Context: an optimization exercise on an open-source flow, tuned for small area, a short achievable clock period and few clock cycles per item. The choices shown serve that exercise and are no tape-out recipe. In this exercise RTL edits were held to simulation tests only and were not proved equivalent to the original. Some runs may be left out. An edit can pass the tests and still lose a function that they never use.

<file path="flow/design.v">
module counter_4_bit  
     (
         input  wire       clk          ,
         input  wire       rst          ,
         input  wire       enable       ,
		 output wire [3:0] count       
     );
reg [3:0] data ;
always @(posedge clk or negedge rst)
     begin
	     if(!rst)
	         begin			 
			     data <= 4'b0000 ; 	
			 end
	     else if (enable)
		     begin
                 data <= data + 4'b0001  ; 					     
	         end	
	 end
assign count =  data ;
endmodule
module ifft_add_sub  
     (
         input  wire  signed [15:0]  op_1       ,      
         input  wire  signed [15:0]  op_2       ,      
		 output wire  signed [15:0]  sum_out    ,      
		 output wire  signed [15:0]  sub_out           
     );
assign sum_out = op_1 + op_2 ;
assign sub_out = op_1 - op_2 ;
endmodule
module ifft_complex_multipier  
     (
         input  wire signed [15:0] op_1_real   ,
         input  wire signed [15:0] op_1_imag   ,
         input  wire signed [15:0] op_2_real   ,		 
         input  wire signed [15:0] op_2_imag   ,
         output wire signed [15:0] result_real ,
         output wire signed [15:0] result_imag 
     );
reg signed [31:0] op1r_x_op2r ;
reg signed [31:0] op1r_x_op2i ;
reg signed [31:0] op1i_x_op2r ;
reg signed [31:0] op1i_x_op2i ;
reg signed [31:0] o_r ;
reg signed [31:0] o_i ;
always @(*)
     begin	 
         op1r_x_op2r = op_1_real*op_2_real;  
         op1r_x_op2i = op_1_real*op_2_imag;  
         op1i_x_op2r = op_1_imag*op_2_real;  
         op1i_x_op2i = op_1_imag*op_2_imag; 
         o_r = op1r_x_op2r-op1i_x_op2i;  
         o_i = op1i_x_op2r+op1r_x_op2i;
	 end	 
assign result_real = o_r[25:10];
assign result_imag = o_i[25:10];
endmodule
module ifft_controller  
     (
         input  wire       clk               ,
         input  wire       rst               ,
         input  wire       enable            ,
		 input wire [3:0]  count             ,
         output reg        wr_enable_ram_3   ,
         output reg        wr_enable_ram_1_2 ,
         output reg        i_o_ctrl          ,       
		 output reg        ctrl              ,
         output reg        shift             ,
		 output reg        sel               ,       
		 output reg        count_en          ,       
		 output reg        done              ,    
		 output reg [3:0]  ram_1_rd_add      ,
         output reg [3:0]  ram_2_rd_add      ,
		 output reg [2:0]  ram_3_rd_add      ,
		 output reg [3:0]  ram_1_2_wr_add    ,
		 output reg [2:0]  ram_3_wr_add      ,
		 output reg [3:0]  rom_rd_add        
     );
localparam  [6:0] idle            = 7'b0000000,
                  phase_a         = 7'b0000001,
                  phase_b_1       = 7'b0000011,
                  phase_b_2       = 7'b0000010,
                  phase_b_3       = 7'b0000110,
                  phase_b_4       = 7'b0000111,
                  phase_b_5       = 7'b0000101,
                  phase_b_6       = 7'b0000100,
                  phase_b_7       = 7'b0001100,
                  phase_b_8       = 7'b0001101,
                  phase_b_9       = 7'b0001111,
                  phase_b_10      = 7'b0001110,
                  phase_b_11      = 7'b0001010,
                  phase_b_12      = 7'b0001011,
                  phase_b_13      = 7'b0001001,
                  phase_b_14      = 7'b0001000,
                  phase_b_15      = 7'b0011000,
                  phase_b_16      = 7'b0011001,
                  phase_c_1       = 7'b0011011,
                  phase_c_2       = 7'b0011010,
                  phase_c_3       = 7'b0011110,
                  phase_c_4       = 7'b0011111,
                  phase_c_5       = 7'b0011101,
                  phase_c_6       = 7'b0011100,
                  phase_c_7       = 7'b0010100,
                  phase_c_8       = 7'b0010101,
                  phase_c_9       = 7'b0010111,
                  phase_c_10      = 7'b0010110,
                  phase_c_11      = 7'b0010010,
                  phase_c_12      = 7'b0010011,
                  phase_c_13      = 7'b0010001,
                  phase_c_14      = 7'b0010000,
                  phase_c_15      = 7'b0110000,
                  phase_c_16      = 7'b0110001,
                  phase_d_1       = 7'b0110011,
                  phase_d_2       = 7'b0110010,
                  phase_d_3       = 7'b0110110,
                  phase_d_4       = 7'b0110111,
                  phase_d_5       = 7'b0110101,
                  phase_d_6       = 7'b0110100,
                  phase_d_7       = 7'b0111100,
                  phase_d_8       = 7'b0111101,
                  phase_d_9       = 7'b0111111,
                  phase_d_10      = 7'b0111110,
                  phase_d_11      = 7'b0111010,
                  phase_d_12      = 7'b0111011,
                  phase_d_13      = 7'b0111001,
                  phase_d_14      = 7'b0111000,
                  phase_d_15      = 7'b0101000,
                  phase_d_16      = 7'b0101001,
                  phase_e_1       = 7'b0101011,
                  phase_e_2       = 7'b0101010,
                  phase_e_3       = 7'b0101110,
                  phase_e_4       = 7'b0101111,
                  phase_e_5       = 7'b0101101,
                  phase_e_6       = 7'b0101100,
                  phase_e_7       = 7'b0100100,
                  phase_e_8       = 7'b0100101,
                  phase_e_9       = 7'b0100111,
                  phase_e_10      = 7'b0100110,
                  phase_e_11      = 7'b0100010,
                  phase_e_12      = 7'b0100011,
                  phase_e_13      = 7'b0100001,
                  phase_e_14      = 7'b0100000,
                  phase_e_15      = 7'b1100000,
                  phase_e_16      = 7'b1100001;	
reg         [6:0] current_state , next_state ;
always @(posedge clk or negedge rst)
     begin
	     if(!rst)
	         begin			 
			     current_state <= idle ; 	
			 end	    
	     else 
		     begin
			     current_state <= next_state ; 	
			 end 			 
	 end	 
always @(*)
     begin
         wr_enable_ram_3   = 1'b0 ;
         wr_enable_ram_1_2 = 1'b0 ;
         i_o_ctrl          = 1'b0 ;           
		 ctrl              = 1'b0 ;           
         shift             = 1'b0 ;
         count_en          = 1'b0 ;
		 sel               = 1'b0 ;           
		 done              = 1'b0 ;           
		 ram_1_rd_add      = 4'b0000 ;
         ram_2_rd_add      = 4'b0000 ;
		 ram_3_rd_add      = 3'b000  ;
		 ram_1_2_wr_add    = 4'b0000 ;
		 ram_3_wr_add      = 3'b000  ;
		 rom_rd_add        = 4'b0000  ;
	     case(current_state)
		     idle : 
			         begin
					     wr_enable_ram_3   = 1'b0 ;
					     wr_enable_ram_1_2 = 1'b0 ;
					     i_o_ctrl          = 1'b0 ;   
					     ctrl              = 1'b0 ;   
					     shift             = 1'b0 ;
					     count_en          = 1'b0 ;
					     sel               = 1'b0 ;   
					     done              = 1'b0 ;   
					     ram_1_rd_add      = 4'b0000 ;
					     ram_2_rd_add      = 4'b0000 ;
					     ram_3_rd_add      = 3'b000  ;
					     ram_1_2_wr_add    = 4'b0000 ;
					     ram_3_wr_add      = 3'b000  ;
						 rom_rd_add        = 4'b0000  ;
					 end
		     phase_a : 
			         begin
					     wr_enable_ram_1_2 = 1'b1 ;
					     i_o_ctrl          = 1'b1 ;   
					     shift             = 1'b1 ;
					     count_en          = 1'b1 ;
					     sel               = 1'b1 ;    
					 end					 
             phase_b_1 : 
			         begin
                         wr_enable_ram_3   = 1'b1 ;
                         wr_enable_ram_1_2 = 1'b1 ;  
                         ram_1_rd_add      = 4'b0000 ;
                         ram_2_rd_add      = 4'b1000 ;
                         ram_1_2_wr_add    = 4'b0000 ;
                         ram_3_wr_add      = 3'b000  ;
					 end
             phase_b_2 : 
			         begin
                         wr_enable_ram_3   = 1'b1 ;
                         wr_enable_ram_1_2 = 1'b1 ;  
                         ram_1_rd_add      = 4'b0001 ;
                         ram_2_rd_add      = 4'b1001 ;
                         ram_1_2_wr_add    = 4'b0001 ;
                         ram_3_wr_add      = 3'b001  ;
					 end
             phase_b_3 : 
			         begin
					     wr_enable_ram_3   = 1'b1 ;
						 wr_enable_ram_1_2 = 1'b1 ;  
						 ram_1_rd_add      = 4'b0010 ;
						 ram_2_rd_add      = 4'b1010 ;
						 ram_1_2_wr_add    = 4'b0010 ;
						 ram_3_wr_add      = 3'b010  ;
					 end
             phase_b_4 : 
			         begin
					     wr_enable_ram_3   = 1'b1 ;
						 wr_enable_ram_1_2 = 1'b1 ;  
						 ram_1_rd_add      = 4'b0011 ;
						 ram_2_rd_add      = 4'b1011 ;
						 ram_1_2_wr_add    = 4'b0011 ;
						 ram_3_wr_add      = 3'b011  ;
					 end
             phase_b_5 : 
			         begin
					     wr_enable_ram_3   = 1'b1 ;
						 wr_enable_ram_1_2 = 1'b1 ;  
						 ram_1_rd_add      = 4'b0100 ;
						 ram_2_rd_add      = 4'b1100 ;
						 ram_1_2_wr_add    = 4'b1000 ;
						 ram_3_wr_add      = 3'b100  ;
					 end
             phase_b_6 : 
			         begin
					     wr_enable_ram_3   = 1'b1 ;
						 wr_enable_ram_1_2 = 1'b1 ;  
						 ram_1_rd_add      = 4'b0101 ;
						 ram_2_rd_add      = 4'b1101 ;
						 ram_1_2_wr_add    = 4'b1001 ;
						 ram_3_wr_add      = 3'b101  ;					    
					 end
             phase_b_7 : 
			         begin						    
					     wr_enable_ram_3   = 1'b1 ;
						 wr_enable_ram_1_2 = 1'b1 ;  
						 ram_1_rd_add      = 4'b0110 ;
						 ram_2_rd_add      = 4'b1110 ;
						 ram_1_2_wr_add    = 4'b1010 ;
						 ram_3_wr_add      = 3'b110  ;					  		 
					 end
             phase_b_8 : 
			         begin
					     wr_enable_ram_3   = 1'b1 ;
						 wr_enable_ram_1_2 = 1'b1 ;  
						 ram_1_rd_add      = 4'b0111 ;
						 ram_2_rd_add      = 4'b1111 ;
						 ram_1_2_wr_add    = 4'b1011 ;
						 ram_3_wr_add      = 3'b111  ;	
					 end
             phase_b_9 : 
			         begin
						 wr_enable_ram_1_2 = 1'b1 ;
						 ctrl              = 1'b1 ;    
						 ram_3_rd_add      = 3'b000  ;
						 ram_1_2_wr_add    = 4'b0100 ;
						 rom_rd_add        = 4'b0000  ;
					 end
             phase_b_10 : 
			         begin
						 wr_enable_ram_1_2 = 1'b1 ;
						 ctrl              = 1'b1 ;    
						 ram_3_rd_add      = 3'b001  ;
						 ram_1_2_wr_add    = 4'b0101 ;
						 rom_rd_add        = 3'b001  ;
					 end
             phase_b_11 : 
			         begin
						 wr_enable_ram_1_2 = 1'b1 ;
						 ctrl              = 1'b1 ;    
						 ram_3_rd_add      = 3'b010  ;
						 ram_1_2_wr_add    = 4'b0110 ;
						 rom_rd_add        = 4'b0010  ;
					 end
             phase_b_12 : 
			         begin
						 wr_enable_ram_1_2 = 1'b1 ;
						 ctrl              = 1'b1 ;    
						 ram_3_rd_add      = 3'b011  ;
						 ram_1_2_wr_add    = 4'b0111 ;
						 rom_rd_add        = 4'b0011  ;
					 end
             phase_b_13 : 
			         begin
						 wr_enable_ram_1_2 = 1'b1 ;
						 ctrl              = 1'b1 ;    
						 ram_3_rd_add      = 3'b100  ;
						 ram_1_2_wr_add    = 4'b1100 ;
						 rom_rd_add        = 4'b0100  ;
					 end
             phase_b_14 : 
			         begin
						 wr_enable_ram_1_2 = 1'b1 ;
						 ctrl              = 1'b1 ;    
						 ram_3_rd_add      = 3'b101  ;
						 ram_1_2_wr_add    = 4'b1101 ;
						 rom_rd_add        = 4'b0101  ;				    
					 end
             phase_b_15 : 
			         begin
						 wr_enable_ram_1_2 = 1'b1 ;
						 ctrl              = 1'b1 ;    
						 ram_3_rd_add      = 3'b110  ;
						 ram_1_2_wr_add    = 4'b1110 ;
						 rom_rd_add        = 4'b0110  ;	
					 end
             phase_b_16 : 
			         begin
						 wr_enable_ram_1_2 = 1'b1 ;
						 ctrl              = 1'b1 ;    
						 ram_3_rd_add      = 3'b111  ;
						 ram_1_2_wr_add    = 4'b1111 ;
						 rom_rd_add        = 4'b0111  ;	
					 end
             phase_c_1 : 
			         begin
                         wr_enable_ram_3   = 1'b1 ;
                         wr_enable_ram_1_2 = 1'b1 ;  
                         ram_1_rd_add      = 4'b0000 ;
                         ram_2_rd_add      = 4'b1000 ;
                         ram_1_2_wr_add    = 4'b0000 ;
                         ram_3_wr_add      = 3'b000  ;					     
					 end
             phase_c_2 : 
			         begin
                         wr_enable_ram_3   = 1'b1 ;
                         wr_enable_ram_1_2 = 1'b1 ;  
                         ram_1_rd_add      = 4'b0001 ;
                         ram_2_rd_add      = 4'b1001 ;
                         ram_1_2_wr_add    = 4'b0001 ;
                         ram_3_wr_add      = 3'b001  ;						    
					 end
             phase_c_3 : 
			         begin
                         wr_enable_ram_3   = 1'b1 ;
                         wr_enable_ram_1_2 = 1'b1 ;  
                         ram_1_rd_add      = 4'b0010 ;
                         ram_2_rd_add      = 4'b1010 ;
                         ram_1_2_wr_add    = 4'b1000 ;
                         ram_3_wr_add      = 3'b010  ;						    
					 end
             phase_c_4 : 
			         begin
                         wr_enable_ram_3   = 1'b1 ;
                         wr_enable_ram_1_2 = 1'b1 ;  
                         ram_1_rd_add      = 4'b0011 ;
                         ram_2_rd_add      = 4'b1011 ;
                         ram_1_2_wr_add    = 4'b1001 ;
                         ram_3_wr_add      = 3'b011  ;
					 end
             phase_c_5 :                                           
			         begin
						 wr_enable_ram_1_2 = 1'b1 ;
						 ctrl              = 1'b1 ;    
						 ram_3_rd_add      = 3'b000  ;
						 ram_1_2_wr_add    = 4'b0010 ;
						 rom_rd_add        = 4'b1000  ;						    
					 end
             phase_c_6 : 
			         begin
						 wr_enable_ram_1_2 = 1'b1 ;
						 ctrl              = 1'b1 ;    
						 ram_3_rd_add      = 3'b001  ;
						 ram_1_2_wr_add    = 4'b0011 ;
						 rom_rd_add        = 4'b1001  ;						    
					 end
             phase_c_7 : 
			         begin
						 wr_enable_ram_1_2 = 1'b1 ;
						 ctrl              = 1'b1 ;    
						 ram_3_rd_add      = 3'b010  ;
						 ram_1_2_wr_add    = 4'b1010 ;
						 rom_rd_add        = 4'b1010  ;						    
					 end
             phase_c_8 : 
			         begin
						 wr_enable_ram_1_2 = 1'b1 ;
						 ctrl              = 1'b1 ;    
						 ram_3_rd_add      = 3'b011  ;
						 ram_1_2_wr_add    = 4'b1011 ;
						 rom_rd_add        = 4'b1011  ;						    
					 end
             phase_c_9 :                                   
			         begin
                         wr_enable_ram_3   = 1'b1 ;
                         wr_enable_ram_1_2 = 1'b1 ;  
                         ram_1_rd_add      = 4'b0100 ;
                         ram_2_rd_add      = 4'b1100 ;
                         ram_1_2_wr_add    = 4'b0100 ;
                         ram_3_wr_add      = 3'b000  ;					    
					 end
             phase_c_10 : 
			         begin
                         wr_enable_ram_3   = 1'b1 ;
                         wr_enable_ram_1_2 = 1'b1 ;  
                         ram_1_rd_add      = 4'b0101 ;
                         ram_2_rd_add      = 4'b1101 ;
                         ram_1_2_wr_add    = 4'b0101 ;
                         ram_3_wr_add      = 3'b001  ;						    
					 end
             phase_c_11 : 
			         begin
                         wr_enable_ram_3   = 1'b1 ;
                         wr_enable_ram_1_2 = 1'b1 ;  
                         ram_1_rd_add      = 4'b0110 ;
                         ram_2_rd_add      = 4'b1110 ;
                         ram_1_2_wr_add    = 4'b1100 ;
                         ram_3_wr_add      = 3'b010  ;						    
					 end
             phase_c_12 : 
			         begin
                         wr_enable_ram_3   = 1'b1 ;
                         wr_enable_ram_1_2 = 1'b1 ;  
                         ram_1_rd_add      = 4'b0111 ;
                         ram_2_rd_add      = 4'b1111 ;
                         ram_1_2_wr_add    = 4'b1101 ;
                         ram_3_wr_add      = 3'b011  ;						    
					 end
             phase_c_13 : 
			         begin
						 wr_enable_ram_1_2 = 1'b1 ;
						 ctrl              = 1'b1 ;    
						 ram_3_rd_add      = 3'b000  ;
						 ram_1_2_wr_add    = 4'b0110 ;
						 rom_rd_add        = 4'b1000  ;							    
					 end
             phase_c_14 : 
			         begin
						 wr_enable_ram_1_2 = 1'b1 ;
						 ctrl              = 1'b1 ;    
						 ram_3_rd_add      = 3'b001  ;
						 ram_1_2_wr_add    = 4'b0111 ;
						 rom_rd_add        = 4'b1001  ;						    
					 end
             phase_c_15 : 
			         begin
						 wr_enable_ram_1_2 = 1'b1 ;
						 ctrl              = 1'b1 ;    
						 ram_3_rd_add      = 3'b010  ;
						 ram_1_2_wr_add    = 4'b1110 ;
						 rom_rd_add        = 4'b1010  ;						    
					 end
             phase_c_16 : 
			         begin
						 wr_enable_ram_1_2 = 1'b1 ;
						 ctrl              = 1'b1 ;    
						 ram_3_rd_add      = 3'b011  ;
						 ram_1_2_wr_add    = 4'b1111 ;
						 rom_rd_add        = 4'b1011  ;						    
					 end
             phase_d_1 :                                        
			         begin
                         wr_enable_ram_3   = 1'b1 ;
                         wr_enable_ram_1_2 = 1'b1 ;  
                         ram_1_rd_add      = 4'b0000 ;
                         ram_2_rd_add      = 4'b1000 ;
                         ram_1_2_wr_add    = 4'b0000 ;
                         ram_3_wr_add      = 3'b000  ;
					 end
             phase_d_2 : 
			         begin
                         wr_enable_ram_3   = 1'b1 ;
                         wr_enable_ram_1_2 = 1'b1 ;  
                         ram_1_rd_add      = 4'b0001 ;
                         ram_2_rd_add      = 4'b1001 ;
                         ram_1_2_wr_add    = 4'b1000 ;
                         ram_3_wr_add      = 3'b001  ;					    
					 end
             phase_d_3 : 
			         begin
						 wr_enable_ram_1_2 = 1'b1 ;
						 ctrl              = 1'b1 ;    
						 ram_3_rd_add      = 3'b000  ;
						 ram_1_2_wr_add    = 4'b0001;
						 rom_rd_add        = 4'b1100  ;						    
					 end
             phase_d_4 : 
			         begin
						 wr_enable_ram_1_2 = 1'b1 ;
						 ctrl              = 1'b1 ;    
						 ram_3_rd_add      = 3'b001  ;
						 ram_1_2_wr_add    = 4'b1001 ;
						 rom_rd_add        = 4'b1101  ;						    
					 end
             phase_d_5 :                                          
			         begin
					     wr_enable_ram_3   = 1'b1 ;
						 wr_enable_ram_1_2 = 1'b1 ;  
						 ram_1_rd_add      = 4'b0010 ;
						 ram_2_rd_add      = 4'b1010 ;
						 ram_1_2_wr_add    = 4'b0010 ;
						 ram_3_wr_add      = 3'b000  ;	 
					 end
             phase_d_6 : 
			         begin
					     wr_enable_ram_3   = 1'b1 ;
						 wr_enable_ram_1_2 = 1'b1 ;  
						 ram_1_rd_add      = 4'b0011 ;
						 ram_2_rd_add      = 4'b1011 ;
						 ram_1_2_wr_add    = 4'b1010 ;
						 ram_3_wr_add      = 3'b001  ;						    					  		 
					 end
             phase_d_7 : 
			         begin
						 wr_enable_ram_1_2 = 1'b1 ;
						 ctrl              = 1'b1 ;    
						 ram_3_rd_add      = 3'b000 ;
						 ram_1_2_wr_add    = 4'b0011 ;
						 rom_rd_add        = 4'b1100  ;						    
					 end
             phase_d_8 : 
			         begin
						 wr_enable_ram_1_2 = 1'b1 ;
						 ctrl              = 1'b1 ;    
						 ram_3_rd_add      = 3'b001 ;
						 ram_1_2_wr_add    = 4'b1011 ;
						 rom_rd_add        = 4'b1101  ;						    					  		 
					 end
             phase_d_9 :                                              
			         begin
					     wr_enable_ram_3   = 1'b1 ;
						 wr_enable_ram_1_2 = 1'b1 ;  
						 ram_1_rd_add      = 4'b0100 ;
						 ram_2_rd_add      = 4'b1100 ;
						 ram_1_2_wr_add    = 4'b0100 ;
						 ram_3_wr_add      = 3'b000  ;						    
					 end
             phase_d_10 : 
			         begin
					     wr_enable_ram_3   = 1'b1 ;
						 wr_enable_ram_1_2 = 1'b1 ;  
						 ram_1_rd_add      = 4'b0101 ;
						 ram_2_rd_add      = 4'b1101 ;
						 ram_1_2_wr_add    = 4'b1100 ;
						 ram_3_wr_add      = 3'b001  ;					    
					 end
             phase_d_11 : 
			         begin
						 wr_enable_ram_1_2 = 1'b1 ;
						 ctrl              = 1'b1 ;    
						 ram_3_rd_add      = 3'b000 ;
						 ram_1_2_wr_add    = 4'b0101 ;
						 rom_rd_add        = 4'b1100  ;						    
					 end
             phase_d_12 : 
			         begin
						 wr_enable_ram_1_2 = 1'b1 ;
						 ctrl              = 1'b1 ;    
						 ram_3_rd_add      = 3'b001 ;
						 ram_1_2_wr_add    = 4'b1101 ;
						 rom_rd_add        = 4'b1101  ;	
					 end
             phase_d_13 :                                          
			         begin
					     wr_enable_ram_3   = 1'b1 ;
						 wr_enable_ram_1_2 = 1'b1 ;  
						 ram_1_rd_add      = 4'b0110 ;
						 ram_2_rd_add      = 4'b1110 ;
						 ram_1_2_wr_add    = 4'b0110 ;
						 ram_3_wr_add      = 3'b000  ;						    					  		 
					 end
             phase_d_14 : 
			         begin
					     wr_enable_ram_3   = 1'b1 ;
						 wr_enable_ram_1_2 = 1'b1 ;  
						 ram_1_rd_add      = 4'b0111 ;
						 ram_2_rd_add      = 4'b1111 ;
						 ram_1_2_wr_add    = 4'b1110 ;
						 ram_3_wr_add      = 3'b001  ;						    					  		 
					 end
             phase_d_15 : 
			         begin
						 wr_enable_ram_1_2 = 1'b1 ;
						 ctrl              = 1'b1 ;    
						 ram_3_rd_add      = 3'b000 ;
						 ram_1_2_wr_add    = 4'b0111 ;
						 rom_rd_add        = 4'b1100  ;						    
					 end
             phase_d_16 : 
			         begin
						 wr_enable_ram_1_2 = 1'b1 ;
						 ctrl              = 1'b1 ;    
						 ram_3_rd_add      = 3'b001 ;
						 ram_1_2_wr_add    = 4'b1111 ;
						 rom_rd_add        = 4'b1101  ;						    					  		 
					 end
             phase_e_1 :                                                     
			         begin
					     wr_enable_ram_3   = 1'b1 ;
						 ram_1_rd_add      = 4'b0000 ;
						 ram_2_rd_add      = 4'b1000 ;
						 ram_3_wr_add      = 3'b000  ;
						 done              = 1'b1 ;						 
					 end
             phase_e_2 : 
			         begin
						 ctrl              = 1'b1 ;    
						 ram_3_rd_add      = 3'b000 ;
						 rom_rd_add        = 4'b1110  ;	
						 done              = 1'b1 ;						 
					 end
             phase_e_3 : 
			         begin
					     wr_enable_ram_3   = 1'b1 ;
						 ram_1_rd_add      = 4'b0001 ;
						 ram_2_rd_add      = 4'b1001 ;
						 ram_3_wr_add      = 3'b000  ;	
						 done              = 1'b1 ;						 
					 end
             phase_e_4 : 
			         begin
						 ctrl              = 1'b1 ;    
						 ram_3_rd_add      = 3'b000 ;
						 rom_rd_add        = 4'b1110  ;	
						 done              = 1'b1 ;						 
					 end
             phase_e_5 : 
			         begin
					     wr_enable_ram_3   = 1'b1 ;
						 ram_1_rd_add      = 4'b0010 ;
						 ram_2_rd_add      = 4'b1010 ;
						 ram_3_wr_add      = 3'b000  ;	
						 done              = 1'b1 ;						 
					 end
             phase_e_6 : 
			         begin
						 ctrl              = 1'b1 ;    
						 ram_3_rd_add      = 3'b000 ;
						 rom_rd_add        = 4'b1110  ;	
						 done              = 1'b1 ;						 
					 end
             phase_e_7 : 
			         begin
					     wr_enable_ram_3   = 1'b1 ;
						 ram_1_rd_add      = 4'b0011 ;
						 ram_2_rd_add      = 4'b1011;
						 ram_3_wr_add      = 3'b000  ;	
						 done              = 1'b1 ;						 
					 end
             phase_e_8 : 
			         begin
						 ctrl              = 1'b1 ;    
						 ram_3_rd_add      = 3'b000 ;
						 rom_rd_add        = 4'b1110  ;	
						 done              = 1'b1 ;						 
					 end
             phase_e_9 : 
			         begin
					     wr_enable_ram_3   = 1'b1 ;
						 ram_1_rd_add      = 4'b0100 ;
						 ram_2_rd_add      = 4'b1100 ;
						 ram_3_wr_add      = 3'b000  ;	
						 done              = 1'b1 ;						 
					 end
             phase_e_10 : 
			         begin
						 ctrl              = 1'b1 ;    
						 ram_3_rd_add      = 3'b000 ;
						 rom_rd_add        = 4'b1110  ;	
						 done              = 1'b1 ;						 
					 end
             phase_e_11 : 
			         begin
					     wr_enable_ram_3   = 1'b1 ;
						 ram_1_rd_add      = 4'b0101 ;
						 ram_2_rd_add      = 4'b1101 ;
						 ram_3_wr_add      = 3'b000  ;	
						 done              = 1'b1 ;						 
					 end
             phase_e_12 : 
			         begin
						 ctrl              = 1'b1 ;    
						 ram_3_rd_add      = 3'b000 ;
						 rom_rd_add        = 4'b1110  ;	
						 done              = 1'b1 ;						 
					 end
             phase_e_13 : 
			         begin
					     wr_enable_ram_3   = 1'b1 ;
						 ram_1_rd_add      = 4'b0110 ;
						 ram_2_rd_add      = 4'b1110 ;
						 ram_3_wr_add      = 3'b000  ;	
						 done              = 1'b1 ;						 
					 end
             phase_e_14 : 
			         begin
						 ctrl              = 1'b1 ;    
						 ram_3_rd_add      = 3'b000 ;
						 rom_rd_add        = 4'b1110  ;	
						 done              = 1'b1 ;						 
					 end
             phase_e_15 : 
			         begin
					     wr_enable_ram_3   = 1'b1 ;
						 ram_1_rd_add      = 4'b0111 ;
						 ram_2_rd_add      = 4'b1111 ;
						 ram_3_wr_add      = 3'b000  ;	
						 done              = 1'b1 ;			
						 done              = 1'b1 ;						 
					 end
             phase_e_16 : 
			         begin
						 ctrl              = 1'b1 ;    
						 ram_3_rd_add      = 3'b000 ;
						 rom_rd_add        = 4'b1110  ;
						 done              = 1'b1 ;						 
					 end				 
             default :
			 	     begin
					     wr_enable_ram_3   = 1'b0 ;
					     wr_enable_ram_1_2 = 1'b0 ;
					     i_o_ctrl          = 1'b0 ;   
					     ctrl              = 1'b0 ;   
					     shift             = 1'b0 ;
					     count_en          = 1'b0 ;
					     sel               = 1'b0 ;   
					     done              = 1'b0 ;   
					     ram_1_rd_add      = 4'b0000 ;
					     ram_2_rd_add      = 4'b0000 ;
					     ram_3_rd_add      = 3'b000  ;
					     ram_1_2_wr_add    = 4'b0000 ;
					     ram_3_wr_add      = 3'b000  ;
					     rom_rd_add        = 3'b000  ;
					 end						 
		 endcase
     end		 
always @(*)
     begin
	     case(current_state)
		     idle : 
			         begin
					     if (enable==1'b1)
					         begin
					 	  	     next_state = phase_a ;			 							 
					         end
					     else 
						     begin
							     next_state = idle ;							 							 
							 end					 
					 end
		     phase_a : 
			         begin
					     if (count == 4'b1111)
					         begin
					 	  	     next_state = phase_b_1 ;			 	  					 
					         end
					     else 
						     begin
							     next_state = phase_a ;							 							 
							 end					 
					 end					 
             phase_b_1 : 
			         begin
					 	 next_state = phase_b_2 ;			 							 
					 end
             phase_b_2 : 
			         begin
					 	 next_state = phase_b_3 ;			 							 
					 end
             phase_b_3 : 
			         begin
					 	 next_state = phase_b_4 ;			 							 
					 end
             phase_b_4 : 
			         begin
					 	 next_state = phase_b_5 ;			 							 
					 end
             phase_b_5 : 
			         begin
					 	 next_state = phase_b_6 ;			 							 
					 end
             phase_b_6 : 
			         begin
					 	 next_state = phase_b_7 ;			 							 
					 end
             phase_b_7 : 
			         begin
					 	 next_state = phase_b_8 ;			 							 
					 end
             phase_b_8 : 
			         begin
					 	 next_state = phase_b_9 ;			 							 
					 end
             phase_b_9 : 
			         begin
					 	 next_state = phase_b_10 ;			 							 
					 end
             phase_b_10 : 
			         begin
					 	 next_state = phase_b_11 ;			 							 
					 end
             phase_b_11 : 
			         begin
					 	 next_state = phase_b_12 ;			 							 
					 end
             phase_b_12 : 
			         begin
					 	 next_state = phase_b_13 ;			 							 
					 end
             phase_b_13 : 
			         begin
					 	 next_state = phase_b_14 ;			 							 
					 end
             phase_b_14 : 
			         begin
					 	 next_state = phase_b_15 ;			 							 
					 end
             phase_b_15 : 
			         begin
					 	 next_state = phase_b_16 ;			 							 
					 end
             phase_b_16 : 
			         begin
					 	 next_state = phase_c_1 ;		                 							 
					 end
             phase_c_1 : 
			         begin
					 	 next_state = phase_c_2 ;			 							 
					 end
             phase_c_2 : 
			         begin
					 	 next_state = phase_c_3 ;			 							 
					 end
             phase_c_3 : 
			         begin
					 	 next_state = phase_c_4 ;			 							 
					 end
             phase_c_4 : 
			         begin
					 	 next_state = phase_c_5 ;			 							 
					 end
             phase_c_5 : 
			         begin
					 	 next_state = phase_c_6 ;			 							 
					 end
             phase_c_6 : 
			         begin
					 	 next_state = phase_c_7 ;			 							 
					 end
             phase_c_7 : 
			         begin
					 	 next_state = phase_c_8 ;			 							 
					 end
             phase_c_8 : 
			         begin
					 	 next_state = phase_c_9 ;			 							 
					 end
             phase_c_9 : 
			         begin
					 	 next_state = phase_c_10 ;			 							 
					 end
             phase_c_10 : 
			         begin
					 	 next_state = phase_c_11 ;			 							 
					 end
             phase_c_11 : 
			         begin
					 	 next_state = phase_c_12 ;			 							 
					 end
             phase_c_12 : 
			         begin
					 	 next_state = phase_c_13 ;			 							 
					 end
             phase_c_13 : 
			         begin
					 	 next_state = phase_c_14 ;			 							 
					 end
             phase_c_14 : 
			         begin
					 	 next_state = phase_c_15 ;			 							 
					 end
             phase_c_15 : 
			         begin
					 	 next_state = phase_c_16 ;			 							 
					 end
             phase_c_16 : 
			         begin
					 	 next_state = phase_d_1 ;			 							 
					 end
             phase_d_1 : 
			         begin
					 	 next_state = phase_d_2 ;			 							 
					 end
             phase_d_2 : 
			         begin
					 	 next_state = phase_d_3 ;			 							 
					 end
             phase_d_3 : 
			         begin
					 	 next_state = phase_d_4 ;			 							 
					 end
             phase_d_4 : 
			         begin
					 	 next_state = phase_d_5 ;			 							 
					 end
             phase_d_5 : 
			         begin
					 	 next_state = phase_d_6 ;			 							 
					 end
             phase_d_6 : 
			         begin
					 	 next_state = phase_d_7 ;			 							 
					 end
             phase_d_7 : 
			         begin
					 	 next_state = phase_d_8 ;			 							 
					 end
             phase_d_8 : 
			         begin
					 	 next_state = phase_d_9 ;			 							 
					 end
             phase_d_9 : 
			         begin
					 	 next_state = phase_d_10 ;			 							 
					 end
             phase_d_10 : 
			         begin
					 	 next_state = phase_d_11 ;			 							 
					 end
             phase_d_11 : 
			         begin
					 	 next_state = phase_d_12 ;			 							 
					 end
             phase_d_12 : 
			         begin
					 	 next_state = phase_d_13 ;			 							 
					 end
             phase_d_13 : 
			         begin
					 	 next_state = phase_d_14 ;			 							 
					 end
             phase_d_14 : 
			         begin
					 	 next_state = phase_d_15 ;			 							 
					 end
             phase_d_15 : 
			         begin
					 	 next_state = phase_d_16 ;			 							 
					 end
             phase_d_16 : 
			         begin
					 	 next_state = phase_e_1 ;			 							 
					 end
             phase_e_1 : 
			         begin
					 	 next_state = phase_e_2 ;			 							 
					 end
             phase_e_2 : 
			         begin
					 	 next_state = phase_e_3 ;			 							 
					 end
             phase_e_3 : 
			         begin
					 	 next_state = phase_e_4 ;			 							 
					 end
             phase_e_4 : 
			         begin
					 	 next_state = phase_e_5 ;			 							 
					 end
             phase_e_5 : 
			         begin
					 	 next_state = phase_e_6 ;			 							 
					 end
             phase_e_6 : 
			         begin
					 	 next_state = phase_e_7 ;			 							 
					 end
             phase_e_7 : 
			         begin
					 	 next_state = phase_e_8 ;			 							 
					 end
             phase_e_8 : 
			         begin
					 	 next_state = phase_e_9 ;			 							 
					 end
             phase_e_9 : 
			         begin
					 	 next_state = phase_e_10 ;			 							 
					 end
             phase_e_10 : 
			         begin
					 	 next_state = phase_e_11 ;			 							 
					 end
             phase_e_11 : 
			         begin
					 	 next_state = phase_e_12 ;			 							 
					 end
             phase_e_12 : 
			         begin
					 	 next_state = phase_e_13 ;			 							 
					 end
             phase_e_13 : 
			         begin
					 	 next_state = phase_e_14 ;			 							 
					 end
             phase_e_14 : 
			         begin
					 	 next_state = phase_e_15 ;			 							 
					 end
             phase_e_15 : 
			         begin
					 	 next_state = phase_e_16 ;			 							 
					 end
             phase_e_16 : 
			         begin
					 	 next_state = idle ;			 							 
					 end					 
             default :
			 	     begin
				         next_state = idle ;			 							 
					 end						 
		 endcase
	 end			 
endmodule
module ifft_mux  
     (
         input  wire [15:0] in_0,
         input  wire [15:0] in_1,
         input  wire        sel ,
         output reg  [15:0] out 
     );
always @(*)
     begin
	     case(sel)
			 2'b0:  
			     begin
				     out = in_0;
				 end
			 2'b1:  
			     begin
				     out = in_1;
				 end
         endcase		 
	 end	 
endmodule
module ifft_mux_add  
     (
         input  wire [3:0] in_0,
         input  wire [3:0] in_1,
         input  wire        sel ,
         output reg  [3:0] out 
     );
always @(*)
     begin
	     case(sel)
			 2'b0:  
			     begin
				     out = in_0;
				 end
			 2'b1:  
			     begin
				     out = in_1;
				 end
         endcase		 
	 end	 
endmodule
module ifft_p2s  
     (
	     input   wire           clk      ,
	     input   wire           rst      ,
	     input   wire           wr_en    ,
	     input   wire           shift    ,
		 input   wire  [3:0]    count    ,   
         input   wire  [15:0]   in_0     ,
         input   wire  [15:0]   in_1     ,
         input   wire  [15:0]   in_2     ,
         input   wire  [15:0]   in_3     ,
         input   wire  [15:0]   in_4     ,
         input   wire  [15:0]   in_5     ,
         input   wire  [15:0]   in_6     ,
         input   wire  [15:0]   in_7     ,
         input   wire  [15:0]   in_8     ,
         input   wire  [15:0]   in_9     ,
         input   wire  [15:0]   in_10    ,
         input   wire  [15:0]   in_11    ,
		 output  wire  [15:0]   data_out     
     );
reg    [15:0] r_0     ;
reg    [15:0] r_1     ;
reg    [15:0] r_2     ;
reg    [15:0] r_3     ;
reg    [15:0] r_4     ;
reg    [15:0] r_5     ;
reg    [15:0] r_6     ;
reg    [15:0] r_7     ;
reg    [15:0] r_8     ;
reg    [15:0] r_9     ;
reg    [15:0] r_10    ;
reg    [15:0] r_11    ;
always @(posedge clk or negedge rst )
     begin
	     if(!rst)
		     begin
			     r_0   <= 16'h0000;
				 r_1   <= 16'h0000;
				 r_2   <= 16'h0000;
				 r_3   <= 16'h0000;
				 r_4   <= 16'h0000;
				 r_5   <= 16'h0000;
				 r_6   <= 16'h0000;
				 r_7   <= 16'h0000;
				 r_8   <= 16'h0000;
				 r_9   <= 16'h0000;
				 r_10  <= 16'h0000;
				 r_11  <= 16'h0000;
			 end
         else if(shift)
		     begin         
			     r_0   <= r_1      ;
			     r_1   <= r_2      ;
			     r_2   <= r_3      ;
			     r_3   <= r_4      ;
			     r_4   <= r_5      ;
			     r_5   <= r_6      ;
			     r_6   <= r_7      ;
			     r_7   <= r_8      ;
			     r_8   <= r_9      ;
			     r_9   <= r_10     ;
			     r_10  <= r_11     ;
			     r_11  <= 16'h0000 ;
             end			 
	     else if(wr_en) 
		     begin
 			     r_0   <= in_0 ;
			     r_1   <= in_1 ;
			     r_2   <= in_2 ;
			     r_3   <= in_3 ;
			     r_4   <= in_4 ;
			     r_5   <= in_5 ;
			     r_6   <= in_6 ;
			     r_7   <= in_7 ;
			     r_8   <= in_8 ;
			     r_9   <= in_9 ;
			     r_10  <= in_10;
			     r_11  <= in_11;	
			 end	
	 end	 
assign data_out = r_0 ;
endmodule
module ifft_ram  
    #( 
	     parameter DATA_WIDTH = 16, 
	     parameter ADDR_WIDTH = 4, 
	     parameter DEPTH      = 16
     )
     (
         input   wire                        clk                       ,
         input   wire                        rst                       ,
         input   wire                        wr_en                     ,
         input   wire  [ADDR_WIDTH-1:0]      rd_add                    ,
         input   wire  [ADDR_WIDTH-1:0]      wr_add                    ,
		   input   wire  [DATA_WIDTH-1:0]      data_in                   ,
		   output  wire   [DATA_WIDTH-1:0]      data_out                  
     );
reg   [DATA_WIDTH-1:0] mem [2**ADDR_WIDTH-1:0];
always @(posedge clk )
     begin
         if(wr_en) 
		     begin
 			     mem[wr_add] <= data_in ;
			 end				 
	 end	 
			assign	  data_out  = mem [rd_add] ;
endmodule
module ifft_tf_rom  
     (
         input  wire  [3 :0]   rd_add    ,
		 output reg   [15:0]   data_out_imag ,
		 output reg   [15:0]   data_out_real
     );
always @(*)
     begin
	     case(rd_add)
             4'b0000: data_out_imag=16'b0000000000000000;     
             4'b0001: data_out_imag=16'b0000000110000111;     
             4'b0010: data_out_imag=16'b0000001011010100;     
             4'b0011: data_out_imag=16'b0000001110110010;     
             4'b0100: data_out_imag=16'b0000010000000000;     
             4'b0101: data_out_imag=16'b0000001110110010;     
             4'b0110: data_out_imag=16'b0000001011010100;     
             4'b0111: data_out_imag=16'b0000000110000111;     
             4'b1000: data_out_imag=16'b0000000000000000;     
             4'b1001: data_out_imag=16'b0000001011010100;     
             4'b1010: data_out_imag=16'b0000010000000000;     
             4'b1011: data_out_imag=16'b0000001011010100;     
             4'b1100: data_out_imag=16'b0000000000000000;     
             4'b1101: data_out_imag=16'b0000010000000000;     
             4'b1110: data_out_imag=16'b0000000000000000;     
			 default: data_out_imag=16'b0000000000000000;     
         endcase    
	 end
always @(*)
     begin
	     case(rd_add)
             4'b0000: data_out_real=16'b0000010000000000;     
             4'b0001: data_out_real=16'b0000001110110010;     
             4'b0010: data_out_real=16'b0000001011010100;     
             4'b0011: data_out_real=16'b0000000110000111;     
             4'b0100: data_out_real=16'b0000000000000000;     
             4'b0101: data_out_real=16'b1111111001111000;     
             4'b0110: data_out_real=16'b1111110100101011;     
             4'b0111: data_out_real=16'b1111110001001101;     
             4'b1000: data_out_real=16'b0000010000000000;     
             4'b1001: data_out_real=16'b0000001011010100;     
             4'b1010: data_out_real=16'b0000000000000000;     
             4'b1011: data_out_real=16'b1111110100101011;     
             4'b1100: data_out_real=16'b0000010000000000;     
             4'b1101: data_out_real=16'b0000000000000000;     
             4'b1110: data_out_real=16'b0000010000000000;     
			 default: data_out_real=16'b0000000000000000;     
         endcase    
	 end
endmodule
module ifft_top 
     (
         input   wire           clk           ,                 
         input   wire           rst           ,                 
		 input   wire           ifft_enable   ,                 
		 input   wire  [15:0]   in_0_real     ,                 
         input   wire  [15:0]   in_1_real     ,                 
         input   wire  [15:0]   in_2_real     ,                 
         input   wire  [15:0]   in_3_real     ,                 
         input   wire  [15:0]   in_4_real     ,                 
         input   wire  [15:0]   in_5_real     ,                 
         input   wire  [15:0]   in_6_real     ,                 
         input   wire  [15:0]   in_7_real     ,                 
         input   wire  [15:0]   in_8_real     ,                 
         input   wire  [15:0]   in_9_real     ,                 
         input   wire  [15:0]   in_10_real    ,                 
         input   wire  [15:0]   in_11_real    ,                 
		 input   wire  [15:0]   in_0_imag     ,                 
         input   wire  [15:0]   in_1_imag     ,                 
         input   wire  [15:0]   in_2_imag     ,                 
         input   wire  [15:0]   in_3_imag     ,                 
         input   wire  [15:0]   in_4_imag     ,                 
         input   wire  [15:0]   in_5_imag     ,                 
         input   wire  [15:0]   in_6_imag     ,                 
         input   wire  [15:0]   in_7_imag     ,                 
         input   wire  [15:0]   in_8_imag     ,                 
         input   wire  [15:0]   in_9_imag     ,                 
         input   wire  [15:0]   in_10_imag    ,                 
         input   wire  [15:0]   in_11_imag    ,                 
		 output  wire  [15:0]   ifft_out_real ,                 
		 output  wire  [15:0]   ifft_out_imag ,                 
		 output  wire           finish                          
     );
wire [15:0] w_1 ;                                           
wire [15:0] w_2 ;                                           
wire [15:0] w_3 ;                                           
wire [15:0] w_4 ;                                           
wire [15:0] w_5 ;                                           
wire [15:0] w_6 ;                                           
wire [15:0] w_7 ;                                           
wire [15:0] w_8 ;                                           
wire [15:0] w_9 ;                                           
wire [15:0] w_10 ;                                          
wire [15:0] w_11;                                           
wire [15:0] w_12 ;                                          
wire [15:0] w_13;                                           
wire [15:0] w_14 ;                                          
wire [15:0] w_15;                                           
wire [15:0] w_16 ;                                          
wire [15:0] w_17;                                           
wire [15:0] w_18 ;                                          
wire [15:0] w_19;                                           
wire [15:0] w_20 ;                                          
wire [3:0]  wr_add_ram_1_2;                                 
wire [3:0]  wr_add_ctrl ;                                   
wire [3:0]  count ;                                         
wire [3:0]  ram_1_rd_add ;                                  
wire [3:0]  ram_2_rd_add ;                                  
wire [3:0]  rom_rd_add   ;                                  
wire [2:0]  ram_3_rd_add ;                                  
wire [2:0]  ram_3_wr_add ;                                  
wire        shift ;                                         
wire        sel ;                                           
wire        ctrl ;                                          
wire        count_en ;                                      
wire        wr_enable_ram_3  ;                              
wire        wr_enable_ram_1_2;                              
wire        i_o_ctrl ;                                      
ifft_controller  control_unit
     (
         .clk               (clk) ,
         .rst               (rst) ,
         .enable            (ifft_enable) ,
		 .count             (count) ,
         .wr_enable_ram_3   (wr_enable_ram_3) ,
         .wr_enable_ram_1_2 (wr_enable_ram_1_2) ,
         .i_o_ctrl          (i_o_ctrl) ,       
		 .ctrl              (ctrl) ,
         .shift             (shift) ,
		 .sel               (sel) ,            
		 .count_en          (count_en) ,       
		 .done              (finish) ,      
		 .ram_1_rd_add      (ram_1_rd_add) ,
         .ram_2_rd_add      (ram_2_rd_add) ,
		 .ram_3_rd_add      (ram_3_rd_add) ,
		 .ram_1_2_wr_add    (wr_add_ctrl) ,
		 .ram_3_wr_add      (ram_3_wr_add) ,
		 .rom_rd_add        (rom_rd_add) 
     );
ifft_add_sub   butterfly_real 
     (
         .op_1    (w_9)   ,      
         .op_2    (w_11)  ,      
		 .sum_out (w_17)  ,      
		 .sub_out (w_18)         
     );
ifft_add_sub   butterfly_imag 
     (
         .op_1    (w_10)  ,      
         .op_2    (w_12)  ,      
		 .sum_out (w_19)  ,      
		 .sub_out (w_20)         
     );
ifft_complex_multipier  complex_multipier
     (
         .op_1_real   (w_13),
         .op_1_imag   (w_14),
         .op_2_real   (w_7),		 
         .op_2_imag   (w_8),
         .result_real (w_15),
         .result_imag (w_16)
     );
ifft_tf_rom  rom_tf
     (
         .rd_add        (rom_rd_add),
		 .data_out_imag (w_8),
		 .data_out_real (w_7)
     );
ifft_ram   
    #( 
	     .DATA_WIDTH(16) , 
	     .ADDR_WIDTH(4 ) , 
	     .DEPTH     (16) 
     )
	 ram_1_real
     (
         .clk       (clk)   ,
         .rst       (rst)   ,
         .wr_en     (wr_enable_ram_1_2)   ,
         .rd_add    (ram_1_rd_add)   ,
         .wr_add    (wr_add_ram_1_2)   ,
		 .data_in   (w_3)   ,
		 .data_out  (w_9)   
     );
ifft_ram   
    #( 
	     .DATA_WIDTH(16) , 
	     .ADDR_WIDTH(4 ) , 
	     .DEPTH     (16) 
     )
	 ram_1_imag
     (
         .clk       (clk)   ,
         .rst       (rst)   ,
         .wr_en     (wr_enable_ram_1_2)   ,
         .rd_add    (ram_1_rd_add)   ,
         .wr_add    (wr_add_ram_1_2)   ,
		 .data_in   (w_4)   ,
		 .data_out  (w_10)   
     );
ifft_ram   
    #( 
	     .DATA_WIDTH(16) , 
	     .ADDR_WIDTH(4 ) , 
	     .DEPTH     (16) 
     )
	 ram_2_real
     (
         .clk       (clk)   ,
         .rst       (rst)   ,
         .wr_en     (wr_enable_ram_1_2)   ,
         .rd_add    (ram_2_rd_add)   ,
         .wr_add    (wr_add_ram_1_2)   ,
		 .data_in   (w_3)   ,
		 .data_out  (w_11)   
     );
ifft_ram   
    #( 
	     .DATA_WIDTH(16) , 
	     .ADDR_WIDTH(4 ) , 
	     .DEPTH     (16) 
     )
	 ram_2_imag
     (
         .clk       (clk)   ,
         .rst       (rst)   ,
         .wr_en     (wr_enable_ram_1_2)   ,
         .rd_add    (ram_2_rd_add)   ,
         .wr_add    (wr_add_ram_1_2)   ,
		 .data_in   (w_4)   ,
		 .data_out  (w_12)   
     );
ifft_ram   
    #( 
	     .DATA_WIDTH(16) , 
	     .ADDR_WIDTH(3 ) , 
	     .DEPTH     (16) 
     )
	 ram_3_real
     (
         .clk       (clk)   ,
         .rst       (rst)   ,
         .wr_en     (wr_enable_ram_3)   ,
         .rd_add    (ram_3_rd_add)   ,
         .wr_add    (ram_3_wr_add)   ,
		 .data_in   (w_18)   ,
		 .data_out  (w_13)   
     );
ifft_ram   
    #( 
	     .DATA_WIDTH(16) , 
	     .ADDR_WIDTH(3 ) , 
	     .DEPTH     (16) 
     )
	 ram_3_imag
     (
         .clk       (clk)   ,
         .rst       (rst)   ,
         .wr_en     (wr_enable_ram_3)   ,
         .rd_add    (ram_3_rd_add)   ,
         .wr_add    (ram_3_wr_add)   ,
		 .data_in   (w_20)   ,
		 .data_out  (w_14)   
     );
ifft_p2s  p2s_real
     (
	     .clk      (clk),
	     .rst      (rst),
	     .wr_en    (ifft_enable),
	     .shift    (shift),
		 .count    (count),   
         .in_0     (in_0_real ),
         .in_1     (in_1_real ),
         .in_2     (in_2_real ),
         .in_3     (in_3_real ),
         .in_4     (in_4_real ),
         .in_5     (in_5_real ),
         .in_6     (in_6_real ),
         .in_7     (in_7_real ),
         .in_8     (in_8_real ),
         .in_9     (in_9_real ),
         .in_10    (in_10_real),
         .in_11    (in_11_real),
		 .data_out (w_1)    
     );
ifft_p2s  p2s_imag
     (
	     .clk      (clk),
	     .rst      (rst),
	     .wr_en    (ifft_enable),
	     .shift    (shift),
		 .count    (count),   
         .in_0     (in_0_imag ),
         .in_1     (in_1_imag ),
         .in_2     (in_2_imag ),
         .in_3     (in_3_imag ),
         .in_4     (in_4_imag ),
         .in_5     (in_5_imag ),
         .in_6     (in_6_imag ),
         .in_7     (in_7_imag ),
         .in_8     (in_8_imag ),
         .in_9     (in_9_imag ),
         .in_10    (in_10_imag),
         .in_11    (in_11_imag),
		 .data_out (w_2)    
     );
counter_4_bit  counter_phase_a
     (
         .clk      (clk)         ,
         .rst      (rst)         ,
         .enable   (count_en)    ,
		 .count    (count)   
     );
ifft_mux_add   wr_address_mux_ram_1
     (
         .in_0 (wr_add_ctrl) ,
         .in_1 (count) ,
         .sel  (sel) ,
         .out  (wr_add_ram_1_2)
     );
ifft_mux  input_mux_real
     (
         .in_0 (w_5),
         .in_1 (w_1),
         .sel  (i_o_ctrl),
         .out  (w_3)
     );
ifft_mux  input_mux_imag
     (
         .in_0 (w_6),
         .in_1 (w_2),
         .sel  (i_o_ctrl),
         .out  (w_4)
     );	 
ifft_mux  ctrl_mux_real
     (
         .in_0 (w_17),
         .in_1 (w_15),
         .sel  (ctrl),
         .out  (w_5)
     );
ifft_mux  ctrl_mux_imag
     (
         .in_0 (w_19),
         .in_1 (w_16),
         .sel  (ctrl),
         .out  (w_6)
     );	 
assign ifft_out_real = w_3 ;                                           
assign ifft_out_imag = w_4 ;                                           
endmodule
</file>
<file path="flow/run.sh">
#!/bin/bash
# synth_recipe.tcl (not shown) runs the flow's synth.tcl, then flattens the netlist and writes it again
# the make line also repeats each setting of config.mk as NAME=value (left out here)
make -C /OpenROAD-flow-scripts/flow DESIGN_CONFIG=/design/flow/config.mk WORK_HOME=/design/flow/orfs CLKGATE_MAP_FILE= SYNTH_SCRIPT=/design/flow/synth_recipe.tcl finish
</file>
<file path="flow/config.mk">
export PLATFORM = sky130hd
export DESIGN_NAME = ifft_top
export DESIGN_NICKNAME = ifft_top
export VERILOG_FILES = /design/flow/design.v
export SDC_FILE = /design/flow/constraint.sdc
export NUM_CORES = 4
export LEC_CHECK = 0
export CAP_MARGIN = 20
export CORE_MARGIN = 2
export CORE_UTILIZATION = 40
export SLEW_MARGIN = 20
</file>
<file path="flow/constraint.sdc">
create_clock -name core_clock -period 13.6 [get_ports {clk}]
set_input_delay 2.7200 -clock core_clock [delete_from_list [all_inputs] [get_ports {clk}]]
set_output_delay 2.7200 -clock core_clock [all_outputs]
set_load 0.01 [all_outputs]
</file>
==> key figures, run 1 <==
CTS
  – Post-CTS Hold Buffers: 0
  – Maximum buffer depth of the clock tree: 3
  – CTS tree: yes
  – Clock transition at path regs: 0.07 ns
  – Resize count post-CTS: 119

Critical path
  – Cell family with most CP delay: adder cells
  – R2r setup slk: 3.30 ns
  – WP buf/inv: 13
  – Crit path depth: 40
  – Setup CP Type: register to output pin
  – Critical Path End: ifft_out_imag[14]

STA
  – Tmin final: 13.43 ns
  – Final Skew: 0.0293 ns
  – Final setup margin: 0.165 ns
  – Least-Margin Pin Slew: 1.23 ns
  – Final setup viols: 0
  – Max_slew headroom: 17.7%
  – Peak Freq: 74.4 MHz

Flow run
  – Max-Cap Viols: 0

Layout
  – Layout clock buffers: 140
  – Final instance area: 95600 sq um
  – Antenna cell count: 12
  – Layout cells sized above 1: 11.0%
  – Largest register by flop count: ram_2_real.mem
  – Commonest cells after routing, fill and taps aside: 1334 x nand2_1, 1047 x inv_1, 768 x edfxtp_1
  – Inverters, non-clock: 1056
  – Fraction of area in registers: 34.5%
  – Non-filler cells, final: 11078
  – # nets final: 9858

Synth
  – Synth Area in Simple Gates: 11.7%
  – Post-synth top area cell: edfxtp_1
  – Mapped Avg Cell Area: 10.4 sq um
  – Commonest cells post-synth: 1341 x nand2_1, 1052 x inv_1, 768 x edfxtp_1
  – YS warnings: 9
  – Synth area leaders: edfxtp_1 29%, fa_1 19%, dfrtp_1 12%, nand2_1 6.3%, ha_1 6.1%
  – Adder-cell share of the synthesized area: 25.1%
  – Area of the mapped netlist: 80400 sq um
  – Post-synthesis mux area share: 5.55%
  – Yosys reg bits: 1163
  – Main synth FF type: edfxtp_1

Detailed routing
  – DRT met1 WL: 110 mm
  – Metal2 WL: 128 mm
  – Residual DRC: 0
  – First drt pass iteration count: 5
  – Vias: 58778
  – Top sig layer: met5

Hold path
  – HP Class: register to register
  – Hold path cells: 2
  – Hold path endpoint: p2s_imag.r_5[15]

Floorplanning
  – Number of well taps: 2656
  – Initial Utilization: 40.3%
  – CORE AREA: 200000 sq um
  – Num ports: 420
  – Die Width: 452 um

Global routing
  – Most Used Layer, Global Route: met2
  – Vias in the first global route: 59919

Placed design
  – HPWL Detailed: 197 mm

Status
  – Status: finished clean
Testbench counts for the RTL of run 1, summed over its fixed seeds: cycles 41,472, items 512.
### Sequential cells grouped by signal name, run 1

Other sequential cells in the stronger grey, the rest of the logic in the fainter grey.
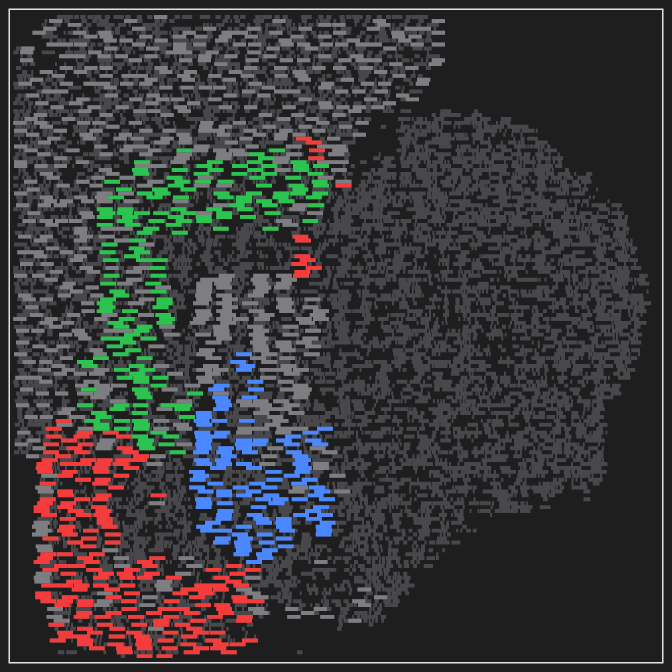
Key: red = ram_2_real.mem [placed flops 208, where south-west]; blue = ram_3_real.mem [placed flops 128]; green = ram_2_imag.mem [placed flops 176]
Another 651 sequential cells are not coloured.
register area: 32900 sq um
Final Util: 47.9%

### Clock tree after CTS, run 1

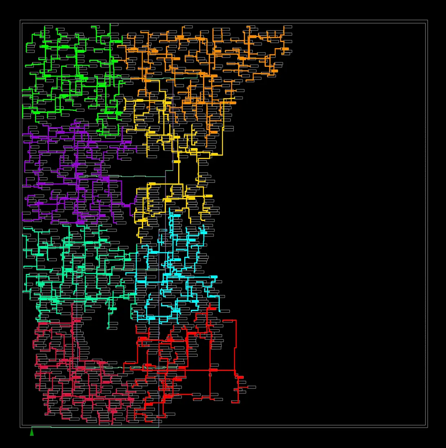
# clock sinks: 1163
Max H-tree Level: 3
Seq cells: 1163
CTS buffer count: 109
CTS root buf: clkbuf_16

### Signal wires on met3, run 1

Bar = 100 um.
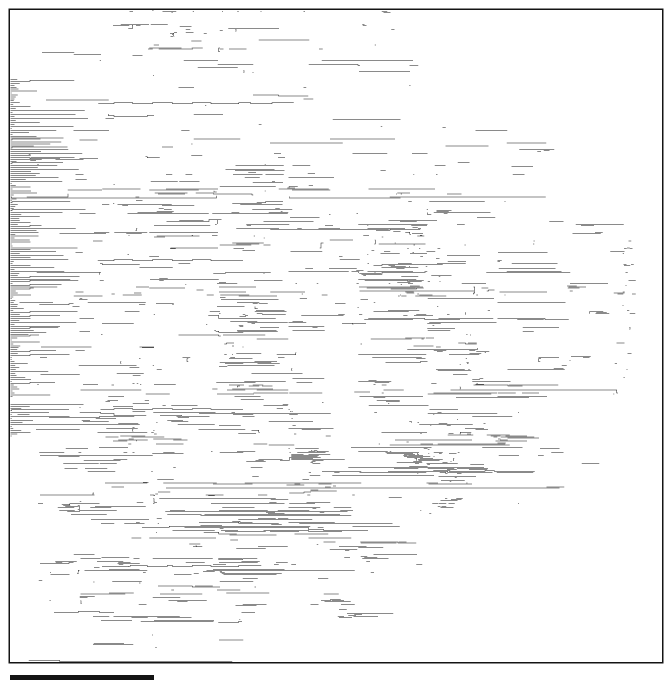
The longest straight run is 273 um. The layer holds 7.1% of the routed length. The wires run mostly horizontal.
routed wire length: 267 mm
GRT met3 Usage: 4.59%

## Run 2: files that changed since run 1, shown whole
==> flow/design.v <==
module ifft_top (
    input  wire        clk,
    input  wire        rst,
    input  wire        ifft_enable,
    input  wire [15:0] in_0_real,
    input  wire [15:0] in_1_real,
    input  wire [15:0] in_2_real,
    input  wire [15:0] in_3_real,
    input  wire [15:0] in_4_real,
    input  wire [15:0] in_5_real,
    input  wire [15:0] in_6_real,
    input  wire [15:0] in_7_real,
    input  wire [15:0] in_8_real,
    input  wire [15:0] in_9_real,
    input  wire [15:0] in_10_real,
    input  wire [15:0] in_11_real,
    input  wire [15:0] in_0_imag,
    input  wire [15:0] in_1_imag,
    input  wire [15:0] in_2_imag,
    input  wire [15:0] in_3_imag,
    input  wire [15:0] in_4_imag,
    input  wire [15:0] in_5_imag,
    input  wire [15:0] in_6_imag,
    input  wire [15:0] in_7_imag,
    input  wire [15:0] in_8_imag,
    input  wire [15:0] in_9_imag,
    input  wire [15:0] in_10_imag,
    input  wire [15:0] in_11_imag,
    output wire [15:0] ifft_out_real,
    output wire [15:0] ifft_out_imag,
    output wire        finish
);
  reg       busy;
  reg [4:0] t;
  reg       fin;
  wire      start = ~busy & ifft_enable;
  always @(posedge clk or negedge rst) begin
    if (!rst) begin
      busy <= 1'b0;
      t    <= 5'd0;
      fin  <= 1'b0;
    end else begin
      if (start) begin
        busy <= 1'b1;
        t    <= 5'd1;
      end else if (busy) begin
        t <= t + 5'd1;
        if (t == 5'd23) busy <= 1'b0;
      end
      fin <= busy & (t >= 5'd7) & (t <= 5'd22);
    end
  end
  assign finish = fin;
  wire [4:0] phA = t - 5'd1;    
  wire [4:0] phB = t - 5'd2;    
  wire [4:0] phC = t - 5'd3;    
  wire [1:0] rA = phA[3:2];
  wire [1:0] rB = phB[3:2], pB = phB[1:0];
  wire [1:0] rC = phC[3:2], pC = phC[1:0];
  wire [1:0] kO = t[1:0] + 2'd1;  
  reg [15:0] ar[0:3], ai[0:3], br[0:3], bi[0:3], cr[0:3], ci[0:3];
  integer i;
  always @(posedge clk) begin
    if (start) begin
      ar[0] <= in_0_real;  ai[0] <= in_0_imag;
      ar[1] <= in_1_real;  ai[1] <= in_1_imag;
      ar[2] <= in_2_real;  ai[2] <= in_2_imag;
      ar[3] <= in_3_real;  ai[3] <= in_3_imag;
      br[0] <= in_4_real;  bi[0] <= in_4_imag;
      br[1] <= in_5_real;  bi[1] <= in_5_imag;
      br[2] <= in_6_real;  bi[2] <= in_6_imag;
      br[3] <= in_7_real;  bi[3] <= in_7_imag;
      cr[0] <= in_8_real;  ci[0] <= in_8_imag;
      cr[1] <= in_9_real;  ci[1] <= in_9_imag;
      cr[2] <= in_10_real; ci[2] <= in_10_imag;
      cr[3] <= in_11_real; ci[3] <= in_11_imag;
    end else begin
      for (i = 0; i < 4; i = i + 1) begin
        ar[i] <= ar[(i+1)%4]; ai[i] <= ai[(i+1)%4];
        br[i] <= br[(i+1)%4]; bi[i] <= bi[(i+1)%4];
        cr[i] <= cr[(i+1)%4]; ci[i] <= ci[(i+1)%4];
      end
    end
  end
  reg [15:0] zr[0:3], zi[0:3];
  wire [15:0] zin_r, zin_i;
  always @(posedge clk) begin
    zr[0] <= zin_r; zi[0] <= zin_i;
    for (i = 1; i < 4; i = i + 1) begin
      zr[i] <= zr[i-1]; zi[i] <= zi[i-1];
    end
  end
  wire [15:0] ur = ar[0], ui = ai[0], vr = br[0], vi = bi[0], wr = cr[0], wi = ci[0];
  wire        sub_w = (rA == 2'd1);
  wire [15:0] s1r = sub_w ? ur - wr : ur + wr;
  wire [15:0] s1i = sub_w ? ui - wi : ui + wi;
  wire [15:0] pa_r = s1r + vr, pa_i = s1i + vi;
  wire [15:0] pm_r = s1r - vr, pm_i = s1i - vi;
  reg  [15:0] PAr, PAi, PBr, PBi, PA2r, PA2i;
  always @(posedge clk) begin
    PAr <= pa_r; PAi <= pa_i;
    case (rA)
      2'd0: begin PBr <= pm_r;  PBi <= pm_i;  end
      2'd1: begin PBr <= s1r;   PBi <= s1i;   end
      2'd2: begin PBr <= vr;    PBi <= vi;    end
      2'd3: begin PBr <= zr[1]; PBi <= zi[1]; end
    endcase
    PA2r <= PAr; PA2i <= PAi;
  end
  localparam M_ID = 3'd0, M_J = 3'd1, M_T1 = 3'd2, M_T3 = 3'd3,
             M_W1 = 3'd4, M_W3 = 3'd5, M_W5 = 3'd6, M_W7 = 3'd7;
  reg [2:0] mode;
  always @(*) begin
    case ({rB, pB})
      4'b00_00: mode = M_ID; 4'b00_01: mode = M_T1; 4'b00_10: mode = M_J;  4'b00_11: mode = M_T3;
      4'b01_00: mode = M_ID; 4'b01_01: mode = M_W1; 4'b01_10: mode = M_T1; 4'b01_11: mode = M_W3;
      4'b10_00: mode = M_J;  4'b10_01: mode = M_W5; 4'b10_10: mode = M_T3; 4'b10_11: mode = M_W7;
      default:  begin
        case (pB) 2'd0: mode = M_ID; 2'd1: mode = M_T1; 2'd2: mode = M_J; default: mode = M_T3; endcase
      end
    endcase
  end
  wire [25:0] dr = {{10{PBr[15]}}, PBr};
  wire [25:0] di = {{10{PBi[15]}}, PBi};
  reg        x1d, x1n, y1d, y1n, x2d, x2n, y2d, y2n, zc;    
  always @(*) begin
    case (mode)
      M_W1:    {x1d,x1n,y1d,y1n,x2d,x2n,y2d,y2n,zc} = 9'b00_11_10_00_0;
      M_W3:    {x1d,x1n,y1d,y1n,x2d,x2n,y2d,y2n,zc} = 9'b11_00_00_10_0;
      M_W5:    {x1d,x1n,y1d,y1n,x2d,x2n,y2d,y2n,zc} = 9'b11_01_00_11_1;
      default: {x1d,x1n,y1d,y1n,x2d,x2n,y2d,y2n,zc} = 9'b01_11_11_00_1;  
    endcase
  end
  wire [25:0] X1 = (x1d ? di : dr) ^ {26{x1n}};
  wire [25:0] Y1 = (y1d ? di : dr) ^ {26{y1n}};
  wire [25:0] X2 = (x2d ? di : dr) ^ {26{x2n}};
  wire [25:0] Y2 = (y2d ? di : dr) ^ {26{y2n}};
  wire [25:0] Z1 = zc ? ~dr : 26'd0;
  wire [25:0] Z2 = zc ? ~di : 26'd0;
  wire [25:0] k1 = (x1n ? 26'd946 : 26'd0) + (y1n ? 26'd391 : 26'd0) + {25'd0, zc};
  wire [25:0] k2 = (x2n ? 26'd946 : 26'd0) + (y2n ? 26'd391 : 26'd0) + {25'd0, zc};
  wire [25:0] cs_re = (X1 << 10) - (X1 << 6) - (X1 << 4) + (X1 << 1)
                    + (Y1 << 9) - (Y1 << 7) + (Y1 << 3) - Y1 + Z1 + k1;
  wire [25:0] cs_im = (X2 << 10) - (X2 << 6) - (X2 << 4) + (X2 << 1)
                    + (Y2 << 9) - (Y2 << 7) + (Y2 << 3) - Y2 + Z2 + k2;
  wire        t3 = (mode == M_T3);
  wire [25:0] hu = dr - di, hv = dr + di;
  wire [25:0] H1 = t3 ? ~hv : hu;
  wire [25:0] H2 = t3 ? hu : hv;
  wire [25:0] Zh1 = t3 ? ~dr : 26'd0;
  wire [25:0] Zh2 = t3 ? ~di : 26'd0;
  wire [25:0] kh1 = t3 ? 26'd725 : 26'd0;   
  wire [25:0] kh2 = t3 ? 26'd1 : 26'd0;
  wire [25:0] h_re = (H1 << 9) + (H1 << 8) - (H1 << 5) - (H1 << 3) - (H1 << 2) + Zh1 + kh1;
  wire [25:0] h_im = (H2 << 9) + (H2 << 8) - (H2 << 5) - (H2 << 3) - (H2 << 2) + Zh2 + kh2;
  reg [15:0] m_r, m_i;
  always @(*) begin
    case (mode)
      M_ID:       begin m_r = PBr;         m_i = PBi;         end
      M_J:        begin m_r = -PBi;        m_i = PBr;         end
      M_T1, M_T3: begin m_r = h_re[25:10]; m_i = h_im[25:10]; end
      default:    begin m_r = cs_re[25:10]; m_i = cs_im[25:10]; end
    endcase
  end
  reg [15:0] MRr, MRi;
  always @(posedge clk) begin
    MRr <= m_r; MRi <= m_i;
  end
  wire [15:0] za_r = zr[3], za_i = zi[3];
  wire [15:0] sum_r = za_r + MRr, sum_i = za_i + MRi;
  wire [15:0] dif_r = za_r - MRr, dif_i = za_i - MRi;
  reg  [15:0] gv_r, gv_i, zn_r, zn_i;
  always @(*) begin
    case (rC)
      2'd0:    begin gv_r = PA2r;  gv_i = PA2i;  zn_r = MRr;   zn_i = MRi;   end
      2'd1:    begin gv_r = za_r;  gv_i = za_i;  zn_r = MRr;   zn_i = MRi;   end
      2'd2:    begin gv_r = sum_r; gv_i = sum_i; zn_r = dif_r; zn_i = dif_i; end
      default: begin gv_r = MRr;   gv_i = MRi;   zn_r = dif_r; zn_i = dif_i; end
    endcase
  end
  assign zin_r = zn_r;
  assign zin_i = zn_i;
  reg [15:0] sr[0:2], si[0:2];
  reg [15:0] g0r, g0i, g1r, g1i, g2r, g2i, g3r, g3i;
  always @(posedge clk) begin
    sr[0] <= gv_r; si[0] <= gv_i;
    sr[1] <= sr[0]; si[1] <= si[0];
    sr[2] <= sr[1]; si[2] <= si[1];
    if (pC == 2'd3) begin
      g0r <= sr[2]; g0i <= si[2];
      g1r <= sr[1]; g1i <= si[1];
      g2r <= sr[0]; g2i <= si[0];
      g3r <= gv_r;  g3i <= gv_i;
    end
  end
  wire        swp = kO[1];               
  wire        n2  = kO[1];               
  wire        nr1 = (kO == 2'd1) | (kO == 2'd2);
  wire        nr3 = (kO == 2'd1) | (kO == 2'd3);
  wire        ni1 = (kO == 2'd1) | (kO == 2'd3);
  wire        ni3 = (kO == 2'd1) | (kO == 2'd2);
  wire [15:0] or1 = (swp ? g1i : g1r) ^ {16{nr1}};
  wire [15:0] or3 = (swp ? g3i : g3r) ^ {16{nr3}};
  wire [15:0] or2 = g2r ^ {16{n2}};
  wire [15:0] oi1 = (swp ? g1r : g1i) ^ {16{ni1}};
  wire [15:0] oi3 = (swp ? g3r : g3i) ^ {16{ni3}};
  wire [15:0] oi2 = g2i ^ {16{n2}};
  wire [1:0]  cor = nr1 + nr3 + n2;
  wire [1:0]  coi = ni1 + ni3 + n2;
  wire [15:0] o_r = g0r + or1 + or2 + or3 + {14'd0, cor};
  wire [15:0] o_i = g0i + oi1 + oi2 + oi3 + {14'd0, coi};
  reg  [15:0] OR, OI;
  always @(posedge clk) begin
    OR <= o_r; OI <= o_i;
  end
  assign ifft_out_real = OR;
  assign ifft_out_imag = OI;
endmodule
### Clock tree after CTS, run 2

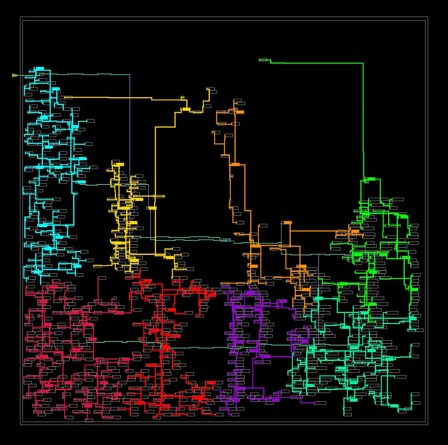
# clock sinks: 903
CTS buffer count: 94

==> run 2 against run 1 <==
  * Still clean on timing, DRC and antenna
  * Clock skew increased by 0.0078 ns
  * Utilization decreased by 0.75 points
  * Non-clock buffer count is 393 lower
  * Critical path depth is 11 lower
  * Critical path type is now register to register
  * Highest routed layer unchanged
==> key figures, run 2 <==
Global routing
  – Met1 Use GR: 28.0%
  – Most Used Layer, Global Route: met2
  – Vias in the first global route: 41127

Placed design
  – Final Wtd Congestion: 0.948
  – HPWL Detailed: 130 mm

Floorplanning
  – CORE AREA: 141000 sq um
  – Num ports: 420
  – Die area: 146000 sq um
  – Number of well taps: 1890
  – Initial Utilization: 40.3%
  – Die Width: 381 um

Layout
  – Fraction of area in registers: 29.1%
  – Final instance area: 66600 sq um
  – Commonest cells after routing, fill and taps aside: 803 x inv_1, 768 x dfxtp_1, 438 x fa_1
  – Register area: 19400 sq um
  – Layout cells sized above 1: 11.9%
  – Signal buffers: 487
  – Seq cells: 903
  – FILL cells: 13099
  – Layout clock buffers: 124
  – # nets final: 7055
  – Final Util: 47.1%
  – Non-filler cells, final: 7804
  – Inverters, non-clock: 808
  – Antenna cell count: 10

Critical path
  – R2r startpoint: t[0]
  – Crit path depth: 29
  – Critical Path End: MRi[8]
  – R2r setup slk: 3.56 ns
  – Worst setup path start: t[0]
  – Setup CP Type: register to register
  – Cell family with most CP delay: adder cells
  – WP buf/inv: 8
  – CP Launch Type: register

Synth
  – Post-synth top area cell: dfxtp_1
  – Adder-cell share of the synthesized area: 24.3%
  – Synth Area in Simple Gates: 7.35%
  – Synth Area in Compound Gates: 9.81%
  – Commonest cells post-synth: 803 x inv_1, 768 x dfxtp_1, 438 x fa_1
  – Area of the mapped netlist: 57000 sq um
  – YS warnings: 11
  – Sequential element share of the synthesized area: 34.0%
  – Yosys reg bits: 903
  – Synth area leaders: dfxtp_1 27%, fa_1 15%, ha_1 8.9%, mux2_2 7.0%, edfxtp_1 6.7%
  – Yosys cell types: 90
  – Post-synthesis mux area share: 10.5%
  – Main synth FF type: dfxtp_1
  – Mapped Avg Cell Area: 10.4 sq um

STA
  – Final Hold Vio Count: 0
  – Final setup margin: 3.56 ns
  – Max_slew headroom: 23.4%
  – Least-Margin Pin Slew: 1.15 ns
  – Final Skew: 0.0371 ns
  – Tmin final: 10.04 ns
  – Final setup viols: 0

Hold path
  – Hold_sp: zi[2][0]
  – HP Class: register to register
  – Hold path cells: 0
  – Hold path endpoint: zi[3][0]

Status
  – Status: finished clean

CTS
  – Resize count post-CTS: 0
  – CTS root buf: clkbuf_16
  – CTS tree: yes
  – Maximum buffer depth of the clock tree: 3
  – Max H-tree Level: 3
  – Clock transition at path regs: 0.06 ns
  – Post-CTS Hold Buffers: 0

Flow run
  – Max-Cap Viols: 0

Detailed routing
  – First drt pass iteration count: 8
  – Metal2 WL: 75.6 mm
  – DRT met1 WL: 67.9 mm
  – Residual DRC: 0
  – Top sig layer: met5
Testbench counts for the RTL of run 2, summed over its fixed seeds: cycles 12,288, items 512.
### Signal wires on met3, run 2

Bar = 100 um.
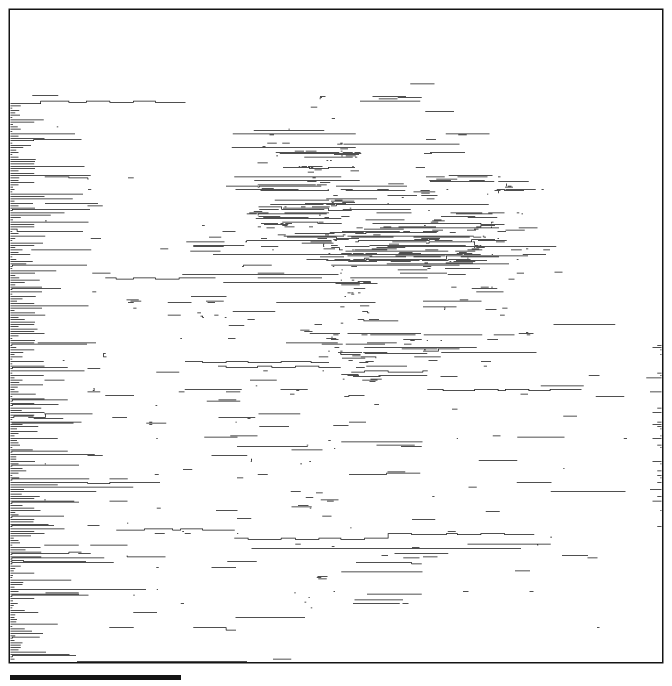
The wires run mostly horizontal. The longest straight run is 157 um.
routed wire length: 161 mm
Vias: 39838
GRT met3 Usage: 5.68%

==> run 3: a larger rewrite; changed files in full <==
==> flow/design.v <==
module ifft_top (
    input  wire        clk,
    input  wire        rst,
    input  wire        ifft_enable,
    input  wire [15:0] in_0_real,
    input  wire [15:0] in_1_real,
    input  wire [15:0] in_2_real,
    input  wire [15:0] in_3_real,
    input  wire [15:0] in_4_real,
    input  wire [15:0] in_5_real,
    input  wire [15:0] in_6_real,
    input  wire [15:0] in_7_real,
    input  wire [15:0] in_8_real,
    input  wire [15:0] in_9_real,
    input  wire [15:0] in_10_real,
    input  wire [15:0] in_11_real,
    input  wire [15:0] in_0_imag,
    input  wire [15:0] in_1_imag,
    input  wire [15:0] in_2_imag,
    input  wire [15:0] in_3_imag,
    input  wire [15:0] in_4_imag,
    input  wire [15:0] in_5_imag,
    input  wire [15:0] in_6_imag,
    input  wire [15:0] in_7_imag,
    input  wire [15:0] in_8_imag,
    input  wire [15:0] in_9_imag,
    input  wire [15:0] in_10_imag,
    input  wire [15:0] in_11_imag,
    output wire [15:0] ifft_out_real,
    output wire [15:0] ifft_out_imag,
    output wire        finish
);
  integer i;
  reg       busy;
  reg [4:0] t;
  reg       fin;
  wire      start = ~busy & ifft_enable;
  always @(posedge clk or negedge rst) begin
    if (!rst) begin
      busy <= 1'b0;
      t    <= 5'd0;
      fin  <= 1'b0;
    end else begin
      if (start) begin
        busy <= 1'b1;
        t    <= 5'd1;
      end else if (busy) begin
        t <= t + 5'd1;
        if (t == 5'd24) busy <= 1'b0;
      end
      fin <= busy & (t >= 5'd8) & (t <= 5'd23);
    end
  end
  assign finish = fin;
  reg [3:0] phA, phB1, phB2, phC;
  reg [1:0] kO;
  always @(posedge clk) begin
    phA  <= start ? 4'd0 : phA + 4'd1;
    phB1 <= phA;
    phB2 <= phB1;
    phC  <= phB2;
    kO   <= t[1:0] + 2'd2;    
  end
  wire [1:0] rA = phA[3:2];
  wire [1:0] rC = phC[3:2], pC = phC[1:0];
  reg [15:0] ar[0:3], ai[0:3], br[0:3], bi[0:3], cr[0:3], ci[0:3];
  always @(posedge clk) begin
    if (!busy) begin
      ar[0] <= in_0_real;  ai[0] <= in_0_imag;
      ar[1] <= in_1_real;  ai[1] <= in_1_imag;
      ar[2] <= in_2_real;  ai[2] <= in_2_imag;
      ar[3] <= in_3_real;  ai[3] <= in_3_imag;
      br[0] <= in_4_real;  bi[0] <= in_4_imag;
      br[1] <= in_5_real;  bi[1] <= in_5_imag;
      br[2] <= in_6_real;  bi[2] <= in_6_imag;
      br[3] <= in_7_real;  bi[3] <= in_7_imag;
      cr[0] <= in_8_real;  ci[0] <= in_8_imag;
      cr[1] <= in_9_real;  ci[1] <= in_9_imag;
      cr[2] <= in_10_real; ci[2] <= in_10_imag;
      cr[3] <= in_11_real; ci[3] <= in_11_imag;
    end else begin
      for (i = 0; i < 4; i = i + 1) begin
        ar[i] <= ar[(i+1)%4]; ai[i] <= ai[(i+1)%4];
        br[i] <= br[(i+1)%4]; bi[i] <= bi[(i+1)%4];
        cr[i] <= cr[(i+1)%4]; ci[i] <= ci[(i+1)%4];
      end
    end
  end
  reg  [15:0] zr[0:3], zi[0:3];
  wire [15:0] zin_r, zin_i;
  always @(posedge clk) begin
    zr[0] <= zin_r; zi[0] <= zin_i;
    for (i = 1; i < 4; i = i + 1) begin
      zr[i] <= zr[i-1]; zi[i] <= zi[i-1];
    end
  end
  wire        r0A = (rA == 2'd0), r1A = (rA == 2'd1);
  wire [15:0] wopr = cr[0] ^ {16{r1A}}, wopi = ci[0] ^ {16{r1A}};
  wire [15:0] vopr = r0A ? ~br[0] : 16'd0, vopi = r0A ? ~bi[0] : 16'd0;
  wire [1:0]  kA = {1'b0, r1A} + {1'b0, r0A};
  wire [15:0] pre_r = ar[0] + wopr + vopr + {14'd0, kA};
  wire [15:0] pre_i = ai[0] + wopi + vopi + {14'd0, kA};
  reg  [15:0] PBr, PBi;
  always @(posedge clk) begin
    case (rA)
      2'd0, 2'd1: begin PBr <= pre_r; PBi <= pre_i; end
      2'd2:       begin PBr <= br[0]; PBi <= bi[0]; end
      default:    begin PBr <= zr[0]; PBi <= zi[0]; end
    endcase
  end
  localparam M_ID = 3'd0, M_J = 3'd1, M_T1 = 3'd2, M_T3 = 3'd3,
             M_W1 = 3'd4, M_W3 = 3'd5, M_W5 = 3'd6, M_W7 = 3'd7;
  reg [2:0] modeA;
  always @(*) begin
    case (phA)
      4'd0:  modeA = M_ID; 4'd1:  modeA = M_T1; 4'd2:  modeA = M_J;  4'd3:  modeA = M_T3;
      4'd4:  modeA = M_ID; 4'd5:  modeA = M_W1; 4'd6:  modeA = M_T1; 4'd7:  modeA = M_W3;
      4'd8:  modeA = M_J;  4'd9:  modeA = M_W5; 4'd10: modeA = M_T3; 4'd11: modeA = M_W7;
      4'd12: modeA = M_ID; 4'd13: modeA = M_T1; 4'd14: modeA = M_J;  default: modeA = M_T3;
    endcase
  end
  reg [4:0]  cre, cim;
  reg        hs;
  always @(*) begin
    case (modeA)
      M_W1:    begin cre = 5'b00_11_0; cim = 5'b10_00_0; hs = 1'b0; end
      M_W3:    begin cre = 5'b11_00_0; cim = 5'b00_10_0; hs = 1'b0; end
      M_W5:    begin cre = 5'b11_01_1; cim = 5'b00_11_1; hs = 1'b0; end
      M_W7:    begin cre = 5'b01_11_1; cim = 5'b11_00_1; hs = 1'b0; end
      M_T1:    begin cre = 5'b00_11_0; cim = 5'b10_00_0; hs = 1'b1; end
      default: begin cre = 5'b01_11_1; cim = 5'b00_11_1; hs = 1'b1; end  
    endcase
  end
  function [10:0] kconst(input [4:0] c, input h);
    kconst = 11'd4 + {10'd0, h} + {10'd0, c[0]}
           + (c[3] ? (h ? 11'd724 : 11'd946) : 11'd0)
           + (c[1] ? (h ? 11'd724 : 11'd391) : 11'd0);
  endfunction
  reg [4:0]  creB, cimB;
  reg        hsB, byB, jB;
  reg [10:0] kreB, kimB;
  reg        byB2, jB2;
  always @(posedge clk) begin
    creB <= cre; cimB <= cim; hsB <= hs;
    kreB <= kconst(cre, hs); kimB <= kconst(cim, hs);
    byB  <= (modeA == M_ID) | (modeA == M_J);
    jB   <= (modeA == M_J);
    byB2 <= byB; jB2 <= jB;
  end
  wire [25:0] s_re, c_re, s_im, c_im;
  ifft_tw_comp u_re (.dr(PBr), .di(PBi), .src_im(1'b0), .ctl(creB), .hsel(hsB), .kc(kreB),
                     .s(s_re), .c(c_re));
  ifft_tw_comp u_im (.dr(PBr), .di(PBi), .src_im(1'b1), .ctl(cimB), .hsel(hsB), .kc(kimB),
                     .s(s_im), .c(c_im));
  wire [10:0] lo_re = {1'b0, s_re[9:0]} + {1'b0, c_re[9:0]};
  wire [10:0] lo_im = {1'b0, s_im[9:0]} + {1'b0, c_im[9:0]};
  reg  [15:0] SRr, CRr, SRi, CRi, BPr, BPi;
  reg         LCr, LCi;
  always @(posedge clk) begin
    SRr <= s_re[25:10]; CRr <= c_re[25:10]; LCr <= lo_re[10];
    SRi <= s_im[25:10]; CRi <= c_im[25:10]; LCi <= lo_im[10];
    BPr <= jB ? -PBi : PBr;
    BPi <= jB ? PBr : PBi;
  end
  wire [15:0] prod_r = SRr + CRr + {15'd0, LCr};
  wire [15:0] prod_i = SRi + CRi + {15'd0, LCi};
  reg  [15:0] MRr, MRi;
  always @(posedge clk) begin
    MRr <= byB2 ? BPr : prod_r;
    MRi <= byB2 ? BPi : prod_i;
  end
  wire        r0C = (rC == 2'd0);
  wire [15:0] z3r = zr[3], z3i = zi[3];
  wire [15:0] a1r = r0C ? ar[1] : z3r,  a1i = r0C ? ai[1] : z3i;
  wire [15:0] a2r = r0C ? cr[1] : MRr,  a2i = r0C ? ci[1] : MRi;
  wire [15:0] a3r = r0C ? br[1] : 16'd0, a3i = r0C ? bi[1] : 16'd0;
  wire [15:0] sum_r = a1r + a2r + a3r, sum_i = a1i + a2i + a3i;
  wire [15:0] dif_r = z3r - MRr, dif_i = z3i - MRi;
  reg  [15:0] gv_r, gv_i;
  always @(*) begin
    case (rC)
      2'd1:       begin gv_r = z3r;   gv_i = z3i;   end
      2'd3:       begin gv_r = MRr;   gv_i = MRi;   end
      default:    begin gv_r = sum_r; gv_i = sum_i; end
    endcase
  end
  assign zin_r = (rC == 2'd2) ? dif_r : MRr;
  assign zin_i = (rC == 2'd2) ? dif_i : MRi;
  reg [15:0] sr[0:2], si[0:2];
  reg [15:0] g0r, g0i, g1r, g1i, g2r, g2i, g3r, g3i;
  always @(posedge clk) begin
    sr[0] <= gv_r;  si[0] <= gv_i;
    sr[1] <= sr[0]; si[1] <= si[0];
    sr[2] <= sr[1]; si[2] <= si[1];
    if (pC == 2'd3) begin
      g0r <= sr[2]; g0i <= si[2];
      g1r <= sr[1]; g1i <= si[1];
      g2r <= sr[0]; g2i <= si[0];
      g3r <= gv_r;  g3i <= gv_i;
    end
  end
  reg swp, nr1, nr3, ni1, ni3;
  always @(posedge clk) begin
    swp <= kO[1];
    nr1 <= (kO == 2'd1) | (kO == 2'd2);
    nr3 <= (kO == 2'd1) | (kO == 2'd3);
    ni1 <= (kO == 2'd1) | (kO == 2'd3);
    ni3 <= (kO == 2'd1) | (kO == 2'd2);
  end
  wire        n2  = swp;
  wire [15:0] or1 = (swp ? g1i : g1r) ^ {16{nr1}};
  wire [15:0] or3 = (swp ? g3i : g3r) ^ {16{nr3}};
  wire [15:0] or2 = g2r ^ {16{n2}};
  wire [15:0] oi1 = (swp ? g1r : g1i) ^ {16{ni1}};
  wire [15:0] oi3 = (swp ? g3r : g3i) ^ {16{ni3}};
  wire [15:0] oi2 = g2i ^ {16{n2}};
  wire [1:0]  cor = nr1 + nr3 + n2;
  wire [1:0]  coi = ni1 + ni3 + n2;
  wire [15:0] o_r = g0r + or1 + or2 + or3 + {14'd0, cor};
  wire [15:0] o_i = g0i + oi1 + oi2 + oi3 + {14'd0, coi};
  reg  [15:0] OR, OI;
  always @(posedge clk) begin
    OR <= o_r; OI <= o_i;
  end
  assign ifft_out_real = OR;
  assign ifft_out_imag = OI;
endmodule
module ifft_tw_comp (
    input  wire [15:0] dr,
    input  wire [15:0] di,
    input  wire        src_im,
    input  wire [4:0]  ctl,      
    input  wire        hsel,
    input  wire [10:0] kc,
    output wire [25:0] s,
    output wire [25:0] c
);
  wire xs = ctl[4], xn = ctl[3], ys = ctl[2], yn = ctl[1], zc = ctl[0];
  wire [25:0] er = {{10{dr[15]}}, dr};
  wire [25:0] ei = {{10{di[15]}}, di};
  wire [25:0] X  = (xs ? ei : er) ^ {26{xn}};
  wire [25:0] Y  = (ys ? ei : er) ^ {26{yn}};
  wire [25:0] sv = src_im ? ei : er;
  wire [25:0] o0  = X << 10;
  wire [25:0] o1  = ~(X << 6);
  wire [25:0] o2  = hsel ? ~(X << 8) : ~(X << 4);
  wire [25:0] o3  = hsel ? (X << 4) : (X << 1);
  wire [25:0] o4  = hsel ? (X << 2) : 26'd0;
  wire [25:0] o5  = Y << 9;
  wire [25:0] o6  = hsel ? (Y << 8) : ~(Y << 7);
  wire [25:0] o7  = hsel ? ~(Y << 5) : (Y << 3);
  wire [25:0] o8  = hsel ? ~(Y << 3) : ~Y;
  wire [25:0] o9  = hsel ? ~(Y << 2) : 26'd0;
  wire [25:0] o10 = zc ? ~sv : 26'd0;
  wire [25:0] o11 = {15'd0, kc};
  wire [25:0] s1a, c1a, s1b, c1b, s1c, c1c, s1d, c1d;
  ifft_csa l1a (o0, o1, o2,  s1a, c1a);
  ifft_csa l1b (o3, o4, o5,  s1b, c1b);
  ifft_csa l1c (o6, o7, o8,  s1c, c1c);
  ifft_csa l1d (o9, o10, o11, s1d, c1d);
  wire [25:0] s2a, c2a, s2b, c2b;
  ifft_csa l2a (s1a, c1a, s1b, s2a, c2a);
  ifft_csa l2b (c1b, s1c, c1c, s2b, c2b);
  wire [25:0] s3a, c3a, s3b, c3b;
  ifft_csa l3a (s2a, c2a, s2b, s3a, c3a);
  ifft_csa l3b (c2b, s1d, c1d, s3b, c3b);
  wire [25:0] s4, c4;
  ifft_csa l4 (s3a, c3a, s3b, s4, c4);
  ifft_csa l5 (s4, c4, c3b, s, c);
endmodule
module ifft_csa (
    input  wire [25:0] a,
    input  wire [25:0] b,
    input  wire [25:0] d,
    output wire [25:0] s,
    output wire [25:0] c
);
  assign s = a ^ b ^ d;
  wire [25:0] m = (a & b) | (a & d) | (b & d);
  assign c = {m[24:0], 1'b0};
endmodule
==> flow/config.mk <==
export PLATFORM = sky130hd
export DESIGN_NAME = ifft_top
export DESIGN_NICKNAME = ifft_top
export VERILOG_FILES = /design/flow/design.v
export SDC_FILE = /design/flow/constraint.sdc
export NUM_CORES = 4
export LEC_CHECK = 0
export ABC_CLOCK_PERIOD_IN_PS = 3500
export CAP_MARGIN = 20
export CORE_MARGIN = 2
export CORE_UTILIZATION = 40
export SLEW_MARGIN = 20
### Signal wires on met3, run 3

Bar = 100 um.
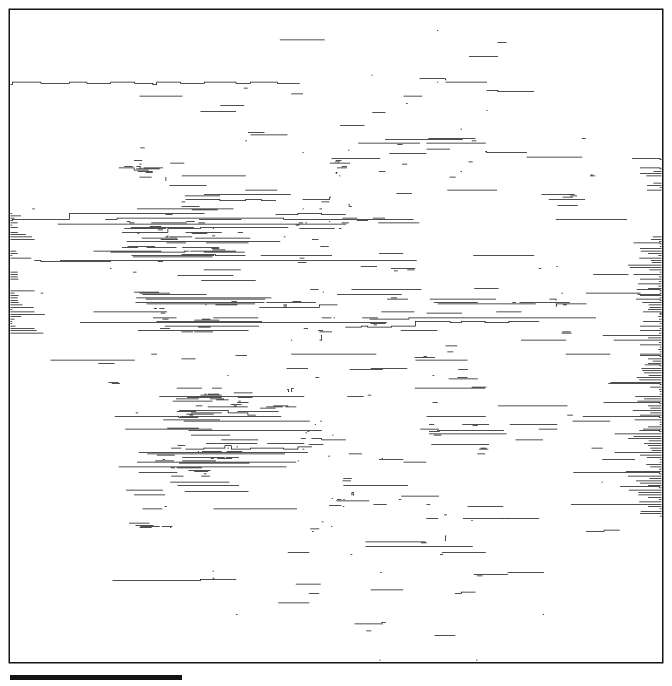
The wires run mostly horizontal. The layer carries 9550 um of wire. The layer holds 6.3% of the routed length.
Vias: 36766
routed wire length: 152 mm

### Clock tree after CTS, run 3

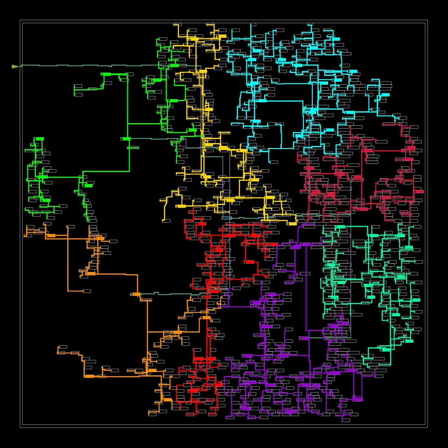
# clock sinks: 995
Seq cells: 995

==> run 3 against run 2 <==
  * Critical endpoint is now LCr
  * Still clean
  * Maximum frequency grew 71%
  * First-iteration DRC count is 7.4% lower
  * Register-to-register slack better by 4.2 ns
==> key figures, run 3 <==
Status
  – Status: finished clean

Detailed routing
  – Initial drt markers: 2480
  – DRT met1 WL: 66.3 mm
  – Top sig layer: met4
  – Metal2 WL: 72.2 mm
  – Antenna viol nets, final: 0
  – First drt pass iteration count: 6
  – Residual DRC: 0

Layout
  – Signal buffers: 449
  – Fraction of area in registers: 32.2%
  – ClkCell Share: 5.99%
  – Layout clock buffers: 150
  – Footprint of the multi-input gates: 31100 sq um
  – Leading cell kind: multi-input gates
  – Final instance area: 66000 sq um
  – Final Util: 47.4%
  – Inverters, non-clock: 791
  – Commonest cells after routing, fill and taps aside: 851 x dfxtp_1, 789 x inv_1, 499 x fa_1
  – Non-clk buf share: 6.70%
  – Non-filler cells, final: 7511
  – Register area: 21300 sq um
  – FILL cells: 12883
  – Antenna cell count: 4
  – # nets final: 6685
  – Layout cells sized above 1: 12.2%
  – Most common cell after layout, fill and taps aside: dfxtp_1

Floorplanning
  – CORE AREA: 139000 sq um
  – Die Width: 378 um
  – Chip Height: 378 um
  – Number of well taps: 1876
  – Initial Utilization: 40.2%
  – Num ports: 420
  – Die area: 143000 sq um

CTS
  – Max H-tree Level: 3
  – Resize count post-CTS: 0
  – Post-CTS Setup Bufs: 0
  – Maximum buffer depth of the clock tree: 3
  – CTS buffer count: 107
  – CTS tree: yes
  – Post-CTS Hold Buffers: 0
  – CTS root buf: clkbuf_16
  – Clock transition at path regs: 0.06 ns

Critical path
  – Critical path's largest stage delay: 0.90 ns
  – R2r startpoint: hsB
  – R2r setup slk: 7.74 ns
  – WP buf/inv: 5
  – Max FO, Critical Path: 82
  – R2r worst-path depth: 16
  – Crit path depth: 16
  – Setup CP Type: register to register
  – CP Launch Type: register
  – CP Data Arrival Time: 6.49 ns
  – Crit-path cells: clkinv_2 -> buf_4 -> nand2_1 -> nand2_1 -> fa_1 -> inv_1 -> fa_1 -> inv_1 -> fa_1 -> fa_1 -> inv_1 -> fa_1 -> ha_1 -> or3_1 -> o21ai_0 -> a21oi_1
  – Critical Path End: LCr
  – Cell family with most CP delay: adder cells
  – Worst setup path start: hsB

Synth
  – Post-synthesis mux area share: 12.1%
  – Mapped Avg Cell Area: 10.8 sq um
  – Most common cell in the netlist: dfxtp_1
  – Yosys reg bits: 995
  – Synth Area in Simple Gates: 6.66%
  – Post-synth top area cell: dfxtp_1
  – Yosys cell types: 76
  – Commonest cells post-synth: 860 x dfxtp_1, 790 x inv_1, 499 x fa_1
  – YS warnings: 11
  – Adder-cell share of the synthesized area: 23.7%
  – XOR/XNOR Fraction of Synth Area: 6.26%
  – Largest family of logic cells by synthesized area: adder cells
  – Ys async rst share: 0.704%
  – Post-synth EDFFs: 128
  – Synth area leaders: dfxtp_1 31%, fa_1 18%, mux2_2 8.5%, edfxtp_1 6.9%, ha_1 5.8%
  – Synth Area in Compound Gates: 6.73%
  – Sequential element share of the synthesized area: 37.9%
  – Main synth FF type: dfxtp_1
  – Area of the mapped netlist: 56000 sq um

STA
  – Final setup viols: 0
  – Final Hold Vio Count: 0
  – Peak Freq: 171 MHz
  – Slew Limit Fails: 0
  – Final Cycle Share: 43.1%
  – Final Skew: 0.0647 ns
  – Tmin final: 5.86 ns
  – RSZ-0062 raised after global routing: no
  – Max_slew headroom: 26.3%
  – Least-Margin Pin Slew: 1.11 ns
  – Final setup margin: 7.74 ns

Global routing
  – Initial antenna violation count: 7
  – GRT met3 Usage: 4.25%
  – Met2 Use GR: 35.5%
  – Most Used Layer, Global Route: met2
  – Met1 Use GR: 27.7%
  – First-pass GRT wire length: 228 mm
  – Vias in the first global route: 38008

Hold path
  – HP Class: register to register
  – Hold_sp: zi[1][13]
  – Hold path endpoint: zi[2][13]
  – Hold path cells: 0

Placed design
  – Final Wtd Congestion: 0.927
  – Inst Count DP: 7306
  – HPWL Detailed: 121 mm
  – Port Buffers: 419

Flow run
  – Max-Cap Viols: 0
Testbench counts for the RTL of run 3, summed over its fixed seeds: cycles 12,800, items 512.
==> run 4: a larger rewrite; changed files in full <==
==> flow/design.v <==
module ifft_top (
    input  wire        clk,
    input  wire        rst,
    input  wire        ifft_enable,
    input  wire [15:0] in_0_real,
    input  wire [15:0] in_1_real,
    input  wire [15:0] in_2_real,
    input  wire [15:0] in_3_real,
    input  wire [15:0] in_4_real,
    input  wire [15:0] in_5_real,
    input  wire [15:0] in_6_real,
    input  wire [15:0] in_7_real,
    input  wire [15:0] in_8_real,
    input  wire [15:0] in_9_real,
    input  wire [15:0] in_10_real,
    input  wire [15:0] in_11_real,
    input  wire [15:0] in_0_imag,
    input  wire [15:0] in_1_imag,
    input  wire [15:0] in_2_imag,
    input  wire [15:0] in_3_imag,
    input  wire [15:0] in_4_imag,
    input  wire [15:0] in_5_imag,
    input  wire [15:0] in_6_imag,
    input  wire [15:0] in_7_imag,
    input  wire [15:0] in_8_imag,
    input  wire [15:0] in_9_imag,
    input  wire [15:0] in_10_imag,
    input  wire [15:0] in_11_imag,
    output wire [15:0] ifft_out_real,
    output wire [15:0] ifft_out_imag,
    output wire        finish
);
  integer i;
  reg       busy;
  reg [4:0] t;
  reg       fin;
  wire      start = ~busy & ifft_enable;
  always @(posedge clk or negedge rst) begin
    if (!rst) begin
      busy <= 1'b0;
      t    <= 5'd0;
      fin  <= 1'b0;
    end else begin
      if (start) begin
        busy <= 1'b1;
        t    <= 5'd1;
      end else if (busy) begin
        t <= t + 5'd1;
        if (t == 5'd24) busy <= 1'b0;
      end
      fin <= busy & (t >= 5'd8) & (t <= 5'd23);
    end
  end
  assign finish = fin;
  reg [3:0] phA, phB1, phB2, phC;
  reg [1:0] kO;
  wire [3:0] phA_n = busy ? phA + 4'd1 : 4'd0;
  reg  r0A, r1A, r2A, r3A;
  reg  r0C, r1C, r2C, r3C, p3C;
  always @(posedge clk) begin
    phA  <= phA_n;
    phB1 <= phA;
    phB2 <= phB1;
    phC  <= phB2;
    r0A  <= (phA_n[3:2] == 2'd0);
    r1A  <= (phA_n[3:2] == 2'd1);
    r2A  <= (phA_n[3:2] == 2'd2);
    r3A  <= (phA_n[3:2] == 2'd3);
    r0C  <= (phB2[3:2] == 2'd0);
    r1C  <= (phB2[3:2] == 2'd1);
    r2C  <= (phB2[3:2] == 2'd2);
    r3C  <= (phB2[3:2] == 2'd3);
    p3C  <= (phB2[1:0] == 2'd3);
    kO   <= t[1:0] + 2'd2;    
  end
  reg [15:0] ar[0:3], ai[0:3], br[0:3], bi[0:3], cr[0:3], ci[0:3];
  always @(posedge clk) begin
    if (!busy) begin
      ar[0] <= in_0_real;  ai[0] <= in_0_imag;
      ar[1] <= in_1_real;  ai[1] <= in_1_imag;
      ar[2] <= in_2_real;  ai[2] <= in_2_imag;
      ar[3] <= in_3_real;  ai[3] <= in_3_imag;
      br[0] <= in_4_real;  bi[0] <= in_4_imag;
      br[1] <= in_5_real;  bi[1] <= in_5_imag;
      br[2] <= in_6_real;  bi[2] <= in_6_imag;
      br[3] <= in_7_real;  bi[3] <= in_7_imag;
      cr[0] <= in_8_real;  ci[0] <= in_8_imag;
      cr[1] <= in_9_real;  ci[1] <= in_9_imag;
      cr[2] <= in_10_real; ci[2] <= in_10_imag;
      cr[3] <= in_11_real; ci[3] <= in_11_imag;
    end else begin
      for (i = 0; i < 4; i = i + 1) begin
        ar[i] <= ar[(i+1)%4]; ai[i] <= ai[(i+1)%4];
        br[i] <= br[(i+1)%4]; bi[i] <= bi[(i+1)%4];
        cr[i] <= cr[(i+1)%4]; ci[i] <= ci[(i+1)%4];
      end
    end
  end
  reg  [15:0] zr[0:3], zi[0:3];
  wire [15:0] zin_r, zin_i;
  always @(posedge clk) begin
    zr[0] <= zin_r; zi[0] <= zin_i;
    for (i = 1; i < 4; i = i + 1) begin
      zr[i] <= zr[i-1]; zi[i] <= zi[i-1];
    end
  end
  wire [15:0] wopr = cr[0] ^ {16{r1A}}, wopi = ci[0] ^ {16{r1A}};
  wire [15:0] vopr = r0A ? ~br[0] : 16'd0, vopi = r0A ? ~bi[0] : 16'd0;
  wire [1:0]  kA = {1'b0, r1A} + {1'b0, r0A};
  wire [15:0] pre_r = ar[0] + wopr + vopr + {14'd0, kA};
  wire [15:0] pre_i = ai[0] + wopi + vopi + {14'd0, kA};
  wire [15:0] pbr = r2A ? br[0] : r3A ? zr[0] : pre_r;
  wire [15:0] pbi = r2A ? bi[0] : r3A ? zi[0] : pre_i;
  localparam M_ID = 3'd0, M_J = 3'd1, M_T1 = 3'd2, M_T3 = 3'd3,
             M_W1 = 3'd4, M_W3 = 3'd5, M_W5 = 3'd6, M_W7 = 3'd7;
  reg [2:0] modeN, modeA;
  always @(posedge clk) modeA <= modeN;
  always @(*) begin
    case (phA_n)
      4'd0:  modeN = M_ID; 4'd1:  modeN = M_T1; 4'd2:  modeN = M_J;  4'd3:  modeN = M_T3;
      4'd4:  modeN = M_ID; 4'd5:  modeN = M_W1; 4'd6:  modeN = M_T1; 4'd7:  modeN = M_W3;
      4'd8:  modeN = M_J;  4'd9:  modeN = M_W5; 4'd10: modeN = M_T3; 4'd11: modeN = M_W7;
      4'd12: modeN = M_ID; 4'd13: modeN = M_T1; 4'd14: modeN = M_J;  default: modeN = M_T3;
    endcase
  end
  reg [4:0]  cre, cim;
  reg        hs;
  always @(*) begin
    case (modeA)
      M_W1:    begin cre = 5'b00_11_0; cim = 5'b10_00_0; hs = 1'b0; end
      M_W3:    begin cre = 5'b11_00_0; cim = 5'b00_10_0; hs = 1'b0; end
      M_W5:    begin cre = 5'b11_01_1; cim = 5'b00_11_1; hs = 1'b0; end
      M_W7:    begin cre = 5'b01_11_1; cim = 5'b11_00_1; hs = 1'b0; end
      M_T1:    begin cre = 5'b00_11_0; cim = 5'b10_00_0; hs = 1'b1; end
      default: begin cre = 5'b01_11_1; cim = 5'b00_11_1; hs = 1'b1; end  
    endcase
  end
  function [10:0] kconst(input [4:0] c, input h);
    kconst = 11'd4 + {10'd0, h} + {10'd0, c[0]}
           + (c[3] ? (h ? 11'd724 : 11'd946) : 11'd0)
           + (c[1] ? (h ? 11'd724 : 11'd391) : 11'd0);
  endfunction
  wire byA = (modeA == M_ID) | (modeA == M_J);
  wire jA  = (modeA == M_J);
  reg [15:0] XRr, YRr, ZRr, XRi, YRi, ZRi;
  reg        hsB, byB, byB2;
  reg [10:0] kreB, kimB, kreB2, kimB2;
  always @(posedge clk) begin
    XRr <= byA ? (jA ? -pbi : pbr) : (cre[4] ? pbi : pbr) ^ {16{cre[3]}};
    YRr <= (cre[2] ? pbi : pbr) ^ {16{cre[1]}};
    ZRr <= cre[0] ? ~pbr : 16'd0;
    XRi <= byA ? (jA ? pbr : pbi) : (cim[4] ? pbi : pbr) ^ {16{cim[3]}};
    YRi <= (cim[2] ? pbi : pbr) ^ {16{cim[1]}};
    ZRi <= cim[0] ? ~pbi : 16'd0;
    hsB  <= hs;
    byB  <= byA;
    byB2 <= byB;
    kreB <= kconst(cre, hs); kimB <= kconst(cim, hs);
    kreB2 <= kreB; kimB2 <= kimB;
  end
  wire [25:0] s_re, c_re, s_im, c_im;
  ifft_tw_comp u_re (.x(XRr), .y(YRr), .z(ZRr), .hsel(hsB), .s(s_re), .c(c_re));
  ifft_tw_comp u_im (.x(XRi), .y(YRi), .z(ZRi), .hsel(hsB), .s(s_im), .c(c_im));
  reg  [25:0] SRr, CRr, SRi, CRi;
  reg  [15:0] BPr, BPi;
  always @(posedge clk) begin
    SRr <= s_re; CRr <= c_re;
    SRi <= s_im; CRi <= c_im;
    BPr <= XRr;  BPi <= XRi;
  end
  wire [25:0] prod_r = SRr + CRr + {15'd0, kreB2};
  wire [25:0] prod_i = SRi + CRi + {15'd0, kimB2};
  reg  [15:0] MRr, MRi;
  always @(posedge clk) begin
    MRr <= byB2 ? BPr : prod_r[25:10];
    MRi <= byB2 ? BPi : prod_i[25:10];
  end
  wire [15:0] z3r = zr[3], z3i = zi[3];
  wire [15:0] a1r = r0C ? ar[1] : z3r,  a1i = r0C ? ai[1] : z3i;
  wire [15:0] a2r = r0C ? cr[1] : MRr,  a2i = r0C ? ci[1] : MRi;
  wire [15:0] a3r = r0C ? br[1] : 16'd0, a3i = r0C ? bi[1] : 16'd0;
  wire [15:0] sum_r = a1r + a2r + a3r, sum_i = a1i + a2i + a3i;
  wire [15:0] dif_r = z3r - MRr, dif_i = z3i - MRi;
  wire [15:0] gv_r = r1C ? z3r : r3C ? MRr : sum_r;
  wire [15:0] gv_i = r1C ? z3i : r3C ? MRi : sum_i;
  assign zin_r = r2C ? dif_r : MRr;
  assign zin_i = r2C ? dif_i : MRi;
  reg [15:0] sr[0:2], si[0:2];
  reg [15:0] g0r, g0i, g1r, g1i, g2r, g2i, g3r, g3i;
  always @(posedge clk) begin
    sr[0] <= gv_r;  si[0] <= gv_i;
    sr[1] <= sr[0]; si[1] <= si[0];
    sr[2] <= sr[1]; si[2] <= si[1];
    if (p3C) begin
      g0r <= sr[2]; g0i <= si[2];
      g1r <= sr[1]; g1i <= si[1];
      g2r <= sr[0]; g2i <= si[0];
      g3r <= gv_r;  g3i <= gv_i;
    end
  end
  reg swp, nr1, nr3, ni1, ni3;
  always @(posedge clk) begin
    swp <= kO[1];
    nr1 <= (kO == 2'd1) | (kO == 2'd2);
    nr3 <= (kO == 2'd1) | (kO == 2'd3);
    ni1 <= (kO == 2'd1) | (kO == 2'd3);
    ni3 <= (kO == 2'd1) | (kO == 2'd2);
  end
  wire        n2  = swp;
  wire [15:0] or1 = (swp ? g1i : g1r) ^ {16{nr1}};
  wire [15:0] or3 = (swp ? g3i : g3r) ^ {16{nr3}};
  wire [15:0] or2 = g2r ^ {16{n2}};
  wire [15:0] oi1 = (swp ? g1r : g1i) ^ {16{ni1}};
  wire [15:0] oi3 = (swp ? g3r : g3i) ^ {16{ni3}};
  wire [15:0] oi2 = g2i ^ {16{n2}};
  wire [1:0]  cor = nr1 + nr3 + n2;
  wire [1:0]  coi = ni1 + ni3 + n2;
  wire [15:0] o_r = g0r + or1 + or2 + or3 + {14'd0, cor};
  wire [15:0] o_i = g0i + oi1 + oi2 + oi3 + {14'd0, coi};
  reg  [15:0] OR, OI;
  always @(posedge clk) begin
    OR <= o_r; OI <= o_i;
  end
  assign ifft_out_real = OR;
  assign ifft_out_imag = OI;
endmodule
module ifft_tw_comp (
    input  wire [15:0] x,
    input  wire [15:0] y,
    input  wire [15:0] z,
    input  wire        hsel,
    output wire [25:0] s,
    output wire [25:0] c
);
  wire [25:0] X = {{10{x[15]}}, x};
  wire [25:0] Y = {{10{y[15]}}, y};
  wire [25:0] o0  = X << 10;
  wire [25:0] o1  = ~(X << 6);
  wire [25:0] o2  = hsel ? ~(X << 8) : ~(X << 4);
  wire [25:0] o3  = hsel ? (X << 4) : (X << 1);
  wire [25:0] o4  = hsel ? (X << 2) : 26'd0;
  wire [25:0] o5  = Y << 9;
  wire [25:0] o6  = hsel ? (Y << 8) : ~(Y << 7);
  wire [25:0] o7  = hsel ? ~(Y << 5) : (Y << 3);
  wire [25:0] o8  = hsel ? ~(Y << 3) : ~Y;
  wire [25:0] o9  = hsel ? ~(Y << 2) : 26'd0;
  wire [25:0] o10 = {{10{z[15]}}, z};
  wire [25:0] s1a, c1a, s1b, c1b, s1c, c1c;
  ifft_csa l1a (o0, o1, o2,  s1a, c1a);
  ifft_csa l1b (o3, o4, o5,  s1b, c1b);
  ifft_csa l1c (o6, o7, o8,  s1c, c1c);
  wire [25:0] s2a, c2a, s2b, c2b;
  ifft_csa l2a (s1a, c1a, s1b, s2a, c2a);
  ifft_csa l2b (c1b, s1c, c1c, s2b, c2b);
  wire [25:0] s3a, c3a, s3b, c3b;
  ifft_csa l3a (s2a, c2a, s2b, s3a, c3a);
  ifft_csa l3b (c2b, o9, o10, s3b, c3b);
  wire [25:0] s4, c4;
  ifft_csa l4 (s3a, c3a, s3b, s4, c4);
  ifft_csa l5 (s4, c4, c3b, s, c);
endmodule
module ifft_csa (
    input  wire [25:0] a,
    input  wire [25:0] b,
    input  wire [25:0] d,
    output wire [25:0] s,
    output wire [25:0] c
);
  assign s = a ^ b ^ d;
  wire [25:0] m = (a & b) | (a & d) | (b & d);
  assign c = {m[24:0], 1'b0};
endmodule
==> run 4 against run 3 <==
  * Still clean
  * Wire length increased by 5.3%
  * Count of clock-buffer cells in the layout increased by 3
  * Hold slack improved by 0.0074 ns
  * Critical path depth increased by 2
  * Synthesized area increased by 2.6%
  * Register-to-register slack improved by 0.03 ns
  * Global-route usage increased by 0.65 points
  * Sequential cell count increased by 112
  * Critical path type unchanged
  * Critical endpoint is now XRr[15]
==> key figures, run 4 <==
Global routing
  – Vias in the first global route: 38480
  – Met2 Use GR: 35.8%
  – Initial antenna violation count: 14
  – First-pass GRT wire length: 239 mm
  – Met1 Use GR: 29.0%
  – Most Used Layer, Global Route: met2

CTS
  – Post-CTS Setup Bufs: 0
  – Clock transition at path regs: 0.06 ns
  – Post-CTS Hold Buffers: 0
  – Max H-tree Level: 3
  – CTS root buf: clkbuf_16
  – CTS tree: yes
  – Maximum buffer depth of the clock tree: 3
  – # clock sinks: 1107

Detailed routing
  – Top sig layer: met5
  – Antenna viol nets, final: 0
  – Routed WL per cell: 21.1 um
  – Met3 routed WL: 11.5 mm
  – Initial drt markers: 2380
  – First drt pass iteration count: 5
  – DRT met1 WL: 69.4 mm
  – Metal2 WL: 75.4 mm

Floorplanning
  – CORE AREA: 143000 sq um
  – Number of well taps: 1903
  – Initial Utilization: 40.1%
  – Chip Height: 383 um
  – Die Width: 383 um
  – Num ports: 420
  – Die area: 147000 sq um

Layout
  – Antenna cell count: 5
  – Most common cell after layout, fill and taps aside: dfxtp_1
  – Final Util: 47.4%
  – Non-clk buf share: 6.54%
  – ClkCell Share: 6.25%
  – Comb_multi_in: 3252
  – Final instance area: 67800 sq um
  – Inverters, non-clock: 652
  – Register area: 23500 sq um
  – # nets final: 6744
  – FILL cells: 13135
  – Footprint of the multi-input gates: 30800 sq um
  – P&R area growth vs syn: 18.1%
  – Signal buffers: 451
  – Leading cell kind: multi-input gates
  – Layout cells sized above 1: 12.8%
  – Commonest cells after routing, fill and taps aside: 958 x dfxtp_1, 648 x inv_1, 495 x fa_1
  – Fraction of area in registers: 34.7%
  – Layout clock buffers: 153

Critical path
  – R2r setup slk: 7.77 ns
  – Critical path's largest stage delay: 0.64 ns
  – Critical Path End: XRr[15]
  – Worst setup path start: r1A
  – Max FO, Critical Path: 33
  – Crit path depth: 18
  – Crit-path cells: buf_4 -> ha_1 -> inv_1 -> fa_1 -> inv_1 -> fa_1 -> ha_1 -> fa_1 -> a211oi_2 -> o21ai_1 -> a211o_1 -> a2111oi_0 -> or3_1 -> o21ai_1 -> xnor2_1 -> a21oi_1 -> mux2_2 -> a211o_1
  – Setup CP Type: register to register
  – CP Data Arrival Time: 6.48 ns
  – Cell family with most CP delay: adder cells
  – CP Launch Type: register
  – R2r startpoint: r1A
  – WP buf/inv: 3
  – R2r worst-path depth: 18

Hold path
  – Hold_sp: phB1[3]
  – HP Class: register to register
  – Hold path endpoint: phB2[3]
  – Hold path cells: 0

Placed design
  – Placed Area: 63600 sq um
  – Inst Count DP: 7365
  – Pre-CTS setup slack: 7.74 ns
  – Final Wtd Congestion: 0.914
  – HPWL Detailed: 128 mm
  – Port Buffers: 419

Synth
  – Post-synth top area cell: dfxtp_1
  – Ys async rst share: 0.632%
  – Sequential element share of the synthesized area: 40.9%
  – Yosys cell types: 90
  – Yosys reg bits: 1107
  – Post-synthesis mux area share: 10.1%
  – Main synth FF type: dfxtp_1
  – Largest family of logic cells by synthesized area: adder cells
  – Mapped Avg Cell Area: 11.1 sq um
  – Post-synth EDFFs: 128
  – Synth Area in Compound Gates: 7.86%
  – YS warnings: 11
  – XOR/XNOR Fraction of Synth Area: 5.03%
  – Area of the mapped netlist: 57400 sq um
  – Gate Count Post-Synth: 5195
  – Synth area leaders: dfxtp_1 34%, fa_1 17%, mux2_2 8.6%, edfxtp_1 6.7%, ha_1 6.1%
  – Most common cell in the netlist: dfxtp_1
  – Adder-cell share of the synthesized area: 23.4%
  – Commonest cells post-synth: 972 x dfxtp_1, 648 x inv_1, 495 x fa_1
  – Synth Area in Simple Gates: 7.23%

STA
  – Peak Freq: 172 MHz
  – Least-Margin Pin Slew: 1.20 ns
  – Final Skew: 0.0465 ns
  – Max_slew headroom: 19.8%
  – Final Cycle Share: 42.9%
  – Final setup margin: 7.77 ns
  – Tmin final: 5.83 ns
  – Final Hold Vio Count: 0
  – Final setup viols: 0
  – Slew Limit Fails: 0

Flow run
  – Max-Cap Viols: 0

Status
  – Status: finished clean
Testbench counts for the RTL of run 4, summed over its fixed seeds: cycles 12,800, items 512.
### Clock tree after CTS, run 4

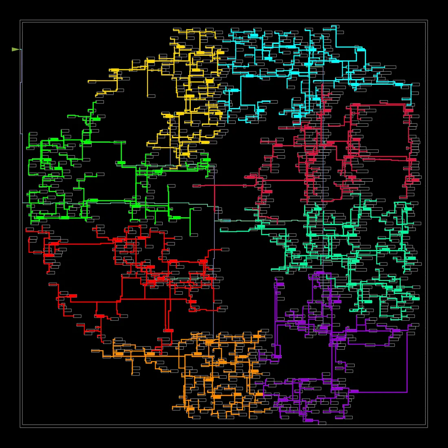
Seq cells: 1107
CTS buffer count: 118

### Signal wires on met3, run 4

Bar = 100 um.
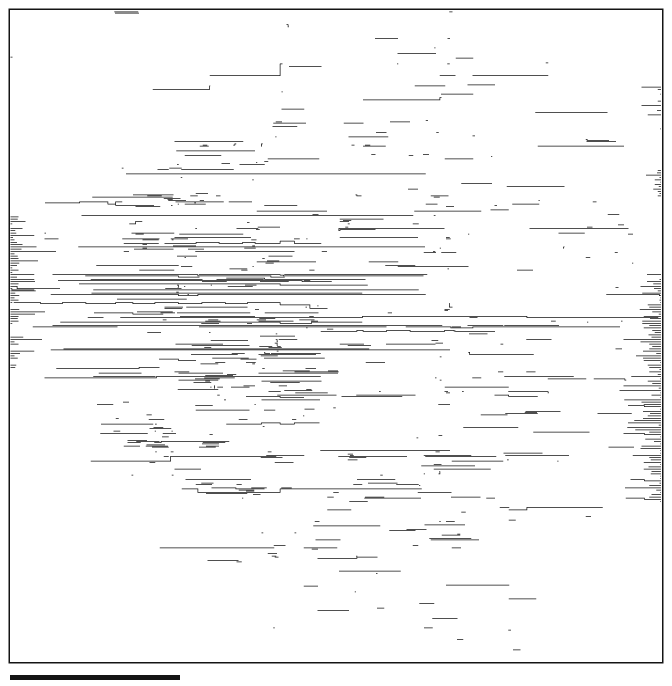
470 nets have wire on it. The longest straight run is 234 um. The layer carries 11500 um of wire. The wires run mostly horizontal.
GRT met3 Usage: 4.98%
routed wire length: 160 mm
Vias: 37570

==> run 4 -> run 5 <==
--- a/flow/config.mk
+++ b/flow/config.mk
@@ -6,5 +6,5 @@
 export NUM_CORES = 4
 export LEC_CHECK = 0
-export ABC_CLOCK_PERIOD_IN_PS = 3500
+export ABC_CLOCK_PERIOD_IN_PS = 2500
 export CAP_MARGIN = 20
 export CORE_MARGIN = 2
==> run 5 against run 4 <==
  * Highest routed layer unchanged
  * Critical path type unchanged
  * Still clean on timing, DRC and antenna
  * Critical path depth unchanged
  * Count of clock-buffer cells in the layout did not move
  * Critical endpoint unchanged
==> key figures, run 5 <==
Status
  – Status: finished clean

Floorplanning
  – Die Width: 383 um
  – Die area: 147000 sq um
  – Number of well taps: 1903
  – Initial Utilization: 40.1%

Placed design
  – Inst Count DP: 7365
  – Placed Area: 63600 sq um
  – Final Wtd Congestion: 0.914
  – Pre-CTS setup slack: 7.74 ns
  – Port Buffers: 419

Critical path
  – Crit path depth: 18
  – WP buf/inv: 3
  – R2r worst-path depth: 18
  – R2r startpoint: r1A
  – Critical path's largest stage delay: 0.64 ns
  – Setup CP Type: register to register
  – CP Data Arrival Time: 6.48 ns
  – Critical Path End: XRr[15]

Synth
  – Mapped Avg Cell Area: 11.1 sq um
  – Synth area leaders: dfxtp_1 34%, fa_1 17%, mux2_2 8.6%, edfxtp_1 6.7%, ha_1 6.1%
  – Synth Area in Compound Gates: 7.86%
  – Sequential element share of the synthesized area: 40.9%
  – Area of the mapped netlist: 57400 sq um
  – Most common cell in the netlist: dfxtp_1
  – YS warnings: 11
  – Post-synth EDFFs: 128
  – Main synth FF type: dfxtp_1
  – XOR/XNOR Fraction of Synth Area: 5.03%
  – Ys async rst share: 0.632%
  – Yosys reg bits: 1107
  – Commonest cells post-synth: 972 x dfxtp_1, 648 x inv_1, 495 x fa_1
  – Post-synthesis mux area share: 10.1%

Detailed routing
  – Metal2 WL: 75.4 mm
  – First drt pass iteration count: 5
  – Residual DRC: 0
  – Antenna viol nets, final: 0
  – Routed wire length: 160 mm
  – Vias: 37570
  – Top sig layer: met5
  – Met3 routed WL: 11.5 mm
  – DRT met1 WL: 69.4 mm

Global routing
  – Initial antenna violation count: 14
  – Most Used Layer, Global Route: met2
  – Met1 Use GR: 29.0%
  – Vias in the first global route: 38480
  – GRT met3 Usage: 4.98%
  – First-pass GRT wire length: 239 mm

Layout
  – P&R area growth vs syn: 18.1%
  – FILL cells: 13135
  – ClkCell Share: 6.25%
  – # nets final: 6744
  – Signal buffers: 451
  – Inverters, non-clock: 652
  – Layout cells sized above 1: 12.8%
  – Non-clk buf share: 6.54%
  – Non-filler cells, final: 7592
  – Commonest cells after routing, fill and taps aside: 958 x dfxtp_1, 648 x inv_1, 495 x fa_1
  – Footprint of the multi-input gates: 30800 sq um

Hold path
  – Hold path endpoint: phB2[3]
  – Hold path cells: 0

STA
  – Peak Freq: 172 MHz
  – Final setup viols: 0
  – RSZ-0062 raised after global routing: no
  – Final Cycle Share: 42.9%
  – Slew Limit Fails: 0
  – Max_slew headroom: 19.8%
  – Final Skew: 0.0465 ns
  – Final setup margin: 7.77 ns

CTS
  – CTS buffer count: 118
  – Maximum buffer depth of the clock tree: 3
  – Post-CTS Hold Buffers: 0
### Signal wires on met2, run 5

Cells faint in the background.
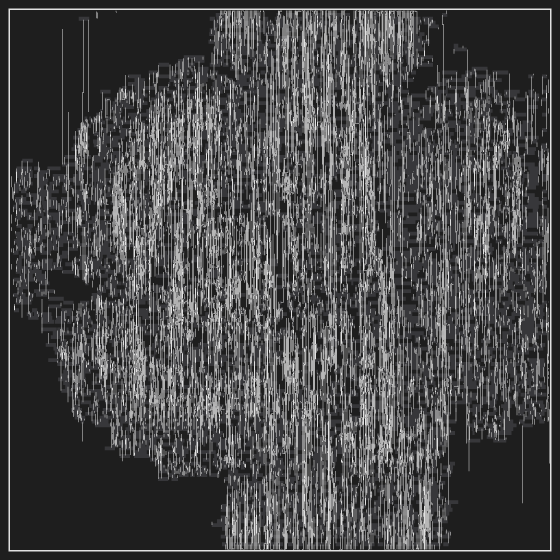
The wires run mostly vertical. 5759 nets have wire on it. The layer holds 47% of the routed length.
met2 Use GR: 35.8%

### Placed cells, one colour a class, run 5

Bar = 100 um. Fill, decap, tap and diode cells in grey.
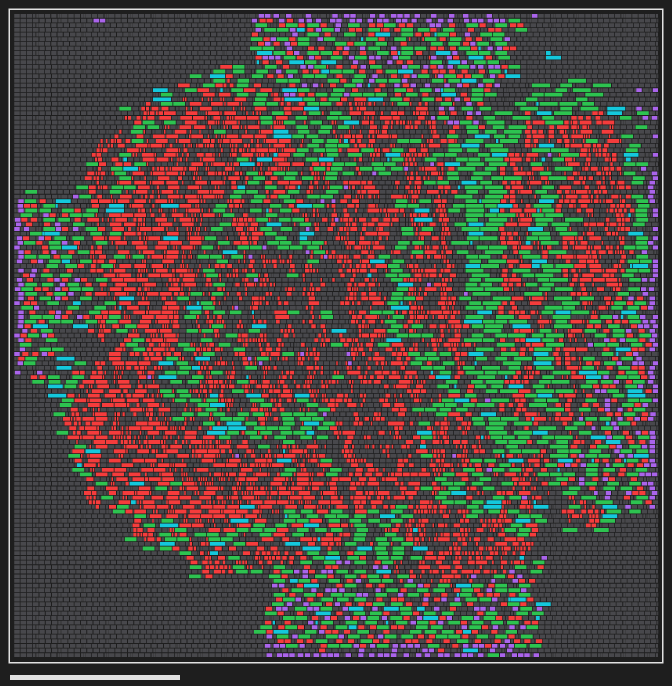
Key: green = sequential cells [cells 1107, share of their area 36%]; red = remaining logic cells [cells 3904, share of their area 51%]; purple = remaining buffers and delay cells [cells 451, share of their area 6.8%]; cyan = clock drivers and dummy loads [cells 222, share of their area 6.5%]
CORE AREA: 143000 sq um
site row count: 139
fraction of area in registers: 34.7%
final instance area: 67800 sq um
Final Util: 47.4%

==> run 6: a larger rewrite; changed files in full <==
==> flow/design.v <==
module ifft_top (
    input  wire        clk,
    input  wire        rst,
    input  wire        ifft_enable,
    input  wire [15:0] in_0_real,
    input  wire [15:0] in_1_real,
    input  wire [15:0] in_2_real,
    input  wire [15:0] in_3_real,
    input  wire [15:0] in_4_real,
    input  wire [15:0] in_5_real,
    input  wire [15:0] in_6_real,
    input  wire [15:0] in_7_real,
    input  wire [15:0] in_8_real,
    input  wire [15:0] in_9_real,
    input  wire [15:0] in_10_real,
    input  wire [15:0] in_11_real,
    input  wire [15:0] in_0_imag,
    input  wire [15:0] in_1_imag,
    input  wire [15:0] in_2_imag,
    input  wire [15:0] in_3_imag,
    input  wire [15:0] in_4_imag,
    input  wire [15:0] in_5_imag,
    input  wire [15:0] in_6_imag,
    input  wire [15:0] in_7_imag,
    input  wire [15:0] in_8_imag,
    input  wire [15:0] in_9_imag,
    input  wire [15:0] in_10_imag,
    input  wire [15:0] in_11_imag,
    output wire [15:0] ifft_out_real,
    output wire [15:0] ifft_out_imag,
    output wire        finish
);
  integer i;
  reg       busy;
  reg [4:0] t;
  reg       fin;
  wire      start = ~busy & ifft_enable;
  always @(posedge clk or negedge rst) begin
    if (!rst) begin
      busy <= 1'b0;
      t    <= 5'd0;
      fin  <= 1'b0;
    end else begin
      if (start) begin
        busy <= 1'b1;
        t    <= 5'd1;
      end else if (busy) begin
        t <= t + 5'd1;
        if (t == 5'd24) busy <= 1'b0;
      end
      fin <= busy & (t >= 5'd8) & (t <= 5'd23);
    end
  end
  assign finish = fin;
  reg [3:0] phA, phB1, phB2, phC;
  reg [1:0] kO;
  wire [3:0] phA_n = busy ? phA + 4'd1 : 4'd0;
  reg  r0A, r1A, r2A, r3A;
  reg  r0C, r1C, r2C, r3C, p3C;
  always @(posedge clk) begin
    phA  <= phA_n;
    phB1 <= phA;
    phB2 <= phB1;
    phC  <= phB2;
    r0A  <= (phA_n[3:2] == 2'd0);
    r1A  <= (phA_n[3:2] == 2'd1);
    r2A  <= (phA_n[3:2] == 2'd2);
    r3A  <= (phA_n[3:2] == 2'd3);
    r0C  <= (phB2[3:2] == 2'd0);
    r1C  <= (phB2[3:2] == 2'd1);
    r2C  <= (phB2[3:2] == 2'd2);
    r3C  <= (phB2[3:2] == 2'd3);
    p3C  <= (phB2[1:0] == 2'd3);
    kO   <= t[1:0] + 2'd2;    
  end
  reg [15:0] ar[0:3], ai[0:3], br[0:3], bi[0:3], cr[0:3], ci[0:3];
  always @(posedge clk) begin
    if (!busy) begin
      ar[0] <= in_0_real;  ai[0] <= in_0_imag;
      ar[1] <= in_1_real;  ai[1] <= in_1_imag;
      ar[2] <= in_2_real;  ai[2] <= in_2_imag;
      ar[3] <= in_3_real;  ai[3] <= in_3_imag;
      br[0] <= in_4_real;  bi[0] <= in_4_imag;
      br[1] <= in_5_real;  bi[1] <= in_5_imag;
      br[2] <= in_6_real;  bi[2] <= in_6_imag;
      br[3] <= in_7_real;  bi[3] <= in_7_imag;
      cr[0] <= in_8_real;  ci[0] <= in_8_imag;
      cr[1] <= in_9_real;  ci[1] <= in_9_imag;
      cr[2] <= in_10_real; ci[2] <= in_10_imag;
      cr[3] <= in_11_real; ci[3] <= in_11_imag;
    end else begin
      for (i = 0; i < 4; i = i + 1) begin
        ar[i] <= ar[(i+1)%4]; ai[i] <= ai[(i+1)%4];
        br[i] <= br[(i+1)%4]; bi[i] <= bi[(i+1)%4];
        cr[i] <= cr[(i+1)%4]; ci[i] <= ci[(i+1)%4];
      end
    end
  end
  reg  [15:0] zr[0:3], zi[0:3];
  wire [15:0] zin_r, zin_i;
  always @(posedge clk) begin
    zr[0] <= zin_r; zi[0] <= zin_i;
    for (i = 1; i < 4; i = i + 1) begin
      zr[i] <= zr[i-1]; zi[i] <= zi[i-1];
    end
  end
  wire [15:0] wopr = cr[0] ^ {16{r1A}}, wopi = ci[0] ^ {16{r1A}};
  wire [15:0] vopr = r0A ? ~br[0] : 16'd0, vopi = r0A ? ~bi[0] : 16'd0;
  wire [15:0] pre_r, pre_i;
  ifft_add3 #(16) u_prr (ar[0], wopr, vopr, r0A | r1A, pre_r);
  ifft_add3 #(16) u_pri (ai[0], wopi, vopi, r0A | r1A, pre_i);
  reg  [15:0] PBr, PBi;
  always @(posedge clk) begin
    PBr <= r2A ? br[0] : r3A ? zr[0] : pre_r;
    PBi <= r2A ? bi[0] : r3A ? zi[0] : pre_i;
  end
  localparam M_ID = 3'd0, M_J = 3'd1, M_T1 = 3'd2, M_T3 = 3'd3,
             M_W1 = 3'd4, M_W3 = 3'd5, M_W5 = 3'd6, M_W7 = 3'd7;
  reg [2:0] modeN, modeA, modeA2;
  always @(posedge clk) begin
    modeA  <= modeN;
    modeA2 <= modeA;
  end
  always @(*) begin
    case (phA_n)
      4'd0:  modeN = M_ID; 4'd1:  modeN = M_T1; 4'd2:  modeN = M_J;  4'd3:  modeN = M_T3;
      4'd4:  modeN = M_ID; 4'd5:  modeN = M_W1; 4'd6:  modeN = M_T1; 4'd7:  modeN = M_W3;
      4'd8:  modeN = M_J;  4'd9:  modeN = M_W5; 4'd10: modeN = M_T3; 4'd11: modeN = M_W7;
      4'd12: modeN = M_ID; 4'd13: modeN = M_T1; 4'd14: modeN = M_J;  default: modeN = M_T3;
    endcase
  end
  reg [4:0]  cre, cim;
  reg        hs;
  always @(*) begin
    case (modeA2)
      M_W1:    begin cre = 5'b00_11_0; cim = 5'b10_00_0; hs = 1'b0; end
      M_W3:    begin cre = 5'b11_00_0; cim = 5'b00_10_0; hs = 1'b0; end
      M_W5:    begin cre = 5'b11_01_1; cim = 5'b00_11_1; hs = 1'b0; end
      M_W7:    begin cre = 5'b01_11_1; cim = 5'b11_00_1; hs = 1'b0; end
      M_T1:    begin cre = 5'b00_11_0; cim = 5'b10_00_0; hs = 1'b1; end
      default: begin cre = 5'b01_11_1; cim = 5'b00_11_1; hs = 1'b1; end  
    endcase
  end
  wire byA2 = (modeA2 == M_ID) | (modeA2 == M_J);
  wire jA2  = (modeA2 == M_J);
  reg [15:0] XRr, YRr, ZRr, XRi, YRi, ZRi;
  reg        hsB, byB, byC;
  reg [3:0]  kreB, kimB, kreC, kimC;    
  always @(posedge clk) begin
    XRr <= byA2 ? (jA2 ? -PBi : PBr) : (cre[4] ? PBi : PBr) ^ {16{cre[3]}};
    YRr <= (cre[2] ? PBi : PBr) ^ {16{cre[1]}};
    ZRr <= cre[0] ? ~PBr : 16'd0;
    XRi <= byA2 ? (jA2 ? PBr : PBi) : (cim[4] ? PBi : PBr) ^ {16{cim[3]}};
    YRi <= (cim[2] ? PBi : PBr) ^ {16{cim[1]}};
    ZRi <= cim[0] ? ~PBi : 16'd0;
    hsB  <= hs;
    byB  <= byA2;
    byC  <= byB;
    kreB <= {hs, cre[3], cre[1], cre[0]}; kimB <= {hs, cim[3], cim[1], cim[0]};
    kreC <= kreB; kimC <= kimB;
  end
  wire [25:0] s_re, c_re, s_im, c_im;
  ifft_tw_comp u_re (.x(XRr), .y(YRr), .z(ZRr), .hsel(hsB), .s(s_re), .c(c_re));
  ifft_tw_comp u_im (.x(XRi), .y(YRi), .z(ZRi), .hsel(hsB), .s(s_im), .c(c_im));
  reg  [25:0] SRr, CRr, SRi, CRi;
  always @(posedge clk) begin
    SRr <= byB ? {XRr, 10'd0} : s_re;  CRr <= byB ? 26'd0 : c_re;
    SRi <= byB ? {XRi, 10'd0} : s_im;  CRi <= byB ? 26'd0 : c_im;
  end
  reg  [25:0] kpr, kmr, kpi, kmi;
  always @(*) begin
    case ({byC, kreC})
      5'd0: begin kpr = 26'h08e00d1; kmr = 26'h3720330; end
      5'd1: begin kpr = 26'h08e00d2; kmr = 26'h372032f; end
      5'd2: begin kpr = 26'h08e0258; kmr = 26'h37201a9; end
      5'd3: begin kpr = 26'h08e0259; kmr = 26'h37201a8; end
      5'd4: begin kpr = 26'h08e0483; kmr = 26'h371ff7e; end
      5'd5: begin kpr = 26'h08e0484; kmr = 26'h371ff7d; end
      5'd6: begin kpr = 26'h08e060a; kmr = 26'h371fdf7; end
      5'd7: begin kpr = 26'h08e060b; kmr = 26'h371fdf6; end
      5'd8: begin kpr = 26'h3bf816c; kmr = 26'h0408295; end
      5'd9: begin kpr = 26'h3bf816d; kmr = 26'h0408294; end
      5'd10: begin kpr = 26'h3bf8440; kmr = 26'h0407fc1; end
      5'd11: begin kpr = 26'h3bf8441; kmr = 26'h0407fc0; end
      5'd12: begin kpr = 26'h3bf8440; kmr = 26'h0407fc1; end
      5'd13: begin kpr = 26'h3bf8441; kmr = 26'h0407fc0; end
      5'd14: begin kpr = 26'h3bf8714; kmr = 26'h0407ced; end
      5'd15: begin kpr = 26'h3bf8715; kmr = 26'h0407cec; end
      5'd16: begin kpr = 26'h0000000; kmr = 26'h0000401; end
      5'd17: begin kpr = 26'h0000000; kmr = 26'h0000401; end
      5'd18: begin kpr = 26'h0000000; kmr = 26'h0000401; end
      5'd19: begin kpr = 26'h0000000; kmr = 26'h0000401; end
      5'd20: begin kpr = 26'h0000000; kmr = 26'h0000401; end
      5'd21: begin kpr = 26'h0000000; kmr = 26'h0000401; end
      5'd22: begin kpr = 26'h0000000; kmr = 26'h0000401; end
      5'd23: begin kpr = 26'h0000000; kmr = 26'h0000401; end
      5'd24: begin kpr = 26'h0000000; kmr = 26'h0000401; end
      5'd25: begin kpr = 26'h0000000; kmr = 26'h0000401; end
      5'd26: begin kpr = 26'h0000000; kmr = 26'h0000401; end
      5'd27: begin kpr = 26'h0000000; kmr = 26'h0000401; end
      5'd28: begin kpr = 26'h0000000; kmr = 26'h0000401; end
      5'd29: begin kpr = 26'h0000000; kmr = 26'h0000401; end
      5'd30: begin kpr = 26'h0000000; kmr = 26'h0000401; end
      5'd31: begin kpr = 26'h0000000; kmr = 26'h0000401; end
    endcase
  end
  always @(*) begin
    case ({byC, kimC})
      5'd0: begin kpi = 26'h08e00d1; kmi = 26'h3720330; end
      5'd1: begin kpi = 26'h08e00d2; kmi = 26'h372032f; end
      5'd2: begin kpi = 26'h08e0258; kmi = 26'h37201a9; end
      5'd3: begin kpi = 26'h08e0259; kmi = 26'h37201a8; end
      5'd4: begin kpi = 26'h08e0483; kmi = 26'h371ff7e; end
      5'd5: begin kpi = 26'h08e0484; kmi = 26'h371ff7d; end
      5'd6: begin kpi = 26'h08e060a; kmi = 26'h371fdf7; end
      5'd7: begin kpi = 26'h08e060b; kmi = 26'h371fdf6; end
      5'd8: begin kpi = 26'h3bf816c; kmi = 26'h0408295; end
      5'd9: begin kpi = 26'h3bf816d; kmi = 26'h0408294; end
      5'd10: begin kpi = 26'h3bf8440; kmi = 26'h0407fc1; end
      5'd11: begin kpi = 26'h3bf8441; kmi = 26'h0407fc0; end
      5'd12: begin kpi = 26'h3bf8440; kmi = 26'h0407fc1; end
      5'd13: begin kpi = 26'h3bf8441; kmi = 26'h0407fc0; end
      5'd14: begin kpi = 26'h3bf8714; kmi = 26'h0407ced; end
      5'd15: begin kpi = 26'h3bf8715; kmi = 26'h0407cec; end
      5'd16: begin kpi = 26'h0000000; kmi = 26'h0000401; end
      5'd17: begin kpi = 26'h0000000; kmi = 26'h0000401; end
      5'd18: begin kpi = 26'h0000000; kmi = 26'h0000401; end
      5'd19: begin kpi = 26'h0000000; kmi = 26'h0000401; end
      5'd20: begin kpi = 26'h0000000; kmi = 26'h0000401; end
      5'd21: begin kpi = 26'h0000000; kmi = 26'h0000401; end
      5'd22: begin kpi = 26'h0000000; kmi = 26'h0000401; end
      5'd23: begin kpi = 26'h0000000; kmi = 26'h0000401; end
      5'd24: begin kpi = 26'h0000000; kmi = 26'h0000401; end
      5'd25: begin kpi = 26'h0000000; kmi = 26'h0000401; end
      5'd26: begin kpi = 26'h0000000; kmi = 26'h0000401; end
      5'd27: begin kpi = 26'h0000000; kmi = 26'h0000401; end
      5'd28: begin kpi = 26'h0000000; kmi = 26'h0000401; end
      5'd29: begin kpi = 26'h0000000; kmi = 26'h0000401; end
      5'd30: begin kpi = 26'h0000000; kmi = 26'h0000401; end
      5'd31: begin kpi = 26'h0000000; kmi = 26'h0000401; end
    endcase
  end
  wire [15:0] z3r = zr[3], z3i = zi[3];
  wire [15:0] zsr = r2C ? z3r : 16'd0, zsi = r2C ? z3i : 16'd0;
  wire [25:0] psum_r, psum_i, pdif_r, pdif_i;
  ifft_add4 #(26) u_psr (SRr, CRr, kpr, {zsr, 10'd0}, 1'b0, psum_r);
  ifft_add4 #(26) u_psi (SRi, CRi, kpi, {zsi, 10'd0}, 1'b0, psum_i);
  ifft_add4 #(26) u_pdr (~SRr, ~CRr, kmr, {z3r, 10'd0}, 1'b0, pdif_r);
  ifft_add4 #(26) u_pdi (~SRi, ~CRi, kmi, {z3i, 10'd0}, 1'b0, pdif_i);
  wire [15:0] q0r, q0i;
  ifft_add3 #(16) u_q0r (ar[1], br[1], cr[1], 1'b0, q0r);
  ifft_add3 #(16) u_q0i (ai[1], bi[1], ci[1], 1'b0, q0i);
  wire [15:0] gv_r = r0C ? q0r : r1C ? z3r : psum_r[25:10];
  wire [15:0] gv_i = r0C ? q0i : r1C ? z3i : psum_i[25:10];
  assign zin_r = r2C ? pdif_r[25:10] : psum_r[25:10];
  assign zin_i = r2C ? pdif_i[25:10] : psum_i[25:10];
  reg [15:0] sr[0:2], si[0:2];
  reg [15:0] g0r, g0i, g1r, g1i, g2r, g2i, g3r, g3i;
  reg        rot;
  always @(posedge clk) begin
    sr[0] <= gv_r;  si[0] <= gv_i;
    sr[1] <= sr[0]; si[1] <= si[0];
    sr[2] <= sr[1]; si[2] <= si[1];
    if (p3C) begin
      g0r <= sr[2]; g0i <= si[2];
      g1r <= sr[1]; g1i <= si[1];
      g2r <= sr[0]; g2i <= si[0];
      g3r <= gv_r;  g3i <= gv_i;
    end else if (rot) begin
      g1r <= ~g1i; g1i <= g1r;
      g3r <= ~g3i; g3i <= g3r;
    end
  end
  reg n0, n1, n2, n3;
  always @(posedge clk) begin
    rot <= (kO == 2'd1);
    n0  <= (kO != 2'd0);
    n1  <= (kO == 2'd1) | (kO == 2'd3);
    n2  <= kO[1];
    n3  <= (kO == 2'd1) | (kO == 2'd2);
  end
  wire [15:0] o_r, o_i;
  ifft_add4 #(16) u_or (g0r, g2r ^ {16{n2}}, g1r ^ {16{n1}}, g3r ^ {16{n3}}, n0, o_r);
  ifft_add4 #(16) u_oi (g0i, g2i ^ {16{n2}}, g1i ^ {16{n1}}, g3i ^ {16{n3}}, n0, o_i);
  reg  [15:0] OR, OI;
  always @(posedge clk) begin
    OR <= o_r; OI <= o_i;
  end
  assign ifft_out_real = OR;
  assign ifft_out_imag = OI;
endmodule
module ifft_tw_comp (
    input  wire [15:0] x,
    input  wire [15:0] y,
    input  wire [15:0] z,
    input  wire        hsel,
    output wire [25:0] s,
    output wire [25:0] c
);
  function [25:0] t(input [15:0] v, input integer k);
    t = {10'd0, ~v[15], v[14:0]} << k;
  endfunction
  wire [15:0] nx = ~x, ny = ~y;
  wire [15:0] xg = hsel ? x : 16'd0;
  wire [15:0] yg = hsel ? ny : 16'd0;
  wire [25:0] o0  = t(x, 10);
  wire [25:0] o1  = t(nx, 6);
  wire [25:0] o2  = hsel ? t(nx, 8) : t(nx, 4);
  wire [25:0] o3  = hsel ? t(x, 4)  : t(x, 1);
  wire [25:0] o4  = t(xg, 2);
  wire [25:0] o5  = t(y, 9);
  wire [25:0] o6  = hsel ? t(y, 8)  : t(ny, 7);
  wire [25:0] o7  = hsel ? t(ny, 5) : t(y, 3);
  wire [25:0] o8  = hsel ? t(ny, 3) : t(ny, 0);
  wire [25:0] o9  = t(yg, 2);
  wire [25:0] o10 = t(z, 0);
  wire [25:0] s1a, c1a, s1b, c1b, s1c, c1c;
  ifft_csa l1a (o0, o1, o2,  s1a, c1a);
  ifft_csa l1b (o3, o4, o5,  s1b, c1b);
  ifft_csa l1c (o6, o7, o8,  s1c, c1c);
  wire [25:0] s2a, c2a, s2b, c2b;
  ifft_csa l2a (s1a, c1a, s1b, s2a, c2a);
  ifft_csa l2b (c1b, s1c, c1c, s2b, c2b);
  wire [25:0] s3a, c3a, s3b, c3b;
  ifft_csa l3a (s2a, c2a, s2b, s3a, c3a);
  ifft_csa l3b (c2b, o9, o10, s3b, c3b);
  wire [25:0] s4, c4;
  ifft_csa l4 (s3a, c3a, s3b, s4, c4);
  ifft_csa l5 (s4, c4, c3b, s, c);
endmodule
module ifft_add3 #(parameter W = 16) (
    input  wire [W-1:0] a,
    input  wire [W-1:0] b,
    input  wire [W-1:0] d,
    input  wire         ci,
    output wire [W-1:0] y
);
  wire [W-1:0] s = a ^ b ^ d;
  wire [W-1:0] m = (a & b) | (a & d) | (b & d);
  assign y = s + {m[W-2:0], ci};
endmodule
module ifft_add4 #(parameter W = 16) (
    input  wire [W-1:0] a,
    input  wire [W-1:0] b,
    input  wire [W-1:0] d,
    input  wire [W-1:0] e,
    input  wire         ci,
    output wire [W-1:0] y
);
  wire [W-1:0] s1 = a ^ b ^ d;
  wire [W-1:0] m1 = (a & b) | (a & d) | (b & d);
  wire [W-1:0] c1 = {m1[W-2:0], ci};
  wire [W-1:0] s2 = s1 ^ c1 ^ e;
  wire [W-1:0] m2 = (s1 & c1) | (s1 & e) | (c1 & e);
  assign y = s2 + {m2[W-2:0], ci};
endmodule
module ifft_csa (
    input  wire [25:0] a,
    input  wire [25:0] b,
    input  wire [25:0] d,
    output wire [25:0] s,
    output wire [25:0] c
);
  assign s = a ^ b ^ d;
  wire [25:0] m = (a & b) | (a & d) | (b & d);
  assign c = {m[24:0], 1'b0};
endmodule
==> flow/config.mk <==
export PLATFORM = sky130hd
export DESIGN_NAME = ifft_top
export DESIGN_NICKNAME = ifft_top
export VERILOG_FILES = /design/flow/design.v
export SDC_FILE = /design/flow/constraint.sdc
export NUM_CORES = 4
export LEC_CHECK = 0
export CAP_MARGIN = 20
export CORE_MARGIN = 2
export CORE_UTILIZATION = 40
export SLEW_MARGIN = 20
### Signal wires on met2, run 6

Cells faint in the background.
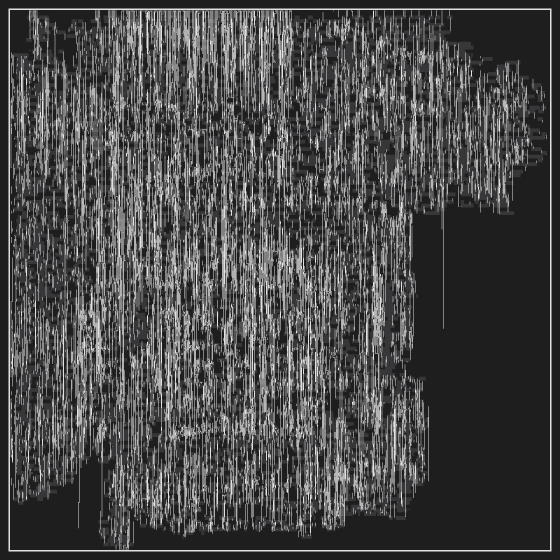
5992 nets have wire on it. The layer holds 48% of the routed length. The wires run mostly vertical.
Vias: 38297
routed wire length: 160 mm
met2 Use GR: 35.8%

### Local utilization, run 6

The die is cut into 39 by 39 equal tiles; black is low, pale yellow is high, 0 to 100% covered.
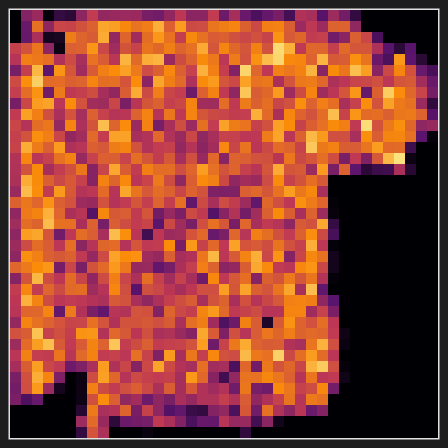
The emptiest ninth of the die: south-east. The mean over all tiles is 45%. 20% of the tiles are nearly empty. The fullest tile reaches 94%.
Initial Utilization: 40.4%
Final Util: 47.5%
CORE AREA: 148000 sq um

==> run 6 against run 5 <==
  * Sequential cell count is 14 lower
  * Critical path depth decreased by 7
  * Largest cell class unchanged
  * Final cell count up 3.9%
  * Final area rose by 3.4%
  * Still clean on timing, DRC and antenna
  * Global-route usage shrank 0.72 points
  * Non-clock buffer count rose by 1
==> key figures, run 6 <==
Floorplanning
  – Die Width: 390 um
  – Number of well taps: 1930
  – Num ports: 420
  – Chip Height: 390 um
  – Site row count: 141

Placed design
  – Pre-CTS setup slack: 8.43 ns
  – Placed Area: 65800 sq um
  – Inst Count DP: 7661

CTS
  – Clock transition at path regs: 0.07 ns
  – CTS root buf: clkbuf_16
  – CTS tree: yes
  – Post-CTS Setup Bufs: 0
  – Maximum buffer depth of the clock tree: 3
  – Resize count post-CTS: 0
  – Post-CTS Hold Buffers: 0
  – Max H-tree Level: 3
  – CTS buffer count: 118

Layout
  – Commonest cells after routing, fill and taps aside: 948 x dfxtp_1, 871 x inv_1, 534 x fa_1
  – Footprint of the multi-input gates: 32400 sq um
  – Signal buffers: 452
  – Layout clock buffers: 163
  – Seq cells: 1093
  – Antenna cell count: 1
  – Comb_multi_in: 3310
  – Register area: 23200 sq um
  – Inverters, non-clock: 876
  – Fraction of area in registers: 33.1%
  – Non-clk buf share: 6.37%
  – Layout cells sized above 1: 12.7%
  – Most common cell after layout, fill and taps aside: dfxtp_1
  – # nets final: 7123
  – Leading cell kind: multi-input gates
  – Non-filler cells, final: 7885
  – P&R area growth vs syn: 17.6%

Critical path
  – WP buf/inv: 3
  – R2r worst-path depth: 11
  – Critical Path End: SRr[10]
  – Setup CP Type: register to register
  – Crit path depth: 11
  – Critical path's largest stage delay: 0.93 ns
  – Max FO, Critical Path: 93
  – R2r setup slk: 8.27 ns
  – Worst setup path start: hsB
  – R2r startpoint: hsB
  – CP Data Arrival Time: 5.93 ns
  – Crit-path cells: inv_2 -> buf_4 -> nor2_1 -> a21oi_1 -> fa_1 -> fa_1 -> fa_1 -> fa_1 -> inv_1 -> fa_1 -> mux2_2
  – Cell family with most CP delay: adder cells

Synth
  – Post-synthesis mux area share: 9.73%
  – XOR/XNOR Fraction of Synth Area: 4.86%
  – Largest family of logic cells by synthesized area: adder cells
  – Adder-cell share of the synthesized area: 25.3%
  – Mapped Avg Cell Area: 10.9 sq um
  – Sequential element share of the synthesized area: 38.9%
  – Ys async rst share: 0.640%
  – Main synth FF type: dfxtp_1
  – Most common cell in the netlist: dfxtp_1
  – Synth Area in Compound Gates: 7.68%
  – Yosys reg bits: 1093
  – Post-synth top area cell: dfxtp_1
  – Gate Count Post-Synth: 5488
  – Yosys cell types: 89
  – Post-synth EDFFs: 128
  – Commonest cells post-synth: 958 x dfxtp_1, 872 x inv_1, 534 x fa_1
  – Synth Area in Simple Gates: 6.71%

Detailed routing
  – Residual DRC: 0
  – Antenna viol nets, final: 0
  – Top sig layer: met5
  – Met3 routed WL: 9.56 mm
  – Initial drt markers: 2091
  – First drt pass iteration count: 5
  – DRT met1 WL: 69.3 mm
  – Metal2 WL: 77.0 mm
  – Routed WL per cell: 20.3 um

STA
  – Peak Freq: 188 MHz
  – Final Cycle Share: 39.2%
  – Final setup viols: 0
  – Final Hold Vio Count: 0
  – Slew Limit Fails: 0
  – Final Skew: 0.0690 ns
  – Tmin final: 5.33 ns
  – Least-Margin Pin Slew: 1.04 ns
  – RSZ-0062 raised after global routing: no
  – Max_slew headroom: 30.8%

Global routing
  – Most Used Layer, Global Route: met2
  – Initial antenna violation count: 11
  – GRT met3 Usage: 4.27%
  – First-pass GRT wire length: 244 mm
  – Met1 Use GR: 27.4%
  – Vias in the first global route: 40213

Status
  – Status: finished clean

Hold path
  – Hold path cells: 0
  – Hold_sp: zr[2][9]
Testbench counts for the RTL of run 6, summed over its fixed seeds: cycles 12,800, items 512.
--- run 7 (changed files replaced; the others as in run 6) ---
==> flow/design.v <==
module ifft_top (
    input  wire        clk,
    input  wire        rst,
    input  wire        ifft_enable,
    input  wire [15:0] in_0_real,
    input  wire [15:0] in_1_real,
    input  wire [15:0] in_2_real,
    input  wire [15:0] in_3_real,
    input  wire [15:0] in_4_real,
    input  wire [15:0] in_5_real,
    input  wire [15:0] in_6_real,
    input  wire [15:0] in_7_real,
    input  wire [15:0] in_8_real,
    input  wire [15:0] in_9_real,
    input  wire [15:0] in_10_real,
    input  wire [15:0] in_11_real,
    input  wire [15:0] in_0_imag,
    input  wire [15:0] in_1_imag,
    input  wire [15:0] in_2_imag,
    input  wire [15:0] in_3_imag,
    input  wire [15:0] in_4_imag,
    input  wire [15:0] in_5_imag,
    input  wire [15:0] in_6_imag,
    input  wire [15:0] in_7_imag,
    input  wire [15:0] in_8_imag,
    input  wire [15:0] in_9_imag,
    input  wire [15:0] in_10_imag,
    input  wire [15:0] in_11_imag,
    output wire [15:0] ifft_out_real,
    output wire [15:0] ifft_out_imag,
    output wire        finish
);
  integer i;
  reg       busy;
  reg [4:0] t;
  reg       fin;
  wire      start = ~busy & ifft_enable;
  always @(posedge clk or negedge rst) begin
    if (!rst) begin
      busy <= 1'b0;
      t    <= 5'd0;
      fin  <= 1'b0;
    end else begin
      if (start) begin
        busy <= 1'b1;
        t    <= 5'd1;
      end else if (busy) begin
        t <= t + 5'd1;
        if (t == 5'd21) busy <= 1'b0;
      end
      fin <= busy & (t >= 5'd5) & (t <= 5'd20);
    end
  end
  assign finish = fin;
  wire [4:0] tn = busy ? t + 5'd1 : 5'd1;
  localparam M_ID = 3'd0, M_J = 3'd1, M_T1 = 3'd2, M_T3 = 3'd3,
             M_W1 = 3'd4, M_W3 = 3'd5, M_W5 = 3'd6, M_W7 = 3'd7;
  reg [2:0] modeN;
  always @(*) begin
    case (tn)
      5'd1:  modeN = M_T1; 5'd2:  modeN = M_J;  5'd3:  modeN = M_T3;
      5'd4:  modeN = M_W1; 5'd5:  modeN = M_T1; 5'd6:  modeN = M_W3;
      5'd7:  modeN = M_W5; 5'd8:  modeN = M_T3; 5'd9:  modeN = M_W7;
      5'd11: modeN = M_T1; 5'd12: modeN = M_J;  5'd13: modeN = M_T3;
      default: modeN = M_ID;
    endcase
  end
  wire [1:0] kn = tn[1:0] + 2'd3;           
  reg  [2:0] modeA, modeA2;
  reg        r0A, r1A, r2A, r3A;            
  reg        r2B1, r2B2, r2C;               
  reg  [3:1] weB1, weB2, weC;               
  reg        ringG, g0Q1, g0Q2, g0Q3;       
  reg  [3:1] weG;                           
  reg        bl, bp3;                       
  reg        rot, n0, n1, n2, n3;           
  always @(posedge clk) begin
    modeA  <= modeN;
    modeA2 <= modeA;
    r0A  <= (tn >= 5'd1)  & (tn <= 5'd3);
    r1A  <= (tn >= 5'd4)  & (tn <= 5'd6);
    r2A  <= (tn >= 5'd7)  & (tn <= 5'd9);
    r3A  <= (tn >= 5'd11) & (tn <= 5'd13);
    r2B1 <= (tn >= 5'd8)  & (tn <= 5'd10);
    r2B2 <= r2B1;
    r2C  <= r2B2;
    weB1[1] <= (tn == 5'd2) | (tn == 5'd8)  | (tn == 5'd12);
    weB1[2] <= (tn == 5'd3) | (tn == 5'd9)  | (tn == 5'd13);
    weB1[3] <= (tn == 5'd4) | (tn == 5'd10) | (tn == 5'd14);
    weB2 <= weB1;
    weC  <= weB2;
    ringG <= (tn <= 5'd3);
    weG[1] <= (tn == 5'd1);
    weG[2] <= (tn == 5'd2);
    weG[3] <= (tn == 5'd3);
    g0Q1 <= (tn == 5'd8);
    g0Q2 <= (tn == 5'd12);
    g0Q3 <= (tn == 5'd16);
    bl   <= (tn == 5'd4) | (tn == 5'd8) | (tn == 5'd12) | (tn == 5'd16);
    bp3  <= (tn == 5'd12) | (tn == 5'd16);
    rot  <= (kn == 2'd1);
    n0   <= (kn != 2'd0);
    n1   <= (kn == 2'd1) | (kn == 2'd3);
    n2   <= kn[1];
    n3   <= (kn == 2'd1) | (kn == 2'd2);
  end
  reg [15:0] x0r, x0i, x4r, x4i, x8r, x8i;
  reg [15:0] ar[0:2], ai[0:2], br[0:2], bi[0:2], cr[0:2], ci[0:2];
  always @(posedge clk) begin
    if (!busy) begin
      x0r <= in_0_real;   x0i <= in_0_imag;
      x4r <= in_4_real;   x4i <= in_4_imag;
      x8r <= in_8_real;   x8i <= in_8_imag;
      ar[0] <= in_1_real;  ai[0] <= in_1_imag;
      ar[1] <= in_2_real;  ai[1] <= in_2_imag;
      ar[2] <= in_3_real;  ai[2] <= in_3_imag;
      br[0] <= in_5_real;  bi[0] <= in_5_imag;
      br[1] <= in_6_real;  bi[1] <= in_6_imag;
      br[2] <= in_7_real;  bi[2] <= in_7_imag;
      cr[0] <= in_9_real;  ci[0] <= in_9_imag;
      cr[1] <= in_10_real; ci[1] <= in_10_imag;
      cr[2] <= in_11_real; ci[2] <= in_11_imag;
    end else begin
      for (i = 0; i < 3; i = i + 1) begin
        ar[i] <= ar[(i+1)%3]; ai[i] <= ai[(i+1)%3];
        br[i] <= br[(i+1)%3]; bi[i] <= bi[(i+1)%3];
        cr[i] <= cr[(i+1)%3]; ci[i] <= ci[(i+1)%3];
      end
    end
  end
  reg  [15:0] zr[0:2], zi[0:2];
  wire [15:0] zin_r, zin_i;
  always @(posedge clk) begin
    zr[0] <= zin_r; zi[0] <= zin_i;
    for (i = 1; i < 3; i = i + 1) begin
      zr[i] <= zr[i-1]; zi[i] <= zi[i-1];
    end
  end
  wire [15:0] wopr = cr[0] ^ {16{r1A}}, wopi = ci[0] ^ {16{r1A}};
  wire [15:0] vopr = r0A ? ~br[0] : 16'd0, vopi = r0A ? ~bi[0] : 16'd0;
  wire [15:0] pre_r, pre_i;
  ifft_add3 #(16) u_prr (ar[0], wopr, vopr, r0A | r1A, pre_r);
  ifft_add3 #(16) u_pri (ai[0], wopi, vopi, r0A | r1A, pre_i);
  reg  [15:0] PBr, PBi;
  always @(posedge clk) begin
    PBr <= r2A ? br[0] : r3A ? zr[0] : pre_r;
    PBi <= r2A ? bi[0] : r3A ? zi[0] : pre_i;
  end
  reg [4:0]  cre, cim;
  reg        hs;
  always @(*) begin
    case (modeA2)
      M_W1:    begin cre = 5'b00_11_0; cim = 5'b10_00_0; hs = 1'b0; end
      M_W3:    begin cre = 5'b11_00_0; cim = 5'b00_10_0; hs = 1'b0; end
      M_W5:    begin cre = 5'b11_01_1; cim = 5'b00_11_1; hs = 1'b0; end
      M_W7:    begin cre = 5'b01_11_1; cim = 5'b11_00_1; hs = 1'b0; end
      M_T1:    begin cre = 5'b00_11_0; cim = 5'b10_00_0; hs = 1'b1; end
      default: begin cre = 5'b01_11_1; cim = 5'b00_11_1; hs = 1'b1; end  
    endcase
  end
  wire byA2 = (modeA2 == M_ID) | (modeA2 == M_J);
  wire jA2  = (modeA2 == M_J);
  reg [15:0] XRr, YRr, ZRr, XRi, YRi, ZRi;
  reg        hsB, byB, byC;
  reg [3:0]  kreB, kimB, kreC, kimC;    
  always @(posedge clk) begin
    XRr <= byA2 ? (jA2 ? -PBi : PBr) : (cre[4] ? PBi : PBr) ^ {16{cre[3]}};
    YRr <= (cre[2] ? PBi : PBr) ^ {16{cre[1]}};
    ZRr <= cre[0] ? ~PBr : 16'd0;
    XRi <= byA2 ? (jA2 ? PBr : PBi) : (cim[4] ? PBi : PBr) ^ {16{cim[3]}};
    YRi <= (cim[2] ? PBi : PBr) ^ {16{cim[1]}};
    ZRi <= cim[0] ? ~PBi : 16'd0;
    hsB  <= hs;
    byB  <= byA2;
    byC  <= byB;
    kreB <= {hs, cre[3], cre[1], cre[0]}; kimB <= {hs, cim[3], cim[1], cim[0]};
    kreC <= kreB; kimC <= kimB;
  end
  wire [25:0] s_re, c_re, s_im, c_im;
  ifft_tw_comp u_re (.x(XRr), .y(YRr), .z(ZRr), .hsel(hsB), .s(s_re), .c(c_re));
  ifft_tw_comp u_im (.x(XRi), .y(YRi), .z(ZRi), .hsel(hsB), .s(s_im), .c(c_im));
  reg  [25:0] SRr, CRr, SRi, CRi;
  always @(posedge clk) begin
    SRr <= byB ? {XRr, 10'd0} : s_re;  CRr <= byB ? 26'd0 : c_re;
    SRi <= byB ? {XRi, 10'd0} : s_im;  CRi <= byB ? 26'd0 : c_im;
  end
  reg  [25:0] kpr, kmr, kpi, kmi;
  always @(*) begin
    case ({byC, kreC})
      5'd0: begin kpr = 26'h08e00d1; kmr = 26'h3720330; end
      5'd1: begin kpr = 26'h08e00d2; kmr = 26'h372032f; end
      5'd2: begin kpr = 26'h08e0258; kmr = 26'h37201a9; end
      5'd3: begin kpr = 26'h08e0259; kmr = 26'h37201a8; end
      5'd4: begin kpr = 26'h08e0483; kmr = 26'h371ff7e; end
      5'd5: begin kpr = 26'h08e0484; kmr = 26'h371ff7d; end
      5'd6: begin kpr = 26'h08e060a; kmr = 26'h371fdf7; end
      5'd7: begin kpr = 26'h08e060b; kmr = 26'h371fdf6; end
      5'd8: begin kpr = 26'h3bf816c; kmr = 26'h0408295; end
      5'd9: begin kpr = 26'h3bf816d; kmr = 26'h0408294; end
      5'd10: begin kpr = 26'h3bf8440; kmr = 26'h0407fc1; end
      5'd11: begin kpr = 26'h3bf8441; kmr = 26'h0407fc0; end
      5'd12: begin kpr = 26'h3bf8440; kmr = 26'h0407fc1; end
      5'd13: begin kpr = 26'h3bf8441; kmr = 26'h0407fc0; end
      5'd14: begin kpr = 26'h3bf8714; kmr = 26'h0407ced; end
      5'd15: begin kpr = 26'h3bf8715; kmr = 26'h0407cec; end
      5'd16: begin kpr = 26'h0000000; kmr = 26'h0000401; end
      5'd17: begin kpr = 26'h0000000; kmr = 26'h0000401; end
      5'd18: begin kpr = 26'h0000000; kmr = 26'h0000401; end
      5'd19: begin kpr = 26'h0000000; kmr = 26'h0000401; end
      5'd20: begin kpr = 26'h0000000; kmr = 26'h0000401; end
      5'd21: begin kpr = 26'h0000000; kmr = 26'h0000401; end
      5'd22: begin kpr = 26'h0000000; kmr = 26'h0000401; end
      5'd23: begin kpr = 26'h0000000; kmr = 26'h0000401; end
      5'd24: begin kpr = 26'h0000000; kmr = 26'h0000401; end
      5'd25: begin kpr = 26'h0000000; kmr = 26'h0000401; end
      5'd26: begin kpr = 26'h0000000; kmr = 26'h0000401; end
      5'd27: begin kpr = 26'h0000000; kmr = 26'h0000401; end
      5'd28: begin kpr = 26'h0000000; kmr = 26'h0000401; end
      5'd29: begin kpr = 26'h0000000; kmr = 26'h0000401; end
      5'd30: begin kpr = 26'h0000000; kmr = 26'h0000401; end
      5'd31: begin kpr = 26'h0000000; kmr = 26'h0000401; end
    endcase
  end
  always @(*) begin
    case ({byC, kimC})
      5'd0: begin kpi = 26'h08e00d1; kmi = 26'h3720330; end
      5'd1: begin kpi = 26'h08e00d2; kmi = 26'h372032f; end
      5'd2: begin kpi = 26'h08e0258; kmi = 26'h37201a9; end
      5'd3: begin kpi = 26'h08e0259; kmi = 26'h37201a8; end
      5'd4: begin kpi = 26'h08e0483; kmi = 26'h371ff7e; end
      5'd5: begin kpi = 26'h08e0484; kmi = 26'h371ff7d; end
      5'd6: begin kpi = 26'h08e060a; kmi = 26'h371fdf7; end
      5'd7: begin kpi = 26'h08e060b; kmi = 26'h371fdf6; end
      5'd8: begin kpi = 26'h3bf816c; kmi = 26'h0408295; end
      5'd9: begin kpi = 26'h3bf816d; kmi = 26'h0408294; end
      5'd10: begin kpi = 26'h3bf8440; kmi = 26'h0407fc1; end
      5'd11: begin kpi = 26'h3bf8441; kmi = 26'h0407fc0; end
      5'd12: begin kpi = 26'h3bf8440; kmi = 26'h0407fc1; end
      5'd13: begin kpi = 26'h3bf8441; kmi = 26'h0407fc0; end
      5'd14: begin kpi = 26'h3bf8714; kmi = 26'h0407ced; end
      5'd15: begin kpi = 26'h3bf8715; kmi = 26'h0407cec; end
      5'd16: begin kpi = 26'h0000000; kmi = 26'h0000401; end
      5'd17: begin kpi = 26'h0000000; kmi = 26'h0000401; end
      5'd18: begin kpi = 26'h0000000; kmi = 26'h0000401; end
      5'd19: begin kpi = 26'h0000000; kmi = 26'h0000401; end
      5'd20: begin kpi = 26'h0000000; kmi = 26'h0000401; end
      5'd21: begin kpi = 26'h0000000; kmi = 26'h0000401; end
      5'd22: begin kpi = 26'h0000000; kmi = 26'h0000401; end
      5'd23: begin kpi = 26'h0000000; kmi = 26'h0000401; end
      5'd24: begin kpi = 26'h0000000; kmi = 26'h0000401; end
      5'd25: begin kpi = 26'h0000000; kmi = 26'h0000401; end
      5'd26: begin kpi = 26'h0000000; kmi = 26'h0000401; end
      5'd27: begin kpi = 26'h0000000; kmi = 26'h0000401; end
      5'd28: begin kpi = 26'h0000000; kmi = 26'h0000401; end
      5'd29: begin kpi = 26'h0000000; kmi = 26'h0000401; end
      5'd30: begin kpi = 26'h0000000; kmi = 26'h0000401; end
      5'd31: begin kpi = 26'h0000000; kmi = 26'h0000401; end
    endcase
  end
  wire [15:0] z2r = zr[2], z2i = zi[2];
  wire [15:0] zsr = r2C ? z2r : 16'd0, zsi = r2C ? z2i : 16'd0;
  wire [25:0] psum_r, psum_i, pdif_r, pdif_i;
  ifft_add4 #(26) u_psr (SRr, CRr, kpr, {zsr, 10'd0}, 1'b0, 1'b0, psum_r);
  ifft_add4 #(26) u_psi (SRi, CRi, kpi, {zsi, 10'd0}, 1'b0, 1'b0, psum_i);
  ifft_add4 #(26) u_pdr (~SRr, ~CRr, kmr, {z2r, 10'd0}, 1'b0, 1'b0, pdif_r);
  ifft_add4 #(26) u_pdi (~SRi, ~CRi, kmi, {z2i, 10'd0}, 1'b0, 1'b0, pdif_i);
  wire [15:0] gv_r = psum_r[25:10], gv_i = psum_i[25:10];
  assign zin_r = r2C ? pdif_r[25:10] : gv_r;
  assign zin_i = r2C ? pdif_i[25:10] : gv_i;
  wire        n8  = g0Q2 | g0Q3;
  wire        sw4 = g0Q2 | g0Q3;
  wire        n4r = g0Q1 | g0Q2, n4i = g0Q1 | g0Q3;
  wire [15:0] gar = ringG ? ar[0] : x0r,  gai = ringG ? ai[0] : x0i;
  wire [15:0] gbr = ringG ? cr[0] : x8r ^ {16{n8}};
  wire [15:0] gbi = ringG ? ci[0] : x8i ^ {16{n8}};
  wire [15:0] gcr = ringG ? br[0] : (sw4 ? x4i : x4r) ^ {16{n4r}};
  wire [15:0] gci = ringG ? bi[0] : (sw4 ? x4r : x4i) ^ {16{n4i}};
  wire [15:0] g0v_r, g0v_i;
  ifft_add4 #(16) u_g0r (gar, gbr, gcr, 16'd0, n8, n4r, g0v_r);
  ifft_add4 #(16) u_g0i (gai, gbi, gci, 16'd0, n8, n4i, g0v_i);
  reg [15:0] s1r, s1i, s2r, s2i, s3r, s3i;
  reg [15:0] g0r, g0i, g1r, g1i, g2r, g2i, g3r, g3i;
  always @(posedge clk) begin
    if (weG[1] | weC[1]) begin s1r <= weG[1] ? g0v_r : gv_r; s1i <= weG[1] ? g0v_i : gv_i; end
    if (weG[2] | weC[2]) begin s2r <= weG[2] ? g0v_r : gv_r; s2i <= weG[2] ? g0v_i : gv_i; end
    if (weG[3] | weC[3]) begin s3r <= weG[3] ? g0v_r : gv_r; s3i <= weG[3] ? g0v_i : gv_i; end
    if (bl) begin
      g0r <= g0v_r; g0i <= g0v_i;
      g1r <= s1r;   g1i <= s1i;
      g2r <= s2r;   g2i <= s2i;
      g3r <= bp3 ? gv_r : s3r;  g3i <= bp3 ? gv_i : s3i;
    end else if (rot) begin
      g1r <= ~g1i; g1i <= g1r;
      g3r <= ~g3i; g3i <= g3r;
    end
  end
  wire [15:0] o_r, o_i;
  ifft_add4 #(16) u_or (g0r, g2r ^ {16{n2}}, g1r ^ {16{n1}}, g3r ^ {16{n3}}, n0, n0, o_r);
  ifft_add4 #(16) u_oi (g0i, g2i ^ {16{n2}}, g1i ^ {16{n1}}, g3i ^ {16{n3}}, n0, n0, o_i);
  reg  [15:0] OR, OI;
  always @(posedge clk) begin
    OR <= o_r; OI <= o_i;
  end
  assign ifft_out_real = OR;
  assign ifft_out_imag = OI;
endmodule
module ifft_tw_comp (
    input  wire [15:0] x,
    input  wire [15:0] y,
    input  wire [15:0] z,
    input  wire        hsel,
    output wire [25:0] s,
    output wire [25:0] c
);
  function [25:0] t(input [15:0] v, input integer k);
    t = {10'd0, ~v[15], v[14:0]} << k;
  endfunction
  wire [15:0] nx = ~x, ny = ~y;
  wire [15:0] xg = hsel ? x : 16'd0;
  wire [15:0] yg = hsel ? ny : 16'd0;
  wire [25:0] o0  = t(x, 10);
  wire [25:0] o1  = t(nx, 6);
  wire [25:0] o2  = hsel ? t(nx, 8) : t(nx, 4);
  wire [25:0] o3  = hsel ? t(x, 4)  : t(x, 1);
  wire [25:0] o4  = t(xg, 2);
  wire [25:0] o5  = t(y, 9);
  wire [25:0] o6  = hsel ? t(y, 8)  : t(ny, 7);
  wire [25:0] o7  = hsel ? t(ny, 5) : t(y, 3);
  wire [25:0] o8  = hsel ? t(ny, 3) : t(ny, 0);
  wire [25:0] o9  = t(yg, 2);
  wire [25:0] o10 = t(z, 0);
  wire [25:0] s1a, c1a, s1b, c1b, s1c, c1c;
  ifft_csa l1a (o0, o1, o2,  s1a, c1a);
  ifft_csa l1b (o3, o4, o5,  s1b, c1b);
  ifft_csa l1c (o6, o7, o8,  s1c, c1c);
  wire [25:0] s2a, c2a, s2b, c2b;
  ifft_csa l2a (s1a, c1a, s1b, s2a, c2a);
  ifft_csa l2b (c1b, s1c, c1c, s2b, c2b);
  wire [25:0] s3a, c3a, s3b, c3b;
  ifft_csa l3a (s2a, c2a, s2b, s3a, c3a);
  ifft_csa l3b (c2b, o9, o10, s3b, c3b);
  wire [25:0] s4, c4;
  ifft_csa l4 (s3a, c3a, s3b, s4, c4);
  ifft_csa l5 (s4, c4, c3b, s, c);
endmodule
module ifft_add3 #(parameter W = 16) (
    input  wire [W-1:0] a,
    input  wire [W-1:0] b,
    input  wire [W-1:0] d,
    input  wire         ci,
    output wire [W-1:0] y
);
  wire [W-1:0] s = a ^ b ^ d;
  wire [W-1:0] m = (a & b) | (a & d) | (b & d);
  assign y = s + {m[W-2:0], ci};
endmodule
module ifft_add4 #(parameter W = 16) (
    input  wire [W-1:0] a,
    input  wire [W-1:0] b,
    input  wire [W-1:0] d,
    input  wire [W-1:0] e,
    input  wire         ci1,
    input  wire         ci2,
    output wire [W-1:0] y
);
  wire [W-1:0] s1 = a ^ b ^ d;
  wire [W-1:0] m1 = (a & b) | (a & d) | (b & d);
  wire [W-1:0] c1 = {m1[W-2:0], ci1};
  wire [W-1:0] s2 = s1 ^ c1 ^ e;
  wire [W-1:0] m2 = (s1 & c1) | (s1 & e) | (c1 & e);
  assign y = s2 + {m2[W-2:0], ci2};
endmodule
module ifft_csa (
    input  wire [25:0] a,
    input  wire [25:0] b,
    input  wire [25:0] d,
    output wire [25:0] s,
    output wire [25:0] c
);
  assign s = a ^ b ^ d;
  wire [25:0] m = (a & b) | (a & d) | (b & d);
  assign c = {m[24:0], 1'b0};
endmodule
==> run 7 against run 6 <==
  * Final cell count is 4.3% higher
  * Wire length is 11% higher
  * First-iteration DRC count is 55% higher
  * Final area is 4.0% higher
  * Synthesized area is 5.3% higher
  * Global-route usage is 0.96 points higher
  * Count of clock-buffer cells in the layout is 8 higher
  * Synthesized cell count is 4.4% higher
==> key figures, run 7 <==
Status
  – Status: finished clean

Floorplanning
  – Die Width: 400 um
  – CORE AREA: 156000 sq um
  – Number of well taps: 2058
  – Chip Height: 400 um
  – Site row count: 145
  – Die area: 160000 sq um
  – Initial Utilization: 40.2%

Critical path
  – R2r startpoint: g0Q3
  – Critical path's largest stage delay: 0.74 ns
  – Max FO, Critical Path: 48
  – Crit path capture type: register
  – Worst setup path start: g0Q3
  – R2r setup slk: 7.81 ns
  – Critical Path End: s1i[15]
  – Crit path depth: 17
  – CP Data Arrival Time: 6.27 ns
  – WP buf/inv: 1
  – Setup CP Type: register to register
  – Cell family with most CP delay: compound AO/OA/AOI/OAI gates

Synth
  – Largest family of logic cells by synthesized area: adder cells
  – Ys async rst share: 0.658%
  – Gate Count Post-Synth: 5727
  – Sequential element share of the synthesized area: 39.0%
  – Commonest cells post-synth: 824 x inv_1, 737 x dfxtp_1, 534 x fa_1
  – Synth Area in Simple Gates: 6.98%
  – YS warnings: 18
  – Post-synth top area cell: dfxtp_1
  – Adder-cell share of the synthesized area: 24.7%
  – XOR/XNOR Fraction of Synth Area: 5.60%
  – Yosys cell types: 83
  – Post-synthesis mux area share: 9.56%
  – Post-synth EDFFs: 320
  – Yosys reg bits: 1064
  – Synth area leaders: dfxtp_1 23%, fa_1 17%, edfxtp_1 15%, ha_1 7.6%, mux2_2 7.6%
  – Main synth FF type: dfxtp_1
  – Area of the mapped netlist: 62900 sq um
  – Most common cell in the netlist: inv_1
  – Mapped Avg Cell Area: 11.0 sq um
  – Synth Area in Compound Gates: 7.79%

CTS
  – CTS tree: yes
  – Post-CTS Setup Bufs: 0
  – CTS root buf: clkbuf_16
  – # clock sinks: 1064
  – Maximum buffer depth of the clock tree: 3
  – Resize count post-CTS: 0
  – Clock transition at path regs: 0.06 ns

Detailed routing
  – Residual DRC: 0
  – Met3 routed WL: 11.5 mm
  – First drt pass iteration count: 6
  – DRT met1 WL: 75.1 mm
  – Metal2 WL: 84.4 mm
  – Antenna viol nets, final: 0
  – Initial drt markers: 3233

STA
  – Final Hold Vio Count: 0
  – Final Cycle Share: 42.5%
  – Peak Freq: 173 MHz
  – Slew Limit Fails: 0
  – Final setup margin: 7.81 ns
  – Final setup viols: 0
  – Tmin final: 5.79 ns
  – Max_slew headroom: 23.1%
  – Final Skew: 0.0703 ns
  – RSZ-0062 raised after global routing: no

Layout
  – Footprint of the multi-input gates: 34300 sq um
  – Final instance area: 73000 sq um
  – Antenna cell count: 5
  – # nets final: 7373
  – Comb_multi_in: 3601
  – ClkCell Share: 5.32%
  – Seq cells: 1064
  – FILL cells: 14443
  – P&R area growth vs syn: 16.1%
  – Fraction of area in registers: 33.7%
  – Inverters, non-clock: 829
  – Layout cells sized above 1: 11.4%
  – Signal buffers: 458
  – Register area: 24600 sq um
  – Most common cell after layout, fill and taps aside: inv_1
  – Non-clk buf share: 6.15%
  – Non-filler cells, final: 8227
  – Commonest cells after routing, fill and taps aside: 823 x inv_1, 722 x dfxtp_1, 534 x fa_1
  – Layout clock buffers: 171

Flow run
  – Max-Cap Viols: 0

Global routing
  – Vias in the first global route: 42729
  – Initial antenna violation count: 7
  – Most Used Layer, Global Route: met2
  – GRT met3 Usage: 4.20%

Hold path
  – Hold path cells: 0
  – Hold path endpoint: zr[2][10]
  – Hold_sp: zr[1][10]

Placed design
  – Placed Area: 69100 sq um
  – Final Wtd Congestion: 0.905
  – Inst Count DP: 8010
  – HPWL Detailed: 141 mm
  – Port Buffers: 419
Testbench counts for the RTL of run 7, summed over its fixed seeds: cycles 11,264, items 512.
### Signal wires on met2, run 7

Cells faint in the background.
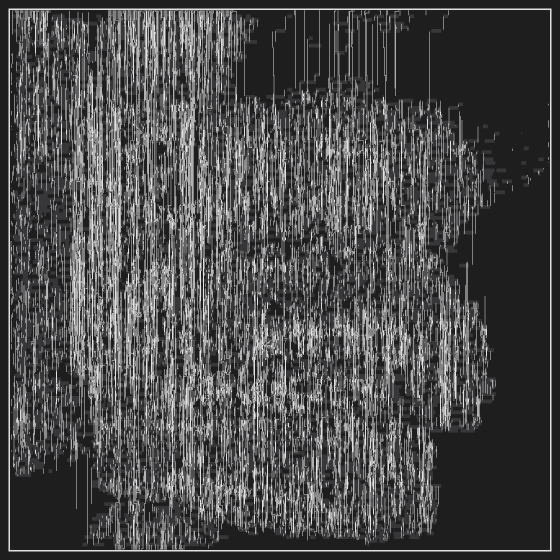
The wires run mostly vertical. 6162 nets have wire on it.
routed wire length: 177 mm
met2 Use GR: 37.1%
Vias: 41172

### Routing congestion, run 7

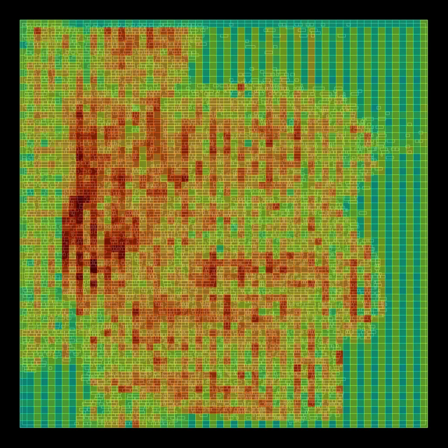
Final Util: 46.7%
Total GRT Usage: 22.1%

--- run 8 (changed files replaced; the others as in run 7) ---
==> flow/design.v <==
module ifft_top (
    input  wire        clk,
    input  wire        rst,
    input  wire        ifft_enable,
    input  wire [15:0] in_0_real,
    input  wire [15:0] in_1_real,
    input  wire [15:0] in_2_real,
    input  wire [15:0] in_3_real,
    input  wire [15:0] in_4_real,
    input  wire [15:0] in_5_real,
    input  wire [15:0] in_6_real,
    input  wire [15:0] in_7_real,
    input  wire [15:0] in_8_real,
    input  wire [15:0] in_9_real,
    input  wire [15:0] in_10_real,
    input  wire [15:0] in_11_real,
    input  wire [15:0] in_0_imag,
    input  wire [15:0] in_1_imag,
    input  wire [15:0] in_2_imag,
    input  wire [15:0] in_3_imag,
    input  wire [15:0] in_4_imag,
    input  wire [15:0] in_5_imag,
    input  wire [15:0] in_6_imag,
    input  wire [15:0] in_7_imag,
    input  wire [15:0] in_8_imag,
    input  wire [15:0] in_9_imag,
    input  wire [15:0] in_10_imag,
    input  wire [15:0] in_11_imag,
    output wire [15:0] ifft_out_real,
    output wire [15:0] ifft_out_imag,
    output wire        finish
);
  integer i;
  reg       busy;
  reg [4:0] t;
  reg       fin;
  wire      start = ~busy & ifft_enable;
  always @(posedge clk or negedge rst) begin
    if (!rst) begin
      busy <= 1'b0;
      t    <= 5'd0;
      fin  <= 1'b0;
    end else begin
      if (start) begin
        busy <= 1'b1;
        t    <= 5'd1;
      end else if (busy) begin
        t <= t + 5'd1;
        if (t == 5'd21) busy <= 1'b0;
      end
      fin <= busy & (t >= 5'd5) & (t <= 5'd20);
    end
  end
  assign finish = fin;
  wire [4:0] tn = busy ? t + 5'd1 : 5'd1;
  localparam M_ID = 3'd0, M_J = 3'd1, M_T1 = 3'd2, M_T3 = 3'd3,
             M_W1 = 3'd4, M_W3 = 3'd5, M_W5 = 3'd6, M_W7 = 3'd7;
  reg [2:0] modeN;
  always @(*) begin
    case (tn)
      5'd1:  modeN = M_T1; 5'd2:  modeN = M_J;  5'd3:  modeN = M_T3;
      5'd4:  modeN = M_W1; 5'd5:  modeN = M_T1; 5'd6:  modeN = M_W3;
      5'd7:  modeN = M_W5; 5'd8:  modeN = M_T3; 5'd9:  modeN = M_W7;
      5'd11: modeN = M_T1; 5'd12: modeN = M_J;  5'd13: modeN = M_T3;
      default: modeN = M_ID;
    endcase
  end
  wire [1:0] kn = tn[1:0] + 2'd3;           
  reg  [2:0] modeA, modeA2;
  reg        r0A, r1A, r2A, r3A;            
  reg        r2B1, r2B2, r2C;               
  reg  [3:1] weB1, weB2, weC;               
  reg        n8, sw4, n4r, n4i;             
  reg  [3:1] weG;                           
  reg        bl, bp3;                       
  reg        rot, n0, n1, n2, n3;           
  always @(posedge clk) begin
    modeA  <= modeN;
    modeA2 <= modeA;
    r0A  <= (tn >= 5'd1)  & (tn <= 5'd3);
    r1A  <= (tn >= 5'd4)  & (tn <= 5'd6);
    r2A  <= (tn >= 5'd7)  & (tn <= 5'd9);
    r3A  <= (tn >= 5'd11) & (tn <= 5'd13);
    r2B1 <= (tn >= 5'd8)  & (tn <= 5'd10);
    r2B2 <= r2B1;
    r2C  <= r2B2;
    weB1[1] <= (tn == 5'd2) | (tn == 5'd8)  | (tn == 5'd12);
    weB1[2] <= (tn == 5'd3) | (tn == 5'd9)  | (tn == 5'd13);
    weB1[3] <= (tn == 5'd4) | (tn == 5'd10) | (tn == 5'd14);
    weB2 <= weB1;
    weC  <= weB2;
    weG[1] <= (tn == 5'd1);
    weG[2] <= (tn == 5'd2);
    weG[3] <= (tn == 5'd3);
    n8   <= (tn == 5'd11) | (tn == 5'd15);
    sw4  <= (tn == 5'd11) | (tn == 5'd15);
    n4r  <= (tn == 5'd7)  | (tn == 5'd11);
    n4i  <= (tn == 5'd7)  | (tn == 5'd15);
    bl   <= (tn == 5'd4) | (tn == 5'd8) | (tn == 5'd12) | (tn == 5'd16);
    bp3  <= (tn == 5'd12) | (tn == 5'd16);
    rot  <= (kn == 2'd1);
    n0   <= (kn != 2'd0);
    n1   <= (kn == 2'd1) | (kn == 2'd3);
    n2   <= kn[1];
    n3   <= (kn == 2'd1) | (kn == 2'd2);
  end
  reg [15:0] x0r, x0i, x4r, x4i, x8r, x8i;
  reg [15:0] ar[0:2], ai[0:2], br[0:2], bi[0:2], cr[0:2], ci[0:2];
  always @(posedge clk) begin
    if (!busy) begin
      x0r <= in_0_real;   x0i <= in_0_imag;
      x4r <= in_4_real;   x4i <= in_4_imag;
      x8r <= in_8_real;   x8i <= in_8_imag;
      ar[0] <= in_1_real;  ai[0] <= in_1_imag;
      ar[1] <= in_2_real;  ai[1] <= in_2_imag;
      ar[2] <= in_3_real;  ai[2] <= in_3_imag;
      br[0] <= in_5_real;  bi[0] <= in_5_imag;
      br[1] <= in_6_real;  bi[1] <= in_6_imag;
      br[2] <= in_7_real;  bi[2] <= in_7_imag;
      cr[0] <= in_9_real;  ci[0] <= in_9_imag;
      cr[1] <= in_10_real; ci[1] <= in_10_imag;
      cr[2] <= in_11_real; ci[2] <= in_11_imag;
    end else begin
      for (i = 0; i < 3; i = i + 1) begin
        ar[i] <= ar[(i+1)%3]; ai[i] <= ai[(i+1)%3];
        br[i] <= br[(i+1)%3]; bi[i] <= bi[(i+1)%3];
        cr[i] <= cr[(i+1)%3]; ci[i] <= ci[(i+1)%3];
      end
    end
  end
  reg  [15:0] zr[0:3], zi[0:3];
  always @(posedge clk) begin
    zr[0] <= gv_r; zi[0] <= gv_i;
    for (i = 1; i < 4; i = i + 1) begin
      zr[i] <= zr[i-1]; zi[i] <= zi[i-1];
    end
  end
  wire        subA = r1A | r3A;
  wire [15:0] uopr = r3A ? {zr[3][14:0], 1'b0} : ar[0];
  wire [15:0] uopi = r3A ? {zi[3][14:0], 1'b0} : ai[0];
  wire [15:0] wopr = (r3A ? zr[0] : cr[0]) ^ {16{subA}};
  wire [15:0] wopi = (r3A ? zi[0] : ci[0]) ^ {16{subA}};
  wire [15:0] vopr = r0A ? ~br[0] : 16'd0, vopi = r0A ? ~bi[0] : 16'd0;
  wire [15:0] pre_r, pre_i;
  ifft_add3 #(16) u_prr (uopr, wopr, vopr, r0A, subA, pre_r);
  ifft_add3 #(16) u_pri (uopi, wopi, vopi, r0A, subA, pre_i);
  reg  [15:0] PBr, PBi;
  always @(posedge clk) begin
    PBr <= r2A ? br[0] : pre_r;
    PBi <= r2A ? bi[0] : pre_i;
  end
  reg [4:0]  cre, cim;
  reg        hs;
  always @(*) begin
    case (modeA2)
      M_W1:    begin cre = 5'b00_11_0; cim = 5'b10_00_0; hs = 1'b0; end
      M_W3:    begin cre = 5'b11_00_0; cim = 5'b00_10_0; hs = 1'b0; end
      M_W5:    begin cre = 5'b11_01_1; cim = 5'b00_11_1; hs = 1'b0; end
      M_W7:    begin cre = 5'b01_11_1; cim = 5'b11_00_1; hs = 1'b0; end
      M_T1:    begin cre = 5'b00_11_0; cim = 5'b10_00_0; hs = 1'b1; end
      default: begin cre = 5'b01_11_1; cim = 5'b00_11_1; hs = 1'b1; end  
    endcase
  end
  wire byA2 = (modeA2 == M_ID) | (modeA2 == M_J);
  wire jA2  = (modeA2 == M_J);
  reg [15:0] XRr, YRr, ZRr, XRi, YRi, ZRi;
  reg        hsB, byB, byC;
  reg        hq2, hsB2, hq1, hq1b, hsB3, hsB4;
  always @(posedge clk) begin
    hq2  <= (modeA == M_T1) | (modeA == M_T3);
    hsB2 <= hq2;
    hq1  <= (modeN == M_T1) | (modeN == M_T3);
    hq1b <= hq1;
    hsB3 <= hq1b;
    hsB4 <= (tn == 5'd3) | (tn == 5'd5) | (tn == 5'd7) | (tn == 5'd10) | (tn == 5'd13) | (tn == 5'd15);
  end
  reg [3:0]  kreB, kimB, kreC, kimC;    
  always @(posedge clk) begin
    XRr <= byA2 ? (jA2 ? -PBi : PBr) : (cre[4] ? PBi : PBr) ^ {16{cre[3]}};
    YRr <= (cre[2] ? PBi : PBr) ^ {16{cre[1]}};
    ZRr <= cre[0] ? ~PBr : 16'd0;
    XRi <= byA2 ? (jA2 ? PBr : PBi) : (cim[4] ? PBi : PBr) ^ {16{cim[3]}};
    YRi <= (cim[2] ? PBi : PBr) ^ {16{cim[1]}};
    ZRi <= cim[0] ? ~PBi : 16'd0;
    hsB  <= hs;
    byB  <= byA2;
    byC  <= byB;
    kreB <= {hs, cre[3], cre[1], cre[0]}; kimB <= {hs, cim[3], cim[1], cim[0]};
    kreC <= kreB; kimC <= kimB;
  end
  wire [25:0] s_re, c_re, s_im, c_im;
  ifft_tw_comp u_re (.x(XRr), .y(YRr), .z(ZRr), .hx(hsB), .hy(hsB2), .s(s_re), .c(c_re));
  ifft_tw_comp u_im (.x(XRi), .y(YRi), .z(ZRi), .hx(hsB3), .hy(hsB4), .s(s_im), .c(c_im));
  reg  [25:0] SRr, CRr, SRi, CRi;
  always @(posedge clk) begin
    SRr <= byB ? {XRr, 10'd0} : s_re;  CRr <= byB ? 26'd0 : c_re;
    SRi <= byB ? {XRi, 10'd0} : s_im;  CRi <= byB ? 26'd0 : c_im;
  end
  reg  [25:0] kpr, kpi;
  always @(*) begin
    case ({byC, kreC})
      5'd0: kpr = 26'h08e00d1;
      5'd1: kpr = 26'h08e00d2;
      5'd2: kpr = 26'h08e0258;
      5'd3: kpr = 26'h08e0259;
      5'd4: kpr = 26'h08e0483;
      5'd5: kpr = 26'h08e0484;
      5'd6: kpr = 26'h08e060a;
      5'd7: kpr = 26'h08e060b;
      5'd8: kpr = 26'h3bf816c;
      5'd9: kpr = 26'h3bf816d;
      5'd10: kpr = 26'h3bf8440;
      5'd11: kpr = 26'h3bf8441;
      5'd12: kpr = 26'h3bf8440;
      5'd13: kpr = 26'h3bf8441;
      5'd14: kpr = 26'h3bf8714;
      5'd15: kpr = 26'h3bf8715;
      5'd16: kpr = 26'h0000000;
      5'd17: kpr = 26'h0000000;
      5'd18: kpr = 26'h0000000;
      5'd19: kpr = 26'h0000000;
      5'd20: kpr = 26'h0000000;
      5'd21: kpr = 26'h0000000;
      5'd22: kpr = 26'h0000000;
      5'd23: kpr = 26'h0000000;
      5'd24: kpr = 26'h0000000;
      5'd25: kpr = 26'h0000000;
      5'd26: kpr = 26'h0000000;
      5'd27: kpr = 26'h0000000;
      5'd28: kpr = 26'h0000000;
      5'd29: kpr = 26'h0000000;
      5'd30: kpr = 26'h0000000;
      5'd31: kpr = 26'h0000000;
    endcase
  end
  always @(*) begin
    case ({byC, kimC})
      5'd0: kpi = 26'h08e00d1;
      5'd1: kpi = 26'h08e00d2;
      5'd2: kpi = 26'h08e0258;
      5'd3: kpi = 26'h08e0259;
      5'd4: kpi = 26'h08e0483;
      5'd5: kpi = 26'h08e0484;
      5'd6: kpi = 26'h08e060a;
      5'd7: kpi = 26'h08e060b;
      5'd8: kpi = 26'h3bf816c;
      5'd9: kpi = 26'h3bf816d;
      5'd10: kpi = 26'h3bf8440;
      5'd11: kpi = 26'h3bf8441;
      5'd12: kpi = 26'h3bf8440;
      5'd13: kpi = 26'h3bf8441;
      5'd14: kpi = 26'h3bf8714;
      5'd15: kpi = 26'h3bf8715;
      5'd16: kpi = 26'h0000000;
      5'd17: kpi = 26'h0000000;
      5'd18: kpi = 26'h0000000;
      5'd19: kpi = 26'h0000000;
      5'd20: kpi = 26'h0000000;
      5'd21: kpi = 26'h0000000;
      5'd22: kpi = 26'h0000000;
      5'd23: kpi = 26'h0000000;
      5'd24: kpi = 26'h0000000;
      5'd25: kpi = 26'h0000000;
      5'd26: kpi = 26'h0000000;
      5'd27: kpi = 26'h0000000;
      5'd28: kpi = 26'h0000000;
      5'd29: kpi = 26'h0000000;
      5'd30: kpi = 26'h0000000;
      5'd31: kpi = 26'h0000000;
    endcase
  end
  wire [15:0] zsr = r2C ? zr[2] : 16'd0, zsi = r2C ? zi[2] : 16'd0;
  wire [25:0] psum_r, psum_i;
  ifft_add4 #(26) u_psr (SRr, CRr, kpr, {zsr, 10'd0}, 1'b0, 1'b0, psum_r);
  ifft_add4 #(26) u_psi (SRi, CRi, kpi, {zsi, 10'd0}, 1'b0, 1'b0, psum_i);
  wire [15:0] gv_r = psum_r[25:10], gv_i = psum_i[25:10];
  wire [15:0] q0v_r, q0v_i;
  ifft_add3 #(16) u_q0r (ar[0], br[0], cr[0], 1'b0, 1'b0, q0v_r);
  ifft_add3 #(16) u_q0i (ai[0], bi[0], ci[0], 1'b0, 1'b0, q0v_i);
  wire [15:0] gbr = x8r ^ {16{n8}}, gbi = x8i ^ {16{n8}};
  wire [15:0] gcr = (sw4 ? x4i : x4r) ^ {16{n4r}};
  wire [15:0] gci = (sw4 ? x4r : x4i) ^ {16{n4i}};
  wire [15:0] g0v_r, g0v_i;
  ifft_add3 #(16) u_g0r (x0r, gbr, gcr, n8, n4r, g0v_r);
  ifft_add3 #(16) u_g0i (x0i, gbi, gci, n8, n4i, g0v_i);
  reg  [15:0] G0r, G0i;
  always @(posedge clk) begin
    G0r <= g0v_r; G0i <= g0v_i;
  end
  reg [15:0] s1r, s1i, s2r, s2i, s3r, s3i;
  reg [15:0] g0r, g0i, g1r, g1i, g2r, g2i, g3r, g3i;
  always @(posedge clk) begin
    if (weG[1] | weC[1]) begin s1r <= weG[1] ? q0v_r : gv_r; s1i <= weG[1] ? q0v_i : gv_i; end
    if (weG[2] | weC[2]) begin s2r <= weG[2] ? q0v_r : gv_r; s2i <= weG[2] ? q0v_i : gv_i; end
    if (weG[3] | weC[3]) begin s3r <= weG[3] ? q0v_r : gv_r; s3i <= weG[3] ? q0v_i : gv_i; end
    if (bl) begin
      g0r <= G0r;   g0i <= G0i;
      g1r <= s1r;   g1i <= s1i;
      g2r <= s2r;   g2i <= s2i;
      g3r <= bp3 ? gv_r : s3r;  g3i <= bp3 ? gv_i : s3i;
    end else if (rot) begin
      g1r <= ~g1i; g1i <= g1r;
      g3r <= ~g3i; g3i <= g3r;
    end
  end
  wire [15:0] o_r, o_i;
  ifft_add4 #(16) u_or (g0r, g2r ^ {16{n2}}, g1r ^ {16{n1}}, g3r ^ {16{n3}}, n0, n0, o_r);
  ifft_add4 #(16) u_oi (g0i, g2i ^ {16{n2}}, g1i ^ {16{n1}}, g3i ^ {16{n3}}, n0, n0, o_i);
  reg  [15:0] OR, OI;
  always @(posedge clk) begin
    OR <= o_r; OI <= o_i;
  end
  assign ifft_out_real = OR;
  assign ifft_out_imag = OI;
endmodule
module ifft_tw_comp (
    input  wire [15:0] x,
    input  wire [15:0] y,
    input  wire [15:0] z,
    input  wire        hx,       
    input  wire        hy,       
    output wire [25:0] s,
    output wire [25:0] c
);
  function [25:0] t(input [15:0] v, input integer k);
    t = {10'd0, ~v[15], v[14:0]} << k;
  endfunction
  wire [15:0] nx = ~x, ny = ~y;
  wire [15:0] xg = hx ? x : 16'd0;
  wire [15:0] yg = hy ? ny : 16'd0;
  wire [25:0] o0  = t(x, 10);
  wire [25:0] o1  = t(nx, 6);
  wire [25:0] o5  = t(y, 9);
  wire [25:0] o10 = t(z, 0);
  wire [25:0] o2  = hx ? t(nx, 8) : t(nx, 4);
  wire [25:0] o3  = hx ? t(x, 4)  : t(x, 1);
  wire [25:0] o4  = t(xg, 2);
  wire [25:0] o6  = hy ? t(y, 8)  : t(ny, 7);
  wire [25:0] o7  = hy ? t(ny, 5) : t(y, 3);
  wire [25:0] o8  = hy ? t(ny, 3) : t(ny, 0);
  wire [25:0] o9  = t(yg, 2);
  wire [25:0] a1, b1, a2, b2;
  ifft_csa l0a (o0, o1, o5, a1, b1);
  ifft_csa l0b (a1, b1, o10, a2, b2);
  wire [25:0] s1a, c1a, s1b, c1b, s1c, c1c;
  ifft_csa l1a (o2, o3, o4, s1a, c1a);
  ifft_csa l1b (o6, o7, o8, s1b, c1b);
  ifft_csa l1c (o9, a2, b2, s1c, c1c);
  wire [25:0] s2a, c2a, s2b, c2b;
  ifft_csa l2a (s1a, c1a, s1b, s2a, c2a);
  ifft_csa l2b (c1b, s1c, c1c, s2b, c2b);
  wire [25:0] s3, c3;
  ifft_csa l3 (s2a, c2a, s2b, s3, c3);
  ifft_csa l4 (s3, c3, c2b, s, c);
endmodule
module ifft_add3 #(parameter W = 16) (
    input  wire [W-1:0] a,
    input  wire [W-1:0] b,
    input  wire [W-1:0] d,
    input  wire         ci1,
    input  wire         ci2,
    output wire [W-1:0] y
);
  wire [W-1:0] s = a ^ b ^ d;
  wire [W-1:0] m = (a & b) | (a & d) | (b & d);
  assign y = s + {m[W-2:0], ci1} + {{(W-1){1'b0}}, ci2};
endmodule
module ifft_add4 #(parameter W = 16) (
    input  wire [W-1:0] a,
    input  wire [W-1:0] b,
    input  wire [W-1:0] d,
    input  wire [W-1:0] e,
    input  wire         ci1,
    input  wire         ci2,
    output wire [W-1:0] y
);
  wire [W-1:0] s1 = a ^ b ^ d;
  wire [W-1:0] m1 = (a & b) | (a & d) | (b & d);
  wire [W-1:0] c1 = {m1[W-2:0], ci1};
  wire [W-1:0] s2 = s1 ^ c1 ^ e;
  wire [W-1:0] m2 = (s1 & c1) | (s1 & e) | (c1 & e);
  assign y = s2 + {m2[W-2:0], ci2};
endmodule
module ifft_csa (
    input  wire [25:0] a,
    input  wire [25:0] b,
    input  wire [25:0] d,
    output wire [25:0] s,
    output wire [25:0] c
);
  assign s = a ^ b ^ d;
  wire [25:0] m = (a & b) | (a & d) | (b & d);
  assign c = {m[24:0], 1'b0};
endmodule
### Local utilization, run 8

The die is cut into 39 by 39 equal tiles; black is low, pale yellow is high, 0 to 100% covered.
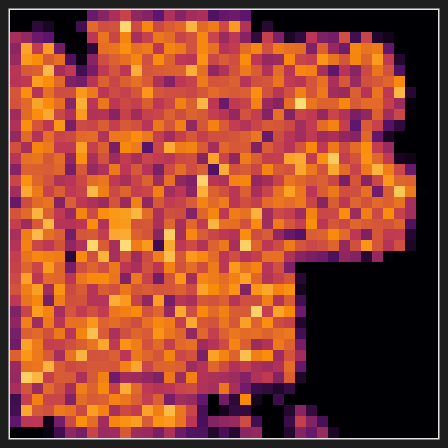
The mean over all tiles is 44%. The emptiest ninth of the die: south-east. 20% of the tiles are nearly empty. The fullest tile reaches 93%. 8.5% of the tiles are over 75% full.
CORE AREA: 150000 sq um
Final Util: 47.2%

### Placed cells, one colour a class, run 8

Bar = 100 um. Fill, decap, tap and diode cells in grey.
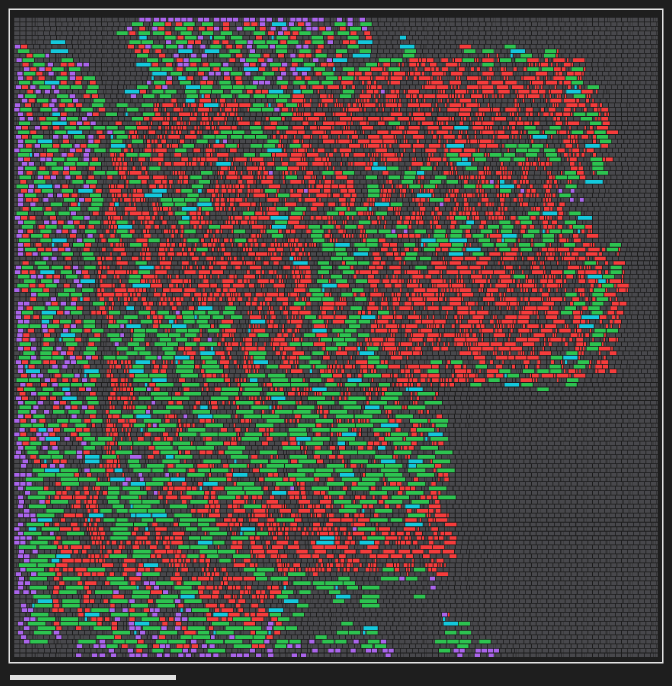
Key: purple = remaining buffers and delay cells [cells 457, share of their area 6.6%]; cyan = clock drivers and dummy loads [cells 219, share of their area 5.8%]; green = sequential cells [cells 1106, share of their area 37%]; red = remaining logic cells [cells 4099, share of their area 50%]
site row count: 142
fraction of area in registers: 35.9%
final instance area: 70800 sq um

==> run 8 against run 7 <==
  * Final cell count is 4.0% lower
  * Clock skew decreased by 0.035 ns
  * Critical endpoint is now PBr[14]
  * Via count fell by 5.2%
  * Worst setup slack improved by 1.2 ns
  * Global-route usage fell by 0.54 points
  * Synthesized cell count decreased by 5.1%
  * Largest cell class unchanged
  * Sequential share of layout area up 2.2 points
  * Wire length down 5.6%
  * Critical path depth decreased by 1
  * Count of clock-buffer cells in the layout increased by 2
==> key figures, run 8 <==
Status
  – Status: finished clean

Detailed routing
  – First drt pass iteration count: 5
  – Met3 routed WL: 13.7 mm
  – Antenna viol nets, final: 0
  – Routed WL per cell: 21.2 um
  – Initial drt markers: 2978
  – DRT met1 WL: 71.2 mm
  – Vias: 39027
  – Top sig layer: met5
  – Routed wire length: 167 mm

Global routing
  – Total GRT Usage: 21.6%
  – Met1 Use GR: 28.2%
  – Vias in the first global route: 39804
  – First-pass GRT wire length: 251 mm
  – Initial antenna violation count: 10
  – Most Used Layer, Global Route: met2

Layout
  – P&R area growth vs syn: 16.8%
  – Most common cell after layout, fill and taps aside: dfxtp_1
  – ClkCell Share: 5.60%
  – Comb_multi_in: 3364
  – Footprint of the multi-input gates: 31700 sq um
  – Signal buffers: 457
  – Leading cell kind: multi-input gates
  – Antenna cell count: 2
  – Register area: 25400 sq um
  – Non-filler cells, final: 7899
  – Inverters, non-clock: 735
  – Seq cells: 1106
  – Layout cells sized above 1: 11.2%
  – # nets final: 6977
  – Layout clock buffers: 173
  – Non-clk buf share: 6.34%

Critical path
  – Critical Path End: PBr[14]
  – WP buf/inv: 3
  – Cell family with most CP delay: compound AO/OA/AOI/OAI gates
  – Setup CP Type: register to register
  – Worst setup path start: r3A
  – R2r startpoint: r3A
  – CP Data Arrival Time: 5.33 ns
  – R2r setup slk: 8.97 ns
  – Crit-path cells: buf_4 -> o21ai_0 -> fa_1 -> inv_1 -> fa_1 -> inv_1 -> fa_1 -> nor2b_1 -> o21ai_1 -> a21boi_0 -> o21ai_0 -> a21boi_1 -> o21bai_1 -> a31oi_1 -> or3_1 -> nand3_1
  – Max FO, Critical Path: 51
  – Crit path depth: 16
  – Crit path capture type: register
  – R2r worst-path depth: 16

Floorplanning
  – Chip Height: 393 um
  – Die Width: 393 um
  – Num ports: 420
  – Number of well taps: 2016
  – Die area: 155000 sq um
  – Initial Utilization: 40.4%

Hold path
  – HP Class: register to register
  – Hold path endpoint: zr[2][10]
  – Hold path cells: 0

CTS
  – CTS buffer count: 118
  – CTS tree: yes
  – Post-CTS Setup Bufs: 0
  – Resize count post-CTS: 0
  – CTS root buf: clkbuf_16
  – Post-CTS Hold Buffers: 0
  – Max H-tree Level: 3

Synth
  – Commonest cells post-synth: 779 x dfxtp_1, 733 x inv_1, 495 x fa_1
  – YS warnings: 18
  – Area of the mapped netlist: 60600 sq um
  – Main synth FF type: dfxtp_1
  – Ys async rst share: 0.633%
  – Adder-cell share of the synthesized area: 23.0%
  – Synth Area in Compound Gates: 7.27%
  – Synth area leaders: dfxtp_1 26%, fa_1 16%, edfxtp_1 16%, mux2_2 6.9%, ha_1 6.5%
  – Gate Count Post-Synth: 5433
  – Post-synthesis mux area share: 9.07%
  – Most common cell in the netlist: dfxtp_1
  – Synth Area in Simple Gates: 7.39%
  – Largest family of logic cells by synthesized area: adder cells

Placed design
  – Placed Area: 66800 sq um
  – Pre-CTS setup slack: 9.01 ns
  – Final Wtd Congestion: 0.902
  – Port Buffers: 419

STA
  – Tmin final: 4.63 ns
  – Final Hold Vio Count: 0
  – Final Cycle Share: 34.1%
  – Final Skew: 0.0352 ns
  – Peak Freq: 216 MHz
  – Least-Margin Pin Slew: 1.15 ns
  – Max_slew headroom: 23.6%
  – Slew Limit Fails: 0
  – RSZ-0062 raised after global routing: no

Flow run
  – Max-Cap Viols: 0
Testbench counts for the RTL of run 8, summed over its fixed seeds: cycles 11,264, items 512.
### Routing congestion, run 8

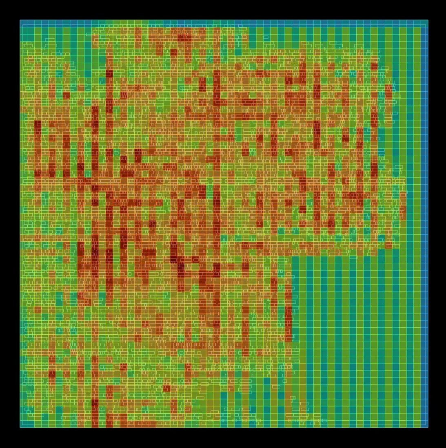

==> run 8 -> run 9 <==
--- a/flow/config.mk
+++ b/flow/config.mk
@@ -8,4 +8,4 @@
 export CAP_MARGIN = 20
 export CORE_MARGIN = 2
-export CORE_UTILIZATION = 40
+export CORE_UTILIZATION = 65
 export SLEW_MARGIN = 20
### Routing congestion, run 9

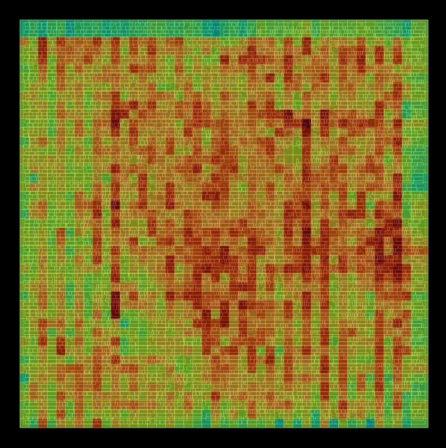
Final Util: 74.9%
Total GRT Usage: 34.2%

==> run 9 against run 8 <==
  * Still clean
  * Register-to-register slack worse by 0.12 ns
  * Wire length is 3.6% lower
  * Worst setup slack worse by 0.12 ns
  * Sequential share of layout area is 0.64 points higher
  * Die area is 38% lower
  * Clock skew is 0.0040 ns lower
  * Utilization is 28 points higher
  * Critical path depth is 2 lower
  * Final cell count is 9.8% lower
==> key figures, run 9 <==
Status
  – Status: finished clean

Synth
  – Adder-cell share of the synthesized area: 23.0%
  – Sequential element share of the synthesized area: 41.9%
  – Largest family of logic cells by synthesized area: adder cells
  – Gate Count Post-Synth: 5433
  – Synth top area share: 25.7%
  – Yosys reg bits: 1106
  – Most common cell in the netlist: dfxtp_1
  – Main synth FF type: dfxtp_1
  – Post-synth EDFFs: 320
  – Synth Area in Simple Gates: 7.39%
  – Mapped Avg Cell Area: 11.2 sq um
  – Synth Area in Compound Gates: 7.27%
  – Post-synthesis mux area share: 9.07%
  – Synth area leaders: dfxtp_1 26%, fa_1 16%, edfxtp_1 16%, mux2_2 6.9%, ha_1 6.5%
  – YS warnings: 18
  – Post-synth top area cell: dfxtp_1
  – Area of the mapped netlist: 60600 sq um
  – Ys async rst share: 0.633%
  – XOR/XNOR Fraction of Synth Area: 5.41%
  – Yosys cell types: 89
  – Commonest cells post-synth: 779 x dfxtp_1, 733 x inv_1, 495 x fa_1

Layout
  – Footprint of the multi-input gates: 31600 sq um
  – Non-clk buf share: 6.39%
  – Multi-input gate share of the layout cell area: 45.5%
  – Final instance area: 69600 sq um
  – Layout cells sized above 1: 10.9%
  – Non-filler cells, final: 7125
  – Signal buffers: 448
  – # nets final: 6962
  – Leading cell kind: multi-input gates
  – Antenna cell count: 5
  – Layout clock buffers: 162
  – Register area: 25400 sq um
  – ClkCell Share: 5.35%
  – Seq cells: 1106
  – Comb_multi_in: 3364
  – Inverters, non-clock: 735
  – Most common cell after layout, fill and taps aside: dfxtp_1
  – Commonest cells after routing, fill and taps aside: 768 x dfxtp_1, 732 x inv_1, 495 x fa_1
  – P&R area growth vs syn: 14.7%
  – Fraction of area in registers: 36.5%
  – FILL cells: 6484

Critical path
  – FF-to-FF End: G0r[14]
  – Crit-path cells: buf_4 -> mux2i_1 -> xnor2_1 -> fa_1 -> fa_1 -> fa_1 -> a21o_1 -> a21oi_1 -> o21bai_1 -> a21o_1 -> a21oi_1 -> o21ai_0 -> a21oi_1 -> o311ai_0
  – R2r setup slk: 8.84 ns
  – Setup CP Type: register to register
  – CP Data Arrival Time: 5.28 ns
  – Critical Path End: G0r[14]
  – Max FO, Critical Path: 34
  – WP buf/inv: 1
  – Crit path depth: 14
  – R2r worst-path depth: 14
  – CP Launch Type: register
  – R2r startpoint: sw4
  – Worst Path Required: 14.12 ns
  – Worst setup path start: sw4
  – Crit path capture type: register
  – Slowest-stage cell, CP: dfxtp_4
  – Critical path's largest stage delay: 0.66 ns
  – Cell family with most CP delay: compound AO/OA/AOI/OAI gates

Floorplanning
  – Die area: 95800 sq um
  – Die Width: 309 um
  – Number of well taps: 1254
  – Num ports: 420
  – Initial Utilization: 65.3%
  – CORE AREA: 92900 sq um
  – Site row count: 112
  – Chip Height: 309 um

STA
  – Setup_tns: 0 ns
  – Final Cycle Share: 35.0%
  – RSZ-0062 raised after global routing: no
  – Final setup margin: 8.84 ns
  – Max_slew headroom: 25.9%
  – Final setup viols: 0
  – Least-Margin Pin Slew: 1.11 ns
  – Final Hold Vio Count: 0
  – Peak Freq: 210 MHz
  – Slew Limit Fails: 0
  – Final Skew: 0.0312 ns
  – Tmin final: 4.76 ns

Placed design
  – Final Wtd Congestion: 0.968
  – Placed Area: 65800 sq um
  – Port Buffers: 419
  – Inst Count DP: 6906
  – Pre-CTS setup slack: 8.87 ns
  – HPWL Detailed: 127 mm

CTS
  – Max H-tree Level: 3
  – Maximum buffer depth of the clock tree: 3
  – CTS tree: yes
  – CTS root buf: clkbuf_16
  – # clock sinks: 1106
  – Post-CTS Hold Buffers: 0
  – Clock transition at path regs: 0.06 ns
  – Resize count post-CTS: 0
  – CTS buffer count: 112
  – Post-CTS Setup Bufs: 0
  – Clock Latency Late Sink: 0.71 ns

Hold path
  – HP Class: register to register
  – Hold path cells: 0
  – Hold path endpoint: weC[2]
  – Hold_sp: weB2[2]

Detailed routing
  – Routed wire length: 161 mm
  – Met3 routed WL: 13.7 mm
  – Initial drt markers: 3510
  – Residual DRC: 0
  – DRT met1 WL: 66.4 mm
  – Metal2 WL: 75.1 mm
  – First drt pass iteration count: 6
  – Routed WL per cell: 22.7 um
  – Antenna viol nets, final: 0
  – Top sig layer: met5

Global routing
  – Met2 Use GR: 54.4%
  – First-pass GRT wire length: 244 mm
  – Met1 Use GR: 46.5%
  – Total global routing overflow: 0
  – Most Used Layer, Global Route: met2
  – Largest net degree at the start of global routing: 164
  – Initial antenna violation count: 13
  – Vias in the first global route: 40411

Flow run
  – Max-Cap Viols: 0
### Signal wires on met3, run 9

Bar = 100 um.
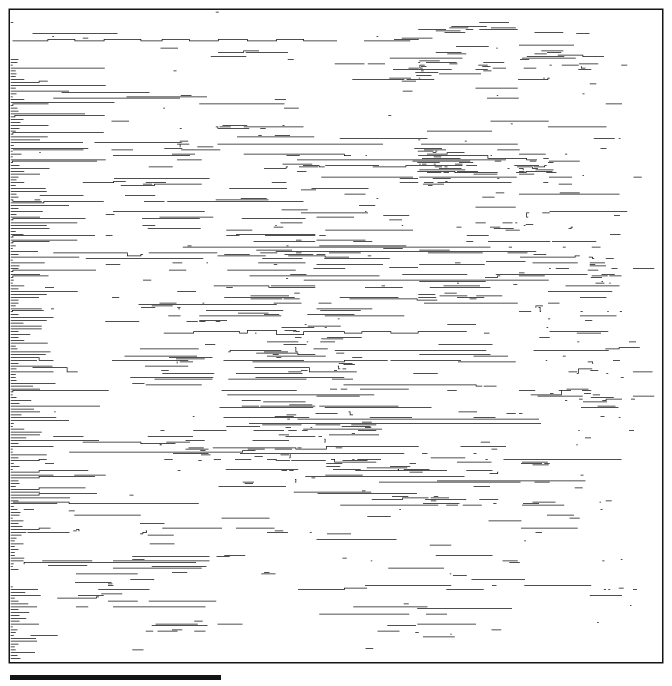
The layer carries 13700 um of wire. 665 nets have wire on it. The wires run mostly horizontal. The longest straight run is 146 um.
GRT met3 Usage: 7.28%
Vias: 39851

==> run 9 -> run 10 <==
--- a/flow/config.mk
+++ b/flow/config.mk
@@ -8,4 +8,5 @@
 export CAP_MARGIN = 20
 export CORE_MARGIN = 2
-export CORE_UTILIZATION = 65
+export CORE_UTILIZATION = 60
+export PLACE_DENSITY = 0.8
 export SLEW_MARGIN = 20
### Clock tree after CTS, run 10

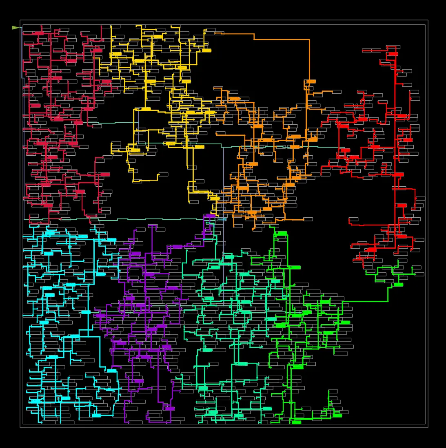
Seq cells: 1106
# clock sinks: 1106

==> run 10 against run 9 <==
  * Sequential share of layout area down 0.11 points
  * Via count up 0.67%
  * Hold slack better by 0.0090 ns
  * Final cell count up 0.60%
  * Clock skew down 0.0052 ns
  * Sequential cell count unchanged
  * Synthesized cell count unchanged
  * Non-clock buffer count up 2
  * Maximum frequency up 1.4%
  * Critical path type unchanged
  * Critical endpoint is now g3i[5]
==> key figures, run 10 <==
STA
  – Min Hold Slack: 0.321 ns
  – Final Hold Vio Count: 0
  – Final setup viols: 0
  – Least-Margin Pin Slew: 1.26 ns
  – Final setup margin: 8.91 ns
  – RSZ-0062 raised after global routing: no
  – Tmin final: 4.69 ns
  – Slew Limit Fails: 0
  – Peak Freq: 213 MHz
  – Max_slew headroom: 15.4%
  – Final Skew: 0.0260 ns
  – Setup_tns: 0 ns
  – Final Cycle Share: 34.5%

Layout
  – Most common cell after layout, fill and taps aside: dfxtp_1
  – Footprint of the multi-input gates: 31600 sq um
  – Largest regs: zi x63, zr x63
  – Antenna cell count: 2
  – Leading cell kind: multi-input gates
  – P&R area growth vs syn: 15.1%
  – Multi-input gate share of the layout cell area: 45.3%
  – Commonest cells after routing, fill and taps aside: 766 x dfxtp_1, 732 x inv_1, 495 x fa_1
  – Comb_multi_in: 3364
  – # nets final: 6965
  – Fraction of area in registers: 36.4%
  – Non-clk buf share: 6.34%
  – Non-filler cells, final: 7168
  – Layout cells sized above 1: 11.2%
  – Signal buffers: 450
  – ClkCell Share: 5.61%
  – Register area: 25400 sq um
  – FILL cells: 7228
  – Inverters, non-clock: 735
  – Final Util: 69.7%
  – Layout clock buffers: 144
  – Final instance area: 69800 sq um

Synth
  – Mapped Avg Cell Area: 11.2 sq um
  – Main synth FF type: dfxtp_1
  – Yosys reg bits: 1106
  – YS warnings: 18
  – Sequential element share of the synthesized area: 41.9%
  – Synth area leaders: dfxtp_1 26%, fa_1 16%, edfxtp_1 16%, mux2_2 6.9%, ha_1 6.5%
  – Commonest cells post-synth: 779 x dfxtp_1, 733 x inv_1, 495 x fa_1
  – Yosys cell types: 89
  – Synth Area in Simple Gates: 7.39%
  – Post-synth top area cell: dfxtp_1
  – Adder-cell share of the synthesized area: 23.0%
  – Synth top area share: 25.7%
  – Post-synth EDFFs: 320
  – Largest family of logic cells by synthesized area: adder cells
  – Most common cell in the netlist: dfxtp_1
  – Post-synthesis mux area share: 9.07%
  – XOR/XNOR Fraction of Synth Area: 5.41%
  – Synth Area in Compound Gates: 7.27%
  – Area of the mapped netlist: 60600 sq um
  – Gate Count Post-Synth: 5433
  – Ys async rst share: 0.633%

CTS
  – Maximum buffer depth of the clock tree: 3
  – Clock Latency Late Sink: 0.71 ns
  – CTS buffer count: 113
  – Post-CTS Hold Buffers: 0
  – Clock transition at path regs: 0.07 ns
  – Post-CTS Setup Bufs: 0
  – Max H-tree Level: 3
  – CTS root buf: clkbuf_16
  – CTS tree: yes
  – Resize count post-CTS: 0

Detailed routing
  – Routed WL per cell: 22.5 um
  – Residual DRC: 0
  – Met3 routed WL: 14.3 mm
  – Metal2 WL: 75.0 mm
  – Initial drt markers: 3804
  – First drt pass iteration count: 8
  – Antenna viol nets, final: 0
  – Top sig layer: met5
  – Vias per std cell: 5.60
  – DRT met1 WL: 65.8 mm

Hold path
  – Hold path endpoint: weB2[3]
  – Hold_sp: weB1[3]
  – Hold path cells: 0
  – HP Class: register to register

Floorplanning
  – Initial Utilization: 60.6%
  – Number of well taps: 1298
  – CORE AREA: 100000 sq um
  – Die area: 104000 sq um
  – Site row count: 116
  – Chip Height: 322 um
  – Die Width: 322 um
  – Num ports: 420

Placed design
  – Pre-CTS setup slack: 9.07 ns
  – Port Buffers: 419
  – Placed Area: 65900 sq um
  – Inst Count DP: 6953
  – HPWL Detailed: 125 mm
  – Final Wtd Congestion: 0.984

Critical path
  – R2r worst-path depth: 13
  – Setup CP Type: register to register
  – Cell family with most CP delay: simple AND/OR/NAND/NOR gates
  – CP Launch Type: register
  – Worst Path Required: 14.15 ns
  – WP buf/inv: 2
  – Worst setup path start: r2C
  – R2r startpoint: r2C
  – Crit path capture type: register
  – Crit-path cells: buf_4 -> nand2_1 -> fa_1 -> inv_1 -> ha_1 -> nand3_1 -> or3_4 -> a21oi_4 -> nand2b_1 -> a21oi_1 -> xnor2_1 -> mux2i_1 -> a21oi_1
  – Most frequent CP cell: a21oi_1
  – R2r setup slk: 8.91 ns
  – CP Data Arrival Time: 5.24 ns
  – Critical path's largest stage delay: 0.93 ns
  – Crit path depth: 13
  – FF-to-FF End: g3i[5]
  – Max FO, Critical Path: 30
  – Critical Path End: g3i[5]
  – Slowest-stage cell, CP: xnor2_1

Global routing
  – Most Used Layer, Global Route: met2
  – Total global routing overflow: 0
  – Vias in the first global route: 41225
  – First-pass GRT wire length: 245 mm
  – Largest net degree at the start of global routing: 84
  – Total GRT Usage: 31.4%
  – GRT met3 Usage: 7.58%
  – Initial antenna violation count: 6
  – Met1 Use GR: 42.1%

Status
  – Status: finished clean

Flow run
  – Max-Cap Viols: 0
### Signal wires on met2, run 10

Cells faint in the background.
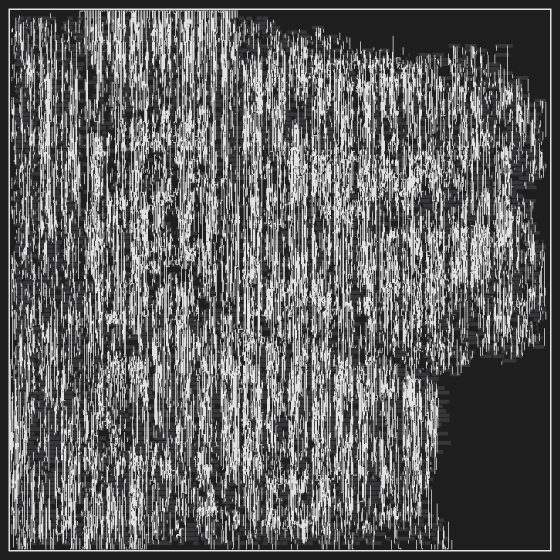
The layer holds 47% of the routed length. 6010 nets have wire on it. The longest straight run is 122 um.
routed wire length: 161 mm
Vias: 40118
met2 Use GR: 50.2%

==> run 10 -> run 11 <==
--- a/flow/config.mk
+++ b/flow/config.mk
@@ -8,5 +8,5 @@
 export CAP_MARGIN = 20
 export CORE_MARGIN = 2
-export CORE_UTILIZATION = 60
-export PLACE_DENSITY = 0.8
+export CORE_UTILIZATION = 40
+export CTS_BUF_LIST = sky130_fd_sc_hd__clkbuf_4 sky130_fd_sc_hd__clkbuf_8
 export SLEW_MARGIN = 20
### Signal wires on met3, run 11

Bar = 100 um.
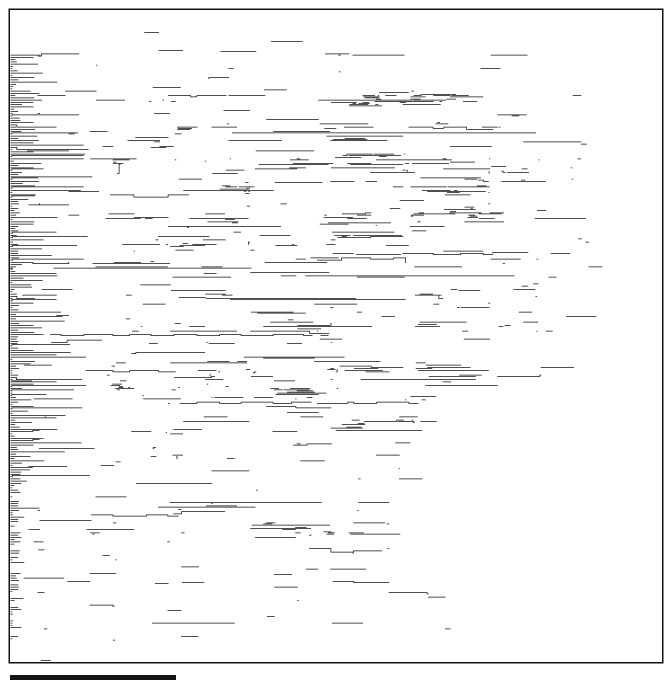
The longest straight run is 183 um. The wires run mostly horizontal. The layer carries 10900 um of wire.
GRT met3 Usage: 4.84%
routed wire length: 169 mm
Vias: 39518

==> run 11 against run 10 <==
  * Maximum frequency rose by 0.54%
  * Synthesized area did not move
  * Global-route usage fell by 9.7 points
  * Worst setup slack improved by 0.025 ns
  * First-iteration DRC count is 20% lower
  * Final area rose by 1.7%
  * Highest routed layer unchanged
==> key figures, run 11 <==
Status
  – Status: finished clean

Detailed routing
  – Metal2 WL: 78.9 mm
  – First drt pass iteration count: 7
  – Routed WL per cell: 21.0 um
  – Vias per std cell: 4.93
  – Met3 routed WL: 10.9 mm
  – DRT met1 WL: 75.0 mm
  – Top sig layer: met5
  – Residual DRC: 0

Synth
  – Main synth FF type: dfxtp_1
  – Mapped Avg Cell Area: 11.2 sq um
  – Largest family of logic cells by synthesized area: adder cells
  – Sequential element share of the synthesized area: 41.9%
  – Yosys cell types: 89
  – Post-synth top area cell: dfxtp_1
  – Ys async rst share: 0.633%
  – Synth area leaders: dfxtp_1 26%, fa_1 16%, edfxtp_1 16%, mux2_2 6.9%, ha_1 6.5%
  – XOR/XNOR Fraction of Synth Area: 5.41%
  – Area of the mapped netlist: 60600 sq um
  – Commonest cells post-synth: 779 x dfxtp_1, 733 x inv_1, 495 x fa_1
  – YS warnings: 18
  – Synth Area in Compound Gates: 7.27%
  – Adder-cell share of the synthesized area: 23.0%
  – Synth Area in Simple Gates: 7.39%
  – Most common cell in the netlist: dfxtp_1

Global routing
  – Initial antenna violation count: 10
  – Total GRT Usage: 21.7%
  – Met1 Use GR: 29.3%
  – Total global routing overflow: 0
  – Largest net degree at the start of global routing: 186
  – First-pass GRT wire length: 254 mm

Layout
  – Seq cells: 1106
  – Footprint of the multi-input gates: 31700 sq um
  – P&R area growth vs syn: 17.0%
  – Comb_multi_in: 3364
  – Antenna cell count: 3
  – Commonest cells after routing, fill and taps aside: 765 x dfxtp_1, 732 x inv_1, 495 x fa_1
  – Register area: 25400 sq um
  – # nets final: 7043
  – Multi-input gate share of the layout cell area: 44.6%
  – Fraction of area in registers: 35.8%
  – Layout cells sized above 1: 13.5%
  – Signal buffers: 457
  – ClkCell Share: 5.80%
  – Final instance area: 71000 sq um
  – Most common cell after layout, fill and taps aside: dfxtp_1
  – FILL cells: 13739
  – Non-clk buf share: 6.33%
  – Layout clock buffers: 290

CTS
  – CTS buffer count: 184
  – Maximum buffer depth of the clock tree: 3
  – Clock transition at path regs: 0.06 ns
  – Clock Latency Late Sink: 0.94 ns
  – Resize count post-CTS: 0
  – Post-CTS Setup Bufs: 0
  – CTS tree: yes

Floorplanning
  – Initial Utilization: 40.4%
  – CORE AREA: 150000 sq um
  – Num ports: 420
  – Die area: 155000 sq um
  – Number of well taps: 2016
  – Chip Height: 393 um

STA
  – Least-Margin Pin Slew: 1.14 ns
  – Min Hold Slack: 0.316 ns
  – Setup_tns: 0 ns
  – Final setup margin: 8.94 ns
  – Final Hold Vio Count: 0
  – Peak Freq: 214 MHz
  – Final Cycle Share: 34.3%
  – RSZ-0062 raised after global routing: no

Placed design
  – Placed Area: 66800 sq um
  – Port Buffers: 419
  – HPWL Detailed: 133 mm
  – Inst Count DP: 7678
  – Pre-CTS setup slack: 9.01 ns

Critical path
  – Most frequent CP cell: fa_1
  – R2r worst-path depth: 16
  – CP Launch Type: register
  – R2r setup slk: 8.94 ns
  – Worst Path Required: 14.44 ns
  – Slowest-stage cell, CP: dfxtp_4
  – FF-to-FF End: PBr[14]
  – Cell family with most CP delay: compound AO/OA/AOI/OAI gates
  – Worst setup path start: r3A
  – WP buf/inv: 3
  – Max FO, Critical Path: 51
  – Crit path depth: 16
  – Setup CP Type: register to register
  – CP Data Arrival Time: 5.51 ns
  – Crit path capture type: register

Flow run
  – Max-Cap Viols: 0

Hold path
  – Hold_sp: modeA[0]
  – HP Class: register to register
  – Hold path endpoint: modeA2[0]
  – Hold path cells: 0
### Signal wires on met2, run 11

Cells faint in the background.
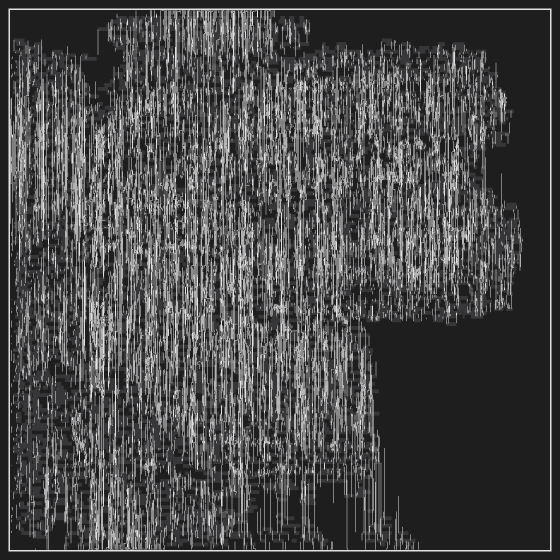
5970 nets have wire on it. The layer holds 47% of the routed length.
met2 Use GR: 35.2%

==> run 11 -> run 12 <==
==> flow/config.mk (replaced) <==
export PLATFORM = sky130hd
export DESIGN_NAME = ifft_top
export DESIGN_NICKNAME = ifft_top
export VERILOG_FILES = /design/flow/design.v
export SDC_FILE = /design/flow/constraint.sdc
export NUM_CORES = 4
export LEC_CHECK = 0
export CAP_MARGIN = 80
export CORE_MARGIN = 2
export CORE_UTILIZATION = 40
export SLEW_MARGIN = 80
### Local utilization, run 12

The die is cut into 39 by 39 equal tiles; black is low, pale yellow is high, 0 to 100% covered.
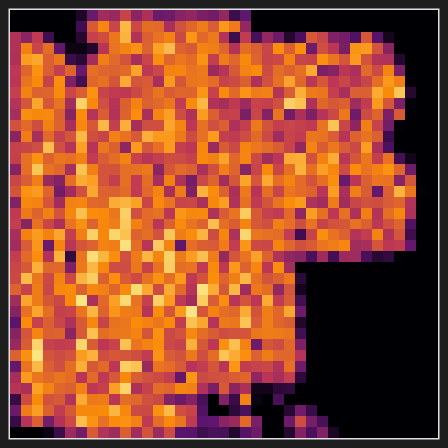
The fullest tile reaches 95%. The mean over all tiles is 47%. The emptiest ninth of the die: south-east. 20% of the tiles are nearly empty. 13% of the tiles are over 75% full.
Initial Utilization: 40.4%
Final Util: 50.0%

### Placed cells, one colour a class, run 12

Bar = 100 um. Fill, decap, tap and diode cells in grey.
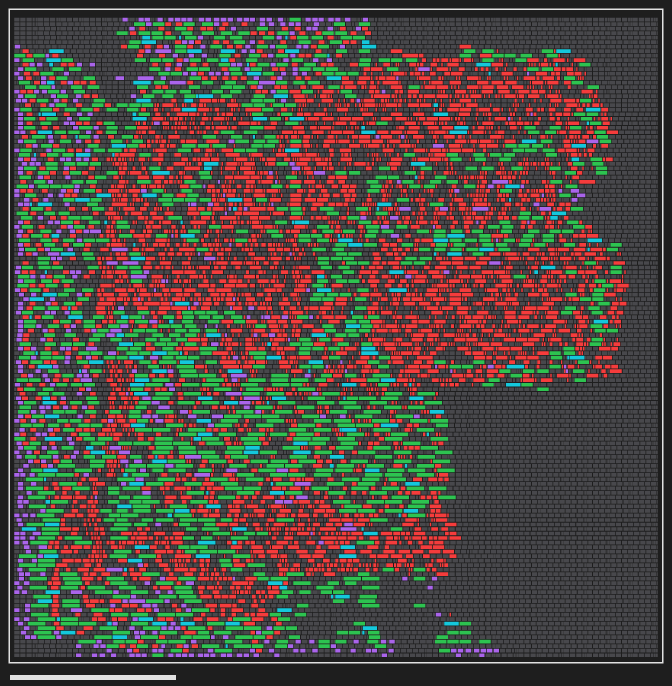
Key: green = sequential cells [cells 1106, share of their area 35%]; purple = remaining buffers and delay cells [cells 596, share of their area 8.9%]; cyan = clock drivers and dummy loads [cells 219, share of their area 5.6%]; red = remaining logic cells [cells 4099, share of their area 50%]
fraction of area in registers: 34.2%
final instance area: 75000 sq um

==> run 12 against run 11 <==
  * Die area stayed put
  * Critical endpoint is now ifft_out_imag[15]
  * Sequential cell count is the same
  * Still clean on timing, DRC and antenna
==> key figures, run 12 <==
Layout
  – Antenna cell count: 0
  – P&R area growth vs syn: 23.8%
  – Commonest cells after routing, fill and taps aside: 725 x inv_1, 644 x dfxtp_1, 493 x fa_1
  – Non-clk buf share: 8.57%
  – FILL cells: 13306
  – Signal buffers: 596

Synth
  – Adder-cell share of the synthesized area: 23.0%
  – Largest family of logic cells by synthesized area: adder cells
  – Synth area leaders: dfxtp_1 26%, fa_1 16%, edfxtp_1 16%, mux2_2 6.9%, ha_1 6.5%
  – Post-synth top area cell: dfxtp_1
  – Ys async rst share: 0.633%
  – Synth top area share: 25.7%
  – Most common cell in the netlist: dfxtp_1
  – Main synth FF type: dfxtp_1
  – Yosys cell types: 89
  – Sequential element share of the synthesized area: 41.9%
  – Gate Count Post-Synth: 5433
  – YS warnings: 18
  – Mapped Avg Cell Area: 11.2 sq um

Critical path
  – FF-to-FF End: OI[15]
  – Crit path depth: 1
  – R2r setup slk: 9.20 ns
  – Worst Path Required: 10.88 ns
  – Max FO, Critical Path: 1
  – Critical Path End: ifft_out_imag[15]
  – WP buf/inv: 1
  – Slowest-stage cell, CP: clkdlybuf4s50_1
  – CP Data Arrival Time: 1.69 ns

Detailed routing
  – Initial drt markers: 2737
  – Routed wire length: 170 mm
  – First drt pass iteration count: 5
  – Metal2 WL: 81.0 mm
  – Residual DRC: 0
  – Routed WL per cell: 21.2 um

Global routing
  – Initial antenna violation count: 7
  – Total GRT Usage: 21.9%
  – Total global routing overflow: 0
  – First-pass GRT wire length: 257 mm

STA
  – Final setup viols: 0
  – Setup_tns: 0 ns
  – RSZ-0062 raised after global routing: no
  – Final Hold Vio Count: 0
  – Min Hold Slack: 0.323 ns

Status
  – Status: finished clean

CTS
  – Max H-tree Level: 3
  – Clock Latency Late Sink: 0.79 ns
  – Clock transition at path regs: 0.06 ns
  – CTS root buf: clkbuf_16
  – Maximum buffer depth of the clock tree: 3
  – Post-CTS Hold Buffers: 0

Floorplanning
  – Num ports: 420

Hold path
  – Hold path cells: 0

Placed design
  – Port Buffers: 419
  – Placed Area: 70200 sq um
### Signal wires on met3, run 12

Bar = 100 um.
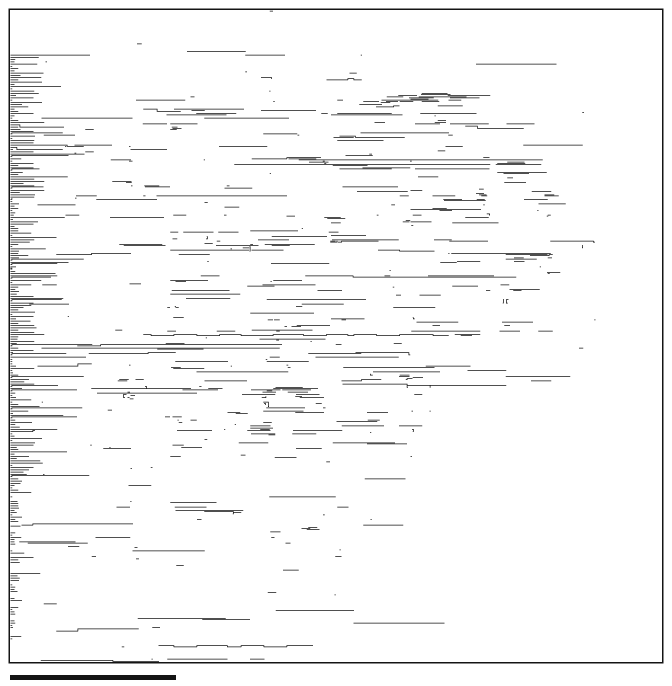

==> run 12 -> run 13 <==
--- a/flow/design.v
+++ b/flow/design.v
@@ -47,7 +47,7 @@
       end else if (busy) begin
         t <= t + 5'd1;
-        if (t == 5'd21) busy <= 1'b0;
+        if (t == 5'd20) busy <= 1'b0;
       end
-      fin <= busy & (t >= 5'd5) & (t <= 5'd20);
+      fin <= busy & (t >= 5'd4) & (t <= 5'd19);
     end
   end
@@ -59,12 +59,12 @@
   always @(*) begin
     case (tn)
-      5'd1:  modeN = M_T1; 5'd2:  modeN = M_J;  5'd3:  modeN = M_T3;
-      5'd4:  modeN = M_W1; 5'd5:  modeN = M_T1; 5'd6:  modeN = M_W3;
-      5'd7:  modeN = M_W5; 5'd8:  modeN = M_T3; 5'd9:  modeN = M_W7;
-      5'd11: modeN = M_T1; 5'd12: modeN = M_J;  5'd13: modeN = M_T3;
+      5'd1:  modeN = M_T1; 5'd2:  modeN = M_T3;
+      5'd3:  modeN = M_T1; 5'd4:  modeN = M_W1; 5'd5:  modeN = M_W3;
+      5'd6:  modeN = M_T3; 5'd7:  modeN = M_W5; 5'd8:  modeN = M_W7;
+      5'd10: modeN = M_J;  5'd11: modeN = M_T1; 5'd12: modeN = M_T3;
       default: modeN = M_ID;
     endcase
   end
-  wire [1:0] kn = tn[1:0] + 2'd3;           
+  wire [1:0] kn = tn[1:0];                  
   reg  [2:0] modeA, modeA2;
   reg        r0A, r1A, r2A, r3A;            
@@ -73,4 +73,5 @@
   reg        n8, sw4, n4r, n4i;             
   reg  [3:1] weG;                           
+  reg        bp2;                           
   reg        bl, bp3;                       
   reg        rot, n0, n1, n2, n3;           
@@ -78,25 +79,26 @@
     modeA  <= modeN;
     modeA2 <= modeA;
-    r0A  <= (tn >= 5'd1)  & (tn <= 5'd3);
-    r1A  <= (tn >= 5'd4)  & (tn <= 5'd6);
-    r2A  <= (tn >= 5'd7)  & (tn <= 5'd9);
-    r3A  <= (tn >= 5'd11) & (tn <= 5'd13);
-    r2B1 <= (tn >= 5'd8)  & (tn <= 5'd10);
+    r0A  <= (tn >= 5'd1)  & (tn <= 5'd2);
+    r1A  <= (tn >= 5'd3)  & (tn <= 5'd5);
+    r2A  <= (tn >= 5'd6)  & (tn <= 5'd8);
+    r3A  <= (tn >= 5'd10) & (tn <= 5'd12);
+    r2B1 <= (tn >= 5'd7)  & (tn <= 5'd9);
     r2B2 <= r2B1;
     r2C  <= r2B2;
     weB1[1] <= (tn == 5'd2) | (tn == 5'd8)  | (tn == 5'd12);
-    weB1[2] <= (tn == 5'd3) | (tn == 5'd9)  | (tn == 5'd13);
-    weB1[3] <= (tn == 5'd4) | (tn == 5'd10) | (tn == 5'd14);
+    weB1[2] <= (tn == 5'd7) | (tn == 5'd11);
+    weB1[3] <= (tn == 5'd3) | (tn == 5'd9)  | (tn == 5'd13);
     weB2 <= weB1;
     weC  <= weB2;
     weG[1] <= (tn == 5'd1);
-    weG[2] <= (tn == 5'd2);
-    weG[3] <= (tn == 5'd3);
-    n8   <= (tn == 5'd11) | (tn == 5'd15);
-    sw4  <= (tn == 5'd11) | (tn == 5'd15);
-    n4r  <= (tn == 5'd7)  | (tn == 5'd11);
-    n4i  <= (tn == 5'd7)  | (tn == 5'd15);
-    bl   <= (tn == 5'd4) | (tn == 5'd8) | (tn == 5'd12) | (tn == 5'd16);
-    bp3  <= (tn == 5'd12) | (tn == 5'd16);
+    weG[2] <= (tn == 5'd4);
+    weG[3] <= (tn == 5'd2);
+    bp2  <= (tn == 5'd3);
+    n8   <= (tn == 5'd10) | (tn == 5'd14);
+    sw4  <= (tn == 5'd10) | (tn == 5'd14);
+    n4r  <= (tn == 5'd6)  | (tn == 5'd10);
+    n4i  <= (tn == 5'd6)  | (tn == 5'd14);
+    bl   <= (tn == 5'd3) | (tn == 5'd7) | (tn == 5'd11) | (tn == 5'd15);
+    bp3  <= (tn == 5'd11) | (tn == 5'd15);
     rot  <= (kn == 2'd1);
     n0   <= (kn != 2'd0);
@@ -113,12 +115,12 @@
       x8r <= in_8_real;   x8i <= in_8_imag;
       ar[0] <= in_1_real;  ai[0] <= in_1_imag;
-      ar[1] <= in_2_real;  ai[1] <= in_2_imag;
-      ar[2] <= in_3_real;  ai[2] <= in_3_imag;
+      ar[1] <= in_3_real;  ai[1] <= in_3_imag;
+      ar[2] <= in_2_real;  ai[2] <= in_2_imag;
       br[0] <= in_5_real;  bi[0] <= in_5_imag;
-      br[1] <= in_6_real;  bi[1] <= in_6_imag;
-      br[2] <= in_7_real;  bi[2] <= in_7_imag;
+      br[1] <= in_7_real;  bi[1] <= in_7_imag;
+      br[2] <= in_6_real;  bi[2] <= in_6_imag;
       cr[0] <= in_9_real;  ci[0] <= in_9_imag;
-      cr[1] <= in_10_real; ci[1] <= in_10_imag;
-      cr[2] <= in_11_real; ci[2] <= in_11_imag;
+      cr[1] <= in_11_real; ci[1] <= in_11_imag;
+      cr[2] <= in_10_real; ci[2] <= in_10_imag;
     end else begin
       for (i = 0; i < 3; i = i + 1) begin
@@ -173,5 +175,5 @@
     hq1b <= hq1;
     hsB3 <= hq1b;
-    hsB4 <= (tn == 5'd3) | (tn == 5'd5) | (tn == 5'd7) | (tn == 5'd10) | (tn == 5'd13) | (tn == 5'd15);
+    hsB4 <= (tn == 5'd3) | (tn == 5'd4) | (tn == 5'd5) | (tn == 5'd8) | (tn == 5'd13) | (tn == 5'd14);
   end
   reg [3:0]  kreB, kimB, kreC, kimC;    
@@ -278,4 +280,7 @@
   ifft_add3 #(16) u_q0r (ar[0], br[0], cr[0], 1'b0, 1'b0, q0v_r);
   ifft_add3 #(16) u_q0i (ai[0], bi[0], ci[0], 1'b0, 1'b0, q0v_i);
+  wire [15:0] jv_r, jv_i;
+  ifft_add3 #(16) u_jr (~ai[2], ~ci[2], bi[2], 1'b1, 1'b1, jv_r);
+  ifft_add3 #(16) u_ji (ar[2], cr[2], ~br[2], 1'b1, 1'b0, jv_i);
   wire [15:0] gbr = x8r ^ {16{n8}}, gbi = x8i ^ {16{n8}};
   wire [15:0] gcr = (sw4 ? x4i : x4r) ^ {16{n4r}};
@@ -292,10 +297,10 @@
   always @(posedge clk) begin
     if (weG[1] | weC[1]) begin s1r <= weG[1] ? q0v_r : gv_r; s1i <= weG[1] ? q0v_i : gv_i; end
-    if (weG[2] | weC[2]) begin s2r <= weG[2] ? q0v_r : gv_r; s2i <= weG[2] ? q0v_i : gv_i; end
+    if (weG[2] | weC[2]) begin s2r <= weG[2] ? jv_r : gv_r; s2i <= weG[2] ? jv_i : gv_i; end
     if (weG[3] | weC[3]) begin s3r <= weG[3] ? q0v_r : gv_r; s3i <= weG[3] ? q0v_i : gv_i; end
     if (bl) begin
       g0r <= G0r;   g0i <= G0i;
       g1r <= s1r;   g1i <= s1i;
-      g2r <= s2r;   g2i <= s2i;
+      g2r <= bp2 ? q0v_r : s2r;   g2i <= bp2 ? q0v_i : s2i;
       g3r <= bp3 ? gv_r : s3r;  g3i <= bp3 ? gv_i : s3i;
     end else if (rot) begin
### Signal wires on met3, run 13

Bar = 100 um.
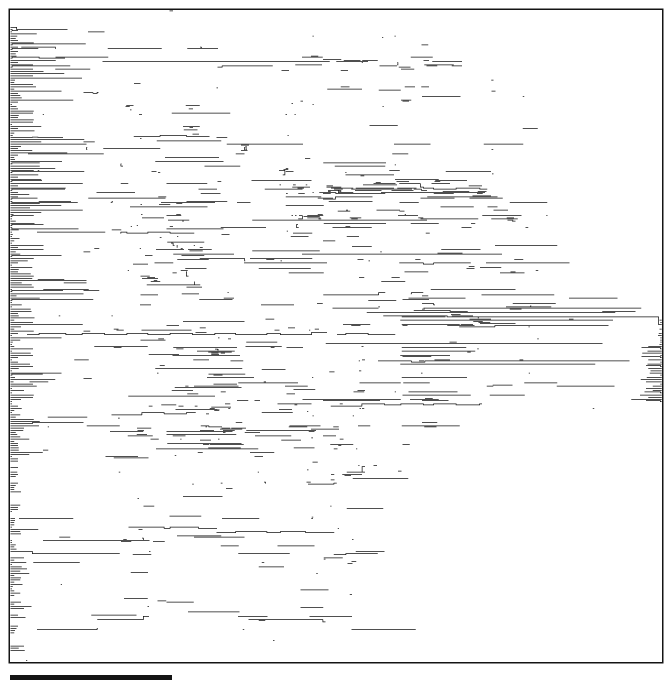
656 nets have wire on it. The wires run mostly horizontal. The layer holds 6.6% of the routed length.
GRT met3 Usage: 4.79%
Vias: 43288
routed wire length: 189 mm

### Routing congestion, run 13

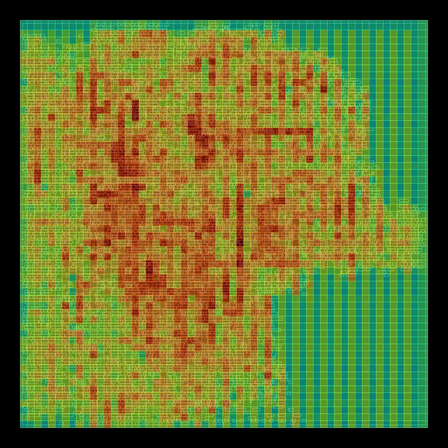
Routed WL per cell: 22.2 um
Final Util: 49.7%
Total GRT Usage: 23.3%

==> run 13 against run 12 <==
  * Worst setup slack lost 0.13 ns
  * Sequential cell count grew 1
  * Final area grew 4.8%
  * Register-to-register slack lost 0.15 ns
  * Hold slack lost 0.0073 ns
  * Clock skew shrank 0.033 ns
  * Maximum frequency shrank 2.9%
  * Non-clock buffer count grew 15
  * Highest routed layer unchanged
  * Critical endpoint is now g3i[11]
==> key figures, run 13 <==
Status
  – Status: finished clean

STA
  – Min Hold Slack: 0.315 ns
  – Peak Freq: 220 MHz
  – Tmin final: 4.55 ns
  – Setup_tns: 0 ns
  – Final Cycle Share: 33.4%
  – Final Hold Vio Count: 0
  – Final Skew: 0.0529 ns
  – Final setup viols: 0
  – Slew Limit Fails: 0
  – RSZ-0062 raised after global routing: no
  – Final setup margin: 9.05 ns

Placed design
  – HPWL Detailed: 154 mm
  – Placed Area: 73600 sq um
  – Final Wtd Congestion: 0.935
  – Port Buffers: 419
  – Pre-CTS setup slack: 9.33 ns
  – Inst Count DP: 8276

CTS
  – CTS buffer count: 130
  – Max H-tree Level: 4
  – CTS tree: yes
  – Post-CTS Hold Buffers: 0
  – Clock transition at path regs: 0.06 ns
  – CTS root buf: clkbuf_16
  – # clock sinks: 1107
  – Resize count post-CTS: 0
  – Maximum buffer depth of the clock tree: 3
  – Clock Latency Late Sink: 0.79 ns
  – Post-CTS Setup Bufs: 0

Layout
  – Most common cell after layout, fill and taps aside: inv_1
  – Comb_multi_in: 3650
  – ClkCell Share: 5.68%
  – Non-filler cells, final: 8523
  – FILL cells: 14160
  – Layout cells sized above 1: 19.4%
  – Register area: 25700 sq um
  – P&R area growth vs syn: 23.6%
  – Layout clock buffers: 167
  – Footprint of the multi-input gates: 36100 sq um
  – Seq cells: 1107
  – Inverters, non-clock: 843
  – Largest regs: zi x63, zr x63
  – Fraction of area in registers: 32.7%
  – Non-clk buf share: 8.32%
  – Leading cell kind: multi-input gates
  – Multi-input gate share of the layout cell area: 46.0%
  – # nets final: 7599
  – Signal buffers: 611
  – Final instance area: 78600 sq um
  – Commonest cells after routing, fill and taps aside: 827 x inv_1, 625 x dfxtp_1, 524 x fa_1
  – Antenna cell count: 4

Hold path
  – Hold path cells: 0
  – Hold_sp: weB1[1]
  – HP Class: register to register
  – Hold path endpoint: weB2[1]

Synth
  – Yosys cell types: 83
  – Post-synth EDFFs: 320
  – Ys async rst share: 0.632%
  – Most common cell in the netlist: inv_1
  – YS warnings: 18
  – Commonest cells post-synth: 840 x inv_1, 780 x dfxtp_1, 527 x fa_1
  – Synth area leaders: dfxtp_1 25%, fa_1 17%, edfxtp_1 15%, mux2_2 6.8%, ha_1 6.7%
  – Mapped Avg Cell Area: 10.9 sq um
  – Post-synth top area cell: dfxtp_1
  – Adder-cell share of the synthesized area: 23.3%
  – Synth Area in Compound Gates: 8.03%
  – Synth Area in Simple Gates: 7.32%
  – Largest family of logic cells by synthesized area: adder cells
  – Yosys reg bits: 1107
  – Synth top area share: 24.6%
  – Sequential element share of the synthesized area: 39.9%
  – Main synth FF type: dfxtp_1
  – XOR/XNOR Fraction of Synth Area: 5.80%
  – Gate Count Post-Synth: 5842
  – Post-synthesis mux area share: 9.17%
  – Area of the mapped netlist: 63600 sq um

Critical path
  – CP Launch Type: register
  – Crit-path cells: inv_1 -> fa_1 -> inv_1 -> ha_1 -> ha_1 -> o21ai_0 -> a21oi_2 -> o211ai_1 -> buf_2 -> a21o_1 -> and3_2 -> o41ai_4 -> clkdlybuf4s25_1 -> buf_1 -> a21oi_2 -> xnor2_4 -> buf_4 -> a221o_1
  – Worst setup path start: SRi[5]
  – Cell family with most CP delay: compound AO/OA/AOI/OAI gates
  – Slowest-stage cell, CP: fa_1
  – CP Data Arrival Time: 5.07 ns
  – R2r setup slk: 9.05 ns
  – Setup CP Type: register to register
  – Crit path capture type: register
  – WP buf/inv: 6
  – R2r startpoint: SRi[5]
  – Worst Path Required: 14.12 ns
  – Max FO, Critical Path: 6
  – FF-to-FF End: g3i[11]
  – Crit path depth: 18
  – R2r worst-path depth: 18
  – Critical Path End: g3i[11]
  – Critical path's largest stage delay: 0.53 ns

Floorplanning
  – Die Width: 403 um
  – CORE AREA: 158000 sq um
  – Initial Utilization: 40.2%
  – Num ports: 420
  – Site row count: 146
  – Chip Height: 403 um
  – Number of well taps: 2072
  – Die area: 162000 sq um

Detailed routing
  – Residual DRC: 0
  – Antenna viol nets, final: 0
  – First drt pass iteration count: 6
  – Metal2 WL: 87.5 mm
  – Top sig layer: met5
  – Initial drt markers: 2955
  – Met3 routed WL: 12.5 mm
  – Vias per std cell: 5.08
  – DRT met1 WL: 82.6 mm

Flow run
  – Max-Cap Viols: 0

Global routing
  – Total global routing overflow: 0
  – Met1 Use GR: 31.5%
  – Most Used Layer, Global Route: met2
  – Initial antenna violation count: 19
  – Vias in the first global route: 44565
  – Met2 Use GR: 37.2%
  – First-pass GRT wire length: 283 mm
  – Largest net degree at the start of global routing: 50
Testbench counts for the RTL of run 13, summed over its fixed seeds: cycles 10,752, items 512.
==> run 13 -> run 14 <==
--- a/flow/config.mk
+++ b/flow/config.mk
@@ -6,6 +6,6 @@
 export NUM_CORES = 4
 export LEC_CHECK = 0
-export CAP_MARGIN = 80
+export CAP_MARGIN = 20
 export CORE_MARGIN = 2
 export CORE_UTILIZATION = 40
-export SLEW_MARGIN = 80
+export SLEW_MARGIN = 20
==> run 14 against run 13 <==
  * Critical path type unchanged
  * Still clean
  * Clock skew increased by 0.060 ns
  * Via count decreased by 2.0%
==> key figures, run 14 <==
Floorplanning
  – Chip Height: 403 um
  – Die area: 162000 sq um
  – Site row count: 146
  – Die Width: 403 um
  – Num ports: 420
  – Number of well taps: 2072

CTS
  – CTS root buf: clkbuf_16
  – Clock transition at path regs: 0.07 ns
  – CTS tree: yes
  – CTS buffer count: 121
  – # clock sinks: 1107
  – Resize count post-CTS: 0
  – Post-CTS Setup Bufs: 0
  – Post-CTS Hold Buffers: 0
  – Clock Latency Late Sink: 0.79 ns
  – Max H-tree Level: 3

Hold path
  – HP Class: register to register
  – Hold path endpoint: zr[2][6]
  – Hold_sp: zr[1][6]
  – Hold path cells: 0

Detailed routing
  – Residual DRC: 0
  – DRT met1 WL: 80.8 mm
  – Metal2 WL: 85.5 mm
  – Vias per std cell: 5.07
  – Met3 routed WL: 12.8 mm
  – Routed wire length: 186 mm
  – Antenna viol nets, final: 0
  – First drt pass iteration count: 6
  – Vias: 42438
  – Initial drt markers: 3233

STA
  – Setup_tns: 0 ns
  – Max_slew headroom: 24.4%
  – RSZ-0062 raised after global routing: no
  – Final setup margin: 8.75 ns
  – Tmin final: 4.85 ns
  – Final setup viols: 0
  – Final Cycle Share: 35.7%
  – Peak Freq: 206 MHz
  – Final Hold Vio Count: 0
  – Slew Limit Fails: 0
  – Least-Margin Pin Slew: 1.13 ns
  – Min Hold Slack: 0.321 ns

Layout
  – Inverters, non-clock: 843
  – Layout cells sized above 1: 11.0%
  – Footprint of the multi-input gates: 34100 sq um
  – ClkCell Share: 5.79%
  – Signal buffers: 465
  – Most common cell after layout, fill and taps aside: inv_1
  – Final instance area: 74200 sq um
  – P&R area growth vs syn: 16.6%
  – FILL cells: 14606
  – Comb_multi_in: 3650
  – Fraction of area in registers: 34.3%
  – Leading cell kind: multi-input gates
  – Seq cells: 1107
  – Antenna cell count: 2
  – Non-clk buf share: 6.14%
  – Largest regs: zi x63, zr x63
  – Non-filler cells, final: 8369
  – Multi-input gate share of the layout cell area: 46.0%

Synth
  – Post-synth EDFFs: 320
  – Gate Count Post-Synth: 5842
  – Post-synth top area cell: dfxtp_1
  – Adder-cell share of the synthesized area: 23.3%
  – Mapped Avg Cell Area: 10.9 sq um
  – Synth area leaders: dfxtp_1 25%, fa_1 17%, edfxtp_1 15%, mux2_2 6.8%, ha_1 6.7%
  – Area of the mapped netlist: 63600 sq um
  – Synth Area in Simple Gates: 7.32%
  – Post-synthesis mux area share: 9.17%
  – Yosys reg bits: 1107
  – Ys async rst share: 0.632%
  – Yosys cell types: 83
  – Most common cell in the netlist: inv_1
  – Synth Area in Compound Gates: 8.03%
  – Main synth FF type: dfxtp_1
  – Commonest cells post-synth: 840 x inv_1, 780 x dfxtp_1, 527 x fa_1
  – Sequential element share of the synthesized area: 39.9%
  – YS warnings: 18
  – Synth top area share: 24.6%
  – Largest family of logic cells by synthesized area: adder cells
  – XOR/XNOR Fraction of Synth Area: 5.80%

Critical path
  – FF-to-FF End: PBi[14]
  – Slowest-stage cell, CP: buf_4
  – Cell family with most CP delay: compound AO/OA/AOI/OAI gates
  – Setup CP Type: register to register
  – Max FO, Critical Path: 60
  – CP Launch Type: register
  – R2r worst-path depth: 16
  – Worst Path Required: 14.30 ns
  – Crit-path cells: buf_4 -> o21ai_0 -> fa_1 -> inv_1 -> fa_1 -> inv_1 -> fa_1 -> nor2b_1 -> o21ai_0 -> a21boi_0 -> o21ai_0 -> a21oi_1 -> o2111ai_1 -> a311oi_1 -> or4_1 -> nand3_1
  – WP buf/inv: 3
  – R2r setup slk: 8.75 ns
  – CP Data Arrival Time: 5.55 ns
  – Worst setup path start: r3A
  – Crit path capture type: register
  – Crit path depth: 16
  – Critical path's largest stage delay: 0.66 ns
  – R2r startpoint: r3A

Global routing
  – Initial antenna violation count: 24
  – First-pass GRT wire length: 276 mm
  – Vias in the first global route: 43555
  – Largest net degree at the start of global routing: 166
  – Met1 Use GR: 30.6%
  – Most Used Layer, Global Route: met2
  – Total global routing overflow: 0

Placed design
  – Placed Area: 69900 sq um
  – Port Buffers: 419
  – Inst Count DP: 8137
  – Final Wtd Congestion: 0.935
  – Pre-CTS setup slack: 8.83 ns

Flow run
  – Max-Cap Viols: 0

Status
  – Status: finished clean
### Routing congestion, run 14

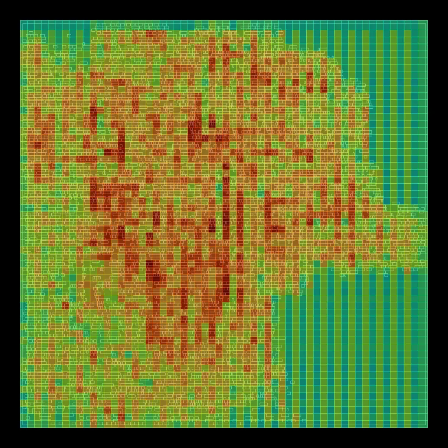
GRT met3 Usage: 4.60%
met2 Use GR: 36.9%
Final Util: 46.9%
Total GRT Usage: 22.8%

### Local utilization, run 14

The die is cut into 20 by 20 equal tiles; black is low, pale yellow is high, 0 to 100% covered.
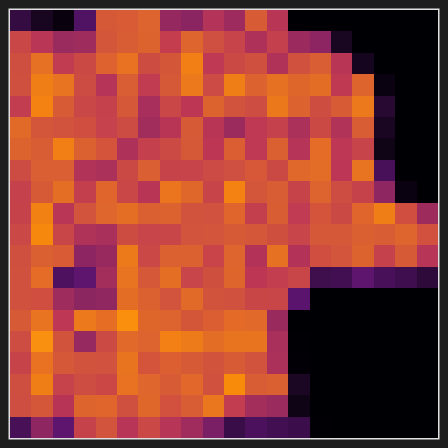
The fullest tile reaches 76%. 0.50% of the tiles are over 75% full. The mean over all tiles is 44%. The emptiest ninth of the die: south-east.
Initial Utilization: 40.2%
CORE AREA: 158000 sq um

==> run 14 -> run 15 <==
--- a/flow/design.v
+++ b/flow/design.v
@@ -69,4 +69,5 @@
   reg  [2:0] modeA, modeA2;
   reg        r0A, r1A, r2A, r3A;            
+  reg        r1Ap, r2Ap, r3Ap, r1Ai, r2Ai, r3Ai;
   reg        r2B1, r2B2, r2C;               
   reg  [3:1] weB1, weB2, weC;               
@@ -83,4 +84,10 @@
     r2A  <= (tn >= 5'd6)  & (tn <= 5'd8);
     r3A  <= (tn >= 5'd10) & (tn <= 5'd12);
+    r1Ap <= (tn >= 5'd2)  & (tn <= 5'd4);
+    r2Ap <= (tn >= 5'd5)  & (tn <= 5'd7);
+    r3Ap <= (tn >= 5'd9)  & (tn <= 5'd11);
+    r1Ai <= r1Ap;
+    r2Ai <= r2Ap;
+    r3Ai <= r3Ap;
     r2B1 <= (tn >= 5'd7)  & (tn <= 5'd9);
     r2B2 <= r2B1;
@@ -138,17 +145,17 @@
     end
   end
-  wire        subA = r1A | r3A;
-  wire [15:0] uopr = r3A ? {zr[3][14:0], 1'b0} : ar[0];
-  wire [15:0] uopi = r3A ? {zi[3][14:0], 1'b0} : ai[0];
-  wire [15:0] wopr = (r3A ? zr[0] : cr[0]) ^ {16{subA}};
-  wire [15:0] wopi = (r3A ? zi[0] : ci[0]) ^ {16{subA}};
+  wire        subA = r1A | r3A, subAi = r1Ai | r3Ai;
+  wire [15:0] uopr = r3A  ? {zr[3][14:0], 1'b0} : ar[0];
+  wire [15:0] uopi = r3Ai ? {zi[3][14:0], 1'b0} : ai[0];
+  wire [15:0] wopr = (r3A  ? zr[0] : cr[0]) ^ {16{subA}};
+  wire [15:0] wopi = (r3Ai ? zi[0] : ci[0]) ^ {16{subAi}};
   wire [15:0] vopr = r0A ? ~br[0] : 16'd0, vopi = r0A ? ~bi[0] : 16'd0;
   wire [15:0] pre_r, pre_i;
   ifft_add3 #(16) u_prr (uopr, wopr, vopr, r0A, subA, pre_r);
-  ifft_add3 #(16) u_pri (uopi, wopi, vopi, r0A, subA, pre_i);
+  ifft_add3 #(16) u_pri (uopi, wopi, vopi, r0A, subAi, pre_i);
   reg  [15:0] PBr, PBi;
   always @(posedge clk) begin
     PBr <= r2A ? br[0] : pre_r;
-    PBi <= r2A ? bi[0] : pre_i;
+    PBi <= r2Ai ? bi[0] : pre_i;
   end
   reg [4:0]  cre, cim;
### Placed cells, one colour a class, run 15

Bar = 100 um. Fill, decap, tap and diode cells in grey.
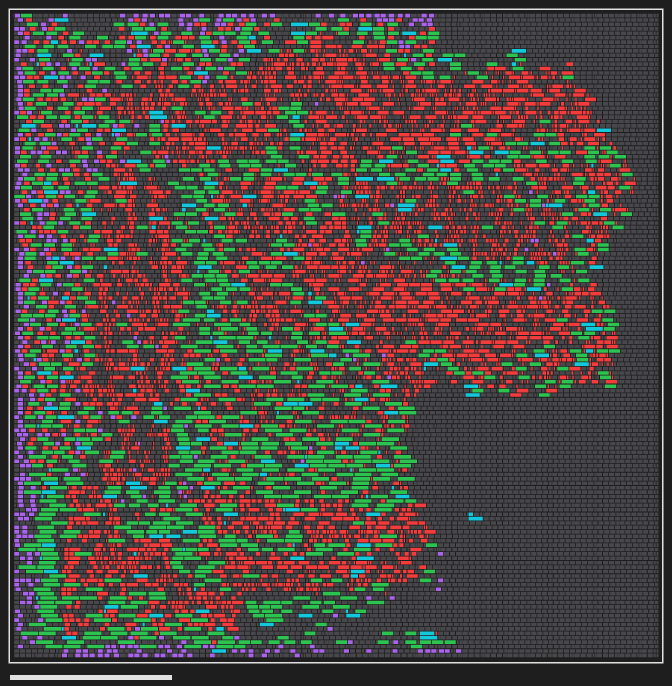
Key: cyan = clock drivers and dummy loads [cells 218, share of their area 5.7%]; purple = remaining buffers and delay cells [cells 462, share of their area 6.4%]; red = remaining logic cells [cells 4493, share of their area 52%]; green = sequential cells [cells 1113, share of their area 36%]
site row count: 146
CORE AREA: 158000 sq um
fraction of area in registers: 34.7%
Final Util: 46.7%
final instance area: 73700 sq um

==> run 15 against run 14 <==
  * Still clean
  * Via count is 0.76% lower
  * Global-route usage is 0.29 points lower
  * Register-to-register slack better by 0.05 ns
  * Sequential cell count is 6 higher
  * Critical path depth is 2 lower
  * Worst setup slack better by 0.051 ns
  * Maximum frequency is 1.1% higher
  * Critical endpoint is now G0r[14]
==> key figures, run 15 <==
STA
  – Final Skew: 0.0537 ns
  – Final setup margin: 8.80 ns
  – Least-Margin Pin Slew: 1.33 ns
  – Max_slew headroom: 10.5%
  – RSZ-0062 raised after global routing: no
  – Slew Limit Fails: 0
  – Min Hold Slack: 0.303 ns
  – Peak Freq: 208 MHz
  – Tmin final: 4.80 ns
  – Final Cycle Share: 35.3%
  – Final setup viols: 0
  – Setup_tns: 0 ns
  – Final Hold Vio Count: 0

Placed design
  – Placed Area: 69600 sq um
  – Port Buffers: 419
  – Pre-CTS setup slack: 8.81 ns
  – Inst Count DP: 8140
  – Final Wtd Congestion: 0.915
  – HPWL Detailed: 146 mm

Synth
  – Main synth FF type: dfxtp_1
  – Area of the mapped netlist: 63300 sq um
  – Yosys cell types: 72
  – Post-synthesis mux area share: 9.10%
  – Gate Count Post-Synth: 5840
  – Synth top area share: 24.8%
  – Synth area leaders: dfxtp_1 25%, fa_1 17%, edfxtp_1 15%, mux2_2 6.8%, ha_1 6.8%
  – Sequential element share of the synthesized area: 40.3%
  – Post-synth EDFFs: 320
  – Post-synth top area cell: dfxtp_1
  – Synth Area in Simple Gates: 7.37%
  – Adder-cell share of the synthesized area: 23.4%
  – XOR/XNOR Fraction of Synth Area: 5.50%
  – Synth Area in Compound Gates: 7.95%
  – Largest family of logic cells by synthesized area: adder cells
  – Yosys reg bits: 1113
  – Ys async rst share: 0.629%
  – Most common cell in the netlist: inv_1
  – Commonest cells post-synth: 838 x inv_1, 786 x dfxtp_1, 527 x fa_1
  – YS warnings: 18
  – Mapped Avg Cell Area: 10.8 sq um

Layout
  – P&R area growth vs syn: 16.3%
  – Commonest cells after routing, fill and taps aside: 837 x inv_1, 771 x dfxtp_1, 527 x fa_1
  – Layout clock buffers: 171
  – Antenna cell count: 9
  – Multi-input gate share of the layout cell area: 45.9%
  – Register area: 25600 sq um
  – Most common cell after layout, fill and taps aside: inv_1
  – ClkCell Share: 5.49%
  – Non-filler cells, final: 8367
  – Comb_multi_in: 3654
  – FILL cells: 14760
  – Footprint of the multi-input gates: 33800 sq um
  – Seq cells: 1113
  – Signal buffers: 462
  – Inverters, non-clock: 839
  – Largest regs: zi x63, zr x63
  – Layout cells sized above 1: 10.5%
  – # nets final: 7444
  – Non-clk buf share: 6.13%
  – Leading cell kind: multi-input gates

CTS
  – Post-CTS Hold Buffers: 0
  – CTS tree: yes
  – CTS root buf: clkbuf_16
  – # clock sinks: 1113
  – CTS buffer count: 118
  – Clock Latency Late Sink: 0.76 ns
  – Post-CTS Setup Bufs: 0
  – Maximum buffer depth of the clock tree: 3
  – Clock transition at path regs: 0.07 ns
  – Resize count post-CTS: 0
  – Max H-tree Level: 3

Critical path
  – R2r setup slk: 8.80 ns
  – Slowest-stage cell, CP: dfxtp_4
  – Worst Path Required: 14.29 ns
  – Max FO, Critical Path: 65
  – Setup CP Type: register to register
  – Critical Path End: G0r[14]
  – Crit-path cells: mux2i_1 -> xnor2_1 -> fa_1 -> fa_1 -> fa_1 -> a21o_1 -> a21oi_1 -> o21ai_0 -> a31oi_1 -> o21ai_0 -> o41ai_1 -> o21bai_1 -> a21oi_1 -> xnor2_1
  – R2r worst-path depth: 14
  – Critical path's largest stage delay: 1.03 ns
  – FF-to-FF End: G0r[14]
  – Cell family with most CP delay: compound AO/OA/AOI/OAI gates
  – CP Launch Type: register
  – WP buf/inv: 0
  – Crit path capture type: register
  – R2r startpoint: sw4
  – Most frequent CP cell: fa_1
  – Worst setup path start: sw4
  – CP Data Arrival Time: 5.49 ns
  – Crit path depth: 14

Floorplanning
  – Number of well taps: 2072
  – Die Width: 402 um
  – Die area: 162000 sq um
  – Chip Height: 402 um
  – Num ports: 420
  – Initial Utilization: 40.1%

Global routing
  – Met1 Use GR: 30.9%
  – Largest net degree at the start of global routing: 97
  – First-pass GRT wire length: 273 mm
  – Total global routing overflow: 0
  – Vias in the first global route: 43109
  – Initial antenna violation count: 22

Detailed routing
  – Vias: 42114
  – Residual DRC: 0
  – Initial drt markers: 3084
  – Met3 routed WL: 11.8 mm
  – First drt pass iteration count: 5
  – Vias per std cell: 5.03
  – Metal2 WL: 84.2 mm
  – Antenna viol nets, final: 0
  – Routed wire length: 183 mm
  – Top sig layer: met5
  – DRT met1 WL: 81.5 mm

Hold path
  – Hold_sp: zr[1][13]
  – Hold path cells: 0
  – Hold path endpoint: zr[2][13]
  – HP Class: register to register

Flow run
  – Max-Cap Viols: 0

Status
  – Status: finished clean
Testbench counts for the RTL of run 15, summed over its fixed seeds: cycles 10,752, items 512.
### Routing congestion, run 15

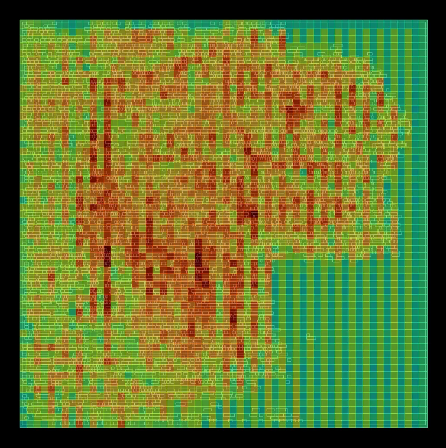
Most Used Layer, Global Route: met2
Total GRT Usage: 22.5%
Routed WL per cell: 21.9 um
met2 Use GR: 36.2%
GRT met3 Usage: 4.13%


==> screenshots <==
Signal wires on met2.
Cells faint in the background.
(a)
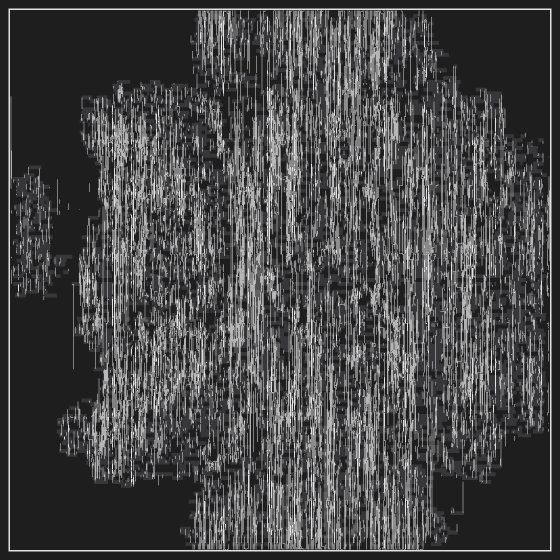
(b)
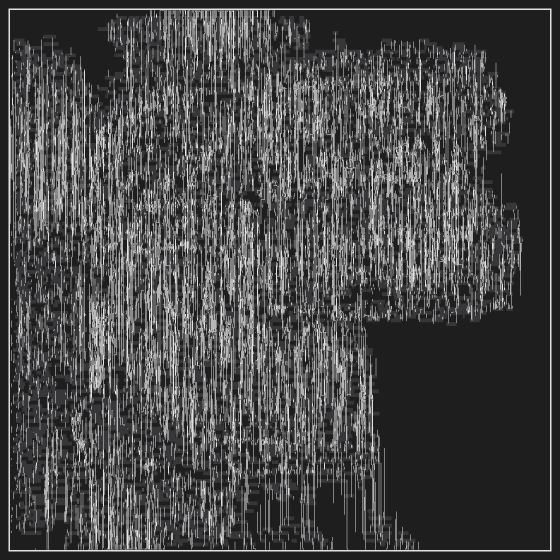
(c)
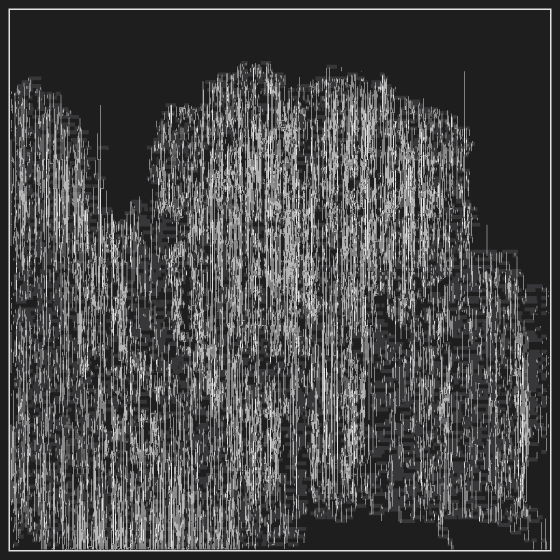
(d)
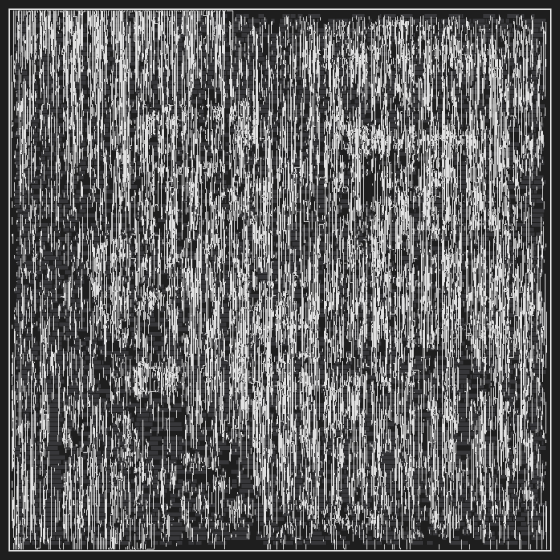
| picture | from |
|---|---|
| (b) | run 8 |
| (c) | run 2 |
| (d) | run 9 |
| (a) | run 3 |

Key to (c):
The wires run mostly vertical. The layer holds 47% of the routed length. The layer carries 75.6 mm of wire.


## Gallery

Local utilization.
image #1
The die is cut into 38 by 38 equal tiles; black is low, pale yellow is high, 0 to 100% covered.
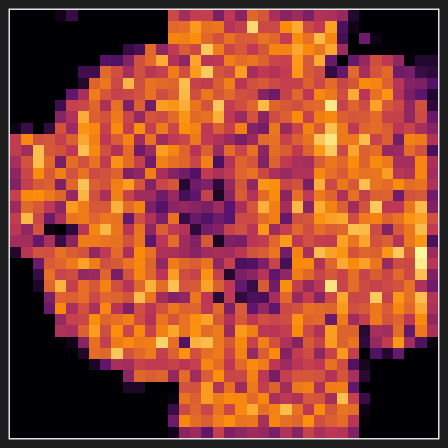
image #2
The die is cut into 39 by 39 equal tiles; black is low, pale yellow is high, 0 to 100% covered.
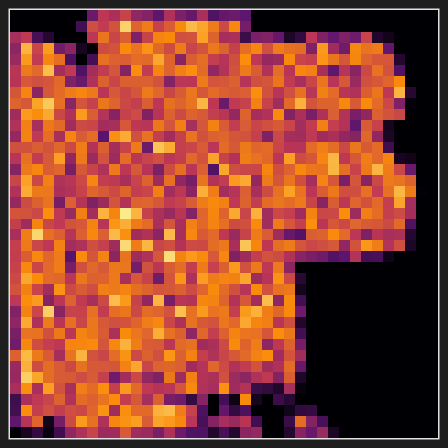
image #3
The die is cut into 32 by 32 equal tiles; black is low, pale yellow is high, 0 to 100% covered.
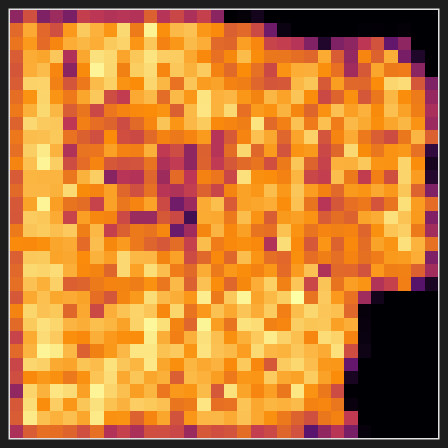
image #4
The die is cut into 23 by 23 equal tiles; black is low, pale yellow is high, 0 to 100% covered.
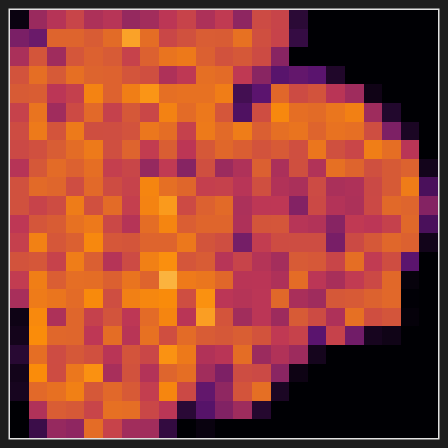
image #5
The die is cut into 31 by 31 equal tiles; black is low, pale yellow is high, 0 to 100% covered.
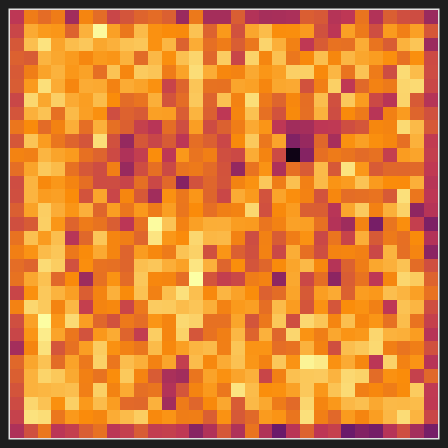
image #6
The die is cut into 20 by 20 equal tiles; black is low, pale yellow is high, 0 to 100% covered.
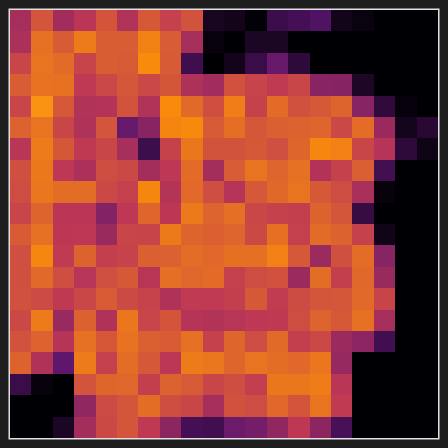
| from | picture |
|---|---|
| run 1 | image #4 |
| run 10 | image #3 |
| run 5 | image #1 |
| run 11 | image #2 |
| run 7 | image #6 |
| run 9 | image #5 |

==> afterwards: timing with drivers on the ports <==
In the flow no input, the clock included, has a driving cell. The finished layouts below were timed again as built, in two steps.
Step 1 sets driving cells, clkbuf_16 on the clock port and buf_2 on the other inputs (assumed; they add their load-dependent delay and slew).
Step 2 times the ports against the registers' clock, not the clock port: input delays grow and output delays shrink by t, the midpoint of the rising clock arrivals with the driver on.
a / b / c = no drivers / after step 1 / after step 2; a / b = the first two.
run	t, ns	setup slack, ns	worst setup path after step 2	slew at the worst register clock pin (ns)	cell pins on the clock port's net
run 1	0.826	0.165 / 0.086 / 0.912	register to output	0.07 / 0.07	1
run 2	0.771	3.558 / 3.558 / 3.558	register to register	0.08 / 0.08	1
run 3	0.803	7.741 / 7.741 / 7.741	register to register	0.07 / 0.07	1
run 4	0.817	7.769 / 7.769 / 7.769	register to register	0.07 / 0.07	1
run 5	0.817	7.769 / 7.769 / 7.769	register to register	0.07 / 0.07	1
run 6	0.810	8.274 / 8.274 / 8.274	register to register	0.07 / 0.07	1
run 7	0.814	7.815 / 7.815 / 7.815	register to register	0.07 / 0.07	1
run 8	0.822	8.966 / 8.966 / 8.966	register to register	0.07 / 0.07	1
run 9	0.774	8.844 / 8.844 / 8.844	register to register	0.07 / 0.07	1
run 10	0.774	8.910 / 8.910 / 8.910	register to register	0.07 / 0.07	1
run 11	0.996	8.935 / 8.935 / 8.935	register to register	0.07 / 0.07	1
run 12	0.827	9.185 / 9.104 / 9.197	register to register	0.07 / 0.07	1
run 13	0.855	9.054 / 9.054 / 9.054	register to register	0.07 / 0.07	1
run 14	0.810	8.746 / 8.746 / 8.746	register to register	0.07 / 0.07	1
run 15	0.808	8.796 / 8.796 / 8.796	register to register	0.07 / 0.07	1
After both steps every run listed still meets setup and hold.
